This design comes from an exercise in tuning for small area, a short achievable clock period and few clock cycles on the open sky130 flow, not from production work.
Where RTL was checked, it was by simulation tests only, not by an equivalence proof against the original.
Not every run is shown, and edits may drop behaviour that the tests do not exercise.
For runs 1 to 3, only the layout was checked, not whether the RTL still works.
Power and IR drop assume default switching activity.

==> flow/design.v <==
module MyDesign(
      output reg        dut_busy                   ,
      input  wire       dut_run                    ,
      input  wire       reset_b                    ,
      input  wire       clk                        ,
      output            input_sram_write_enable    ,
      output     [11:0] input_sram_write_addresss  ,
      output     [15:0] input_sram_write_data      ,
      output     [11:0] input_sram_read_address    ,
      input wire [15:0] input_sram_read_data       ,
      output reg        output_sram_write_enable    ,
      output reg [11:0] output_sram_write_addresss  ,
      output reg [15:0] output_sram_write_data      ,
      output     [11:0] output_sram_read_address    ,
      input wire [15:0] output_sram_read_data       ,
      output            scratchpad_sram_write_enable    ,
      output     [11:0] scratchpad_sram_write_addresss  ,
      output     [15:0] scratchpad_sram_write_data      ,
      output     [11:0] scratchpad_sram_read_address    ,
      input wire [15:0] scratchpad_sram_read_data       ,
      output            weights_sram_write_enable    ,
      output     [11:0] weights_sram_write_addresss  ,
      output     [15:0] weights_sram_write_data      ,
      output reg [11:0] weights_sram_read_address    ,
      input wire [15:0] weights_sram_read_data
);
  assign input_sram_write_enable        = 1'b0;
  assign input_sram_write_addresss      = 12'd0;
  assign input_sram_write_data          = 16'd0;
  assign output_sram_read_address       = 12'd0;
  assign scratchpad_sram_write_enable   = 1'b0;
  assign scratchpad_sram_write_addresss = 12'd0;
  assign scratchpad_sram_write_data     = 16'd0;
  assign scratchpad_sram_read_address   = 12'd0;
  assign weights_sram_write_enable      = 1'b0;
  assign weights_sram_write_addresss    = 12'd0;
  assign weights_sram_write_data        = 16'd0;
  localparam S_IDLE = 3'd0,    
             S_HDR  = 3'd1,    
             S_RUN  = 3'd2,    
             S_HW   = 3'd3,    
             S_DONE = 3'd4;    
  reg  [2:0]  state;
  reg  [11:0] addr;            
  reg  [11:0] cb;              
  reg  [5:0]  half;            
  reg  [1:0]  j;               
  reg  [4:0]  s;               
  reg  [4:0]  a;               
  reg  [2:0]  dcnt;            
  reg  last_s, last_a;
  always @(posedge clk) begin
    last_s <= (s == half[4:0] - 5'd1);
    last_a <= (a == half[4:0] - 5'd2);
  end
  wire hdr_end = (input_sram_read_data[7:0] == 8'hFF);
  reg         use_cb, inc_half, inc_one;
  wire [11:0] abase   = use_cb ? cb : addr;
  wire [11:0] addr_nx = abase + {6'd0, inc_half ? half : 6'd0} + {11'd0, inc_one};
  always @(posedge clk) begin
    use_cb   <= (j == 2'd2) && !(last_s && last_a);
    inc_half <= (j != 2'd2) || (last_s && !last_a);
    inc_one  <= (j == 2'd2);
  end
  always @(posedge clk) begin
    if (!reset_b) begin
      state <= S_IDLE;
      addr  <= 12'd0;
      dut_busy <= 1'b0;
      j <= 2'd0; s <= 5'd0; a <= 5'd0;
      dcnt <= 3'd0;
    end else begin
      case (state)
        S_IDLE: begin
          addr <= 12'd0;
          if (dut_run) begin
            state    <= S_HDR;
            dut_busy <= 1'b1;
          end
        end
        S_HDR: begin
          half <= input_sram_read_data[6:1];
          j <= 2'd0; s <= 5'd0; a <= 5'd0;
          addr <= addr + 12'd1;
          cb   <= addr + 12'd1;
          dcnt <= 3'd0;
          state <= hdr_end ? S_DONE : S_RUN;
        end
        S_RUN: begin
          addr <= addr_nx;
          j <= j + 2'd1;
          if (j == 2'd3) begin
            cb <= addr_nx;
            if (last_s) begin
              s <= 5'd0;
              a <= a + 5'd1;
              if (last_a) state <= S_HW;
            end else begin
              s <= s + 5'd1;
            end
          end
        end
        S_HW: begin
          state <= S_HDR;
        end
        S_DONE: begin
          dcnt <= dcnt + 3'd1;
          if (dcnt == 3'd6) begin
            dut_busy <= 1'b0;
            state    <= S_IDLE;
            addr     <= 12'd0;
          end
        end
        default: state <= S_IDLE;
      endcase
    end
  end
  assign input_sram_read_address = addr;
  reg  [2:0]  waddr;
  reg  [7:0]  kr [0:8];
  always @(posedge clk) begin
    if (!reset_b) begin
      waddr <= 3'd0;
    end else if (state == S_IDLE && dut_run) begin
      waddr <= 3'd1;
    end else if (waddr != 3'd0) begin
      waddr <= (waddr == 3'd5) ? 3'd0 : waddr + 3'd1;
    end
    case (waddr)
      3'd1: begin kr[0] <= weights_sram_read_data[15:8]; kr[1] <= weights_sram_read_data[7:0]; end
      3'd2: begin kr[2] <= weights_sram_read_data[15:8]; kr[3] <= weights_sram_read_data[7:0]; end
      3'd3: begin kr[4] <= weights_sram_read_data[15:8]; kr[5] <= weights_sram_read_data[7:0]; end
      3'd4: begin kr[6] <= weights_sram_read_data[15:8]; kr[7] <= weights_sram_read_data[7:0]; end
      3'd5: begin kr[8] <= weights_sram_read_data[15:8]; end
      default: ;
    endcase
  end
  always @(*) weights_sram_read_address = {9'd0, waddr};
  reg [15:0] sr0, sr1, sr2, sr3, sr4, sr5;
  reg [7:0]  sr6, sr7;        
  always @(posedge clk) begin
    sr0 <= input_sram_read_data;
    sr1 <= sr0; sr2 <= sr1; sr3 <= sr2; sr4 <= sr3; sr5 <= sr4;
    sr6 <= sr5[7:0]; sr7 <= sr6;
  end
  wire tag_start = (state == S_RUN) && (j == 2'd2) && (s != 5'd0);
  wire tag_last  = tag_start && last_s && last_a;
  reg  [9:1] tg, lt;
  always @(posedge clk) begin
    if (!reset_b) begin
      tg <= 9'd0; lt <= 9'd0;
    end else begin
      tg <= {tg[8:1], tag_start};
      lt <= {lt[8:1], tag_last};
    end
  end
  wire sel_a = tg[1] | tg[2];
  reg  [7:0] x00, x01, x02, x10, x11, x12, x20, x21, x22;
  always @(posedge clk) begin
    x00 <= sel_a ? sr5[15:8] : sr7;
    x01 <= sel_a ? sr5[7:0]  : sr3[15:8];
    x02 <= sel_a ? sr1[15:8] : sr3[7:0];
    x10 <= sel_a ? sr4[15:8] : sr6;
    x11 <= sel_a ? sr4[7:0]  : sr2[15:8];
    x12 <= sel_a ? sr0[15:8] : sr2[7:0];
    x20 <= sel_a ? sr3[15:8] : sr5[7:0];
    x21 <= sel_a ? sr3[7:0]  : sr1[15:8];
    x22 <= sel_a ? input_sram_read_data[15:8] : sr1[7:0];
  end
  wire [18:0] ra, rb;
  conv_tree u_tree (
    .clk(clk),
    .k({kr[8], kr[7], kr[6], kr[5], kr[4], kr[3], kr[2], kr[1], kr[0]}),
    .x({x22, x21, x20, x12, x11, x10, x02, x01, x00}),
    .ra(ra), .rb(rb)
  );
  wire [18:0] conv = ra + rb;
  wire [6:0]  cl   = conv[18] ? 7'd0 : ((|conv[17:7]) ? 7'd127 : conv[6:0]);
  reg  [6:0]  clr;
  reg  [6:0]  pool;
  always @(posedge clk) begin
    clr <= cl;
    if (tg[5] || clr > pool) pool <= clr;
  end
  reg hi_full;
  always @(posedge clk) begin
    if (!reset_b) begin
      output_sram_write_enable <= 1'b0;
      output_sram_write_addresss <= 12'd0;
      hi_full <= 1'b0;
    end else begin
      output_sram_write_enable <= 1'b0;
      if (output_sram_write_enable)
        output_sram_write_addresss <= output_sram_write_addresss + 12'd1;
      if (state == S_IDLE) begin
        output_sram_write_addresss <= 12'd0;
        hi_full <= 1'b0;
      end
      if (tg[9]) begin
        if (!hi_full) begin
          output_sram_write_data[15:8] <= {1'b0, pool};
          output_sram_write_data[7:0]  <= 8'd0;
          if (lt[9]) output_sram_write_enable <= 1'b1;
          else       hi_full <= 1'b1;
        end else begin
          output_sram_write_data[7:0] <= {1'b0, pool};
          output_sram_write_enable <= 1'b1;
          hi_full <= 1'b0;
        end
      end
    end
  end
endmodule
module conv_tree(input clk, input [71:0] k, input [71:0] x, output reg [18:0] ra, output reg [18:0] rb);
  reg [144:0] mid;
  wire p1 = x[0] & k[0];
  wire p2 = x[0] & k[1];
  wire p3 = x[0] & k[2];
  wire p4 = x[0] & k[3];
  wire p5 = x[0] & k[4];
  wire p6 = x[0] & k[5];
  wire p7 = x[0] & k[6];
  wire p8 = ~(x[0] & k[7]);
  wire p9 = x[1] & k[0];
  wire p10 = x[1] & k[1];
  wire p11 = x[1] & k[2];
  wire p12 = x[1] & k[3];
  wire p13 = x[1] & k[4];
  wire p14 = x[1] & k[5];
  wire p15 = x[1] & k[6];
  wire p16 = ~(x[1] & k[7]);
  wire p17 = x[2] & k[0];
  wire p18 = x[2] & k[1];
  wire p19 = x[2] & k[2];
  wire p20 = x[2] & k[3];
  wire p21 = x[2] & k[4];
  wire p22 = x[2] & k[5];
  wire p23 = x[2] & k[6];
  wire p24 = ~(x[2] & k[7]);
  wire p25 = x[3] & k[0];
  wire p26 = x[3] & k[1];
  wire p27 = x[3] & k[2];
  wire p28 = x[3] & k[3];
  wire p29 = x[3] & k[4];
  wire p30 = x[3] & k[5];
  wire p31 = x[3] & k[6];
  wire p32 = ~(x[3] & k[7]);
  wire p33 = x[4] & k[0];
  wire p34 = x[4] & k[1];
  wire p35 = x[4] & k[2];
  wire p36 = x[4] & k[3];
  wire p37 = x[4] & k[4];
  wire p38 = x[4] & k[5];
  wire p39 = x[4] & k[6];
  wire p40 = ~(x[4] & k[7]);
  wire p41 = x[5] & k[0];
  wire p42 = x[5] & k[1];
  wire p43 = x[5] & k[2];
  wire p44 = x[5] & k[3];
  wire p45 = x[5] & k[4];
  wire p46 = x[5] & k[5];
  wire p47 = x[5] & k[6];
  wire p48 = ~(x[5] & k[7]);
  wire p49 = x[6] & k[0];
  wire p50 = x[6] & k[1];
  wire p51 = x[6] & k[2];
  wire p52 = x[6] & k[3];
  wire p53 = x[6] & k[4];
  wire p54 = x[6] & k[5];
  wire p55 = x[6] & k[6];
  wire p56 = ~(x[6] & k[7]);
  wire p57 = ~(x[7] & k[0]);
  wire p58 = ~(x[7] & k[1]);
  wire p59 = ~(x[7] & k[2]);
  wire p60 = ~(x[7] & k[3]);
  wire p61 = ~(x[7] & k[4]);
  wire p62 = ~(x[7] & k[5]);
  wire p63 = ~(x[7] & k[6]);
  wire p64 = x[7] & k[7];
  wire p65 = x[8] & k[8];
  wire p66 = x[8] & k[9];
  wire p67 = x[8] & k[10];
  wire p68 = x[8] & k[11];
  wire p69 = x[8] & k[12];
  wire p70 = x[8] & k[13];
  wire p71 = x[8] & k[14];
  wire p72 = ~(x[8] & k[15]);
  wire p73 = x[9] & k[8];
  wire p74 = x[9] & k[9];
  wire p75 = x[9] & k[10];
  wire p76 = x[9] & k[11];
  wire p77 = x[9] & k[12];
  wire p78 = x[9] & k[13];
  wire p79 = x[9] & k[14];
  wire p80 = ~(x[9] & k[15]);
  wire p81 = x[10] & k[8];
  wire p82 = x[10] & k[9];
  wire p83 = x[10] & k[10];
  wire p84 = x[10] & k[11];
  wire p85 = x[10] & k[12];
  wire p86 = x[10] & k[13];
  wire p87 = x[10] & k[14];
  wire p88 = ~(x[10] & k[15]);
  wire p89 = x[11] & k[8];
  wire p90 = x[11] & k[9];
  wire p91 = x[11] & k[10];
  wire p92 = x[11] & k[11];
  wire p93 = x[11] & k[12];
  wire p94 = x[11] & k[13];
  wire p95 = x[11] & k[14];
  wire p96 = ~(x[11] & k[15]);
  wire p97 = x[12] & k[8];
  wire p98 = x[12] & k[9];
  wire p99 = x[12] & k[10];
  wire p100 = x[12] & k[11];
  wire p101 = x[12] & k[12];
  wire p102 = x[12] & k[13];
  wire p103 = x[12] & k[14];
  wire p104 = ~(x[12] & k[15]);
  wire p105 = x[13] & k[8];
  wire p106 = x[13] & k[9];
  wire p107 = x[13] & k[10];
  wire p108 = x[13] & k[11];
  wire p109 = x[13] & k[12];
  wire p110 = x[13] & k[13];
  wire p111 = x[13] & k[14];
  wire p112 = ~(x[13] & k[15]);
  wire p113 = x[14] & k[8];
  wire p114 = x[14] & k[9];
  wire p115 = x[14] & k[10];
  wire p116 = x[14] & k[11];
  wire p117 = x[14] & k[12];
  wire p118 = x[14] & k[13];
  wire p119 = x[14] & k[14];
  wire p120 = ~(x[14] & k[15]);
  wire p121 = ~(x[15] & k[8]);
  wire p122 = ~(x[15] & k[9]);
  wire p123 = ~(x[15] & k[10]);
  wire p124 = ~(x[15] & k[11]);
  wire p125 = ~(x[15] & k[12]);
  wire p126 = ~(x[15] & k[13]);
  wire p127 = ~(x[15] & k[14]);
  wire p128 = x[15] & k[15];
  wire p129 = x[16] & k[16];
  wire p130 = x[16] & k[17];
  wire p131 = x[16] & k[18];
  wire p132 = x[16] & k[19];
  wire p133 = x[16] & k[20];
  wire p134 = x[16] & k[21];
  wire p135 = x[16] & k[22];
  wire p136 = ~(x[16] & k[23]);
  wire p137 = x[17] & k[16];
  wire p138 = x[17] & k[17];
  wire p139 = x[17] & k[18];
  wire p140 = x[17] & k[19];
  wire p141 = x[17] & k[20];
  wire p142 = x[17] & k[21];
  wire p143 = x[17] & k[22];
  wire p144 = ~(x[17] & k[23]);
  wire p145 = x[18] & k[16];
  wire p146 = x[18] & k[17];
  wire p147 = x[18] & k[18];
  wire p148 = x[18] & k[19];
  wire p149 = x[18] & k[20];
  wire p150 = x[18] & k[21];
  wire p151 = x[18] & k[22];
  wire p152 = ~(x[18] & k[23]);
  wire p153 = x[19] & k[16];
  wire p154 = x[19] & k[17];
  wire p155 = x[19] & k[18];
  wire p156 = x[19] & k[19];
  wire p157 = x[19] & k[20];
  wire p158 = x[19] & k[21];
  wire p159 = x[19] & k[22];
  wire p160 = ~(x[19] & k[23]);
  wire p161 = x[20] & k[16];
  wire p162 = x[20] & k[17];
  wire p163 = x[20] & k[18];
  wire p164 = x[20] & k[19];
  wire p165 = x[20] & k[20];
  wire p166 = x[20] & k[21];
  wire p167 = x[20] & k[22];
  wire p168 = ~(x[20] & k[23]);
  wire p169 = x[21] & k[16];
  wire p170 = x[21] & k[17];
  wire p171 = x[21] & k[18];
  wire p172 = x[21] & k[19];
  wire p173 = x[21] & k[20];
  wire p174 = x[21] & k[21];
  wire p175 = x[21] & k[22];
  wire p176 = ~(x[21] & k[23]);
  wire p177 = x[22] & k[16];
  wire p178 = x[22] & k[17];
  wire p179 = x[22] & k[18];
  wire p180 = x[22] & k[19];
  wire p181 = x[22] & k[20];
  wire p182 = x[22] & k[21];
  wire p183 = x[22] & k[22];
  wire p184 = ~(x[22] & k[23]);
  wire p185 = ~(x[23] & k[16]);
  wire p186 = ~(x[23] & k[17]);
  wire p187 = ~(x[23] & k[18]);
  wire p188 = ~(x[23] & k[19]);
  wire p189 = ~(x[23] & k[20]);
  wire p190 = ~(x[23] & k[21]);
  wire p191 = ~(x[23] & k[22]);
  wire p192 = x[23] & k[23];
  wire p193 = x[24] & k[24];
  wire p194 = x[24] & k[25];
  wire p195 = x[24] & k[26];
  wire p196 = x[24] & k[27];
  wire p197 = x[24] & k[28];
  wire p198 = x[24] & k[29];
  wire p199 = x[24] & k[30];
  wire p200 = ~(x[24] & k[31]);
  wire p201 = x[25] & k[24];
  wire p202 = x[25] & k[25];
  wire p203 = x[25] & k[26];
  wire p204 = x[25] & k[27];
  wire p205 = x[25] & k[28];
  wire p206 = x[25] & k[29];
  wire p207 = x[25] & k[30];
  wire p208 = ~(x[25] & k[31]);
  wire p209 = x[26] & k[24];
  wire p210 = x[26] & k[25];
  wire p211 = x[26] & k[26];
  wire p212 = x[26] & k[27];
  wire p213 = x[26] & k[28];
  wire p214 = x[26] & k[29];
  wire p215 = x[26] & k[30];
  wire p216 = ~(x[26] & k[31]);
  wire p217 = x[27] & k[24];
  wire p218 = x[27] & k[25];
  wire p219 = x[27] & k[26];
  wire p220 = x[27] & k[27];
  wire p221 = x[27] & k[28];
  wire p222 = x[27] & k[29];
  wire p223 = x[27] & k[30];
  wire p224 = ~(x[27] & k[31]);
  wire p225 = x[28] & k[24];
  wire p226 = x[28] & k[25];
  wire p227 = x[28] & k[26];
  wire p228 = x[28] & k[27];
  wire p229 = x[28] & k[28];
  wire p230 = x[28] & k[29];
  wire p231 = x[28] & k[30];
  wire p232 = ~(x[28] & k[31]);
  wire p233 = x[29] & k[24];
  wire p234 = x[29] & k[25];
  wire p235 = x[29] & k[26];
  wire p236 = x[29] & k[27];
  wire p237 = x[29] & k[28];
  wire p238 = x[29] & k[29];
  wire p239 = x[29] & k[30];
  wire p240 = ~(x[29] & k[31]);
  wire p241 = x[30] & k[24];
  wire p242 = x[30] & k[25];
  wire p243 = x[30] & k[26];
  wire p244 = x[30] & k[27];
  wire p245 = x[30] & k[28];
  wire p246 = x[30] & k[29];
  wire p247 = x[30] & k[30];
  wire p248 = ~(x[30] & k[31]);
  wire p249 = ~(x[31] & k[24]);
  wire p250 = ~(x[31] & k[25]);
  wire p251 = ~(x[31] & k[26]);
  wire p252 = ~(x[31] & k[27]);
  wire p253 = ~(x[31] & k[28]);
  wire p254 = ~(x[31] & k[29]);
  wire p255 = ~(x[31] & k[30]);
  wire p256 = x[31] & k[31];
  wire p257 = x[32] & k[32];
  wire p258 = x[32] & k[33];
  wire p259 = x[32] & k[34];
  wire p260 = x[32] & k[35];
  wire p261 = x[32] & k[36];
  wire p262 = x[32] & k[37];
  wire p263 = x[32] & k[38];
  wire p264 = ~(x[32] & k[39]);
  wire p265 = x[33] & k[32];
  wire p266 = x[33] & k[33];
  wire p267 = x[33] & k[34];
  wire p268 = x[33] & k[35];
  wire p269 = x[33] & k[36];
  wire p270 = x[33] & k[37];
  wire p271 = x[33] & k[38];
  wire p272 = ~(x[33] & k[39]);
  wire p273 = x[34] & k[32];
  wire p274 = x[34] & k[33];
  wire p275 = x[34] & k[34];
  wire p276 = x[34] & k[35];
  wire p277 = x[34] & k[36];
  wire p278 = x[34] & k[37];
  wire p279 = x[34] & k[38];
  wire p280 = ~(x[34] & k[39]);
  wire p281 = x[35] & k[32];
  wire p282 = x[35] & k[33];
  wire p283 = x[35] & k[34];
  wire p284 = x[35] & k[35];
  wire p285 = x[35] & k[36];
  wire p286 = x[35] & k[37];
  wire p287 = x[35] & k[38];
  wire p288 = ~(x[35] & k[39]);
  wire p289 = x[36] & k[32];
  wire p290 = x[36] & k[33];
  wire p291 = x[36] & k[34];
  wire p292 = x[36] & k[35];
  wire p293 = x[36] & k[36];
  wire p294 = x[36] & k[37];
  wire p295 = x[36] & k[38];
  wire p296 = ~(x[36] & k[39]);
  wire p297 = x[37] & k[32];
  wire p298 = x[37] & k[33];
  wire p299 = x[37] & k[34];
  wire p300 = x[37] & k[35];
  wire p301 = x[37] & k[36];
  wire p302 = x[37] & k[37];
  wire p303 = x[37] & k[38];
  wire p304 = ~(x[37] & k[39]);
  wire p305 = x[38] & k[32];
  wire p306 = x[38] & k[33];
  wire p307 = x[38] & k[34];
  wire p308 = x[38] & k[35];
  wire p309 = x[38] & k[36];
  wire p310 = x[38] & k[37];
  wire p311 = x[38] & k[38];
  wire p312 = ~(x[38] & k[39]);
  wire p313 = ~(x[39] & k[32]);
  wire p314 = ~(x[39] & k[33]);
  wire p315 = ~(x[39] & k[34]);
  wire p316 = ~(x[39] & k[35]);
  wire p317 = ~(x[39] & k[36]);
  wire p318 = ~(x[39] & k[37]);
  wire p319 = ~(x[39] & k[38]);
  wire p320 = x[39] & k[39];
  wire p321 = x[40] & k[40];
  wire p322 = x[40] & k[41];
  wire p323 = x[40] & k[42];
  wire p324 = x[40] & k[43];
  wire p325 = x[40] & k[44];
  wire p326 = x[40] & k[45];
  wire p327 = x[40] & k[46];
  wire p328 = ~(x[40] & k[47]);
  wire p329 = x[41] & k[40];
  wire p330 = x[41] & k[41];
  wire p331 = x[41] & k[42];
  wire p332 = x[41] & k[43];
  wire p333 = x[41] & k[44];
  wire p334 = x[41] & k[45];
  wire p335 = x[41] & k[46];
  wire p336 = ~(x[41] & k[47]);
  wire p337 = x[42] & k[40];
  wire p338 = x[42] & k[41];
  wire p339 = x[42] & k[42];
  wire p340 = x[42] & k[43];
  wire p341 = x[42] & k[44];
  wire p342 = x[42] & k[45];
  wire p343 = x[42] & k[46];
  wire p344 = ~(x[42] & k[47]);
  wire p345 = x[43] & k[40];
  wire p346 = x[43] & k[41];
  wire p347 = x[43] & k[42];
  wire p348 = x[43] & k[43];
  wire p349 = x[43] & k[44];
  wire p350 = x[43] & k[45];
  wire p351 = x[43] & k[46];
  wire p352 = ~(x[43] & k[47]);
  wire p353 = x[44] & k[40];
  wire p354 = x[44] & k[41];
  wire p355 = x[44] & k[42];
  wire p356 = x[44] & k[43];
  wire p357 = x[44] & k[44];
  wire p358 = x[44] & k[45];
  wire p359 = x[44] & k[46];
  wire p360 = ~(x[44] & k[47]);
  wire p361 = x[45] & k[40];
  wire p362 = x[45] & k[41];
  wire p363 = x[45] & k[42];
  wire p364 = x[45] & k[43];
  wire p365 = x[45] & k[44];
  wire p366 = x[45] & k[45];
  wire p367 = x[45] & k[46];
  wire p368 = ~(x[45] & k[47]);
  wire p369 = x[46] & k[40];
  wire p370 = x[46] & k[41];
  wire p371 = x[46] & k[42];
  wire p372 = x[46] & k[43];
  wire p373 = x[46] & k[44];
  wire p374 = x[46] & k[45];
  wire p375 = x[46] & k[46];
  wire p376 = ~(x[46] & k[47]);
  wire p377 = ~(x[47] & k[40]);
  wire p378 = ~(x[47] & k[41]);
  wire p379 = ~(x[47] & k[42]);
  wire p380 = ~(x[47] & k[43]);
  wire p381 = ~(x[47] & k[44]);
  wire p382 = ~(x[47] & k[45]);
  wire p383 = ~(x[47] & k[46]);
  wire p384 = x[47] & k[47];
  wire p385 = x[48] & k[48];
  wire p386 = x[48] & k[49];
  wire p387 = x[48] & k[50];
  wire p388 = x[48] & k[51];
  wire p389 = x[48] & k[52];
  wire p390 = x[48] & k[53];
  wire p391 = x[48] & k[54];
  wire p392 = ~(x[48] & k[55]);
  wire p393 = x[49] & k[48];
  wire p394 = x[49] & k[49];
  wire p395 = x[49] & k[50];
  wire p396 = x[49] & k[51];
  wire p397 = x[49] & k[52];
  wire p398 = x[49] & k[53];
  wire p399 = x[49] & k[54];
  wire p400 = ~(x[49] & k[55]);
  wire p401 = x[50] & k[48];
  wire p402 = x[50] & k[49];
  wire p403 = x[50] & k[50];
  wire p404 = x[50] & k[51];
  wire p405 = x[50] & k[52];
  wire p406 = x[50] & k[53];
  wire p407 = x[50] & k[54];
  wire p408 = ~(x[50] & k[55]);
  wire p409 = x[51] & k[48];
  wire p410 = x[51] & k[49];
  wire p411 = x[51] & k[50];
  wire p412 = x[51] & k[51];
  wire p413 = x[51] & k[52];
  wire p414 = x[51] & k[53];
  wire p415 = x[51] & k[54];
  wire p416 = ~(x[51] & k[55]);
  wire p417 = x[52] & k[48];
  wire p418 = x[52] & k[49];
  wire p419 = x[52] & k[50];
  wire p420 = x[52] & k[51];
  wire p421 = x[52] & k[52];
  wire p422 = x[52] & k[53];
  wire p423 = x[52] & k[54];
  wire p424 = ~(x[52] & k[55]);
  wire p425 = x[53] & k[48];
  wire p426 = x[53] & k[49];
  wire p427 = x[53] & k[50];
  wire p428 = x[53] & k[51];
  wire p429 = x[53] & k[52];
  wire p430 = x[53] & k[53];
  wire p431 = x[53] & k[54];
  wire p432 = ~(x[53] & k[55]);
  wire p433 = x[54] & k[48];
  wire p434 = x[54] & k[49];
  wire p435 = x[54] & k[50];
  wire p436 = x[54] & k[51];
  wire p437 = x[54] & k[52];
  wire p438 = x[54] & k[53];
  wire p439 = x[54] & k[54];
  wire p440 = ~(x[54] & k[55]);
  wire p441 = ~(x[55] & k[48]);
  wire p442 = ~(x[55] & k[49]);
  wire p443 = ~(x[55] & k[50]);
  wire p444 = ~(x[55] & k[51]);
  wire p445 = ~(x[55] & k[52]);
  wire p446 = ~(x[55] & k[53]);
  wire p447 = ~(x[55] & k[54]);
  wire p448 = x[55] & k[55];
  wire p449 = x[56] & k[56];
  wire p450 = x[56] & k[57];
  wire p451 = x[56] & k[58];
  wire p452 = x[56] & k[59];
  wire p453 = x[56] & k[60];
  wire p454 = x[56] & k[61];
  wire p455 = x[56] & k[62];
  wire p456 = ~(x[56] & k[63]);
  wire p457 = x[57] & k[56];
  wire p458 = x[57] & k[57];
  wire p459 = x[57] & k[58];
  wire p460 = x[57] & k[59];
  wire p461 = x[57] & k[60];
  wire p462 = x[57] & k[61];
  wire p463 = x[57] & k[62];
  wire p464 = ~(x[57] & k[63]);
  wire p465 = x[58] & k[56];
  wire p466 = x[58] & k[57];
  wire p467 = x[58] & k[58];
  wire p468 = x[58] & k[59];
  wire p469 = x[58] & k[60];
  wire p470 = x[58] & k[61];
  wire p471 = x[58] & k[62];
  wire p472 = ~(x[58] & k[63]);
  wire p473 = x[59] & k[56];
  wire p474 = x[59] & k[57];
  wire p475 = x[59] & k[58];
  wire p476 = x[59] & k[59];
  wire p477 = x[59] & k[60];
  wire p478 = x[59] & k[61];
  wire p479 = x[59] & k[62];
  wire p480 = ~(x[59] & k[63]);
  wire p481 = x[60] & k[56];
  wire p482 = x[60] & k[57];
  wire p483 = x[60] & k[58];
  wire p484 = x[60] & k[59];
  wire p485 = x[60] & k[60];
  wire p486 = x[60] & k[61];
  wire p487 = x[60] & k[62];
  wire p488 = ~(x[60] & k[63]);
  wire p489 = x[61] & k[56];
  wire p490 = x[61] & k[57];
  wire p491 = x[61] & k[58];
  wire p492 = x[61] & k[59];
  wire p493 = x[61] & k[60];
  wire p494 = x[61] & k[61];
  wire p495 = x[61] & k[62];
  wire p496 = ~(x[61] & k[63]);
  wire p497 = x[62] & k[56];
  wire p498 = x[62] & k[57];
  wire p499 = x[62] & k[58];
  wire p500 = x[62] & k[59];
  wire p501 = x[62] & k[60];
  wire p502 = x[62] & k[61];
  wire p503 = x[62] & k[62];
  wire p504 = ~(x[62] & k[63]);
  wire p505 = ~(x[63] & k[56]);
  wire p506 = ~(x[63] & k[57]);
  wire p507 = ~(x[63] & k[58]);
  wire p508 = ~(x[63] & k[59]);
  wire p509 = ~(x[63] & k[60]);
  wire p510 = ~(x[63] & k[61]);
  wire p511 = ~(x[63] & k[62]);
  wire p512 = x[63] & k[63];
  wire p513 = x[64] & k[64];
  wire p514 = x[64] & k[65];
  wire p515 = x[64] & k[66];
  wire p516 = x[64] & k[67];
  wire p517 = x[64] & k[68];
  wire p518 = x[64] & k[69];
  wire p519 = x[64] & k[70];
  wire p520 = ~(x[64] & k[71]);
  wire p521 = x[65] & k[64];
  wire p522 = x[65] & k[65];
  wire p523 = x[65] & k[66];
  wire p524 = x[65] & k[67];
  wire p525 = x[65] & k[68];
  wire p526 = x[65] & k[69];
  wire p527 = x[65] & k[70];
  wire p528 = ~(x[65] & k[71]);
  wire p529 = x[66] & k[64];
  wire p530 = x[66] & k[65];
  wire p531 = x[66] & k[66];
  wire p532 = x[66] & k[67];
  wire p533 = x[66] & k[68];
  wire p534 = x[66] & k[69];
  wire p535 = x[66] & k[70];
  wire p536 = ~(x[66] & k[71]);
  wire p537 = x[67] & k[64];
  wire p538 = x[67] & k[65];
  wire p539 = x[67] & k[66];
  wire p540 = x[67] & k[67];
  wire p541 = x[67] & k[68];
  wire p542 = x[67] & k[69];
  wire p543 = x[67] & k[70];
  wire p544 = ~(x[67] & k[71]);
  wire p545 = x[68] & k[64];
  wire p546 = x[68] & k[65];
  wire p547 = x[68] & k[66];
  wire p548 = x[68] & k[67];
  wire p549 = x[68] & k[68];
  wire p550 = x[68] & k[69];
  wire p551 = x[68] & k[70];
  wire p552 = ~(x[68] & k[71]);
  wire p553 = x[69] & k[64];
  wire p554 = x[69] & k[65];
  wire p555 = x[69] & k[66];
  wire p556 = x[69] & k[67];
  wire p557 = x[69] & k[68];
  wire p558 = x[69] & k[69];
  wire p559 = x[69] & k[70];
  wire p560 = ~(x[69] & k[71]);
  wire p561 = x[70] & k[64];
  wire p562 = x[70] & k[65];
  wire p563 = x[70] & k[66];
  wire p564 = x[70] & k[67];
  wire p565 = x[70] & k[68];
  wire p566 = x[70] & k[69];
  wire p567 = x[70] & k[70];
  wire p568 = ~(x[70] & k[71]);
  wire p569 = ~(x[71] & k[64]);
  wire p570 = ~(x[71] & k[65]);
  wire p571 = ~(x[71] & k[66]);
  wire p572 = ~(x[71] & k[67]);
  wire p573 = ~(x[71] & k[68]);
  wire p574 = ~(x[71] & k[69]);
  wire p575 = ~(x[71] & k[70]);
  wire p576 = x[71] & k[71];
  wire s577 = p8 ^ p15 ^ p22;
  wire c578 = (p8 & p15) | (p8 & p22) | (p15 & p22);
  wire s579 = p29 ^ p36 ^ p43;
  wire c580 = (p29 & p36) | (p29 & p43) | (p36 & p43);
  wire s581 = p50 ^ p57 ^ p72;
  wire c582 = (p50 & p57) | (p50 & p72) | (p57 & p72);
  wire s583 = p79 ^ p86 ^ p93;
  wire c584 = (p79 & p86) | (p79 & p93) | (p86 & p93);
  wire s585 = p100 ^ p107;
  wire c586 = p100 & p107;
  wire s587 = p16 ^ p23 ^ p30;
  wire c588 = (p16 & p23) | (p16 & p30) | (p23 & p30);
  wire s589 = p37 ^ p44 ^ p51;
  wire c590 = (p37 & p44) | (p37 & p51) | (p44 & p51);
  wire s591 = p58 ^ p80 ^ p87;
  wire c592 = (p58 & p80) | (p58 & p87) | (p80 & p87);
  wire s593 = p5 ^ p12 ^ p19;
  wire c594 = (p5 & p12) | (p5 & p19) | (p12 & p19);
  wire s595 = p26 ^ p33;
  wire c596 = p26 & p33;
  wire s597 = p6 ^ p13 ^ p20;
  wire c598 = (p6 & p13) | (p6 & p20) | (p13 & p20);
  wire s599 = p27 ^ p34 ^ p41;
  wire c600 = (p27 & p34) | (p27 & p41) | (p34 & p41);
  wire s601 = p70 ^ p77 ^ p84;
  wire c602 = (p70 & p77) | (p70 & p84) | (p77 & p84);
  wire s603 = p91 ^ p98 ^ p105;
  wire c604 = (p91 & p98) | (p91 & p105) | (p98 & p105);
  wire s605 = p134 ^ p141 ^ p148;
  wire c606 = (p134 & p141) | (p134 & p148) | (p141 & p148);
  wire s607 = p155 ^ p162 ^ p169;
  wire c608 = (p155 & p162) | (p155 & p169) | (p162 & p169);
  wire s609 = p198 ^ p205 ^ p212;
  wire c610 = (p198 & p205) | (p198 & p212) | (p205 & p212);
  wire s611 = p7 ^ p14 ^ p21;
  wire c612 = (p7 & p14) | (p7 & p21) | (p14 & p21);
  wire s613 = p28 ^ p35 ^ p42;
  wire c614 = (p28 & p35) | (p28 & p42) | (p35 & p42);
  wire s615 = p49 ^ p71 ^ p78;
  wire c616 = (p49 & p71) | (p49 & p78) | (p71 & p78);
  wire s617 = p85 ^ p92 ^ p99;
  wire c618 = (p85 & p92) | (p85 & p99) | (p92 & p99);
  wire s619 = p106 ^ p113 ^ p135;
  wire c620 = (p106 & p113) | (p106 & p135) | (p113 & p135);
  wire s621 = p142 ^ p149 ^ p156;
  wire c622 = (p142 & p149) | (p142 & p156) | (p149 & p156);
  wire s623 = p163 ^ p170 ^ p177;
  wire c624 = (p163 & p170) | (p163 & p177) | (p170 & p177);
  wire s625 = p199 ^ p206 ^ p213;
  wire c626 = (p199 & p206) | (p199 & p213) | (p206 & p213);
  wire s627 = p220 ^ p227 ^ p234;
  wire c628 = (p220 & p227) | (p220 & p234) | (p227 & p234);
  wire s629 = p241 ^ p263 ^ p270;
  wire c630 = (p241 & p263) | (p241 & p270) | (p263 & p270);
  wire s631 = p277 ^ p284 ^ p291;
  wire c632 = (p277 & p284) | (p277 & p291) | (p284 & p291);
  wire s633 = p298 ^ p305 ^ p327;
  wire c634 = (p298 & p305) | (p298 & p327) | (p305 & p327);
  wire s635 = p334 ^ p341 ^ p348;
  wire c636 = (p334 & p341) | (p334 & p348) | (p341 & p348);
  wire s637 = p355 ^ p362 ^ p369;
  wire c638 = (p355 & p362) | (p355 & p369) | (p362 & p369);
  wire s639 = p114 ^ p121 ^ p136;
  wire c640 = (p114 & p121) | (p114 & p136) | (p121 & p136);
  wire s641 = p143 ^ p150 ^ p157;
  wire c642 = (p143 & p150) | (p143 & p157) | (p150 & p157);
  wire s643 = p164 ^ p171 ^ p178;
  wire c644 = (p164 & p171) | (p164 & p178) | (p171 & p178);
  wire s645 = p185 ^ p200 ^ p207;
  wire c646 = (p185 & p200) | (p185 & p207) | (p200 & p207);
  wire s647 = p214 ^ p221 ^ p228;
  wire c648 = (p214 & p221) | (p214 & p228) | (p221 & p228);
  wire s649 = p235 ^ p242 ^ p249;
  wire c650 = (p235 & p242) | (p235 & p249) | (p242 & p249);
  wire s651 = p264 ^ p271 ^ p278;
  wire c652 = (p264 & p271) | (p264 & p278) | (p271 & p278);
  wire s653 = p285 ^ p292 ^ p299;
  wire c654 = (p285 & p292) | (p285 & p299) | (p292 & p299);
  wire s655 = p306 ^ p313 ^ p328;
  wire c656 = (p306 & p313) | (p306 & p328) | (p313 & p328);
  wire s657 = p335 ^ p342 ^ p349;
  wire c658 = (p335 & p342) | (p335 & p349) | (p342 & p349);
  wire s659 = p356 ^ p363 ^ p370;
  wire c660 = (p356 & p363) | (p356 & p370) | (p363 & p370);
  wire s661 = p377 ^ p392 ^ p399;
  wire c662 = (p377 & p392) | (p377 & p399) | (p392 & p399);
  wire s663 = p406 ^ p413 ^ p420;
  wire c664 = (p406 & p413) | (p406 & p420) | (p413 & p420);
  wire s665 = p427 ^ p434 ^ p441;
  wire c666 = (p427 & p434) | (p427 & p441) | (p434 & p441);
  wire s667 = p456 ^ p463 ^ p470;
  wire c668 = (p456 & p463) | (p456 & p470) | (p463 & p470);
  wire s669 = p477 ^ p484 ^ p491;
  wire c670 = (p477 & p484) | (p477 & p491) | (p484 & p491);
  wire s671 = p498 ^ p505 ^ p520;
  wire c672 = (p498 & p505) | (p498 & p520) | (p505 & p520);
  wire s673 = p527 ^ p534;
  wire c674 = p527 & p534;
  wire s675 = p94 ^ p101 ^ p108;
  wire c676 = (p94 & p101) | (p94 & p108) | (p101 & p108);
  wire s677 = p115 ^ p122 ^ p144;
  wire c678 = (p115 & p122) | (p115 & p144) | (p122 & p144);
  wire s679 = p151 ^ p158 ^ p165;
  wire c680 = (p151 & p158) | (p151 & p165) | (p158 & p165);
  wire s681 = p172 ^ p179 ^ p186;
  wire c682 = (p172 & p179) | (p172 & p186) | (p179 & p186);
  wire s683 = p208 ^ p215 ^ p222;
  wire c684 = (p208 & p215) | (p208 & p222) | (p215 & p222);
  wire s685 = p229 ^ p236 ^ p243;
  wire c686 = (p229 & p236) | (p229 & p243) | (p236 & p243);
  wire s687 = p250 ^ p272 ^ p279;
  wire c688 = (p250 & p272) | (p250 & p279) | (p272 & p279);
  wire s689 = p286 ^ p293 ^ p300;
  wire c690 = (p286 & p293) | (p286 & p300) | (p293 & p300);
  wire s691 = p307 ^ p314 ^ p336;
  wire c692 = (p307 & p314) | (p307 & p336) | (p314 & p336);
  wire s693 = p343 ^ p350 ^ p357;
  wire c694 = (p343 & p350) | (p343 & p357) | (p350 & p357);
  wire s695 = p364 ^ p371 ^ p378;
  wire c696 = (p364 & p371) | (p364 & p378) | (p371 & p378);
  wire s697 = p400 ^ p407 ^ p414;
  wire c698 = (p400 & p407) | (p400 & p414) | (p407 & p414);
  wire s699 = p421 ^ p428 ^ p435;
  wire c700 = (p421 & p428) | (p421 & p435) | (p428 & p435);
  wire s701 = p442 ^ p464 ^ p471;
  wire c702 = (p442 & p464) | (p442 & p471) | (p464 & p471);
  wire s703 = p478 ^ p485 ^ p492;
  wire c704 = (p478 & p485) | (p478 & p492) | (p485 & p492);
  wire s705 = p499 ^ p506 ^ p528;
  wire c706 = (p499 & p506) | (p499 & p528) | (p506 & p528);
  wire s707 = p535 ^ p542 ^ p549;
  wire c708 = (p535 & p542) | (p535 & p549) | (p542 & p549);
  wire s709 = p556 ^ p563 ^ p570;
  wire c710 = (p556 & p563) | (p556 & p570) | (p563 & p570);
  wire s711 = 1'b1 ^ s587 ^ s589;
  wire c712 = (1'b1 & s587) | (1'b1 & s589) | (s587 & s589);
  wire s713 = s591 ^ c578;
  wire c714 = s591 & c578;
  wire s715 = p24 ^ p31 ^ p38;
  wire c716 = (p24 & p31) | (p24 & p38) | (p31 & p38);
  wire s717 = p45 ^ p52 ^ p59;
  wire c718 = (p45 & p52) | (p45 & p59) | (p52 & p59);
  wire s719 = p88 ^ p95 ^ p102;
  wire c720 = (p88 & p95) | (p88 & p102) | (p95 & p102);
  wire s721 = p109 ^ p116 ^ p123;
  wire c722 = (p109 & p116) | (p109 & p123) | (p116 & p123);
  wire s723 = p152 ^ p159 ^ p166;
  wire c724 = (p152 & p159) | (p152 & p166) | (p159 & p166);
  wire s725 = p173 ^ p180 ^ p187;
  wire c726 = (p173 & p180) | (p173 & p187) | (p180 & p187);
  wire s727 = p216 ^ p223 ^ p230;
  wire c728 = (p216 & p223) | (p216 & p230) | (p223 & p230);
  wire s729 = p237 ^ p244 ^ p251;
  wire c730 = (p237 & p244) | (p237 & p251) | (p244 & p251);
  wire s731 = p280 ^ p287 ^ p294;
  wire c732 = (p280 & p287) | (p280 & p294) | (p287 & p294);
  wire s733 = p301 ^ p308 ^ p315;
  wire c734 = (p301 & p308) | (p301 & p315) | (p308 & p315);
  wire s735 = p344 ^ p351 ^ p358;
  wire c736 = (p344 & p351) | (p344 & p358) | (p351 & p358);
  wire s737 = p365 ^ p372 ^ p379;
  wire c738 = (p365 & p372) | (p365 & p379) | (p372 & p379);
  wire s739 = p408 ^ p415 ^ p422;
  wire c740 = (p408 & p415) | (p408 & p422) | (p415 & p422);
  wire s741 = p429 ^ p436 ^ p443;
  wire c742 = (p429 & p436) | (p429 & p443) | (p436 & p443);
  wire s743 = p472 ^ p479 ^ p486;
  wire c744 = (p472 & p479) | (p472 & p486) | (p479 & p486);
  wire s745 = p493 ^ p500 ^ p507;
  wire c746 = (p493 & p500) | (p493 & p507) | (p500 & p507);
  wire s747 = p536 ^ p543 ^ p550;
  wire c748 = (p536 & p543) | (p536 & p550) | (p543 & p550);
  wire s749 = p557 ^ p564;
  wire c750 = p557 & p564;
  wire s751 = p32 ^ p39 ^ p46;
  wire c752 = (p32 & p39) | (p32 & p46) | (p39 & p46);
  wire s753 = p53 ^ p60 ^ p96;
  wire c754 = (p53 & p60) | (p53 & p96) | (p60 & p96);
  wire s755 = p103 ^ p110 ^ p117;
  wire c756 = (p103 & p110) | (p103 & p117) | (p110 & p117);
  wire s757 = p124 ^ p160 ^ p167;
  wire c758 = (p124 & p160) | (p124 & p167) | (p160 & p167);
  wire s759 = p174 ^ p181 ^ p188;
  wire c760 = (p174 & p181) | (p174 & p188) | (p181 & p188);
  wire s761 = p224 ^ p231 ^ p238;
  wire c762 = (p224 & p231) | (p224 & p238) | (p231 & p238);
  wire s763 = p245 ^ p252 ^ p288;
  wire c764 = (p245 & p252) | (p245 & p288) | (p252 & p288);
  wire s765 = p295 ^ p302 ^ p309;
  wire c766 = (p295 & p302) | (p295 & p309) | (p302 & p309);
  wire s767 = p316 ^ p352 ^ p359;
  wire c768 = (p316 & p352) | (p316 & p359) | (p352 & p359);
  wire s769 = p366 ^ p373 ^ p380;
  wire c770 = (p366 & p373) | (p366 & p380) | (p373 & p380);
  wire s771 = p416 ^ p423;
  wire c772 = p416 & p423;
  wire s773 = p40 ^ p47 ^ p54;
  wire c774 = (p40 & p47) | (p40 & p54) | (p47 & p54);
  wire s775 = p61 ^ p104 ^ p111;
  wire c776 = (p61 & p104) | (p61 & p111) | (p104 & p111);
  wire s777 = p118 ^ p125 ^ p168;
  wire c778 = (p118 & p125) | (p118 & p168) | (p125 & p168);
  wire s779 = p4 ^ p11 ^ p18;
  wire c780 = (p4 & p11) | (p4 & p18) | (p11 & p18);
  wire s781 = p25 ^ p68 ^ p75;
  wire c782 = (p25 & p68) | (p25 & p75) | (p68 & p75);
  wire s783 = p82 ^ p89 ^ p132;
  wire c784 = (p82 & p89) | (p82 & p132) | (p89 & p132);
  wire s785 = p139 ^ p146 ^ p153;
  wire c786 = (p139 & p146) | (p139 & p153) | (p146 & p153);
  wire s787 = p69 ^ p76 ^ p83;
  wire c788 = (p69 & p76) | (p69 & p83) | (p76 & p83);
  wire s789 = p90 ^ p97 ^ p133;
  wire c790 = (p90 & p97) | (p90 & p133) | (p97 & p133);
  wire s791 = p140 ^ p147 ^ p154;
  wire c792 = (p140 & p147) | (p140 & p154) | (p147 & p154);
  wire s793 = p161 ^ p197 ^ p204;
  wire c794 = (p161 & p197) | (p161 & p204) | (p197 & p204);
  wire s795 = p211 ^ p218 ^ p225;
  wire c796 = (p211 & p218) | (p211 & p225) | (p218 & p225);
  wire s797 = p261 ^ p268 ^ p275;
  wire c798 = (p261 & p268) | (p261 & p275) | (p268 & p275);
  wire s799 = p282 ^ p289 ^ p325;
  wire c800 = (p282 & p289) | (p282 & p325) | (p289 & p325);
  wire s801 = p332 ^ p339 ^ p346;
  wire c802 = (p332 & p339) | (p332 & p346) | (p339 & p346);
  wire s803 = p353 ^ p389 ^ p396;
  wire c804 = (p353 & p389) | (p353 & p396) | (p389 & p396);
  wire s805 = p219 ^ p226 ^ p233;
  wire c806 = (p219 & p226) | (p219 & p233) | (p226 & p233);
  wire s807 = p262 ^ p269 ^ p276;
  wire c808 = (p262 & p269) | (p262 & p276) | (p269 & p276);
  wire s809 = p283 ^ p290 ^ p297;
  wire c810 = (p283 & p290) | (p283 & p297) | (p290 & p297);
  wire s811 = p326 ^ p333 ^ p340;
  wire c812 = (p326 & p333) | (p326 & p340) | (p333 & p340);
  wire s813 = p347 ^ p354 ^ p361;
  wire c814 = (p347 & p354) | (p347 & p361) | (p354 & p361);
  wire s815 = p390 ^ p397 ^ p404;
  wire c816 = (p390 & p397) | (p390 & p404) | (p397 & p404);
  wire s817 = p411 ^ p418 ^ p425;
  wire c818 = (p411 & p418) | (p411 & p425) | (p418 & p425);
  wire s819 = p454 ^ p461 ^ p468;
  wire c820 = (p454 & p461) | (p454 & p468) | (p461 & p468);
  wire s821 = p475 ^ p482 ^ p489;
  wire c822 = (p475 & p482) | (p475 & p489) | (p482 & p489);
  wire s823 = p518 ^ p525 ^ p532;
  wire c824 = (p518 & p525) | (p518 & p532) | (p525 & p532);
  wire s825 = p539 ^ p546 ^ p553;
  wire c826 = (p539 & p546) | (p539 & p553) | (p546 & p553);
  wire s827 = s597 ^ s599;
  wire c828 = s597 & s599;
  wire s829 = p391 ^ p398 ^ p405;
  wire c830 = (p391 & p398) | (p391 & p405) | (p398 & p405);
  wire s831 = p412 ^ p419 ^ p426;
  wire c832 = (p412 & p419) | (p412 & p426) | (p419 & p426);
  wire s833 = p433 ^ p455 ^ p462;
  wire c834 = (p433 & p455) | (p433 & p462) | (p455 & p462);
  wire s835 = p469 ^ p476 ^ p483;
  wire c836 = (p469 & p476) | (p469 & p483) | (p476 & p483);
  wire s837 = p490 ^ p497 ^ p519;
  wire c838 = (p490 & p497) | (p490 & p519) | (p497 & p519);
  wire s839 = p526 ^ p533 ^ p540;
  wire c840 = (p526 & p533) | (p526 & p540) | (p533 & p540);
  wire s841 = p547 ^ p554 ^ p561;
  wire c842 = (p547 & p554) | (p547 & p561) | (p554 & p561);
  wire s843 = s611 ^ s613 ^ s615;
  wire c844 = (s611 & s613) | (s611 & s615) | (s613 & s615);
  wire s845 = s617 ^ s619 ^ s621;
  wire c846 = (s617 & s619) | (s617 & s621) | (s619 & s621);
  wire s847 = s623 ^ s625 ^ s627;
  wire c848 = (s623 & s625) | (s623 & s627) | (s625 & s627);
  wire s849 = s629 ^ s631 ^ s633;
  wire c850 = (s629 & s631) | (s629 & s633) | (s631 & s633);
  wire s851 = s635 ^ s637 ^ c598;
  wire c852 = (s635 & s637) | (s635 & c598) | (s637 & c598);
  wire s853 = c600 ^ c602 ^ c604;
  wire c854 = (c600 & c602) | (c600 & c604) | (c602 & c604);
  wire s855 = p541 ^ p548 ^ p555;
  wire c856 = (p541 & p548) | (p541 & p555) | (p548 & p555);
  wire s857 = p562 ^ p569 ^ s577;
  wire c858 = (p562 & p569) | (p562 & s577) | (p569 & s577);
  wire s859 = s579 ^ s581 ^ s583;
  wire c860 = (s579 & s581) | (s579 & s583) | (s581 & s583);
  wire s861 = s585 ^ s639 ^ s641;
  wire c862 = (s585 & s639) | (s585 & s641) | (s639 & s641);
  wire s863 = s643 ^ s645 ^ s647;
  wire c864 = (s643 & s645) | (s643 & s647) | (s645 & s647);
  wire s865 = s649 ^ s651 ^ s653;
  wire c866 = (s649 & s651) | (s649 & s653) | (s651 & s653);
  wire s867 = s655 ^ s657 ^ s659;
  wire c868 = (s655 & s657) | (s655 & s659) | (s657 & s659);
  wire s869 = s661 ^ s663 ^ s665;
  wire c870 = (s661 & s663) | (s661 & s665) | (s663 & s665);
  wire s871 = s667 ^ s669 ^ s671;
  wire c872 = (s667 & s669) | (s667 & s671) | (s669 & s671);
  wire s873 = s673 ^ c612 ^ c614;
  wire c874 = (s673 & c612) | (s673 & c614) | (c612 & c614);
  wire s875 = c616 ^ c618 ^ c620;
  wire c876 = (c616 & c618) | (c616 & c620) | (c618 & c620);
  wire s877 = c622 ^ c624 ^ c626;
  wire c878 = (c622 & c624) | (c622 & c626) | (c624 & c626);
  wire s879 = c628 ^ c630 ^ c632;
  wire c880 = (c628 & c630) | (c628 & c632) | (c630 & c632);
  wire s881 = c634 ^ c636;
  wire c882 = c634 & c636;
  wire s883 = c580 ^ c582 ^ c584;
  wire c884 = (c580 & c582) | (c580 & c584) | (c582 & c584);
  wire s885 = c586 ^ s675 ^ s677;
  wire c886 = (c586 & s675) | (c586 & s677) | (s675 & s677);
  wire s887 = s679 ^ s681 ^ s683;
  wire c888 = (s679 & s681) | (s679 & s683) | (s681 & s683);
  wire s889 = s685 ^ s687 ^ s689;
  wire c890 = (s685 & s687) | (s685 & s689) | (s687 & s689);
  wire s891 = s691 ^ s693 ^ s695;
  wire c892 = (s691 & s693) | (s691 & s695) | (s693 & s695);
  wire s893 = s697 ^ s699 ^ s701;
  wire c894 = (s697 & s699) | (s697 & s701) | (s699 & s701);
  wire s895 = s703 ^ s705 ^ s707;
  wire c896 = (s703 & s705) | (s703 & s707) | (s705 & s707);
  wire s897 = s709 ^ s711 ^ s713;
  wire c898 = (s709 & s711) | (s709 & s713) | (s711 & s713);
  wire s899 = c640 ^ c642 ^ c644;
  wire c900 = (c640 & c642) | (c640 & c644) | (c642 & c644);
  wire s901 = c646 ^ c648 ^ c650;
  wire c902 = (c646 & c648) | (c646 & c650) | (c648 & c650);
  wire s903 = c652 ^ c654 ^ c656;
  wire c904 = (c652 & c654) | (c652 & c656) | (c654 & c656);
  wire s905 = c658 ^ c660 ^ c662;
  wire c906 = (c658 & c660) | (c658 & c662) | (c660 & c662);
  wire s907 = c664 ^ c666 ^ c668;
  wire c908 = (c664 & c666) | (c664 & c668) | (c666 & c668);
  wire s909 = c670 ^ c672 ^ c674;
  wire c910 = (c670 & c672) | (c670 & c674) | (c672 & c674);
  wire s911 = p571 ^ c588 ^ c590;
  wire c912 = (p571 & c588) | (p571 & c590) | (c588 & c590);
  wire s913 = c592 ^ s715 ^ s717;
  wire c914 = (c592 & s715) | (c592 & s717) | (s715 & s717);
  wire s915 = s719 ^ s721 ^ s723;
  wire c916 = (s719 & s721) | (s719 & s723) | (s721 & s723);
  wire s917 = s725 ^ s727 ^ s729;
  wire c918 = (s725 & s727) | (s725 & s729) | (s727 & s729);
  wire s919 = s731 ^ s733 ^ s735;
  wire c920 = (s731 & s733) | (s731 & s735) | (s733 & s735);
  wire s921 = s737 ^ s739 ^ s741;
  wire c922 = (s737 & s739) | (s737 & s741) | (s739 & s741);
  wire s923 = s743 ^ s745 ^ s747;
  wire c924 = (s743 & s745) | (s743 & s747) | (s745 & s747);
  wire s925 = s749 ^ c676 ^ c678;
  wire c926 = (s749 & c676) | (s749 & c678) | (c676 & c678);
  wire s927 = c680 ^ c682 ^ c684;
  wire c928 = (c680 & c682) | (c680 & c684) | (c682 & c684);
  wire s929 = c686 ^ c688 ^ c690;
  wire c930 = (c686 & c688) | (c686 & c690) | (c688 & c690);
  wire s931 = c692 ^ c694 ^ c696;
  wire c932 = (c692 & c694) | (c692 & c696) | (c694 & c696);
  wire s933 = c698 ^ c700 ^ c702;
  wire c934 = (c698 & c700) | (c698 & c702) | (c700 & c702);
  wire s935 = c704 ^ c706 ^ c708;
  wire c936 = (c704 & c706) | (c704 & c708) | (c706 & c708);
  wire s937 = c710 ^ c712 ^ c714;
  wire c938 = (c710 & c712) | (c710 & c714) | (c712 & c714);
  wire s939 = p430 ^ p437 ^ p444;
  wire c940 = (p430 & p437) | (p430 & p444) | (p437 & p444);
  wire s941 = p480 ^ p487 ^ p494;
  wire c942 = (p480 & p487) | (p480 & p494) | (p487 & p494);
  wire s943 = p501 ^ p508 ^ p544;
  wire c944 = (p501 & p508) | (p501 & p544) | (p508 & p544);
  wire s945 = p551 ^ p558 ^ p565;
  wire c946 = (p551 & p558) | (p551 & p565) | (p558 & p565);
  wire s947 = p572 ^ s751 ^ s753;
  wire c948 = (p572 & s751) | (p572 & s753) | (s751 & s753);
  wire s949 = s755 ^ s757 ^ s759;
  wire c950 = (s755 & s757) | (s755 & s759) | (s757 & s759);
  wire s951 = s761 ^ s763 ^ s765;
  wire c952 = (s761 & s763) | (s761 & s765) | (s763 & s765);
  wire s953 = s767 ^ s769 ^ s771;
  wire c954 = (s767 & s769) | (s767 & s771) | (s769 & s771);
  wire s955 = c716 ^ c718 ^ c720;
  wire c956 = (c716 & c718) | (c716 & c720) | (c718 & c720);
  wire s957 = c722 ^ c724 ^ c726;
  wire c958 = (c722 & c724) | (c722 & c726) | (c724 & c726);
  wire s959 = c728 ^ c730 ^ c732;
  wire c960 = (c728 & c730) | (c728 & c732) | (c730 & c732);
  wire s961 = c734 ^ c736 ^ c738;
  wire c962 = (c734 & c736) | (c734 & c738) | (c736 & c738);
  wire s963 = c740 ^ c742 ^ c744;
  wire c964 = (c740 & c742) | (c740 & c744) | (c742 & c744);
  wire s965 = c746 ^ c748 ^ c750;
  wire c966 = (c746 & c748) | (c746 & c750) | (c748 & c750);
  wire s967 = p175 ^ p182 ^ p189;
  wire c968 = (p175 & p182) | (p175 & p189) | (p182 & p189);
  wire s969 = p232 ^ p239 ^ p246;
  wire c970 = (p232 & p239) | (p232 & p246) | (p239 & p246);
  wire s971 = p253 ^ p296 ^ p303;
  wire c972 = (p253 & p296) | (p253 & p303) | (p296 & p303);
  wire s973 = p310 ^ p317 ^ p360;
  wire c974 = (p310 & p317) | (p310 & p360) | (p317 & p360);
  wire s975 = p367 ^ p374 ^ p381;
  wire c976 = (p367 & p374) | (p367 & p381) | (p374 & p381);
  wire s977 = p424 ^ p431 ^ p438;
  wire c978 = (p424 & p431) | (p424 & p438) | (p431 & p438);
  wire s979 = p445 ^ p488 ^ p495;
  wire c980 = (p445 & p488) | (p445 & p495) | (p488 & p495);
  wire s981 = p502 ^ p509 ^ p552;
  wire c982 = (p502 & p509) | (p502 & p552) | (p509 & p552);
  wire s983 = p559 ^ p566 ^ p573;
  wire c984 = (p559 & p566) | (p559 & p573) | (p566 & p573);
  wire s985 = 1'b1 ^ s773 ^ s775;
  wire c986 = (1'b1 & s773) | (1'b1 & s775) | (s773 & s775);
  wire s987 = s777 ^ c752 ^ c754;
  wire c988 = (s777 & c752) | (s777 & c754) | (c752 & c754);
  wire s989 = c756 ^ c758 ^ c760;
  wire c990 = (c756 & c758) | (c756 & c760) | (c758 & c760);
  wire s991 = c762 ^ c764 ^ c766;
  wire c992 = (c762 & c764) | (c762 & c766) | (c764 & c766);
  wire s993 = c768 ^ c770 ^ c772;
  wire c994 = (c768 & c770) | (c768 & c772) | (c770 & c772);
  wire s995 = p48 ^ p55 ^ p62;
  wire c996 = (p48 & p55) | (p48 & p62) | (p55 & p62);
  wire s997 = p112 ^ p119 ^ p126;
  wire c998 = (p112 & p119) | (p112 & p126) | (p119 & p126);
  wire s999 = p176 ^ p183 ^ p190;
  wire c1000 = (p176 & p183) | (p176 & p190) | (p183 & p190);
  wire s1001 = p240 ^ p247 ^ p254;
  wire c1002 = (p240 & p247) | (p240 & p254) | (p247 & p254);
  wire s1003 = p304 ^ p311 ^ p318;
  wire c1004 = (p304 & p311) | (p304 & p318) | (p311 & p318);
  wire s1005 = p368 ^ p375 ^ p382;
  wire c1006 = (p368 & p375) | (p368 & p382) | (p375 & p382);
  wire s1007 = p432 ^ p439 ^ p446;
  wire c1008 = (p432 & p439) | (p432 & p446) | (p439 & p446);
  wire s1009 = p496 ^ p503 ^ p510;
  wire c1010 = (p496 & p503) | (p496 & p510) | (p503 & p510);
  wire s1011 = p3 ^ p10 ^ p17;
  wire c1012 = (p3 & p10) | (p3 & p17) | (p10 & p17);
  wire s1013 = p67 ^ p74 ^ p81;
  wire c1014 = (p67 & p74) | (p67 & p81) | (p74 & p81);
  wire s1015 = p131 ^ p138 ^ p145;
  wire c1016 = (p131 & p138) | (p131 & p145) | (p138 & p145);
  wire s1017 = p195 ^ p202 ^ p209;
  wire c1018 = (p195 & p202) | (p195 & p209) | (p202 & p209);
  wire s1019 = p196 ^ p203 ^ p210;
  wire c1020 = (p196 & p203) | (p196 & p210) | (p203 & p210);
  wire s1021 = p217 ^ p260 ^ p267;
  wire c1022 = (p217 & p260) | (p217 & p267) | (p260 & p267);
  wire s1023 = p274 ^ p281 ^ p324;
  wire c1024 = (p274 & p281) | (p274 & p324) | (p281 & p324);
  wire s1025 = p331 ^ p338 ^ p345;
  wire c1026 = (p331 & p338) | (p331 & p345) | (p338 & p345);
  wire s1027 = p388 ^ p395 ^ p402;
  wire c1028 = (p388 & p395) | (p388 & p402) | (p395 & p402);
  wire s1029 = p409 ^ p452 ^ p459;
  wire c1030 = (p409 & p452) | (p409 & p459) | (p452 & p459);
  wire s1031 = p466 ^ p473;
  wire c1032 = p466 & p473;
  wire s1033 = p403 ^ p410 ^ p417;
  wire c1034 = (p403 & p410) | (p403 & p417) | (p410 & p417);
  wire s1035 = p453 ^ p460 ^ p467;
  wire c1036 = (p453 & p460) | (p453 & p467) | (p460 & p467);
  wire s1037 = p474 ^ p481 ^ p517;
  wire c1038 = (p474 & p481) | (p474 & p517) | (p481 & p517);
  wire s1039 = p524 ^ p531 ^ p538;
  wire c1040 = (p524 & p531) | (p524 & p538) | (p531 & p538);
  wire s1041 = p545 ^ s593 ^ s595;
  wire c1042 = (p545 & s593) | (p545 & s595) | (s593 & s595);
  wire s1043 = s787 ^ s789 ^ s791;
  wire c1044 = (s787 & s789) | (s787 & s791) | (s789 & s791);
  wire s1045 = s793 ^ s795 ^ s797;
  wire c1046 = (s793 & s795) | (s793 & s797) | (s795 & s797);
  wire s1047 = s799 ^ s801 ^ s803;
  wire c1048 = (s799 & s801) | (s799 & s803) | (s801 & s803);
  wire s1049 = s601 ^ s603 ^ s605;
  wire c1050 = (s601 & s603) | (s601 & s605) | (s603 & s605);
  wire s1051 = s607 ^ s609 ^ c594;
  wire c1052 = (s607 & s609) | (s607 & c594) | (s609 & c594);
  wire s1053 = c596 ^ s805 ^ s807;
  wire c1054 = (c596 & s805) | (c596 & s807) | (s805 & s807);
  wire s1055 = s809 ^ s811 ^ s813;
  wire c1056 = (s809 & s811) | (s809 & s813) | (s811 & s813);
  wire s1057 = s815 ^ s817 ^ s819;
  wire c1058 = (s815 & s817) | (s815 & s819) | (s817 & s819);
  wire s1059 = s821 ^ s823 ^ s825;
  wire c1060 = (s821 & s823) | (s821 & s825) | (s823 & s825);
  wire s1061 = s827 ^ c788 ^ c790;
  wire c1062 = (s827 & c788) | (s827 & c790) | (c788 & c790);
  wire s1063 = c792 ^ c794 ^ c796;
  wire c1064 = (c792 & c794) | (c792 & c796) | (c794 & c796);
  wire s1065 = c798 ^ c800;
  wire c1066 = c798 & c800;
  wire s1067 = c606 ^ c608 ^ c610;
  wire c1068 = (c606 & c608) | (c606 & c610) | (c608 & c610);
  wire s1069 = s829 ^ s831 ^ s833;
  wire c1070 = (s829 & s831) | (s829 & s833) | (s831 & s833);
  wire s1071 = s835 ^ s837 ^ s839;
  wire c1072 = (s835 & s837) | (s835 & s839) | (s837 & s839);
  wire s1073 = s841 ^ s843 ^ s845;
  wire c1074 = (s841 & s843) | (s841 & s845) | (s843 & s845);
  wire s1075 = s847 ^ s849 ^ s851;
  wire c1076 = (s847 & s849) | (s847 & s851) | (s849 & s851);
  wire s1077 = s853 ^ c806 ^ c808;
  wire c1078 = (s853 & c806) | (s853 & c808) | (c806 & c808);
  wire s1079 = c810 ^ c812 ^ c814;
  wire c1080 = (c810 & c812) | (c810 & c814) | (c812 & c814);
  wire s1081 = c816 ^ c818 ^ c820;
  wire c1082 = (c816 & c818) | (c816 & c820) | (c818 & c820);
  wire s1083 = c822 ^ c824 ^ c826;
  wire c1084 = (c822 & c824) | (c822 & c826) | (c824 & c826);
  wire s1085 = c638 ^ s855 ^ s857;
  wire c1086 = (c638 & s855) | (c638 & s857) | (s855 & s857);
  wire s1087 = s859 ^ s861 ^ s863;
  wire c1088 = (s859 & s861) | (s859 & s863) | (s861 & s863);
  wire s1089 = s865 ^ s867 ^ s869;
  wire c1090 = (s865 & s867) | (s865 & s869) | (s867 & s869);
  wire s1091 = s871 ^ s873 ^ s875;
  wire c1092 = (s871 & s873) | (s871 & s875) | (s873 & s875);
  wire s1093 = s877 ^ s879 ^ s881;
  wire c1094 = (s877 & s879) | (s877 & s881) | (s879 & s881);
  wire s1095 = c830 ^ c832 ^ c834;
  wire c1096 = (c830 & c832) | (c830 & c834) | (c832 & c834);
  wire s1097 = c836 ^ c838 ^ c840;
  wire c1098 = (c836 & c838) | (c836 & c840) | (c838 & c840);
  wire s1099 = c842 ^ c844 ^ c846;
  wire c1100 = (c842 & c844) | (c842 & c846) | (c844 & c846);
  wire s1101 = c848 ^ c850 ^ c852;
  wire c1102 = (c848 & c850) | (c848 & c852) | (c850 & c852);
  wire s1103 = s883 ^ s885 ^ s887;
  wire c1104 = (s883 & s885) | (s883 & s887) | (s885 & s887);
  wire s1105 = s889 ^ s891 ^ s893;
  wire c1106 = (s889 & s891) | (s889 & s893) | (s891 & s893);
  wire s1107 = s895 ^ s897 ^ s899;
  wire c1108 = (s895 & s897) | (s895 & s899) | (s897 & s899);
  wire s1109 = s901 ^ s903 ^ s905;
  wire c1110 = (s901 & s903) | (s901 & s905) | (s903 & s905);
  wire s1111 = s907 ^ s909 ^ c856;
  wire c1112 = (s907 & s909) | (s907 & c856) | (s909 & c856);
  wire s1113 = c858 ^ c860 ^ c862;
  wire c1114 = (c858 & c860) | (c858 & c862) | (c860 & c862);
  wire s1115 = c864 ^ c866 ^ c868;
  wire c1116 = (c864 & c866) | (c864 & c868) | (c866 & c868);
  wire s1117 = c870 ^ c872 ^ c874;
  wire c1118 = (c870 & c872) | (c870 & c874) | (c872 & c874);
  wire s1119 = c876 ^ c878 ^ c880;
  wire c1120 = (c876 & c878) | (c876 & c880) | (c878 & c880);
  wire s1121 = s911 ^ s913 ^ s915;
  wire c1122 = (s911 & s913) | (s911 & s915) | (s913 & s915);
  wire s1123 = s917 ^ s919 ^ s921;
  wire c1124 = (s917 & s919) | (s917 & s921) | (s919 & s921);
  wire s1125 = s923 ^ s925 ^ s927;
  wire c1126 = (s923 & s925) | (s923 & s927) | (s925 & s927);
  wire s1127 = s929 ^ s931 ^ s933;
  wire c1128 = (s929 & s931) | (s929 & s933) | (s931 & s933);
  wire s1129 = s935 ^ s937 ^ c884;
  wire c1130 = (s935 & s937) | (s935 & c884) | (s937 & c884);
  wire s1131 = c886 ^ c888 ^ c890;
  wire c1132 = (c886 & c888) | (c886 & c890) | (c888 & c890);
  wire s1133 = c892 ^ c894 ^ c896;
  wire c1134 = (c892 & c894) | (c892 & c896) | (c894 & c896);
  wire s1135 = c898 ^ c900 ^ c902;
  wire c1136 = (c898 & c900) | (c898 & c902) | (c900 & c902);
  wire s1137 = c904 ^ c906 ^ c908;
  wire c1138 = (c904 & c906) | (c904 & c908) | (c906 & c908);
  wire s1139 = s939 ^ s941 ^ s943;
  wire c1140 = (s939 & s941) | (s939 & s943) | (s941 & s943);
  wire s1141 = s945 ^ s947 ^ s949;
  wire c1142 = (s945 & s947) | (s945 & s949) | (s947 & s949);
  wire s1143 = s951 ^ s953 ^ s955;
  wire c1144 = (s951 & s953) | (s951 & s955) | (s953 & s955);
  wire s1145 = s957 ^ s959 ^ s961;
  wire c1146 = (s957 & s959) | (s957 & s961) | (s959 & s961);
  wire s1147 = s963 ^ s965 ^ c912;
  wire c1148 = (s963 & s965) | (s963 & c912) | (s965 & c912);
  wire s1149 = c914 ^ c916 ^ c918;
  wire c1150 = (c914 & c916) | (c914 & c918) | (c916 & c918);
  wire s1151 = c920 ^ c922 ^ c924;
  wire c1152 = (c920 & c922) | (c920 & c924) | (c922 & c924);
  wire s1153 = c926 ^ c928 ^ c930;
  wire c1154 = (c926 & c928) | (c926 & c930) | (c928 & c930);
  wire s1155 = c932 ^ c934 ^ c936;
  wire c1156 = (c932 & c934) | (c932 & c936) | (c934 & c936);
  wire s1157 = s967 ^ s969 ^ s971;
  wire c1158 = (s967 & s969) | (s967 & s971) | (s969 & s971);
  wire s1159 = s973 ^ s975 ^ s977;
  wire c1160 = (s973 & s975) | (s973 & s977) | (s975 & s977);
  wire s1161 = s979 ^ s981 ^ s983;
  wire c1162 = (s979 & s981) | (s979 & s983) | (s981 & s983);
  wire s1163 = s985 ^ s987 ^ s989;
  wire c1164 = (s985 & s987) | (s985 & s989) | (s987 & s989);
  wire s1165 = s991 ^ s993 ^ c940;
  wire c1166 = (s991 & s993) | (s991 & c940) | (s993 & c940);
  wire s1167 = c942 ^ c944 ^ c946;
  wire c1168 = (c942 & c944) | (c942 & c946) | (c944 & c946);
  wire s1169 = c948 ^ c950 ^ c952;
  wire c1170 = (c948 & c950) | (c948 & c952) | (c950 & c952);
  wire s1171 = c954 ^ c956 ^ c958;
  wire c1172 = (c954 & c956) | (c954 & c958) | (c956 & c958);
  wire s1173 = c960 ^ c962 ^ c964;
  wire c1174 = (c960 & c962) | (c960 & c964) | (c962 & c964);
  wire s1175 = p560 ^ p567 ^ p574;
  wire c1176 = (p560 & p567) | (p560 & p574) | (p567 & p574);
  wire s1177 = c774 ^ c776 ^ c778;
  wire c1178 = (c774 & c776) | (c774 & c778) | (c776 & c778);
  wire s1179 = s995 ^ s997 ^ s999;
  wire c1180 = (s995 & s997) | (s995 & s999) | (s997 & s999);
  wire s1181 = s1001 ^ s1003 ^ s1005;
  wire c1182 = (s1001 & s1003) | (s1001 & s1005) | (s1003 & s1005);
  wire s1183 = s1007 ^ s1009 ^ c968;
  wire c1184 = (s1007 & s1009) | (s1007 & c968) | (s1009 & c968);
  wire s1185 = c970 ^ c972 ^ c974;
  wire c1186 = (c970 & c972) | (c970 & c974) | (c972 & c974);
  wire s1187 = c976 ^ c978 ^ c980;
  wire c1188 = (c976 & c978) | (c976 & c980) | (c978 & c980);
  wire s1189 = c982 ^ c984 ^ c986;
  wire c1190 = (c982 & c984) | (c982 & c986) | (c984 & c986);
  wire s1191 = c988 ^ c990 ^ c992;
  wire c1192 = (c988 & c990) | (c988 & c992) | (c990 & c992);
  wire s1193 = p56 ^ p63 ^ p120;
  wire c1194 = (p56 & p63) | (p56 & p120) | (p63 & p120);
  wire s1195 = p127 ^ p184 ^ p191;
  wire c1196 = (p127 & p184) | (p127 & p191) | (p184 & p191);
  wire s1197 = p248 ^ p255 ^ p312;
  wire c1198 = (p248 & p255) | (p248 & p312) | (p255 & p312);
  wire s1199 = p319 ^ p376 ^ p383;
  wire c1200 = (p319 & p376) | (p319 & p383) | (p376 & p383);
  wire s1201 = p440 ^ p447 ^ p504;
  wire c1202 = (p440 & p447) | (p440 & p504) | (p447 & p504);
  wire s1203 = p511 ^ p568 ^ p575;
  wire c1204 = (p511 & p568) | (p511 & p575) | (p568 & p575);
  wire s1205 = c996 ^ c998 ^ c1000;
  wire c1206 = (c996 & c998) | (c996 & c1000) | (c998 & c1000);
  wire s1207 = c1002 ^ c1004 ^ c1006;
  wire c1208 = (c1002 & c1004) | (c1002 & c1006) | (c1004 & c1006);
  wire s1209 = p2 ^ p9 ^ p66;
  wire c1210 = (p2 & p9) | (p2 & p66) | (p9 & p66);
  wire s1211 = p73 ^ p130 ^ p137;
  wire c1212 = (p73 & p130) | (p73 & p137) | (p130 & p137);
  wire s1213 = p194 ^ p201;
  wire c1214 = p194 & p201;
  wire s1215 = p259 ^ p266 ^ p273;
  wire c1216 = (p259 & p266) | (p259 & p273) | (p266 & p273);
  wire s1217 = p323 ^ p330 ^ p337;
  wire c1218 = (p323 & p330) | (p323 & p337) | (p330 & p337);
  wire s1219 = p387 ^ p394 ^ p401;
  wire c1220 = (p387 & p394) | (p387 & p401) | (p394 & p401);
  wire s1221 = p451 ^ p458 ^ p465;
  wire c1222 = (p451 & p458) | (p451 & p465) | (p458 & p465);
  wire s1223 = p515 ^ p522;
  wire c1224 = p515 & p522;
  wire s1225 = p516 ^ p523 ^ p530;
  wire c1226 = (p516 & p523) | (p516 & p530) | (p523 & p530);
  wire s1227 = p537 ^ s779 ^ s781;
  wire c1228 = (p537 & s779) | (p537 & s781) | (s779 & s781);
  wire s1229 = s783 ^ s785 ^ s1019;
  wire c1230 = (s783 & s785) | (s783 & s1019) | (s785 & s1019);
  wire s1231 = s1021 ^ s1023 ^ s1025;
  wire c1232 = (s1021 & s1023) | (s1021 & s1025) | (s1023 & s1025);
  wire s1233 = s1027 ^ s1029 ^ s1031;
  wire c1234 = (s1027 & s1029) | (s1027 & s1031) | (s1029 & s1031);
  wire s1235 = c1012 ^ c1014;
  wire c1236 = c1012 & c1014;
  wire s1237 = c780 ^ c782 ^ c784;
  wire c1238 = (c780 & c782) | (c780 & c784) | (c782 & c784);
  wire s1239 = c786 ^ s1033 ^ s1035;
  wire c1240 = (c786 & s1033) | (c786 & s1035) | (s1033 & s1035);
  wire s1241 = s1037 ^ s1039 ^ s1041;
  wire c1242 = (s1037 & s1039) | (s1037 & s1041) | (s1039 & s1041);
  wire s1243 = s1043 ^ s1045 ^ s1047;
  wire c1244 = (s1043 & s1045) | (s1043 & s1047) | (s1045 & s1047);
  wire s1245 = c1020 ^ c1022 ^ c1024;
  wire c1246 = (c1020 & c1022) | (c1020 & c1024) | (c1022 & c1024);
  wire s1247 = c1026 ^ c1028 ^ c1030;
  wire c1248 = (c1026 & c1028) | (c1026 & c1030) | (c1028 & c1030);
  wire s1249 = c802 ^ c804 ^ s1049;
  wire c1250 = (c802 & c804) | (c802 & s1049) | (c804 & s1049);
  wire s1251 = s1051 ^ s1053 ^ s1055;
  wire c1252 = (s1051 & s1053) | (s1051 & s1055) | (s1053 & s1055);
  wire s1253 = s1057 ^ s1059 ^ s1061;
  wire c1254 = (s1057 & s1059) | (s1057 & s1061) | (s1059 & s1061);
  wire s1255 = s1063 ^ s1065 ^ c1034;
  wire c1256 = (s1063 & s1065) | (s1063 & c1034) | (s1065 & c1034);
  wire s1257 = c1036 ^ c1038 ^ c1040;
  wire c1258 = (c1036 & c1038) | (c1036 & c1040) | (c1038 & c1040);
  wire s1259 = c1042 ^ c1044 ^ c1046;
  wire c1260 = (c1042 & c1044) | (c1042 & c1046) | (c1044 & c1046);
  wire s1261 = c828 ^ s1067 ^ s1069;
  wire c1262 = (c828 & s1067) | (c828 & s1069) | (s1067 & s1069);
  wire s1263 = s1071 ^ s1073 ^ s1075;
  wire c1264 = (s1071 & s1073) | (s1071 & s1075) | (s1073 & s1075);
  wire s1265 = s1077 ^ s1079 ^ s1081;
  wire c1266 = (s1077 & s1079) | (s1077 & s1081) | (s1079 & s1081);
  wire s1267 = s1083 ^ c1050 ^ c1052;
  wire c1268 = (s1083 & c1050) | (s1083 & c1052) | (c1050 & c1052);
  wire s1269 = c1054 ^ c1056 ^ c1058;
  wire c1270 = (c1054 & c1056) | (c1054 & c1058) | (c1056 & c1058);
  wire s1271 = c1060 ^ c1062 ^ c1064;
  wire c1272 = (c1060 & c1062) | (c1060 & c1064) | (c1062 & c1064);
  wire s1273 = c854 ^ s1085 ^ s1087;
  wire c1274 = (c854 & s1085) | (c854 & s1087) | (s1085 & s1087);
  wire s1275 = s1089 ^ s1091 ^ s1093;
  wire c1276 = (s1089 & s1091) | (s1089 & s1093) | (s1091 & s1093);
  wire s1277 = s1095 ^ s1097 ^ s1099;
  wire c1278 = (s1095 & s1097) | (s1095 & s1099) | (s1097 & s1099);
  wire s1279 = s1101 ^ c1068 ^ c1070;
  wire c1280 = (s1101 & c1068) | (s1101 & c1070) | (c1068 & c1070);
  wire s1281 = c1072 ^ c1074 ^ c1076;
  wire c1282 = (c1072 & c1074) | (c1072 & c1076) | (c1074 & c1076);
  wire s1283 = c1078 ^ c1080 ^ c1082;
  wire c1284 = (c1078 & c1080) | (c1078 & c1082) | (c1080 & c1082);
  wire s1285 = c882 ^ s1103 ^ s1105;
  wire c1286 = (c882 & s1103) | (c882 & s1105) | (s1103 & s1105);
  wire s1287 = s1107 ^ s1109 ^ s1111;
  wire c1288 = (s1107 & s1109) | (s1107 & s1111) | (s1109 & s1111);
  wire s1289 = s1113 ^ s1115 ^ s1117;
  wire c1290 = (s1113 & s1115) | (s1113 & s1117) | (s1115 & s1117);
  wire s1291 = s1119 ^ c1086 ^ c1088;
  wire c1292 = (s1119 & c1086) | (s1119 & c1088) | (c1086 & c1088);
  wire s1293 = c1090 ^ c1092 ^ c1094;
  wire c1294 = (c1090 & c1092) | (c1090 & c1094) | (c1092 & c1094);
  wire s1295 = c1096 ^ c1098 ^ c1100;
  wire c1296 = (c1096 & c1098) | (c1096 & c1100) | (c1098 & c1100);
  wire s1297 = c910 ^ s1121 ^ s1123;
  wire c1298 = (c910 & s1121) | (c910 & s1123) | (s1121 & s1123);
  wire s1299 = s1125 ^ s1127 ^ s1129;
  wire c1300 = (s1125 & s1127) | (s1125 & s1129) | (s1127 & s1129);
  wire s1301 = s1131 ^ s1133 ^ s1135;
  wire c1302 = (s1131 & s1133) | (s1131 & s1135) | (s1133 & s1135);
  wire s1303 = s1137 ^ c1104 ^ c1106;
  wire c1304 = (s1137 & c1104) | (s1137 & c1106) | (c1104 & c1106);
  wire s1305 = c1108 ^ c1110 ^ c1112;
  wire c1306 = (c1108 & c1110) | (c1108 & c1112) | (c1110 & c1112);
  wire s1307 = c1114 ^ c1116 ^ c1118;
  wire c1308 = (c1114 & c1116) | (c1114 & c1118) | (c1116 & c1118);
  wire s1309 = c938 ^ s1139 ^ s1141;
  wire c1310 = (c938 & s1139) | (c938 & s1141) | (s1139 & s1141);
  wire s1311 = s1143 ^ s1145 ^ s1147;
  wire c1312 = (s1143 & s1145) | (s1143 & s1147) | (s1145 & s1147);
  wire s1313 = s1149 ^ s1151 ^ s1153;
  wire c1314 = (s1149 & s1151) | (s1149 & s1153) | (s1151 & s1153);
  wire s1315 = s1155 ^ c1122 ^ c1124;
  wire c1316 = (s1155 & c1122) | (s1155 & c1124) | (c1122 & c1124);
  wire s1317 = c1126 ^ c1128 ^ c1130;
  wire c1318 = (c1126 & c1128) | (c1126 & c1130) | (c1128 & c1130);
  wire s1319 = c1132 ^ c1134 ^ c1136;
  wire c1320 = (c1132 & c1134) | (c1132 & c1136) | (c1134 & c1136);
  wire s1321 = c966 ^ s1157 ^ s1159;
  wire c1322 = (c966 & s1157) | (c966 & s1159) | (s1157 & s1159);
  wire s1323 = s1161 ^ s1163 ^ s1165;
  wire c1324 = (s1161 & s1163) | (s1161 & s1165) | (s1163 & s1165);
  wire s1325 = s1167 ^ s1169 ^ s1171;
  wire c1326 = (s1167 & s1169) | (s1167 & s1171) | (s1169 & s1171);
  wire s1327 = s1173 ^ c1140 ^ c1142;
  wire c1328 = (s1173 & c1140) | (s1173 & c1142) | (c1140 & c1142);
  wire s1329 = c1144 ^ c1146 ^ c1148;
  wire c1330 = (c1144 & c1146) | (c1144 & c1148) | (c1146 & c1148);
  wire s1331 = c1150 ^ c1152 ^ c1154;
  wire c1332 = (c1150 & c1152) | (c1150 & c1154) | (c1152 & c1154);
  wire s1333 = c994 ^ s1175 ^ s1177;
  wire c1334 = (c994 & s1175) | (c994 & s1177) | (s1175 & s1177);
  wire s1335 = s1179 ^ s1181 ^ s1183;
  wire c1336 = (s1179 & s1181) | (s1179 & s1183) | (s1181 & s1183);
  wire s1337 = s1185 ^ s1187 ^ s1189;
  wire c1338 = (s1185 & s1187) | (s1185 & s1189) | (s1187 & s1189);
  wire s1339 = s1191 ^ c1158 ^ c1160;
  wire c1340 = (s1191 & c1158) | (s1191 & c1160) | (c1158 & c1160);
  wire s1341 = c1162 ^ c1164 ^ c1166;
  wire c1342 = (c1162 & c1164) | (c1162 & c1166) | (c1164 & c1166);
  wire s1343 = c1168 ^ c1170 ^ c1172;
  wire c1344 = (c1168 & c1170) | (c1168 & c1172) | (c1170 & c1172);
  wire s1345 = c1008 ^ c1010 ^ s1193;
  wire c1346 = (c1008 & c1010) | (c1008 & s1193) | (c1010 & s1193);
  wire s1347 = s1195 ^ s1197 ^ s1199;
  wire c1348 = (s1195 & s1197) | (s1195 & s1199) | (s1197 & s1199);
  wire s1349 = s1201 ^ s1203 ^ s1205;
  wire c1350 = (s1201 & s1203) | (s1201 & s1205) | (s1203 & s1205);
  wire s1351 = s1207 ^ c1176 ^ c1178;
  wire c1352 = (s1207 & c1176) | (s1207 & c1178) | (c1176 & c1178);
  wire s1353 = c1180 ^ c1182 ^ c1184;
  wire c1354 = (c1180 & c1182) | (c1180 & c1184) | (c1182 & c1184);
  wire s1355 = c1186 ^ c1188 ^ c1190;
  wire c1356 = (c1186 & c1188) | (c1186 & c1190) | (c1188 & c1190);
  wire s1357 = p64 ^ p128 ^ p192;
  wire c1358 = (p64 & p128) | (p64 & p192) | (p128 & p192);
  wire s1359 = p256 ^ p320 ^ p384;
  wire c1360 = (p256 & p320) | (p256 & p384) | (p320 & p384);
  wire s1361 = p448 ^ p512 ^ p576;
  wire c1362 = (p448 & p512) | (p448 & p576) | (p512 & p576);
  wire s1363 = c1194 ^ c1196 ^ c1198;
  wire c1364 = (c1194 & c1196) | (c1194 & c1198) | (c1196 & c1198);
  wire s1365 = c1200 ^ c1202 ^ c1204;
  wire c1366 = (c1200 & c1202) | (c1200 & c1204) | (c1202 & c1204);
  wire s1367 = p258 ^ p265 ^ p322;
  wire c1368 = (p258 & p265) | (p258 & p322) | (p265 & p322);
  wire s1369 = p329 ^ p386 ^ p393;
  wire c1370 = (p329 & p386) | (p329 & p393) | (p386 & p393);
  wire s1371 = p529 ^ s1011 ^ s1013;
  wire c1372 = (p529 & s1011) | (p529 & s1013) | (s1011 & s1013);
  wire s1373 = s1015 ^ s1017 ^ s1215;
  wire c1374 = (s1015 & s1017) | (s1015 & s1215) | (s1017 & s1215);
  wire s1375 = s1217 ^ s1219 ^ s1221;
  wire c1376 = (s1217 & s1219) | (s1217 & s1221) | (s1219 & s1221);
  wire s1377 = c1016 ^ c1018 ^ s1225;
  wire c1378 = (c1016 & c1018) | (c1016 & s1225) | (c1018 & s1225);
  wire s1379 = s1227 ^ s1229 ^ s1231;
  wire c1380 = (s1227 & s1229) | (s1227 & s1231) | (s1229 & s1231);
  wire s1381 = s1233 ^ s1235 ^ c1216;
  wire c1382 = (s1233 & s1235) | (s1233 & c1216) | (s1235 & c1216);
  wire s1383 = c1218 ^ c1220;
  wire c1384 = c1218 & c1220;
  wire s1385 = c1032 ^ s1237 ^ s1239;
  wire c1386 = (c1032 & s1237) | (c1032 & s1239) | (s1237 & s1239);
  wire s1387 = s1241 ^ s1243 ^ s1245;
  wire c1388 = (s1241 & s1243) | (s1241 & s1245) | (s1243 & s1245);
  wire s1389 = s1247 ^ c1226 ^ c1228;
  wire c1390 = (s1247 & c1226) | (s1247 & c1228) | (c1226 & c1228);
  wire s1391 = c1230 ^ c1232 ^ c1234;
  wire c1392 = (c1230 & c1232) | (c1230 & c1234) | (c1232 & c1234);
  wire s1393 = c1048 ^ s1249 ^ s1251;
  wire c1394 = (c1048 & s1249) | (c1048 & s1251) | (s1249 & s1251);
  wire s1395 = s1253 ^ s1255 ^ s1257;
  wire c1396 = (s1253 & s1255) | (s1253 & s1257) | (s1255 & s1257);
  wire s1397 = s1259 ^ c1238 ^ c1240;
  wire c1398 = (s1259 & c1238) | (s1259 & c1240) | (c1238 & c1240);
  wire s1399 = c1242 ^ c1244 ^ c1246;
  wire c1400 = (c1242 & c1244) | (c1242 & c1246) | (c1244 & c1246);
  wire s1401 = c1066 ^ s1261 ^ s1263;
  wire c1402 = (c1066 & s1261) | (c1066 & s1263) | (s1261 & s1263);
  wire s1403 = s1265 ^ s1267 ^ s1269;
  wire c1404 = (s1265 & s1267) | (s1265 & s1269) | (s1267 & s1269);
  wire s1405 = s1271 ^ c1250 ^ c1252;
  wire c1406 = (s1271 & c1250) | (s1271 & c1252) | (c1250 & c1252);
  wire s1407 = c1254 ^ c1256 ^ c1258;
  wire c1408 = (c1254 & c1256) | (c1254 & c1258) | (c1256 & c1258);
  wire s1409 = c1084 ^ s1273 ^ s1275;
  wire c1410 = (c1084 & s1273) | (c1084 & s1275) | (s1273 & s1275);
  wire s1411 = s1277 ^ s1279 ^ s1281;
  wire c1412 = (s1277 & s1279) | (s1277 & s1281) | (s1279 & s1281);
  wire s1413 = s1283 ^ c1262 ^ c1264;
  wire c1414 = (s1283 & c1262) | (s1283 & c1264) | (c1262 & c1264);
  wire s1415 = c1266 ^ c1268 ^ c1270;
  wire c1416 = (c1266 & c1268) | (c1266 & c1270) | (c1268 & c1270);
  wire s1417 = c1102 ^ s1285 ^ s1287;
  wire c1418 = (c1102 & s1285) | (c1102 & s1287) | (s1285 & s1287);
  wire s1419 = s1289 ^ s1291 ^ s1293;
  wire c1420 = (s1289 & s1291) | (s1289 & s1293) | (s1291 & s1293);
  wire s1421 = s1295 ^ c1274 ^ c1276;
  wire c1422 = (s1295 & c1274) | (s1295 & c1276) | (c1274 & c1276);
  wire s1423 = c1278 ^ c1280 ^ c1282;
  wire c1424 = (c1278 & c1280) | (c1278 & c1282) | (c1280 & c1282);
  wire s1425 = c1120 ^ s1297 ^ s1299;
  wire c1426 = (c1120 & s1297) | (c1120 & s1299) | (s1297 & s1299);
  wire s1427 = s1301 ^ s1303 ^ s1305;
  wire c1428 = (s1301 & s1303) | (s1301 & s1305) | (s1303 & s1305);
  wire s1429 = s1307 ^ c1286 ^ c1288;
  wire c1430 = (s1307 & c1286) | (s1307 & c1288) | (c1286 & c1288);
  wire s1431 = c1290 ^ c1292 ^ c1294;
  wire c1432 = (c1290 & c1292) | (c1290 & c1294) | (c1292 & c1294);
  wire s1433 = c1138 ^ s1309 ^ s1311;
  wire c1434 = (c1138 & s1309) | (c1138 & s1311) | (s1309 & s1311);
  wire s1435 = s1313 ^ s1315 ^ s1317;
  wire c1436 = (s1313 & s1315) | (s1313 & s1317) | (s1315 & s1317);
  wire s1437 = s1319 ^ c1298 ^ c1300;
  wire c1438 = (s1319 & c1298) | (s1319 & c1300) | (c1298 & c1300);
  wire s1439 = c1302 ^ c1304 ^ c1306;
  wire c1440 = (c1302 & c1304) | (c1302 & c1306) | (c1304 & c1306);
  wire s1441 = c1156 ^ s1321 ^ s1323;
  wire c1442 = (c1156 & s1321) | (c1156 & s1323) | (s1321 & s1323);
  wire s1443 = s1325 ^ s1327 ^ s1329;
  wire c1444 = (s1325 & s1327) | (s1325 & s1329) | (s1327 & s1329);
  wire s1445 = s1331 ^ c1310 ^ c1312;
  wire c1446 = (s1331 & c1310) | (s1331 & c1312) | (c1310 & c1312);
  wire s1447 = c1314 ^ c1316 ^ c1318;
  wire c1448 = (c1314 & c1316) | (c1314 & c1318) | (c1316 & c1318);
  wire s1449 = c1174 ^ s1333 ^ s1335;
  wire c1450 = (c1174 & s1333) | (c1174 & s1335) | (s1333 & s1335);
  wire s1451 = s1337 ^ s1339 ^ s1341;
  wire c1452 = (s1337 & s1339) | (s1337 & s1341) | (s1339 & s1341);
  wire s1453 = s1343 ^ c1322 ^ c1324;
  wire c1454 = (s1343 & c1322) | (s1343 & c1324) | (c1322 & c1324);
  wire s1455 = c1326 ^ c1328 ^ c1330;
  wire c1456 = (c1326 & c1328) | (c1326 & c1330) | (c1328 & c1330);
  wire s1457 = c1192 ^ s1345 ^ s1347;
  wire c1458 = (c1192 & s1345) | (c1192 & s1347) | (s1345 & s1347);
  wire s1459 = s1349 ^ s1351 ^ s1353;
  wire c1460 = (s1349 & s1351) | (s1349 & s1353) | (s1351 & s1353);
  wire s1461 = s1355 ^ c1334 ^ c1336;
  wire c1462 = (s1355 & c1334) | (s1355 & c1336) | (c1334 & c1336);
  wire s1463 = c1338 ^ c1340 ^ c1342;
  wire c1464 = (c1338 & c1340) | (c1338 & c1342) | (c1340 & c1342);
  wire s1465 = c1206 ^ c1208 ^ s1357;
  wire c1466 = (c1206 & c1208) | (c1206 & s1357) | (c1208 & s1357);
  wire s1467 = s1359 ^ s1361 ^ s1363;
  wire c1468 = (s1359 & s1361) | (s1359 & s1363) | (s1361 & s1363);
  wire s1469 = s1365 ^ c1346 ^ c1348;
  wire c1470 = (s1365 & c1346) | (s1365 & c1348) | (c1346 & c1348);
  wire s1471 = c1350 ^ c1352 ^ c1354;
  wire c1472 = (c1350 & c1352) | (c1350 & c1354) | (c1352 & c1354);
  wire s1473 = 1'b1 ^ c1358;
  wire c1474 = 1'b1 & c1358;
  wire s1475 = mid[0] ^ mid[1] ^ mid[2];
  wire c1476 = (mid[0] & mid[1]) | (mid[0] & mid[2]) | (mid[1] & mid[2]);
  wire s1477 = mid[3] ^ mid[4];
  wire c1478 = mid[3] & mid[4];
  wire s1479 = mid[9] ^ mid[10] ^ mid[11];
  wire c1480 = (mid[9] & mid[10]) | (mid[9] & mid[11]) | (mid[10] & mid[11]);
  wire s1481 = mid[12] ^ mid[13] ^ mid[14];
  wire c1482 = (mid[12] & mid[13]) | (mid[12] & mid[14]) | (mid[13] & mid[14]);
  wire s1483 = mid[15] ^ mid[16];
  wire c1484 = mid[15] & mid[16];
  wire s1485 = mid[18] ^ mid[19] ^ mid[20];
  wire c1486 = (mid[18] & mid[19]) | (mid[18] & mid[20]) | (mid[19] & mid[20]);
  wire s1487 = mid[21] ^ mid[22] ^ mid[23];
  wire c1488 = (mid[21] & mid[22]) | (mid[21] & mid[23]) | (mid[22] & mid[23]);
  wire s1489 = mid[24] ^ mid[25] ^ mid[26];
  wire c1490 = (mid[24] & mid[25]) | (mid[24] & mid[26]) | (mid[25] & mid[26]);
  wire s1491 = mid[27] ^ mid[28] ^ mid[29];
  wire c1492 = (mid[27] & mid[28]) | (mid[27] & mid[29]) | (mid[28] & mid[29]);
  wire s1493 = mid[30] ^ mid[31] ^ mid[32];
  wire c1494 = (mid[30] & mid[31]) | (mid[30] & mid[32]) | (mid[31] & mid[32]);
  wire s1495 = mid[33] ^ mid[34] ^ mid[35];
  wire c1496 = (mid[33] & mid[34]) | (mid[33] & mid[35]) | (mid[34] & mid[35]);
  wire s1497 = mid[36] ^ mid[37] ^ mid[38];
  wire c1498 = (mid[36] & mid[37]) | (mid[36] & mid[38]) | (mid[37] & mid[38]);
  wire s1499 = mid[39] ^ mid[40] ^ mid[41];
  wire c1500 = (mid[39] & mid[40]) | (mid[39] & mid[41]) | (mid[40] & mid[41]);
  wire s1501 = mid[42] ^ mid[43] ^ mid[44];
  wire c1502 = (mid[42] & mid[43]) | (mid[42] & mid[44]) | (mid[43] & mid[44]);
  wire s1503 = mid[45] ^ mid[46] ^ mid[47];
  wire c1504 = (mid[45] & mid[46]) | (mid[45] & mid[47]) | (mid[46] & mid[47]);
  wire s1505 = mid[48] ^ mid[49] ^ mid[50];
  wire c1506 = (mid[48] & mid[49]) | (mid[48] & mid[50]) | (mid[49] & mid[50]);
  wire s1507 = mid[51] ^ mid[52] ^ mid[53];
  wire c1508 = (mid[51] & mid[52]) | (mid[51] & mid[53]) | (mid[52] & mid[53]);
  wire s1509 = mid[54] ^ mid[55] ^ mid[56];
  wire c1510 = (mid[54] & mid[55]) | (mid[54] & mid[56]) | (mid[55] & mid[56]);
  wire s1511 = mid[57] ^ mid[58] ^ mid[59];
  wire c1512 = (mid[57] & mid[58]) | (mid[57] & mid[59]) | (mid[58] & mid[59]);
  wire s1513 = mid[60] ^ mid[61] ^ mid[62];
  wire c1514 = (mid[60] & mid[61]) | (mid[60] & mid[62]) | (mid[61] & mid[62]);
  wire s1515 = mid[63] ^ mid[64] ^ mid[65];
  wire c1516 = (mid[63] & mid[64]) | (mid[63] & mid[65]) | (mid[64] & mid[65]);
  wire s1517 = mid[66] ^ mid[67] ^ mid[68];
  wire c1518 = (mid[66] & mid[67]) | (mid[66] & mid[68]) | (mid[67] & mid[68]);
  wire s1519 = mid[69] ^ mid[70] ^ mid[71];
  wire c1520 = (mid[69] & mid[70]) | (mid[69] & mid[71]) | (mid[70] & mid[71]);
  wire s1521 = mid[72] ^ mid[73] ^ mid[74];
  wire c1522 = (mid[72] & mid[73]) | (mid[72] & mid[74]) | (mid[73] & mid[74]);
  wire s1523 = mid[75] ^ mid[76] ^ mid[77];
  wire c1524 = (mid[75] & mid[76]) | (mid[75] & mid[77]) | (mid[76] & mid[77]);
  wire s1525 = mid[78] ^ mid[79] ^ mid[80];
  wire c1526 = (mid[78] & mid[79]) | (mid[78] & mid[80]) | (mid[79] & mid[80]);
  wire s1527 = mid[81] ^ mid[82] ^ mid[83];
  wire c1528 = (mid[81] & mid[82]) | (mid[81] & mid[83]) | (mid[82] & mid[83]);
  wire s1529 = mid[84] ^ mid[85] ^ mid[86];
  wire c1530 = (mid[84] & mid[85]) | (mid[84] & mid[86]) | (mid[85] & mid[86]);
  wire s1531 = mid[87] ^ mid[88] ^ mid[89];
  wire c1532 = (mid[87] & mid[88]) | (mid[87] & mid[89]) | (mid[88] & mid[89]);
  wire s1533 = mid[90] ^ mid[91] ^ mid[92];
  wire c1534 = (mid[90] & mid[91]) | (mid[90] & mid[92]) | (mid[91] & mid[92]);
  wire s1535 = mid[93] ^ mid[94] ^ mid[95];
  wire c1536 = (mid[93] & mid[94]) | (mid[93] & mid[95]) | (mid[94] & mid[95]);
  wire s1537 = mid[96] ^ mid[97] ^ mid[98];
  wire c1538 = (mid[96] & mid[97]) | (mid[96] & mid[98]) | (mid[97] & mid[98]);
  wire s1539 = mid[99] ^ mid[100] ^ mid[101];
  wire c1540 = (mid[99] & mid[100]) | (mid[99] & mid[101]) | (mid[100] & mid[101]);
  wire s1541 = mid[102] ^ mid[103] ^ mid[104];
  wire c1542 = (mid[102] & mid[103]) | (mid[102] & mid[104]) | (mid[103] & mid[104]);
  wire s1543 = mid[105] ^ mid[106] ^ mid[107];
  wire c1544 = (mid[105] & mid[106]) | (mid[105] & mid[107]) | (mid[106] & mid[107]);
  wire s1545 = mid[108] ^ mid[109] ^ mid[110];
  wire c1546 = (mid[108] & mid[109]) | (mid[108] & mid[110]) | (mid[109] & mid[110]);
  wire s1547 = mid[111] ^ mid[112] ^ mid[113];
  wire c1548 = (mid[111] & mid[112]) | (mid[111] & mid[113]) | (mid[112] & mid[113]);
  wire s1549 = mid[114] ^ mid[115] ^ mid[116];
  wire c1550 = (mid[114] & mid[115]) | (mid[114] & mid[116]) | (mid[115] & mid[116]);
  wire s1551 = mid[117] ^ mid[118] ^ mid[119];
  wire c1552 = (mid[117] & mid[118]) | (mid[117] & mid[119]) | (mid[118] & mid[119]);
  wire s1553 = mid[120] ^ mid[121] ^ mid[122];
  wire c1554 = (mid[120] & mid[121]) | (mid[120] & mid[122]) | (mid[121] & mid[122]);
  wire s1555 = mid[123] ^ mid[124] ^ mid[125];
  wire c1556 = (mid[123] & mid[124]) | (mid[123] & mid[125]) | (mid[124] & mid[125]);
  wire s1557 = mid[126] ^ mid[127] ^ mid[128];
  wire c1558 = (mid[126] & mid[127]) | (mid[126] & mid[128]) | (mid[127] & mid[128]);
  wire s1559 = mid[129] ^ mid[130] ^ mid[131];
  wire c1560 = (mid[129] & mid[130]) | (mid[129] & mid[131]) | (mid[130] & mid[131]);
  wire s1561 = mid[132] ^ mid[133] ^ mid[134];
  wire c1562 = (mid[132] & mid[133]) | (mid[132] & mid[134]) | (mid[133] & mid[134]);
  wire s1563 = mid[135] ^ mid[136] ^ mid[137];
  wire c1564 = (mid[135] & mid[136]) | (mid[135] & mid[137]) | (mid[136] & mid[137]);
  wire s1565 = mid[138] ^ mid[139] ^ mid[140];
  wire c1566 = (mid[138] & mid[139]) | (mid[138] & mid[140]) | (mid[139] & mid[140]);
  wire s1567 = mid[141] ^ mid[142] ^ mid[143];
  wire c1568 = (mid[141] & mid[142]) | (mid[141] & mid[143]) | (mid[142] & mid[143]);
  wire s1569 = mid[5] ^ mid[6] ^ mid[7];
  wire c1570 = (mid[5] & mid[6]) | (mid[5] & mid[7]) | (mid[6] & mid[7]);
  wire s1571 = mid[17] ^ s1479 ^ s1481;
  wire c1572 = (mid[17] & s1479) | (mid[17] & s1481) | (s1479 & s1481);
  wire s1573 = s1483 ^ c1476;
  wire c1574 = s1483 & c1476;
  wire s1575 = s1485 ^ s1487 ^ s1489;
  wire c1576 = (s1485 & s1487) | (s1485 & s1489) | (s1487 & s1489);
  wire s1577 = c1480 ^ c1482 ^ c1484;
  wire c1578 = (c1480 & c1482) | (c1480 & c1484) | (c1482 & c1484);
  wire s1579 = s1491 ^ s1493 ^ s1495;
  wire c1580 = (s1491 & s1493) | (s1491 & s1495) | (s1493 & s1495);
  wire s1581 = c1486 ^ c1488 ^ c1490;
  wire c1582 = (c1486 & c1488) | (c1486 & c1490) | (c1488 & c1490);
  wire s1583 = s1497 ^ s1499 ^ s1501;
  wire c1584 = (s1497 & s1499) | (s1497 & s1501) | (s1499 & s1501);
  wire s1585 = c1492 ^ c1494 ^ c1496;
  wire c1586 = (c1492 & c1494) | (c1492 & c1496) | (c1494 & c1496);
  wire s1587 = s1503 ^ s1505 ^ s1507;
  wire c1588 = (s1503 & s1505) | (s1503 & s1507) | (s1505 & s1507);
  wire s1589 = c1498 ^ c1500 ^ c1502;
  wire c1590 = (c1498 & c1500) | (c1498 & c1502) | (c1500 & c1502);
  wire s1591 = s1509 ^ s1511 ^ s1513;
  wire c1592 = (s1509 & s1511) | (s1509 & s1513) | (s1511 & s1513);
  wire s1593 = c1504 ^ c1506 ^ c1508;
  wire c1594 = (c1504 & c1506) | (c1504 & c1508) | (c1506 & c1508);
  wire s1595 = s1515 ^ s1517 ^ s1519;
  wire c1596 = (s1515 & s1517) | (s1515 & s1519) | (s1517 & s1519);
  wire s1597 = c1510 ^ c1512 ^ c1514;
  wire c1598 = (c1510 & c1512) | (c1510 & c1514) | (c1512 & c1514);
  wire s1599 = s1521 ^ s1523 ^ s1525;
  wire c1600 = (s1521 & s1523) | (s1521 & s1525) | (s1523 & s1525);
  wire s1601 = c1516 ^ c1518 ^ c1520;
  wire c1602 = (c1516 & c1518) | (c1516 & c1520) | (c1518 & c1520);
  wire s1603 = s1527 ^ s1529 ^ s1531;
  wire c1604 = (s1527 & s1529) | (s1527 & s1531) | (s1529 & s1531);
  wire s1605 = c1522 ^ c1524 ^ c1526;
  wire c1606 = (c1522 & c1524) | (c1522 & c1526) | (c1524 & c1526);
  wire s1607 = s1533 ^ s1535 ^ s1537;
  wire c1608 = (s1533 & s1535) | (s1533 & s1537) | (s1535 & s1537);
  wire s1609 = c1528 ^ c1530 ^ c1532;
  wire c1610 = (c1528 & c1530) | (c1528 & c1532) | (c1530 & c1532);
  wire s1611 = s1539 ^ s1541 ^ s1543;
  wire c1612 = (s1539 & s1541) | (s1539 & s1543) | (s1541 & s1543);
  wire s1613 = c1534 ^ c1536 ^ c1538;
  wire c1614 = (c1534 & c1536) | (c1534 & c1538) | (c1536 & c1538);
  wire s1615 = s1545 ^ s1547 ^ s1549;
  wire c1616 = (s1545 & s1547) | (s1545 & s1549) | (s1547 & s1549);
  wire s1617 = c1540 ^ c1542 ^ c1544;
  wire c1618 = (c1540 & c1542) | (c1540 & c1544) | (c1542 & c1544);
  wire s1619 = s1551 ^ s1553 ^ s1555;
  wire c1620 = (s1551 & s1553) | (s1551 & s1555) | (s1553 & s1555);
  wire s1621 = c1546 ^ c1548 ^ c1550;
  wire c1622 = (c1546 & c1548) | (c1546 & c1550) | (c1548 & c1550);
  wire s1623 = s1557 ^ s1559 ^ s1561;
  wire c1624 = (s1557 & s1559) | (s1557 & s1561) | (s1559 & s1561);
  wire s1625 = c1552 ^ c1554 ^ c1556;
  wire c1626 = (c1552 & c1554) | (c1552 & c1556) | (c1554 & c1556);
  wire s1627 = s1563 ^ s1565 ^ s1567;
  wire c1628 = (s1563 & s1565) | (s1563 & s1567) | (s1565 & s1567);
  wire s1629 = c1558 ^ c1560 ^ c1562;
  wire c1630 = (c1558 & c1560) | (c1558 & c1562) | (c1560 & c1562);
  wire s1631 = 1'b1 ^ mid[144] ^ c1564;
  wire c1632 = (1'b1 & mid[144]) | (1'b1 & c1564) | (mid[144] & c1564);
  wire s1633 = c1566 ^ c1568;
  wire c1634 = c1566 & c1568;
  wire s1635 = mid[8] ^ s1475;
  wire c1636 = mid[8] & s1475;
  wire s1637 = c1478 ^ s1571 ^ s1573;
  wire c1638 = (c1478 & s1571) | (c1478 & s1573) | (s1571 & s1573);
  wire s1639 = s1575 ^ s1577 ^ c1572;
  wire c1640 = (s1575 & s1577) | (s1575 & c1572) | (s1577 & c1572);
  wire s1641 = s1579 ^ s1581 ^ c1576;
  wire c1642 = (s1579 & s1581) | (s1579 & c1576) | (s1581 & c1576);
  wire s1643 = s1583 ^ s1585 ^ c1580;
  wire c1644 = (s1583 & s1585) | (s1583 & c1580) | (s1585 & c1580);
  wire s1645 = s1587 ^ s1589 ^ c1584;
  wire c1646 = (s1587 & s1589) | (s1587 & c1584) | (s1589 & c1584);
  wire s1647 = s1591 ^ s1593 ^ c1588;
  wire c1648 = (s1591 & s1593) | (s1591 & c1588) | (s1593 & c1588);
  wire s1649 = s1595 ^ s1597 ^ c1592;
  wire c1650 = (s1595 & s1597) | (s1595 & c1592) | (s1597 & c1592);
  wire s1651 = s1599 ^ s1601 ^ c1596;
  wire c1652 = (s1599 & s1601) | (s1599 & c1596) | (s1601 & c1596);
  wire s1653 = s1603 ^ s1605 ^ c1600;
  wire c1654 = (s1603 & s1605) | (s1603 & c1600) | (s1605 & c1600);
  wire s1655 = s1607 ^ s1609 ^ c1604;
  wire c1656 = (s1607 & s1609) | (s1607 & c1604) | (s1609 & c1604);
  wire s1657 = s1611 ^ s1613 ^ c1608;
  wire c1658 = (s1611 & s1613) | (s1611 & c1608) | (s1613 & c1608);
  wire s1659 = s1615 ^ s1617 ^ c1612;
  wire c1660 = (s1615 & s1617) | (s1615 & c1612) | (s1617 & c1612);
  wire s1661 = s1619 ^ s1621 ^ c1616;
  wire c1662 = (s1619 & s1621) | (s1619 & c1616) | (s1621 & c1616);
  wire s1663 = s1623 ^ s1625 ^ c1620;
  wire c1664 = (s1623 & s1625) | (s1623 & c1620) | (s1625 & c1620);
  wire s1665 = s1627 ^ s1629 ^ c1624;
  wire c1666 = (s1627 & s1629) | (s1627 & c1624) | (s1629 & c1624);
  wire s1667 = s1631 ^ s1633 ^ c1628;
  wire c1668 = (s1631 & s1633) | (s1631 & c1628) | (s1633 & c1628);
  wire s1669 = 1'b1 ^ c1632;
  wire c1670 = 1'b1 & c1632;
  wire s1671 = s1477 ^ s1569;
  wire c1672 = s1477 & s1569;
  wire s1673 = c1570 ^ s1637 ^ c1636;
  wire c1674 = (c1570 & s1637) | (c1570 & c1636) | (s1637 & c1636);
  wire s1675 = c1574 ^ s1639 ^ c1638;
  wire c1676 = (c1574 & s1639) | (c1574 & c1638) | (s1639 & c1638);
  wire s1677 = c1578 ^ s1641 ^ c1640;
  wire c1678 = (c1578 & s1641) | (c1578 & c1640) | (s1641 & c1640);
  wire s1679 = c1582 ^ s1643 ^ c1642;
  wire c1680 = (c1582 & s1643) | (c1582 & c1642) | (s1643 & c1642);
  wire s1681 = c1586 ^ s1645 ^ c1644;
  wire c1682 = (c1586 & s1645) | (c1586 & c1644) | (s1645 & c1644);
  wire s1683 = c1590 ^ s1647 ^ c1646;
  wire c1684 = (c1590 & s1647) | (c1590 & c1646) | (s1647 & c1646);
  wire s1685 = c1594 ^ s1649 ^ c1648;
  wire c1686 = (c1594 & s1649) | (c1594 & c1648) | (s1649 & c1648);
  wire s1687 = c1598 ^ s1651 ^ c1650;
  wire c1688 = (c1598 & s1651) | (c1598 & c1650) | (s1651 & c1650);
  wire s1689 = c1602 ^ s1653 ^ c1652;
  wire c1690 = (c1602 & s1653) | (c1602 & c1652) | (s1653 & c1652);
  wire s1691 = c1606 ^ s1655 ^ c1654;
  wire c1692 = (c1606 & s1655) | (c1606 & c1654) | (s1655 & c1654);
  wire s1693 = c1610 ^ s1657 ^ c1656;
  wire c1694 = (c1610 & s1657) | (c1610 & c1656) | (s1657 & c1656);
  wire s1695 = c1614 ^ s1659 ^ c1658;
  wire c1696 = (c1614 & s1659) | (c1614 & c1658) | (s1659 & c1658);
  wire s1697 = c1618 ^ s1661 ^ c1660;
  wire c1698 = (c1618 & s1661) | (c1618 & c1660) | (s1661 & c1660);
  wire s1699 = c1622 ^ s1663 ^ c1662;
  wire c1700 = (c1622 & s1663) | (c1622 & c1662) | (s1663 & c1662);
  wire s1701 = c1626 ^ s1665 ^ c1664;
  wire c1702 = (c1626 & s1665) | (c1626 & c1664) | (s1665 & c1664);
  wire s1703 = c1630 ^ s1667 ^ c1666;
  wire c1704 = (c1630 & s1667) | (c1630 & c1666) | (s1667 & c1666);
  wire s1705 = c1634 ^ s1669 ^ c1668;
  wire c1706 = (c1634 & s1669) | (c1634 & c1668) | (s1669 & c1668);
  always @(posedge clk) begin
    mid[0] <= p1;
    mid[1] <= p65;
    mid[2] <= p129;
    mid[3] <= p193;
    mid[4] <= p257;
    mid[5] <= p321;
    mid[6] <= p385;
    mid[7] <= p449;
    mid[8] <= p513;
    mid[9] <= p450;
    mid[10] <= p457;
    mid[11] <= p514;
    mid[12] <= p521;
    mid[13] <= s1209;
    mid[14] <= s1211;
    mid[15] <= s1213;
    mid[16] <= s1367;
    mid[17] <= s1369;
    mid[18] <= s1223;
    mid[19] <= c1210;
    mid[20] <= c1212;
    mid[21] <= c1214;
    mid[22] <= s1371;
    mid[23] <= s1373;
    mid[24] <= s1375;
    mid[25] <= c1368;
    mid[26] <= c1370;
    mid[27] <= c1222;
    mid[28] <= c1224;
    mid[29] <= s1377;
    mid[30] <= s1379;
    mid[31] <= s1381;
    mid[32] <= s1383;
    mid[33] <= c1372;
    mid[34] <= c1374;
    mid[35] <= c1376;
    mid[36] <= c1236;
    mid[37] <= s1385;
    mid[38] <= s1387;
    mid[39] <= s1389;
    mid[40] <= s1391;
    mid[41] <= c1378;
    mid[42] <= c1380;
    mid[43] <= c1382;
    mid[44] <= c1384;
    mid[45] <= c1248;
    mid[46] <= s1393;
    mid[47] <= s1395;
    mid[48] <= s1397;
    mid[49] <= s1399;
    mid[50] <= c1386;
    mid[51] <= c1388;
    mid[52] <= c1390;
    mid[53] <= c1392;
    mid[54] <= c1260;
    mid[55] <= s1401;
    mid[56] <= s1403;
    mid[57] <= s1405;
    mid[58] <= s1407;
    mid[59] <= c1394;
    mid[60] <= c1396;
    mid[61] <= c1398;
    mid[62] <= c1400;
    mid[63] <= c1272;
    mid[64] <= s1409;
    mid[65] <= s1411;
    mid[66] <= s1413;
    mid[67] <= s1415;
    mid[68] <= c1402;
    mid[69] <= c1404;
    mid[70] <= c1406;
    mid[71] <= c1408;
    mid[72] <= c1284;
    mid[73] <= s1417;
    mid[74] <= s1419;
    mid[75] <= s1421;
    mid[76] <= s1423;
    mid[77] <= c1410;
    mid[78] <= c1412;
    mid[79] <= c1414;
    mid[80] <= c1416;
    mid[81] <= c1296;
    mid[82] <= s1425;
    mid[83] <= s1427;
    mid[84] <= s1429;
    mid[85] <= s1431;
    mid[86] <= c1418;
    mid[87] <= c1420;
    mid[88] <= c1422;
    mid[89] <= c1424;
    mid[90] <= c1308;
    mid[91] <= s1433;
    mid[92] <= s1435;
    mid[93] <= s1437;
    mid[94] <= s1439;
    mid[95] <= c1426;
    mid[96] <= c1428;
    mid[97] <= c1430;
    mid[98] <= c1432;
    mid[99] <= c1320;
    mid[100] <= s1441;
    mid[101] <= s1443;
    mid[102] <= s1445;
    mid[103] <= s1447;
    mid[104] <= c1434;
    mid[105] <= c1436;
    mid[106] <= c1438;
    mid[107] <= c1440;
    mid[108] <= c1332;
    mid[109] <= s1449;
    mid[110] <= s1451;
    mid[111] <= s1453;
    mid[112] <= s1455;
    mid[113] <= c1442;
    mid[114] <= c1444;
    mid[115] <= c1446;
    mid[116] <= c1448;
    mid[117] <= c1344;
    mid[118] <= s1457;
    mid[119] <= s1459;
    mid[120] <= s1461;
    mid[121] <= s1463;
    mid[122] <= c1450;
    mid[123] <= c1452;
    mid[124] <= c1454;
    mid[125] <= c1456;
    mid[126] <= c1356;
    mid[127] <= s1465;
    mid[128] <= s1467;
    mid[129] <= s1469;
    mid[130] <= s1471;
    mid[131] <= c1458;
    mid[132] <= c1460;
    mid[133] <= c1462;
    mid[134] <= c1464;
    mid[135] <= c1360;
    mid[136] <= c1362;
    mid[137] <= c1364;
    mid[138] <= c1366;
    mid[139] <= s1473;
    mid[140] <= c1466;
    mid[141] <= c1468;
    mid[142] <= c1470;
    mid[143] <= c1472;
    mid[144] <= c1474;
    ra <= {c1670, s1705, s1703, s1701, s1699, s1697, s1695, s1693, s1691, s1689, s1687, s1685, s1683, s1681, s1679, s1677, s1675, s1673, s1635};
    rb <= {c1706, c1704, c1702, c1700, c1698, c1696, c1694, c1692, c1690, c1688, c1686, c1684, c1682, c1680, c1678, c1676, c1674, c1672, s1671};
  end
endmodule
==> flow/flow/run.sh <==
#!/bin/bash
# Own layout flow: the standard flow (standard.sh) with two changes.
#  1. After the standard synthesis, fa_polarity.py chooses each full adder's polarity (a full
#     adder is self-dual) and swaps simple gates for their complements, so that most of the
#     inverters Yosys leaves between the adders of the multiplier tree go away. Registers and
#     their cells are untouched; the netlist computes the same function.
#  2. Ports are buffered with sky130_fd_sc_hd__buf_4 (one buffer per port, as the standard
#     flow does) instead of the buffer buffer_ports picks by itself.
# Each step's full output goes to a log file in the work folder.
set -euo pipefail
W=$PWD
RES=$W/orfs/results/${FLOW_PLATFORM}/MyDesign/base
bash standard.sh synth > 1_std_synth.log 2>&1
cp "$RES/1_2_yosys.v" 1_2_yosys.standard.v
python3 flow/fa_polarity.py 1_2_yosys.standard.v 1_2_yosys.polarity.v --size '^\\x[0-2][0-2]\[=sky130_fd_sc_hd__dfxtp_2' '^\\(addr|output_sram_write|dut_busy)=sky130_fd_sc_hd__dfxtp_2' > 2_fa_polarity.log 2>&1
cp 1_2_yosys.polarity.v "$RES/1_2_yosys.v"
rm -f "$RES/1_synth.odb" "$RES/1_synth.sdc"
bash standard.sh synth > 3_std_synth_odb.log 2>&1
bash standard.sh "BUFFER_PORTS_ARGS=-buffer_cell sky130_fd_sc_hd__buf_4" finish > 4_std_layout.log 2>&1
==> flow/flow/fa_polarity.py <==
#!/usr/bin/env python3
"""Remove inverters around full adders in a Yosys/ORFS gate netlist by choosing each full
adder's polarity. A full adder is self-dual: FA(~a, ~b, ~c) = (~sum, ~cout), so an FA cell may
compute on complemented inputs and produce complemented outputs. This picks, per FA cell, the
polarity that needs the fewest inverters, then rebuilds the inverters: for each signal at most one
inverter feeds every pin that needs its complement. Flip-flops and all other cells keep their
connections and function; nets connected to ports are left as they are.

Optionally also changes the drive strength of the cells whose instance names match a regular
expression (--size REGEX=CELL, e.g. to give registers that drive many loads a stronger cell).

usage: fa_polarity.py in.v out.v [--size REGEX=CELL ...]
"""
import re
import sys
import random

src = open(sys.argv[1]).read()
SIZES = []
for a in sys.argv[3:]:
    if a.startswith('--size'):
        continue
    rx, cell = a.rsplit('=', 1)
    SIZES.append((re.compile(rx), cell))
cell_re = re.compile(r'^(\s*)(sky130_fd_sc_hd__\w+)\s+(\S+)\s*\((.*?)\);\n', re.S | re.M)
pin_re = re.compile(r'\.(\w+)\(\s*(.*?)\s*\)\s*(?:,|$)', re.S)

cells = []          # [type, name, {pin: net}, order]
spans = []
for m in cell_re.finditer(src):
    typ, name, body = m.group(2), m.group(3), m.group(4)
    pins = [(p, n.strip()) for p, n in pin_re.findall(body)]
    cells.append([typ, name, dict(pins), [p for p, _ in pins]])
    spans.append((m.start(), m.end()))

OUTPINS = {'X', 'Y', 'Q', 'Q_N', 'SUM', 'COUT', 'HI', 'LO'}
# complement pairs with the same inputs: (cell, output pin, area)
PAIRS = [("and2_1", "X", 6.256, "nand2_1", "Y", 3.7536), ("and2_0", "X", 6.256, "nand2_1", "Y", 3.7536),
         ("or2_1", "X", 6.256, "nor2_1", "Y", 3.7536), ("xor2_1", "X", 8.7584, "xnor2_1", "Y", 8.7584),
         ("or2b_1", "X", 7.5072, "nor2b_1", "Y", 6.256), ("and2b_1", "X", 7.5072, "nand2b_1", "Y", 6.256),
         ("a21o_1", "X", 7.5072, "a21oi_1", "Y", 5.0048), ("o21a_1", "X", 7.5072, "o21ai_0", "Y", 5.0048),
         ("a22o_1", "X", 8.7584, "a22oi_1", "Y", 7.5072), ("o22a_1", "X", 8.7584, "o22ai_1", "Y", 6.256),
         ("mux2_1", "X", 11.2608, "mux2i_1", "Y", 10.0096), ("and3_1", "X", 6.256, "nand3_1", "Y", 5.0048),
         ("or3_1", "X", 6.256, "nor3_1", "Y", 5.0048), ("a211o_1", "X", 8.7584, "a211oi_1", "Y", 7.5072),
         ("o211a_1", "X", 10.0096, "o211ai_1", "Y", 7.5072), ("a31o_1", "X", 8.7584, "a31oi_1", "Y", 6.256),
         ("o31a_1", "X", 8.7584, "o31ai_1", "Y", 7.5072), ("or3b_1", "X", 8.7584, "nor3b_1", "Y", 7.5072),
         ("and3b_1", "X", 8.7584, "nand3b_1", "Y", 7.5072), ("xor3_1", "X", 23.7728, "xnor3_1", "X", 22.5216),
         ("a2bb2o_1", "X", 10.0096, "a2bb2oi_1", "Y", 8.7584), ("o2bb2a_1", "X", 10.0096, "o2bb2ai_1", "Y", 8.7584),
         ("a32o_1", "X", 10.0096, "a32oi_1", "Y", 8.7584), ("and4_1", "X", 8.7584, "nand4_1", "Y", 6.256),
         ("or4_1", "X", 7.5072, "nor4_1", "Y", 6.256), ("a21bo_1", "X", 10.0096, "a21boi_0", "Y", 7.5072),
         ("o21ba_1", "X", 10.0096, "o21bai_1", "Y", 7.5072)]
COMP = {}
for a, ap, aa, b, bp, ba in PAIRS:
    COMP["sky130_fd_sc_hd__" + a] = ("sky130_fd_sc_hd__" + b, ap, bp, ba - aa)
    if "sky130_fd_sc_hd__" + b not in COMP:
        COMP["sky130_fd_sc_hd__" + b] = ("sky130_fd_sc_hd__" + a, bp, ap, aa - ba)
INV_AREA = 3.7536
def is_inv(t): return re.search(r'__(clk)?inv_\d+$', t) is not None
def is_fa(t): return re.search(r'__fa_\d+$', t) is not None

# port nets: anything declared input/output (bus bits written as name[i])
ports = set()
for m in re.finditer(r'^\s*(input|output)\s+(\[(\d+):(\d+)\]\s+)?(\S+?)\s*;', src, re.M):
    nm = m.group(5)
    if m.group(2):
        hi, lo = int(m.group(3)), int(m.group(4))
        for i in range(min(hi, lo), max(hi, lo) + 1):
            ports.add(f"{nm}[{i}]")
    ports.add(nm)

driver = {}
loads = {}
for ci, (typ, name, pins, order) in enumerate(cells):
    for p, n in pins.items():
        if p in OUTPINS:
            driver[n] = (ci, p)
        else:
            loads.setdefault(n, []).append((ci, p))

# root and parity through inverter chains
def root_of(n):
    par = 0
    seen = 0
    while n in driver and is_inv(cells[driver[n][0]][0]) and seen < 50:
        n = cells[driver[n][0]][2]['A']
        par ^= 1
        seen += 1
    return n, par

inv_cells = [ci for ci, c in enumerate(cells) if is_inv(c[0])]
fa_cells = [ci for ci, c in enumerate(cells) if is_fa(c[0])]
gate_cells = [ci for ci, c in enumerate(cells) if c[0] in COMP]
fa_index = {ci: k for k, ci in enumerate(fa_cells)}

# terminal loads of each root: (cell, pin, parity), over the root's inverter tree
term = {}
tree_nets = {}
def collect(r):
    res = []
    nets = []
    stack = [(r, 0)]
    while stack:
        n, par = stack.pop()
        nets.append(n)
        for (ci, p) in loads.get(n, []):
            if is_inv(cells[ci][0]):
                stack.append((cells[ci][2]['Y'], par ^ 1))
            else:
                res.append((ci, p, par))
    return res, nets

roots = set()
for ci in inv_cells:
    roots.add(root_of(cells[ci][2]['A'])[0])
for ci in fa_cells:
    for p in ('COUT', 'SUM'):
        roots.add(cells[ci][2][p])
    for p in ('A', 'B', 'CIN'):
        roots.add(root_of(cells[ci][2][p])[0])
for ci in gate_cells:
    roots.add(cells[ci][2][COMP[cells[ci][0]][1]])
frozen = set()
for r in roots:
    t, nets = collect(r)
    term[r] = t
    tree_nets[r] = nets
    if any(n in ports for n in nets) or r.startswith("1'"):
        frozen.add(r)

src_fa = {}
for ci in fa_cells:
    for p in ('COUT', 'SUM'):
        src_fa[cells[ci][2][p]] = fa_index[ci]
NF = len(fa_cells)
gate_var = {}
for k, ci in enumerate(gate_cells):
    gate_var[ci] = NF + k
    src_fa[cells[ci][2][COMP[cells[ci][0]][1]]] = NF + k
var_cell = fa_cells + gate_cells
fixed = set()
for r in frozen:
    if r in src_fa:
        fixed.add(src_fa[r])

# roots touched by each FA (its output roots and the roots feeding its inputs)
fa_roots = [set() for _ in var_cell]
for r in roots:
    if r in src_fa:
        fa_roots[src_fa[r]].add(r)
    for (ci, p, par) in term[r]:
        if ci in fa_index:
            fa_roots[fa_index[ci]].add(r)

pol = [0] * len(var_cell)
def var_cost(k):
    if k < NF or not pol[k]:
        return 0.0
    return COMP[cells[var_cell[k]][0]][3]

def cost_root(r):
    if r in frozen:
        return INV_AREA if any(par for (ci, p, par) in term[r]) else 0.0
    ps = pol[src_fa[r]] if r in src_fa else 0
    need = False
    for (ci, p, par) in term[r]:
        pl = pol[fa_index[ci]] if ci in fa_index else 0
        if par ^ pl ^ ps:
            need = True
            break
    return INV_AREA if need else 0.0

def total():
    return sum(cost_root(r) for r in roots) + sum(var_cost(k) for k in range(len(var_cell)))

before = sum(1 for _ in inv_cells)
start = total()
improved = True
it = 0
order = list(range(len(var_cell)))
rng = random.Random(1)
while improved and it < 50:
    improved = False
    it += 1
    rng.shuffle(order)
    for k in order:
        if k in fixed:
            continue
        rs = fa_roots[k]
        c0 = sum(cost_root(r) for r in rs) + var_cost(k)
        pol[k] ^= 1
        c1 = sum(cost_root(r) for r in rs) + var_cost(k)
        if c1 < c0 - 1e-9:
            improved = True
        else:
            pol[k] ^= 1
# simulated annealing on top of the greedy result
import math
cur = total()
best = cur
best_pol = pol[:]
free = [k for k in range(len(var_cell)) if k not in fixed]
T0, T1, STEPS = 4.0, 0.05, 400000
for step in range(STEPS):
    T = T0 * (T1 / T0) ** (step / STEPS)
    k = free[rng.randrange(len(free))]
    rs = fa_roots[k]
    c0 = sum(cost_root(r) for r in rs) + var_cost(k)
    pol[k] ^= 1
    c1 = sum(cost_root(r) for r in rs) + var_cost(k)
    d = c1 - c0
    if d <= 0 or rng.random() < math.exp(-d / T):
        cur += d
        if cur < best - 1e-9:
            best = cur
            best_pol = pol[:]
    else:
        pol[k] ^= 1
pol = best_pol
end = total()
sys.stderr.write(f"inverters before {before}, cost (um2) before {start:.1f}, after {end:.1f}, "
                 f"fa {len(fa_cells)} flipped {sum(pol[:NF])}, gates {len(gate_cells)} flipped {sum(pol[NF:])}, iterations {it}\n")

# rebuild: drop tree inverters of non-frozen roots, add one inverter per root that needs it
drop = set()
newcells = []
newwires = []
k = 0
for r in roots:
    if r in frozen:
        continue
    tr = term[r]
    ps = pol[src_fa[r]] if r in src_fa else 0
    for n in tree_nets[r]:
        if n in driver and is_inv(cells[driver[n][0]][0]):
            drop.add(driver[n][0])
    inv_net = None
    for (ci, p, par) in tr:
        pl = pol[fa_index[ci]] if ci in fa_index else 0
        if par ^ pl ^ ps:
            if inv_net is None:
                inv_net = f"_polfix_n{k}_"
                newwires.append(inv_net)
                newcells.append(("sky130_fd_sc_hd__inv_1", f"_polfix_i{k}_", {'A': r, 'Y': inv_net}, ['A', 'Y']))
                k += 1
            cells[ci][2][p] = inv_net
        else:
            cells[ci][2][p] = r

for ci, k in gate_var.items():
    if pol[k]:
        typ, name, pins, order = cells[ci]
        nt, op, np_, _ = COMP[typ]
        pins[np_] = pins.pop(op)
        cells[ci] = [nt, name, pins, [np_ if q == op else q for q in order]]
out = []
pos = 0
first = spans[0][0] if spans else len(src)
head = src[:first]
# declare new wires after the last wire declaration of the header
idx = head.rfind('\n  wire ')
idx = head.index('\n', idx + 1) + 1 if idx >= 0 else len(head)
head = head[:idx] + ''.join(f"  wire {w};\n" for w in newwires) + head[idx:]
out.append(head)
def fmt(typ, name, pins, order):
    body = ",\n".join(f"    .{p}({pins[p]}{' ' if pins[p].startswith(chr(92)) else ''})" for p in order)
    return f"  {typ} {name} (\n{body}\n  );\n"
nsized = 0
for ci, (typ, name, pins, order) in enumerate(cells):
    if ci in drop:
        continue
    for rx, cell in SIZES:
        if rx.search(name) and re.sub(r'_\d+$', '', typ) == re.sub(r'_\d+$', '', cell):
            typ = cell
            nsized += 1
            break
    out.append(fmt(typ, name, pins, order))
sys.stderr.write(f"resized {nsized} cells\n")
for c in newcells:
    out.append(fmt(*c))
out.append(src[spans[-1][1]:] if spans else "")
open(sys.argv[2], 'w').write(''.join(out))
sys.stderr.write(f"dropped {len(drop)} inverters, added {len(newcells)}\n")
==> flow/standard.sh <==
#!/bin/bash
# synth_recipe.tcl (not shown) runs the flow's synth.tcl, then flattens the netlist and writes it again
# the make line also repeats each setting of config.mk as NAME=value (left out here)
make -C /OpenROAD-flow-scripts/flow DESIGN_CONFIG=/design/flow/config.mk WORK_HOME=/design/flow/orfs CLKGATE_MAP_FILE= SYNTH_SCRIPT=/design/flow/synth_recipe.tcl "${@:-finish}"
==> flow/config.mk <==
export PLATFORM = sky130hd
export DESIGN_NAME = MyDesign
export DESIGN_NICKNAME = MyDesign
export VERILOG_FILES = /design/flow/design.v
export SDC_FILE = /design/flow/constraint.sdc
export NUM_CORES = 4
export LEC_CHECK = 0
export CAP_MARGIN = 60
export CORE_MARGIN = 2
export CORE_UTILIZATION = 40
export SLEW_MARGIN = 60
==> flow/constraint.sdc <==
create_clock -name core_clock -period 13.0 [get_ports {clk}]
set_input_delay 2.6000 -clock core_clock [delete_from_list [all_inputs] [get_ports {clk}]]
set_output_delay 2.6000 -clock core_clock [all_outputs]
set_load 0.01 [all_outputs]
==> run_1/zoom.png <==
Scale bar: 10 µm. Window x 57 to 87, y 57 to 87 µm. Cells in gray, sequential cells in the stronger gray; small squares are vias.
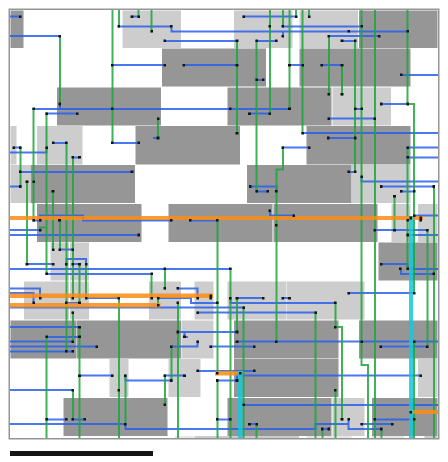
cyan -> met4
blue -> met1
orange -> met3
green -> met2
cells with their middle in the window = 40
sequential cells in the window = 21
netlist names of flops here include = a (3), sr0 (3), sr1 (3)
most frequent = dfxtp_1 (20), mux2_2 (5), nor2_1 (4)

==> run_1/registers.png <==
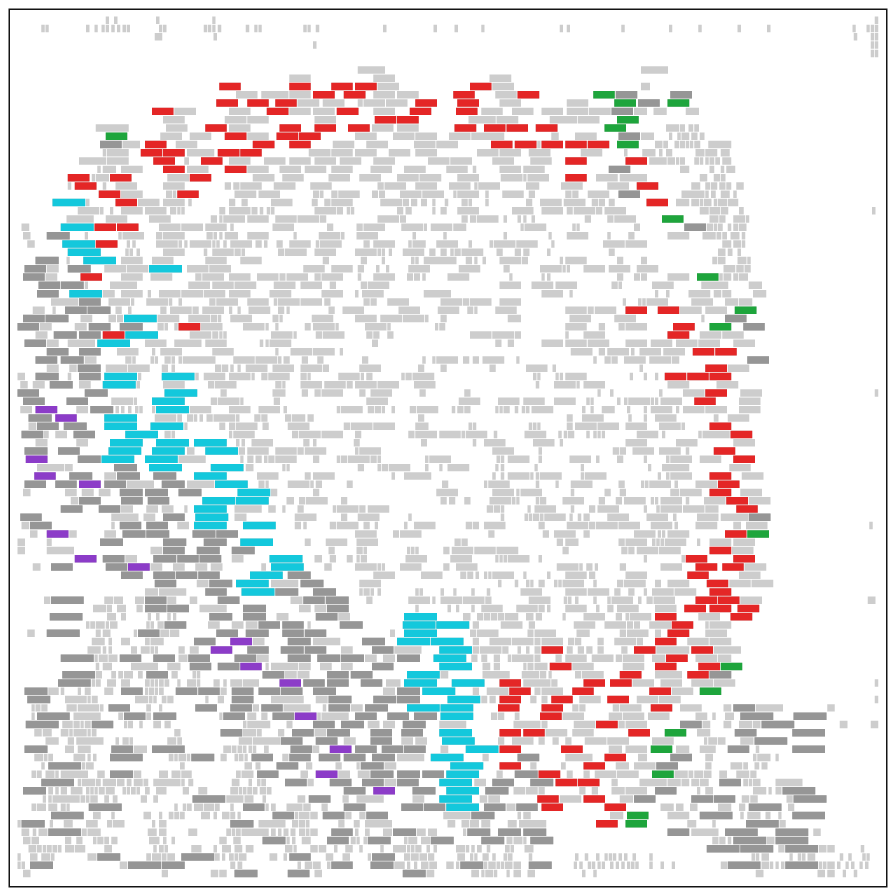
purple -> sr1  # sequential cells 16
cyan -> kr  # sequential cells 72
green -> u_tree.rb  # sequential cells 19
red -> u_tree.mid  # sequential cells 145, where spread over the die
sequential standard cell area: 0.0124 mm²
sequential group power: 2.36 mW
final core area utilization: 0.445

==> run_1/density.png <==
29 x 29 tiles, from dark purple (low) to yellow (high), 0 to 100% covered.
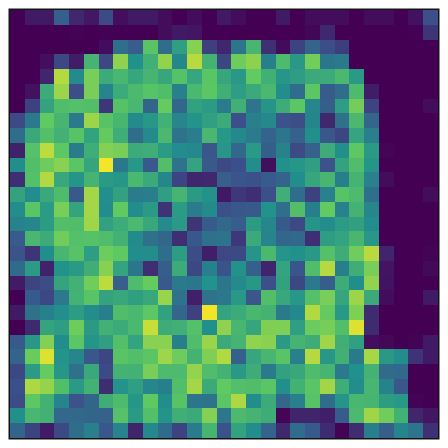
nearly empty tiles = 16%
tiles over 75% full = 10%
emptiest ninth of the die = top right
placeable core region: 0.0800 mm²
initial standard-cell utilization of the core: 0.402

[run 1: per-layer routing]
layer	track usage	up-vias	part of all wire
met3	0.0444	203	0.066
met2	0.378	731	0.48
met1	0.290	9883	0.41
met4	0.0939	2	0.044
li1	-	8177	-
met5	0	-	0.00016
[run 1: per-stage QoR]
step | utilization | cell area (µm²) | hold slack (ns) | worst slack [ns] | power (mW)
after global placement | 0.419 | 33500 | 0.311 | 8.74 | 6.01
after CTS | 0.444 | 35600 | 0.325 | 9.07 | 7.82
after floorplan | - | 32600 | 0.310 | 8.91 | 4.55
final | 0.445 | 35600 | 0.325 | 9.10 | 7.68
after detailed placement | 0.421 | 33700 | 0.312 | 8.95 | 6.14
after global routing | 0.445 | 35600 | 0.325 | 9.03 | 8.28
[run 1: layout make-up]
class	count	area, µm²
Timing Repair Buffer	91	691
Tap cell	1060	1330
Multi-Input combinational cell	1852	18900
Clock buffer	70	1530
Antenna cell	4	10.0
Inverter	118	443
Clock inverter	35	378
Sequential cell	556	12400
Fill cell	7247	44400
==> flow_metrics.tcl, run 1 <==
set metrics [dict create \
    outcome "no timing/DRC/antenna violations" \
    placement_rows 104 \
    cap_viol_max_count 0 \
    clkSlewWorstSetupHoldPaths_ns 0.06 \
    finish.cell_count_without_fillers 3786 \
    post-place-cells 3674 \
    finalHoldViolCount 0 \
    detailedPlacementHpwl_um 73600 \
    syn_area_per_cell_um2 12.6 \
    clock-root-buffer "sky130_fd_sc_hd__clkbuf_16" \
    routed-via-count 18996 \
    setup.worst_path.end_class "register" \
    max-slew-margin-rel 0.582 \
    vdd_ir_drop_max_uv 355 \
    grt_first_pass_wirelength_um 135000 \
    antenna_found_initial 4 \
    drcViolationCount 0 \
    critical-path-top-delay-family "adder cells" \
    timing.hold.worst.class "register to register" \
    r2r-end "u_tree.mid[73]" \
    cts-hold-fix-buffers 0 \
    reg2reg_from "kr[0][4]" \
    most_frequent_cells_in_the_layout "sky130_fd_sc_hd__fa_1, sky130_fd_sc_hd__dfxtp_1, sky130_fd_sc_hd__and2_1" \
    clock-sinks 556 \
    drive_gt1_frac 0.140 \
    fin_setup_tns_ns 0 \
    reg2reg_slack_ns 9.10 \
    syn_to_final_growth_pct 10.6 \
    maximum_clock_frequency_mhz 256 \
    drv_slew 0 \
    clock_skew_ns 0.0494 \
    power.share.sequential 0.307 \
    grt_remaining_overflow 0 \
    power_switching_share 0.389 \
    gp_congestion 0.951 \
    worstSetupPathDepth 8 \
    critical_path.n_buffers_inverters 1 \
    worst-endpoint-arrival_ns 4.37 \
]
==> run 2: changes to the inputs <==
--- a/flow/config.mk
+++ b/flow/config.mk
@@ -5,7 +5,7 @@
 export SDC_FILE = /design/flow/constraint.sdc
 export NUM_CORES = 4
 export LEC_CHECK = 0
-export CAP_MARGIN = 60
+export CAP_MARGIN = 80
 export CORE_MARGIN = 2
 export CORE_UTILIZATION = 40
-export SLEW_MARGIN = 60
+export SLEW_MARGIN = 80
==> run_2/registers.png <==
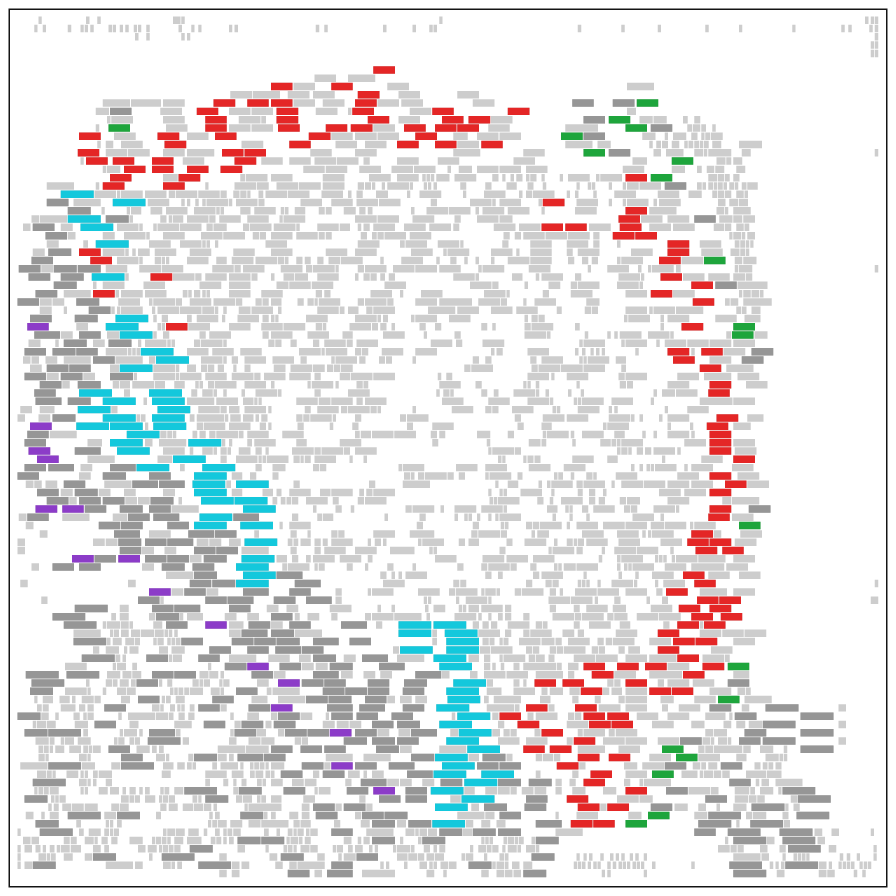
green -> u_tree.rb  # sequential cells 19
red -> u_tree.mid  # sequential cells 145, where spread over the die
purple -> sr1  # sequential cells 16
cyan -> kr  # sequential cells 72
not colored = 304
final core area utilization: 0.465
sequential group power: 2.34 mW
sequential standard cell area: 0.0125 mm²
fraction of standard cell area that is sequential: 0.335

==> run_2/density.png <==
29 x 29 tiles, from dark purple (low) to yellow (high), 0 to 100% covered.
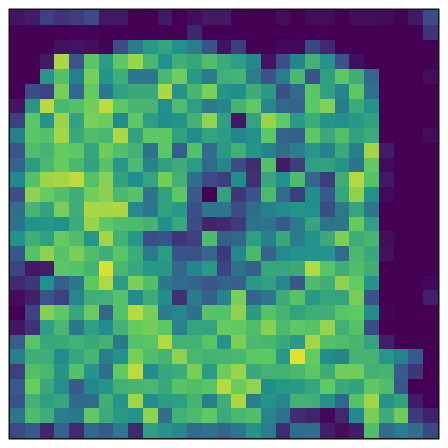
nearly empty tiles = 16%
fullest tile = 96%
mean over tiles = 43%
tiles over 75% full = 11%

==> run 2 against run 1 <==
Net effect: total power grew 2.0%; clock power grew 7%; flip-flop and latch count is the same; worst setup slack lost 0.25 ns; first-iteration DRC count shrank 13%; global-route usage is essentially flat; sequential share of layout area shrank 1.3 points; critical path depth grew 3; largest cell class unchanged; largest power group unchanged.
==> flow_metrics.tcl, run 2 <==
set metrics [dict create \
    outcome "no timing/DRC/antenna violations" \
    power.share.sequential 0.299 \
    fin_setup_tns_ns 0 \
    gp_congestion 0.932 \
    clock-root-buffer "sky130_fd_sc_hd__clkbuf_16" \
    reg2reg_from "kr[0][2]" \
    met2RoutedLength_um 44000 \
    layout.area.top_class "multi-input gates" \
    grt_most_used_layer "met2" \
    highest_layer "met4" \
    syn_to_final_growth_pct 15.7 \
    setup.worst_path.end_class "register" \
    place_area_mm2 0.0351 \
    final-nonclk-buf-share 0.0494 \
    syn_area_per_cell_um2 12.6 \
    setup.worst_path.start "kr[0][2]" \
    grt_remaining_overflow 0 \
    groute.layer.met3.usage 0.0422 \
    num_antenna_cells 1 \
    nonClockBufferCount 230 \
    grt_first_pass_wirelength_um 137000 \
    reg2reg_slack_ns 8.85 \
    worst-endpoint-arrival_ns 4.61 \
    cap_viol_max_count 0 \
    num_tap_cells 1060 \
    multi_input_comb_cells 1852 \
    timing.hold.worst.class "register to register" \
    non_clock_inverter_count 118 \
    maximum_clock_frequency_mhz 241 \
    start_util 0.402 \
    vdd_ir_drop_max_uv 222 \
    cts-hold-fix-buffers 0 \
    area_share_clock_buf_inv 0.0552 \
    antenna_found_initial 2 \
    holdWs_ns 0.326 \
    clkSlewWorstSetupHoldPaths_ns 0.06 \
    clock_skew_ns 0.0378 \
    n_clock_buffer 79 \
    seq_cells 556 \
    power_switching_share 0.381 \
    layout.cell_area.non_filler_mm2 0.0372 \
    most_frequent_cells_in_the_layout "sky130_fd_sc_hd__fa_1, sky130_fd_sc_hd__and2_1, sky130_fd_sc_hd__dfxtp_1" \
    fillCellCount 7227 \
    r2r-end "u_tree.mid[73]" \
]
==> run_2/gate_families.png <==
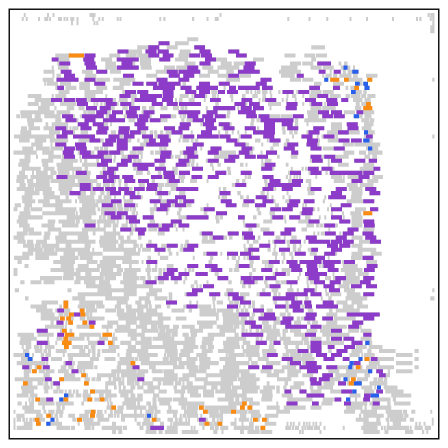
blue -> AND-OR and OR-AND gates  # cells 31, where spread over the die
purple -> adder and majority cells  # cells 609
orange -> XOR/XNOR gates  # cells 63, where spread over the die
commonest non-fill, non-tap cell in the layout: sky130_fd_sc_hd__fa_1
number of standard cells in the final layout excluding fillers: 3927
multi-input gate share of the layout cell area: 0.513

run 2: worst max-delay path, stage by stage, from the launching register on:
cell and delay [ns]:
sky130_fd_sc_hd__edfxtp_1 0.33, sky130_fd_sc_hd__buf_2 0.19, sky130_fd_sc_hd__clkdlybuf4s18_2 0.28, sky130_fd_sc_hd__clkdlybuf4s15_2 0.28, sky130_fd_sc_hd__nand2_1 0.08, sky130_fd_sc_hd__fa_1 0.44, sky130_fd_sc_hd__ha_1 0.28, sky130_fd_sc_hd__inv_1 0.05
sky130_fd_sc_hd__fa_1 0.54, sky130_fd_sc_hd__fa_1 0.45, sky130_fd_sc_hd__fa_1 0.60, sky130_fd_sc_hd__fa_1 0.46
run 2: metrics by stage:
| step | util | setup WS (ns) | total power, mW | std cells |
|---|---|---|---|---|
| global placement | 0.419 | 8.46 | 6.01 | 3670 |
| floorplan | - | 8.91 | 4.55 | 2682 |
| global route | 0.465 | 8.77 | 8.44 | 3926 |
| finish | 0.465 | 8.85 | 7.83 | 3927 |
| CTS | 0.464 | 8.87 | 7.96 | 3924 |
| detailed placement | 0.438 | 8.90 | 6.20 | 3814 |
==> run 3: changes to the inputs <==
--- a/flow/flow/run.sh
+++ b/flow/flow/run.sh
@@ -12,7 +12,7 @@
 RES=$W/orfs/results/${FLOW_PLATFORM}/MyDesign/base
 bash standard.sh synth > 1_std_synth.log 2>&1
 cp "$RES/1_2_yosys.v" 1_2_yosys.standard.v
-python3 flow/fa_polarity.py 1_2_yosys.standard.v 1_2_yosys.polarity.v --size '^\\x[0-2][0-2]\[=sky130_fd_sc_hd__dfxtp_2' '^\\(addr|output_sram_write|dut_busy)=sky130_fd_sc_hd__dfxtp_2' > 2_fa_polarity.log 2>&1
+python3 flow/fa_polarity.py 1_2_yosys.standard.v 1_2_yosys.polarity.v --size '^\\x[0-2][0-2]\[=sky130_fd_sc_hd__dfxtp_2' '^\\(addr|waddr|output_sram_write|dut_busy)=sky130_fd_sc_hd__dfxtp_2' > 2_fa_polarity.log 2>&1
 cp 1_2_yosys.polarity.v "$RES/1_2_yosys.v"
 rm -f "$RES/1_synth.odb" "$RES/1_synth.sdc"
 bash standard.sh synth > 3_std_synth_odb.log 2>&1
--- a/flow/config.mk
+++ b/flow/config.mk
@@ -5,7 +5,9 @@
 export SDC_FILE = /design/flow/constraint.sdc
 export NUM_CORES = 4
 export LEC_CHECK = 0
-export CAP_MARGIN = 80
+export CAP_MARGIN = 60
 export CORE_MARGIN = 2
 export CORE_UTILIZATION = 40
-export SLEW_MARGIN = 80
+export CTS_CLUSTER_DIAMETER = 100
+export CTS_CLUSTER_SIZE = 30
+export SLEW_MARGIN = 60
==> run_3/registers.png <==
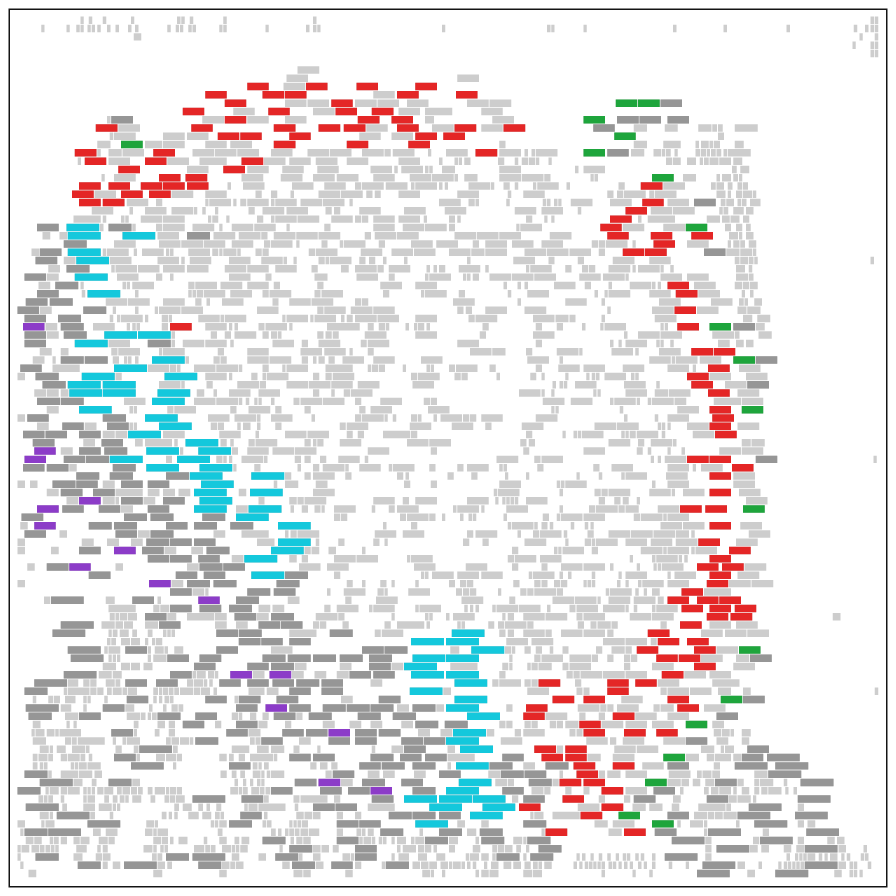
red -> u_tree.mid  # sequential cells 145, where spread over the die
cyan -> kr  # sequential cells 72
purple -> sr1  # sequential cells 16
green -> u_tree.rb  # sequential cells 19
sequential standard cell area: 0.0124 mm²
fraction of standard cell area that is sequential: 0.358
sequential group power: 2.35 mW

==> run_3/gate_families.png <==
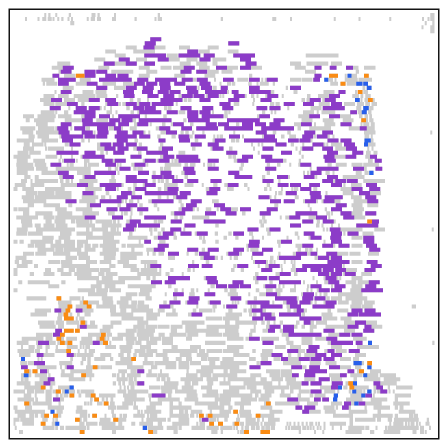
orange -> XOR/XNOR gates  # cells 63, where spread over the die
blue -> AND-OR and OR-AND gates  # cells 31, where spread over the die
purple -> adder and majority cells  # cells 609
number of standard cells in the final layout excluding fillers: 3730
multi-input gate share of the layout cell area: 0.546

==> run 3 against run 2 <==
Net effect: still clean on timing, DRC and antenna; area after synthesis barely moved; synthesized cell count is the same; cell count decreased by 5.0%; routed wire length is 0.92% lower; clock power down 47%; maximum frequency is 5.6% higher; global-route usage shrank 0.24 points; clock skew rose by 0.015 ns; largest cell class unchanged.
==> flow_metrics.tcl, run 3 <==
set metrics [dict create \
    outcome "no timing/DRC/antenna violations" \
    critical-path-top-delay-family "adder cells" \
    setup.worst_path.start "kr[0][4]" \
    power.share.sequential 0.335 \
    start_util 0.402 \
    reg2reg_from "kr[0][4]" \
    clock_group_total_power_uw 925 \
    clock_skew_ns 0.0527 \
    final_common_cell "sky130_fd_sc_hd__fa_1" \
    grt_first_pass_wirelength_um 135000 \
    gp_congestion 0.951 \
    cts_tree "done" \
    fin_setup_tns_ns 0 \
    crit_path_cell_trace "buf_4, nand2_1, fa_1, ha_1, inv_1, fa_1, fa_1, fa_1, fa_1" \
    finalHoldViolCount 0 \
    setup.worst_path.end_class "register" \
    cap_viol_max_count 0 \
    groute.layer.met3.usage 0.0290 \
    place_area_mm2 0.0337 \
    met2RoutedLength_um 43100 \
    slowest_delay_ns 0.61 \
    die_width_um 288 \
    first_global_vias 20535 \
    postLayoutCoreUtil 0.432 \
    layout.cell_area.non_filler_mm2 0.0345 \
    fillCellCount 7361 \
    syn_to_final_growth_pct 7.34 \
    grt_remaining_overflow 0 \
    vdd_ir_drop_max_uv 282 \
    timing.hold.worst.class "register to register" \
    most_frequent_cells_in_the_layout "sky130_fd_sc_hd__fa_1, sky130_fd_sc_hd__dfxtp_1, sky130_fd_sc_hd__and2_1" \
    clkSlewWorstSetupHoldPaths_ns 0.11 \
    clock-root-buffer "sky130_fd_sc_hd__clkbuf_16" \
    syn_area_per_cell_um2 12.6 \
    cts-hold-fix-buffers 0 \
    antenna_found_initial 5 \
    grt_most_used_layer "met2" \
    highest_layer "met4" \
    worst-endpoint-arrival_ns 4.43 \
    power_switching_share 0.410 \
    cpMaxStageDelayCell "sky130_fd_sc_hd__fa_1" \
    global_route.usage.met2 0.372 \
    die_area_mm2 0.0827 \
]
==> run_3/zoom.png <==
Scale bar: 10 µm. Window x 57 to 87, y 57 to 87 µm. Cells in gray, sequential cells in the stronger gray; small squares are vias.
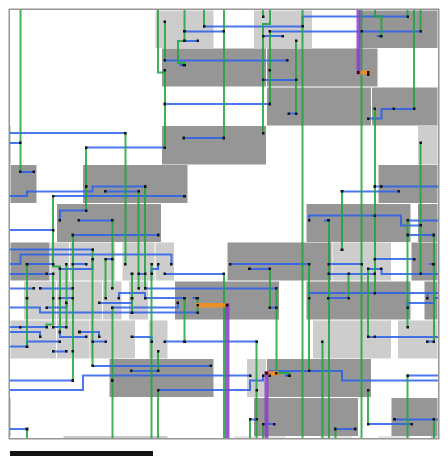
blue -> met1
orange -> met3
green -> met2
purple -> met4
netlist names of flops here include = a (3), sr0 (3), sr2 (2)
most frequent = dfxtp_1 (14), mux2_2 (4), nor2_1 (4)
sequential cells in the window = 16
cells with their middle in the window = 34

==> run 3: cell type report <==
class / instances / area [µm²] / area share
antenna: 2 / 5.00 / 0.000145
clock buffer: 33 / 634 / 0.0184
clock inverter: 10 / 124 / 0.00359
inverter: 118 / 443 / 0.0128
multi-input combinational: 1852 / 18900 / 0.546
sequential: 556 / 12400 / 0.358
tap: 1060 / 1330 / 0.0384
timing repair buffer: 99 / 774 / 0.0224
==> run 3: metrics by stage <==
stage	power (mW)	std cells	hold slack (ns)	setup slack, ns
2_1_floorplan	4.55	2682	0.310	8.91
3_3_place_gp	6.06	3671	0.310	8.99
3_5_place_dp	6.20	3681	0.312	8.94
4_1_cts	7.11	3724	0.338	9.11
5_1_grt	7.56	3728	0.343	9.00
6_report	7.01	3730	0.333	9.07
==> run 3: worst paths after layout <==
| check | cells past startpoint | to | slack [ns] |
|---|---|---|---|
| max | 9 | u_tree.mid[73] | 9.07 |
| min | 0 | sr1[12] | 0.33 |
| max reg2reg | 9 | u_tree.mid[73] | 9.07 |
| min reg2reg | 0 | sr1[12] | 0.33 |
==> run 4: too many edits to list; what changed since run 3 <==
flow/design.v: 2071 -> 1990 lines; modules unchanged: 1
  conv_tree: edited, 1858 -> 1777 lines
--- a/flow/config.mk
+++ b/flow/config.mk
@@ -9,5 +9,6 @@
 export CORE_MARGIN = 2
 export CORE_UTILIZATION = 40
-export CTS_CLUSTER_DIAMETER = 100
-export CTS_CLUSTER_SIZE = 30
+export CTS_BUF_LIST = sky130_fd_sc_hd__clkbuf_16 sky130_fd_sc_hd__clkbuf_8
+export CTS_CLUSTER_DIAMETER = 60
+export CTS_CLUSTER_SIZE = 40
 export SLEW_MARGIN = 60
==> run_4/zoom.png <==
Scale bar: 10 µm. Window x 55 to 85, y 55 to 85 µm. Cells in gray, sequential cells in the stronger gray; small squares are vias.
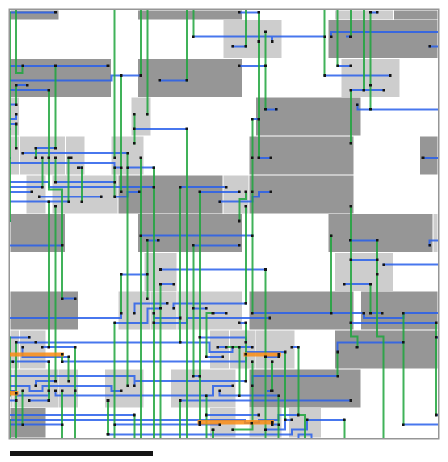
green -> met2
orange -> met3
blue -> met1
most frequent = dfxtp_1 (12)
netlist names of flops here include = s (3), sr0 (3), sr2 (2)
cells with their middle in the window = 40
sequential cells in the window = 15

==> run_4/registers.png <==
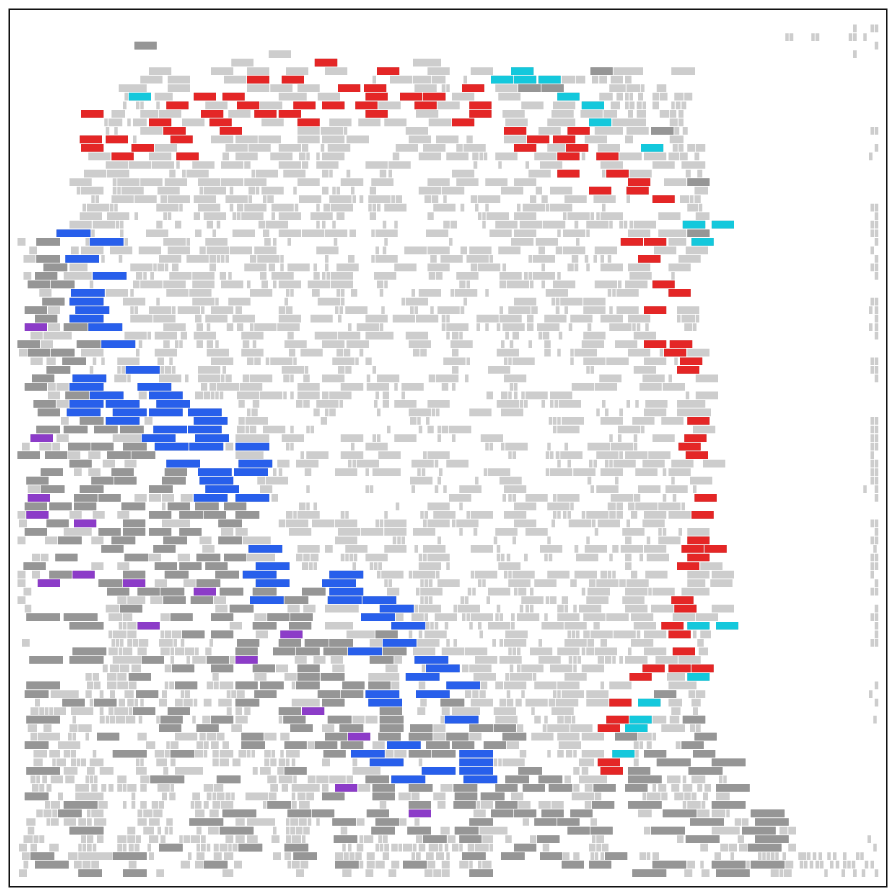
cyan -> u_tree.ra  # sequential cells 19
purple -> sr1  # sequential cells 16
blue -> kr  # sequential cells 72
red -> u_tree.mid  # sequential cells 88
not colored = 294
sequential standard cell area: 0.0110 mm²
final core area utilization: 0.443

==> run 4 against run 3 <==
Net effect: cell count decreased by 4.4%; critical endpoint is now input_sram_read_address[7]; first-iteration DRC count rose by 9.5%; largest power group unchanged; still clean; non-clock buffer count increased by 8; worst setup slack improved by 0.068 ns; total power down 11%.
==> flow_metrics.tcl, run 4 <==
set metrics [dict create \
    outcome "no timing/DRC/antenna violations" \
    syn_to_final_growth_pct 9.21 \
    worst_r2r_path_depth 7 \
    reg2reg_slack_ns 9.30 \
    worstSetupPathDepth 1 \
    syn_area_per_cell_um2 12.3 \
    grt_remaining_overflow 0 \
    critical_path.endpoint "input_sram_read_address[7]" \
    clock-root-buffer "sky130_fd_sc_hd__clkbuf_16" \
    clock_skew_ns 0.0239 \
    place_area_mm2 0.0318 \
    power_switching_share 0.400 \
    most_frequent_cells_in_the_layout "sky130_fd_sc_hd__fa_1, sky130_fd_sc_hd__nand2_1, sky130_fd_sc_hd__dfxtp_1" \
    cts-hold-fix-buffers 0 \
    grt_first_pass_wirelength_um 130000 \
    grt_most_used_layer "met2" \
    timing.hold.worst.class "register to register" \
    layout.cell_area.non_filler_mm2 0.0331 \
    holdWs_ns 0.335 \
    fillCellCount 6782 \
    hold-path-endpoint "sr1[4]" \
    finalHoldViolCount 0 \
    holdPathStages 0 \
    worst-endpoint-arrival_ns 1.26 \
    die_area_mm2 0.0780 \
    vdd_ir_drop_max_uv 215 \
    setup.worst_path.end_class "primary output" \
]
Testbench counts for the RTL of run 4, summed over its fixed seeds: cycles 72,146.
==> run_4/gate_families.png <==
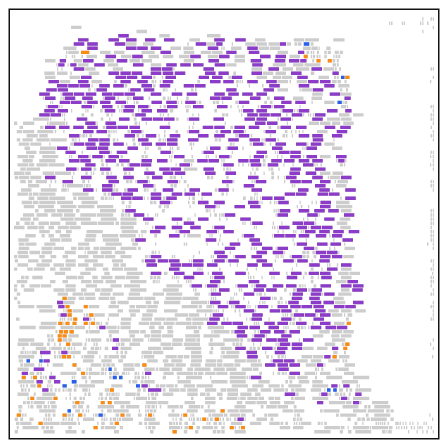
blue -> AND-OR and OR-AND gates  # cells 15, where spread over the die
orange -> XOR/XNOR gates  # cells 58
purple -> adder and majority cells  # cells 589
number of standard cells in the final layout excluding fillers: 3566
multi-input gate share of the layout cell area: 0.550

run 4: final cells by class:
| type | instances | area [µm²] | share of cell area |
|---|---|---|---|
| Multi-Input combinational cell | 1789 | 18200 | 0.550 |
| Sequential cell | 489 | 11000 | 0.333 |
| Tap cell | 969 | 1210 | 0.0366 |
| Timing Repair Buffer | 107 | 850 | 0.0257 |
| Clock buffer | 33 | 815 | 0.0246 |
| Inverter | 152 | 571 | 0.0172 |
| Clock inverter | 25 | 428 | 0.0129 |
| Antenna cell | 2 | 5.00 | 0.000151 |
run 4: power by group through the flow:
stage	logic [mW]	clock network [mW]	registers, mW
final	2.93	1.17	2.12
after global routing	3.35	1.26	2.15
after CTS	3.02	1.20	2.12
after detailed placement	3.00	0	2.16
after global placement	2.92	0	2.15
after floorplan	1.89	0	2.06
run 4: metal layers:
| layer | routed length, µm | share of wire |
|---|---|---|
| met2 | 41000 | 0.47 |
| met1 | 35000 | 0.40 |
| met5 | 0 | 0 |
| met3 | 6340 | 0.073 |
| met4 | 4440 | 0.051 |
==> run 5: changes to the inputs <==
==> flow/config.mk (replaced) <==
export PLATFORM = sky130hd
export DESIGN_NAME = MyDesign
export DESIGN_NICKNAME = MyDesign
export VERILOG_FILES = /design/flow/design.v
export SDC_FILE = /design/flow/constraint.sdc
export NUM_CORES = 4
export LEC_CHECK = 0
export CAP_MARGIN = 60
export CORE_MARGIN = 2
export CORE_UTILIZATION = 55
export CTS_CLUSTER_DIAMETER = 100
export CTS_CLUSTER_SIZE = 25
export PLACE_DENSITY = 0.7
export SLEW_MARGIN = 60
==> run_5/zoom.png <==
Scale bar: 10 µm. Window x 45 to 75, y 45 to 75 µm. Cells in gray, sequential cells in the stronger gray; small squares are vias.
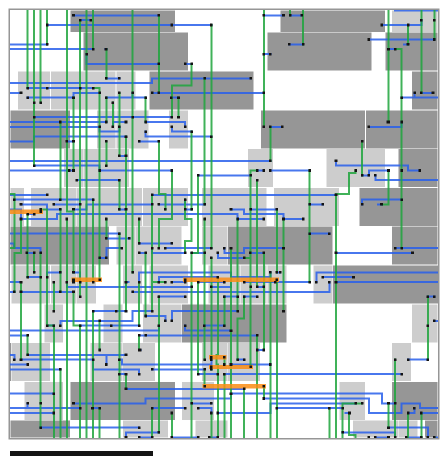
blue -> met1
orange -> met3
green -> met2
netlist names of flops here include = s (5), j (2), sr2 (2)
most frequent = dfxtp_1 (15), nand2_1 (5)
cells with their middle in the window = 57
sequential cells in the window = 15

==> run_5/density.png <==
24 x 24 tiles, from dark purple (low) to yellow (high), 0 to 100% covered.
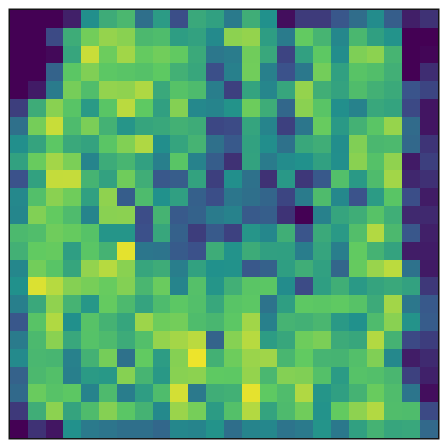
mean over tiles = 55%
fullest tile = 98%
tiles over 75% full = 21%
nearly empty tiles = 3.0%
final core area utilization: 0.589
initial standard-cell utilization of the core: 0.553
placeable core region: 0.0548 mm²

==> run 5 against run 4 <==
Net effect: non-clock buffer count shrank 1; clock power down 27%; clock skew rose by 0.016 ns; die area decreased by 27%; flip-flop and latch count did not move; sequential power about the same; total power shrank 3.7%; cell count decreased by 8.0%; largest power group unchanged.
==> flow_metrics.tcl, run 5 <==
set metrics [dict create \
    outcome "no timing/DRC/antenna violations" \
    layout.area.top_class "multi-input gates" \
    layout.cell_area.non_filler_mm2 0.0322 \
    multi_input_area_mm2 0.0182 \
    sequentialPower_mw 2.12 \
    seq_cells 489 \
    worst-endpoint-arrival_ns 1.20 \
    powerComb_mw 3.01 \
    die_width_um 239 \
    num_antenna_cells 1 \
    final-nonclk-buf-share 0.0261 \
    fin_crit_sh 0.292 \
    htree_num_levels 1 \
    vdd_ir_drop_max_uv 246 \
    cts_max_path_buffers 3 \
    fillCellCount 4425 \
    nonClockBufferCount 106 \
    holdPathStages 0 \
    seq_area_mm2 0.0110 \
    power_frac_clock 0.143 \
    area_share_clock_buf_inv 0.0224 \
    die_h_um 239 \
    worst_ep_required_time_ns 10.40 \
    reg2reg_slack_ns 9.28 \
    total_power_mw 5.99 \
    setup.worst_path.end_class "primary output" \
    power.share.sequential 0.355 \
    place_area_mm2 0.0314 \
    non_clock_inverter_count 152 \
    seq_area_frac 0.342 \
    grt_first_pass_wirelength_um 127000 \
    num_tap_cells 704 \
    top_power_group "combinational logic" \
    syn_to_final_growth_pct 6.36 \
    final_common_cell "sky130_fd_sc_hd__fa_1" \
    most_frequent_cells_in_the_layout "sky130_fd_sc_hd__fa_1, sky130_fd_sc_hd__nand2_1, sky130_fd_sc_hd__dfxtp_1" \
    placement_rows 86 \
    n_clock_buffer 38 \
    drt_iter0_markers 1440 \
    power_switching_share 0.399 \
    antenna_found_initial 2 \
    die_area_mm2 0.0570 \
    finalHoldViolCount 0 \
    grt_remaining_overflow 0 \
    comb_power_share 0.502 \
    multi_input_comb_cells 1789 \
    largest_register_ff_count 88 \
    hold-path-endpoint "u_tree.ra[1]" \
    clock_group_total_power_uw 857 \
    net_switching_power_mw 2.39 \
    syn_area_per_cell_um2 12.3 \
    clock_skew_ns 0.0395 \
    timing.hold.worst.class "register to register" \
    worst_r2r_path_depth 7 \
    clock-root-buffer "sky130_fd_sc_hd__clkbuf_16" \
    cts-hold-fix-buffers 0 \
]
==> run_5/gate_families.png <==
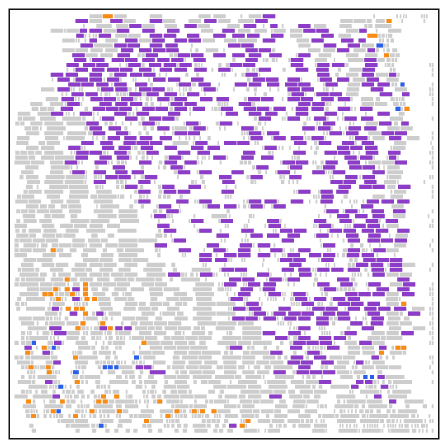
orange -> XOR/XNOR gates  # cells 58
purple -> adder and majority cells  # cells 589, where spread over the die
blue -> AND-OR and OR-AND gates  # cells 15, where spread over the die
multi-input gate share of the layout cell area: 0.564
number of standard cells in the final layout excluding fillers: 3282

run 5: per-stage QoR:
| stage | setup WS, ns | cells | utilization | hold slack, ns |
|---|---|---|---|---|
| 2_1_floorplan | 9.10 | 2584 | - | 0.310 |
| 3_3_place_gp | 8.99 | 3217 | 0.570 | 0.311 |
| 3_5_place_dp | 8.94 | 3234 | 0.574 | 0.312 |
| 4_1_cts | 9.20 | 3275 | 0.587 | 0.335 |
| 5_1_grt | 9.16 | 3281 | 0.588 | 0.340 |
| 6_report | 9.20 | 3282 | 0.589 | 0.335 |
run 5: layer usage:
layer,track usage,wire (µm),up-vias
met4,0.125,4160,0
met5,0,0,-
li1,-,-,7722
met1,0.407,33000,9461
met2,0.503,39900,883
met3,0.0714,7680,231
run 5: worst max-delay path by stage:
| stage | from | to | cells past startpoint |
|---|---|---|---|
| floorplan | reset_b | output_sram_write_data[10] | 4 |
| global placement | reset_b | half[3] | 3 |
| detailed placement | reset_b | output_sram_write_data[12] | 3 |
| CTS | addr[7] | input_sram_read_address[7] | 1 |
| global route | addr[7] | input_sram_read_address[7] | 1 |
| finish | addr[7] | input_sram_read_address[7] | 1 |
==> run 6: changes to the inputs <==
--- a/flow/config.mk
+++ b/flow/config.mk
@@ -7,8 +7,8 @@
 export LEC_CHECK = 0
 export CAP_MARGIN = 60
 export CORE_MARGIN = 2
-export CORE_UTILIZATION = 55
+export CORE_UTILIZATION = 40
 export CTS_CLUSTER_DIAMETER = 100
 export CTS_CLUSTER_SIZE = 25
-export PLACE_DENSITY = 0.7
+export GPL_TIMING_DRIVEN = 1
 export SLEW_MARGIN = 60
==> run_6/density.png <==
28 x 28 tiles, from dark purple (low) to yellow (high), 0 to 100% covered.
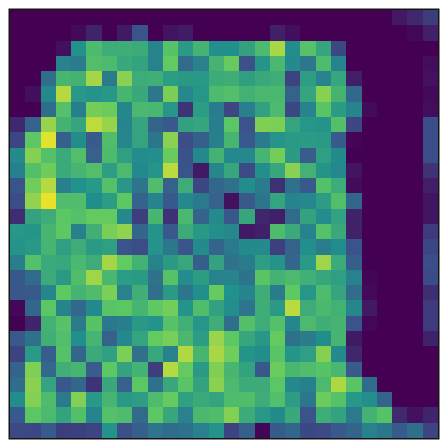
nearly empty tiles = 20%
tiles over 75% full = 7.8%
emptiest ninth of the die = top right
mean over tiles = 40%
fullest tile = 97%
initial standard-cell utilization of the core: 0.406
final core area utilization: 0.436
placeable core region: 0.0747 mm²

==> run_6/registers.png <==
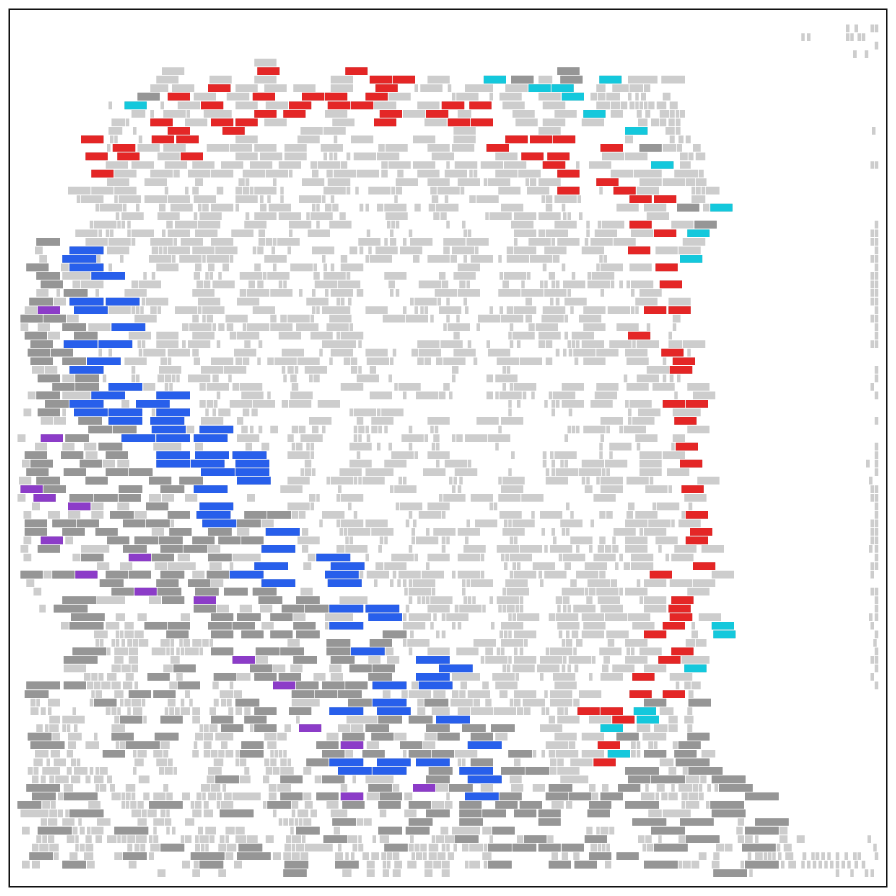
purple -> sr1  # sequential cells 16
red -> u_tree.mid  # sequential cells 88
blue -> kr  # sequential cells 72
cyan -> u_tree.ra  # sequential cells 19
not colored = 294
sequential group power: 2.12 mW
fraction of standard cell area that is sequential: 0.339

==> run 6 against run 5 <==
Net effect: routed wire length grew 1.9%; still clean; cell count grew 8.0%; die area grew 37%; clock power shrank 1%; combinational power shrank 2%; hold slack lost 0.0028 ns.
==> flow_metrics.tcl, run 6 <==
set metrics [dict create \
    grt_remaining_overflow 0 \
    drt-met1-wl_um 34000 \
    worstSetupPathDepth 1 \
    met3RoutedLength_um 7060 \
    highest_layer "met4" \
    largest_register_ff_count 88 \
    holdWs_ns 0.333 \
    num_antenna_cells 0 \
    antenna_found_initial 1 \
    syn_to_final_growth_pct 7.38 \
    seq_area_mm2 0.0110 \
    worst-endpoint-arrival_ns 1.23 \
    multi_input_area_mm2 0.0182 \
    comb_power_share 0.499 \
    worst_slack_ns 9.17 \
    place_area_mm2 0.0318 \
    vdd_ir_drop_max_uv 281 \
    power_switching_share 0.400 \
    layout.cell_area.non_filler_mm2 0.0325 \
    reg2reg_slack_ns 9.30 \
    clock-root-buffer "sky130_fd_sc_hd__clkbuf_16" \
    critical_path.endpoint "input_sram_read_address[7]" \
    worst_r2r_path_depth 7 \
    die_h_um 279 \
    net_switching_power_mw 2.37 \
    preCtsSetupSlack_ns 8.91 \
    power.share.sequential 0.358 \
    cts-hold-fix-buffers 0 \
    grt_first_pass_wirelength_um 130000 \
    hold-path-endpoint "u_tree.ra[2]" \
    outcome "no timing/DRC/antenna violations" \
    clock_skew_ns 0.0246 \
]
==> run_6/gate_families.png <==
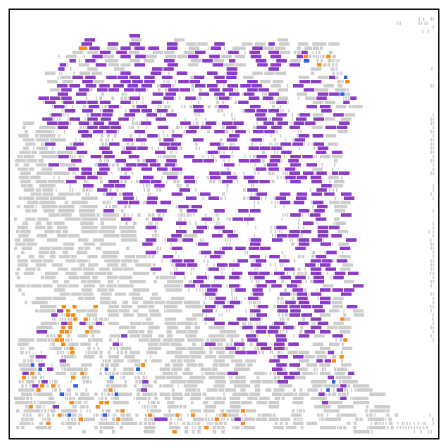
orange -> XOR/XNOR gates  # cells 58
purple -> adder and majority cells  # cells 589
blue -> AND-OR and OR-AND gates  # cells 15, where spread over the die
multi-input gate share of the layout cell area: 0.559
number of standard cells in the final layout excluding fillers: 3544

[run 6: metal layers]
| metal | global-route usage | vias to the layer above |
|---|---|---|
| met3 | 0.0407 | 195 |
| met2 | 0.377 | 864 |
| met5 | 0 | - |
| met1 | 0.292 | 9507 |
| met4 | 0.104 | 0 |
| li1 | - | 7717 |
[run 6: metrics by stage]
stage / cells / power, mW
CTS: 3541 / 6.02
global placement: 3482 / 5.05
floorplan: 2584 / 3.95
detailed placement: 3500 / 5.18
finish: 3544 / 5.93
global route: 3544 / 6.46
[run 6: power by group through the flow]
stage	logic, mW	registers [mW]	clock network, mW
after CTS	3.02	2.12	0.880
after floorplan	1.89	2.06	0
final	2.96	2.12	0.847
after detailed placement	3.02	2.16	0
after global routing	3.38	2.15	0.930
after global placement	2.89	2.15	0
[run 6: area by class of cell]
cell class,instances,area share
clock inverters,4,0.00227
well taps,969,0.0373
clock buffers,37,0.0200
flip-flops and latches,489,0.339
multi-input cells,1789,0.559
inverters,152,0.0175
repair buffers,104,0.0252
==> run 7: changes to the inputs <==
--- a/flow/config.mk
+++ b/flow/config.mk
@@ -10,5 +10,4 @@
 export CORE_UTILIZATION = 40
 export CTS_CLUSTER_DIAMETER = 100
 export CTS_CLUSTER_SIZE = 25
-export GPL_TIMING_DRIVEN = 1
 export SLEW_MARGIN = 60
==> run_7/gate_families.png <==
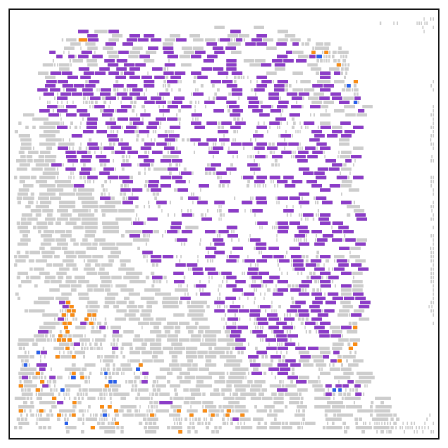
purple -> adder and majority cells  # cells 589
blue -> AND-OR and OR-AND gates  # cells 15, where spread over the die
orange -> XOR/XNOR gates  # cells 58
number of standard cells in the final layout excluding fillers: 3549
multi-input gate share of the layout cell area: 0.559

==> run_7/zoom.png <==
Scale bar: 10 µm. Window x 55 to 85, y 55 to 85 µm. Cells in gray, sequential cells in the stronger gray; small squares are vias.
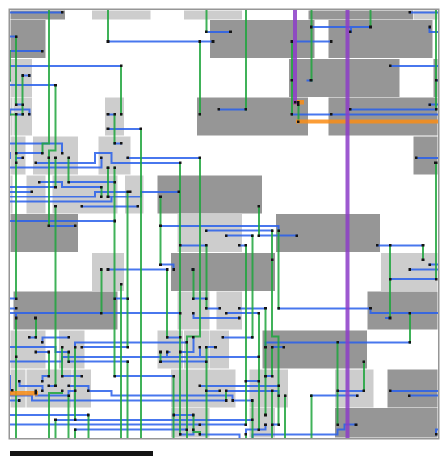
green -> met2
purple -> met4
blue -> met1
orange -> met3
cells with their middle in the window = 39
most frequent = dfxtp_1 (10), inv_1 (4)
sequential cells in the window = 13
netlist names of flops here include = s (2), sr0 (2)

==> run 7 against run 6 <==
Net effect: routed wire length rose by 2.2%; critical path type unchanged; maximum frequency rose by 0.49%; still clean; die area did not move; flip-flop and latch count unchanged; via count shrank 1.1%; global-route usage increased by 0.46 points; clock skew is 0.013 ns higher; sequential power is essentially flat; register-to-register slack got worse by 0.06 ns; synthesized cell count unchanged; highest routed layer unchanged; largest cell class unchanged; cell area did not move; hold slack got worse by 0.0094 ns.
==> flow_metrics.tcl, run 7 <==
set metrics [dict create \
    worst_slack_ns 9.19 \
    reg_with_most_ffs "u_tree.mid" \
    grt_first_pass_wirelength_um 131000 \
    drt_iter0_markers 1394 \
    most_frequent_cells_in_the_layout "sky130_fd_sc_hd__fa_1, sky130_fd_sc_hd__nand2_1, sky130_fd_sc_hd__dfxtp_1" \
    vdd_ir_drop_max_uv 163 \
    reg2reg_slack_ns 9.24 \
    critical-path-top-delay-family "flip-flops" \
    clkSlewWorstSetupHoldPaths_ns 0.10 \
    setup_viol_count_final 0 \
    antenna_found_initial 4 \
    clock-root-buffer "sky130_fd_sc_hd__clkbuf_16" \
    fin_crit_sh 0.293 \
    outcome "no timing/DRC/antenna violations" \
    first_global_vias 20004 \
    die_h_um 279 \
    preCtsSetupSlack_ns 8.88 \
    die_area_mm2 0.0780 \
    timing.setup.critical_path_class "register to primary output" \
    core_mm2 0.0747 \
    setup.worst_path.end_class "primary output" \
    final_period_minus_worst_setup_slack_ns 3.81 \
    power_leakage_nw 13.0 \
    total_power_mw 5.92 \
    clock_skew_ns 0.0372 \
    grt_remaining_overflow 0 \
    start_util 0.406 \
    timing_worst_slew_pin_value_ns 0.638 \
    layout.cell_area.non_filler_mm2 0.0325 \
    nNetsFinal 3217 \
    postLayoutCoreUtil 0.436 \
    worstSkewPairLatency_ns 0.62 \
    post-place-cells 3504 \
    crit_path_cell_trace "buf_4" \
    holdWs_ns 0.323 \
    largest_register_ff_count 88 \
    multi_input_area_mm2 0.0182 \
    syn_to_final_growth_pct 7.38 \
    drt_wl_total_um 88200 \
    cts-hold-fix-buffers 0 \
    worst-endpoint-arrival_ns 1.21 \
    place_area_mm2 0.0318 \
    maximum_number_of_pins_on_one_net_before_global_route_repair 64 \
    seq_area_mm2 0.0110 \
    htree_num_levels 1 \
    post_synth_inst_count 2463 \
]
==> run_7/density.png <==
28 x 28 tiles, from dark purple (low) to yellow (high), 0 to 100% covered.
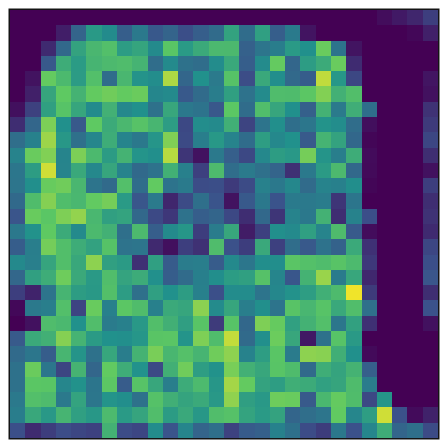
mean over tiles = 40%
tiles over 75% full = 7.8%
emptiest ninth of the die = top right

## run 7: cell type report
type                            instances  area share
Multi-Input combinational cell       1789       0.559
Sequential cell                       489       0.339
Tap cell                              969      0.0373
Timing Repair Buffer                  105      0.0249
Clock buffer                           39      0.0205
Inverter                              152      0.0175
Clock inverter                          4     0.00215
Antenna cell                            2    0.000154
## run 7: per-layer routing
| layer | share of wire | track usage |
|---|---|---|
| met1 | 0.41 | 0.306 |
| met3 | 0.071 | 0.0383 |
| met4 | 0.048 | 0.0962 |
| met5 | 0 | 0 |
| met2 | 0.47 | 0.382 |
## run 7: path summary, 6_finish.rpt
check                               from                          to  depth (start not counted)
worst min-delay path              sr0[3]                      sr1[3]                          0
worst max-delay path             addr[7]  input_sram_read_address[7]                          1
worst min register to register    sr0[3]                      sr1[3]                          0
worst max register to register  kr[7][3]              u_tree.mid[31]                          7
## run 7: power breakdown
part           total (mW)  leakage (nW)  internal, mW  switching (mW)
registers            2.12          4.18          1.91           0.212
clock network       0.854         0.346         0.364           0.489
logic                2.94          8.50          1.29            1.66
total                5.92          13.0          3.56            2.36
==> run 8: changes to the inputs <==
==> flow/config.mk (replaced) <==
export PLATFORM = sky130hd
export DESIGN_NAME = MyDesign
export DESIGN_NICKNAME = MyDesign
export VERILOG_FILES = /design/flow/design.v
export SDC_FILE = /design/flow/constraint.sdc
export NUM_CORES = 4
export LEC_CHECK = 0
export CAP_MARGIN = 45
export CORE_MARGIN = 2
export CORE_UTILIZATION = 55
export CTS_CLUSTER_DIAMETER = 100
export CTS_CLUSTER_SIZE = 25
export PLACE_DENSITY = 0.7
export SLEW_MARGIN = 45
==> run_8/gate_families.png <==
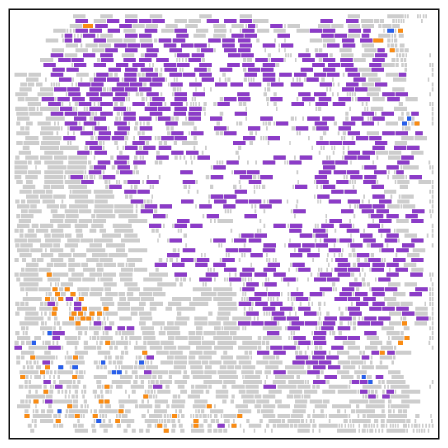
orange -> XOR/XNOR gates  # cells 58
blue -> AND-OR and OR-AND gates  # cells 15, where spread over the die
purple -> adder and majority cells  # cells 589, where spread over the die
multi-input gate share of the layout cell area: 0.568
number of standard cells in the final layout excluding fillers: 3259

==> run_8/registers.png <==
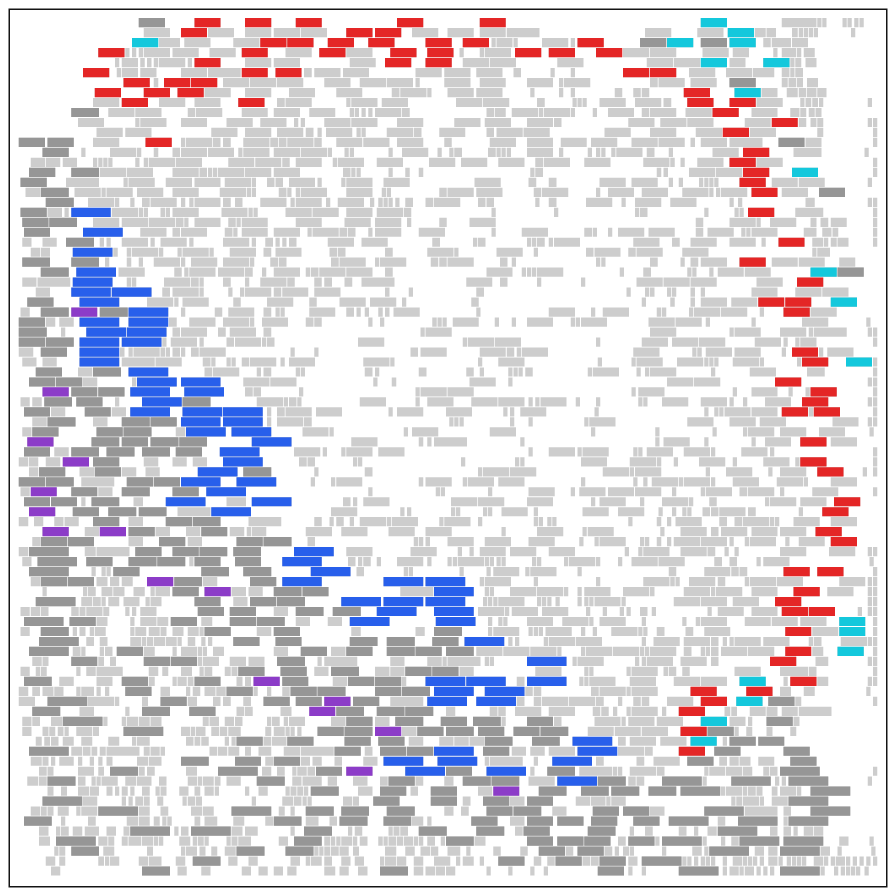
blue -> kr  # sequential cells 72
cyan -> u_tree.ra  # sequential cells 19
purple -> sr1  # sequential cells 16
red -> u_tree.mid  # sequential cells 88, where spread over the die
sequential group power: 2.14 mW
sequential standard cell area: 0.0110 mm²

==> run 8 against run 7 <==
Net effect: still clean on timing, DRC and antenna; sequential power about the same; clock power fell by 3.5%; die area shrank 27%; worst setup slack worse by 0.015 ns; clock skew grew 0.010 ns; routed wire length is 1.9% lower; area after synthesis stayed put; sequential share of layout area rose by 0.62 points; non-clock buffer count shrank 21; first-iteration DRC count is 12% higher; critical path depth is 6 higher; critical path type is now register to register.
==> flow_metrics.tcl, run 8 <==
set metrics [dict create \
    power_frac_clock 0.139 \
    multi_input_area_mm2 0.0182 \
    grt_first_pass_wirelength_um 129000 \
    global_route.usage.met2 0.508 \
    die_area_mm2 0.0570 \
    drt_wl_total_um 86500 \
    worstSetupPathDepth 7 \
    antenna_found_initial 4 \
    fin_setup_tns_ns 0 \
    timing.setup.critical_path_class "register to register" \
    grt_util_met1 0.416 \
    nNetsFinal 3195 \
    first_global_vias 19895 \
    syn_to_final_growth_pct 5.45 \
    core_mm2 0.0548 \
    die_h_um 239 \
    worst_r2r_path_depth 7 \
    largest_register_ff_count 88 \
    drv_slew 0 \
    comb_power_share 0.500 \
    htree_num_levels 1 \
    holdWs_ns 0.299 \
    cts-hold-fix-buffers 0 \
    clkSlewWorstSetupHoldPaths_ns 0.09 \
    worst-endpoint-arrival_ns 4.32 \
    powerComb_mw 2.96 \
    clock_skew_ns 0.0471 \
    maximum_number_of_pins_on_one_net_before_global_route_repair 73 \
    worstSkewPairLatency_ns 0.62 \
    drcViolationCount 0 \
    p_int_mw 3.54 \
    final_period_minus_worst_setup_slack_ns 3.82 \
    start_util 0.553 \
    clock_group_total_power_uw 824 \
    post_synth_inst_count 2463 \
    drt_iter0_markers 1556 \
    power_leakage_nw 12.9 \
    setup_viol_count_final 0 \
    groute.layer.met3.usage 0.0783 \
    setup.worst_path.end_class "register" \
    reg_with_most_ffs "u_tree.mid" \
    net_switching_power_mw 2.39 \
    clock-root-buffer "sky130_fd_sc_hd__clkbuf_16" \
    critical-path-top-delay-family "adder cells" \
    crit_path_cell_trace "nand2_1, fa_1, fa_1, inv_1, fa_1, fa_1, fa_1" \
    fin_crit_sh 0.294 \
    top_power_group "combinational logic" \
    most_frequent_cells_in_the_layout "sky130_fd_sc_hd__fa_1, sky130_fd_sc_hd__nand2_1, sky130_fd_sc_hd__dfxtp_1" \
    timing_worst_slew_pin_value_ns 0.843 \
    outcome "no timing/DRC/antenna violations" \
    power_switching_share 0.403 \
    numPortBuffers 77 \
    total_power_mw 5.93 \
    power.share.sequential 0.361 \
    ant_nets 0 \
]
==> run_8/zoom.png <==
Scale bar: 10 µm. Window x 45 to 75, y 45 to 75 µm. Cells in gray, sequential cells in the stronger gray; small squares are vias.
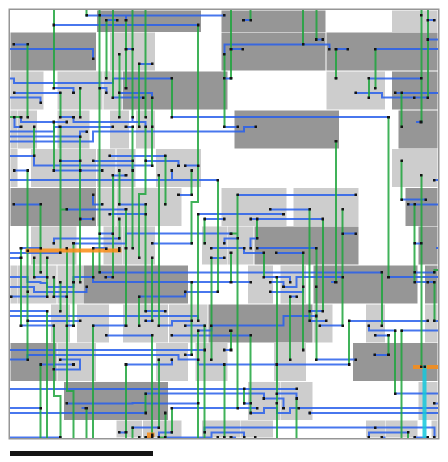
green -> met2
cyan -> met4
orange -> met3
blue -> met1
cells with their middle in the window = 54
most frequent = dfxtp_1 (13), nor2_1 (5), ha_1 (4)
sequential cells in the window = 14
netlist names of flops here include = s (4), j (2)

==> run 8: metal layers <==
metal / share of wire / vias to the layer above
met5: 0.00015 / -
met4: 0.050 / 2
met3: 0.090 / 251
met2: 0.46 / 894
met1: 0.40 / 9480
li1: - / 7673
==> run 8: layout make-up <==
class	instances	area share
well taps	704	0.0276
inverters	152	0.0179
flip-flops and latches	489	0.345
repair buffers	84	0.0201
clock inverters	2	0.000901
multi-input cells	1789	0.568
clock buffers	39	0.0202
==> run 8: stage by stage <==
stage	cells	area (µm²)	utilization	worst slack (ns)
final	3259	32000	0.583	9.18
after global routing	3259	32000	0.583	9.12
after CTS	3258	31900	0.583	9.19
after floorplan	2584	30800	-	9.10
after global placement	3217	31200	0.570	9.00
after detailed placement	3217	31300	0.571	8.95
==> run 8: final timing paths <==
kind                                from              to  slack (ns)
worst max-delay path            kr[4][5]  u_tree.mid[49]        9.18
worst min-delay path              sr0[6]          sr1[6]        0.30
worst max register to register  kr[4][5]  u_tree.mid[49]        9.18
worst min register to register    sr0[6]          sr1[6]        0.30

==> gallery <==
Placement density heat map.
image #1
28 x 28 tiles, from dark purple (low) to yellow (high), 0 to 100% covered.
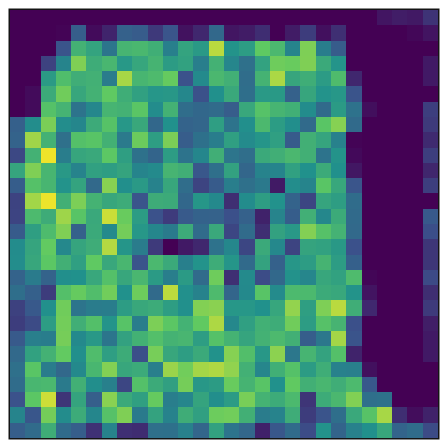
image #2
24 x 24 tiles, from dark purple (low) to yellow (high), 0 to 100% covered.
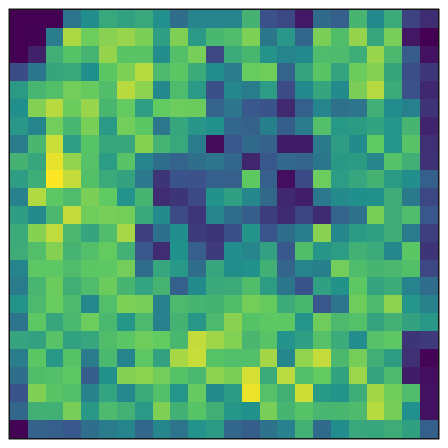
The one with the highest utilization is image #2.
| picture | from |
|---|---|
| image #2 | run 8 |
| image #1 | run 4 |

Key to image #2:
mean over tiles = 55%
nearly empty tiles = 1.6%
emptiest ninth of the die = middle
fullest tile = 100%

==> port drivers added, routing unchanged <==
No port has a modelled driver above. Below, the same layouts with a new extraction and two added sets of constraints.
Step 1: set_driving_cell puts a clkbuf_16 on clk and a buf_2 on each other input, an assumption about the parent block.
Step 2 moves the port delays by t, midway between the first and last clock arrival at a register: inputs arrive t later, outputs are due t later. That takes back most of the time a late clock gives input paths.
Slacks: ideal / step 1 / step 2; pairs: ideal / step 1.
| run | shift t [ns] | setup WS [ns] | cell pins on the clock port's net |
|---|---|---|---|
| run 1 | 0.672 | 9.099 / 9.052 / 8.959 | 1 |
| run 2 | 0.672 | 8.849 / 8.849 / 8.849 | 1 |
| run 3 | 0.664 | 9.069 / 9.069 / 8.944 | 1 |
| run 4 | 0.699 | 9.137 / 9.079 / 8.900 | 1 |
| run 5 | 0.662 | 9.204 / 9.144 / 8.952 | 1 |
| run 6 | 0.657 | 9.172 / 9.116 / 8.924 | 1 |
| run 7 | 0.656 | 9.191 / 9.134 / 8.916 | 1 |
| run 8 | 0.655 | 9.176 / 9.152 / 8.933 | 1 |
After both steps setup and hold are still met in every run listed. The setup slack of run 7, which loses most, moves by -0.057 ns with the drivers and by -0.275 ns with both steps.
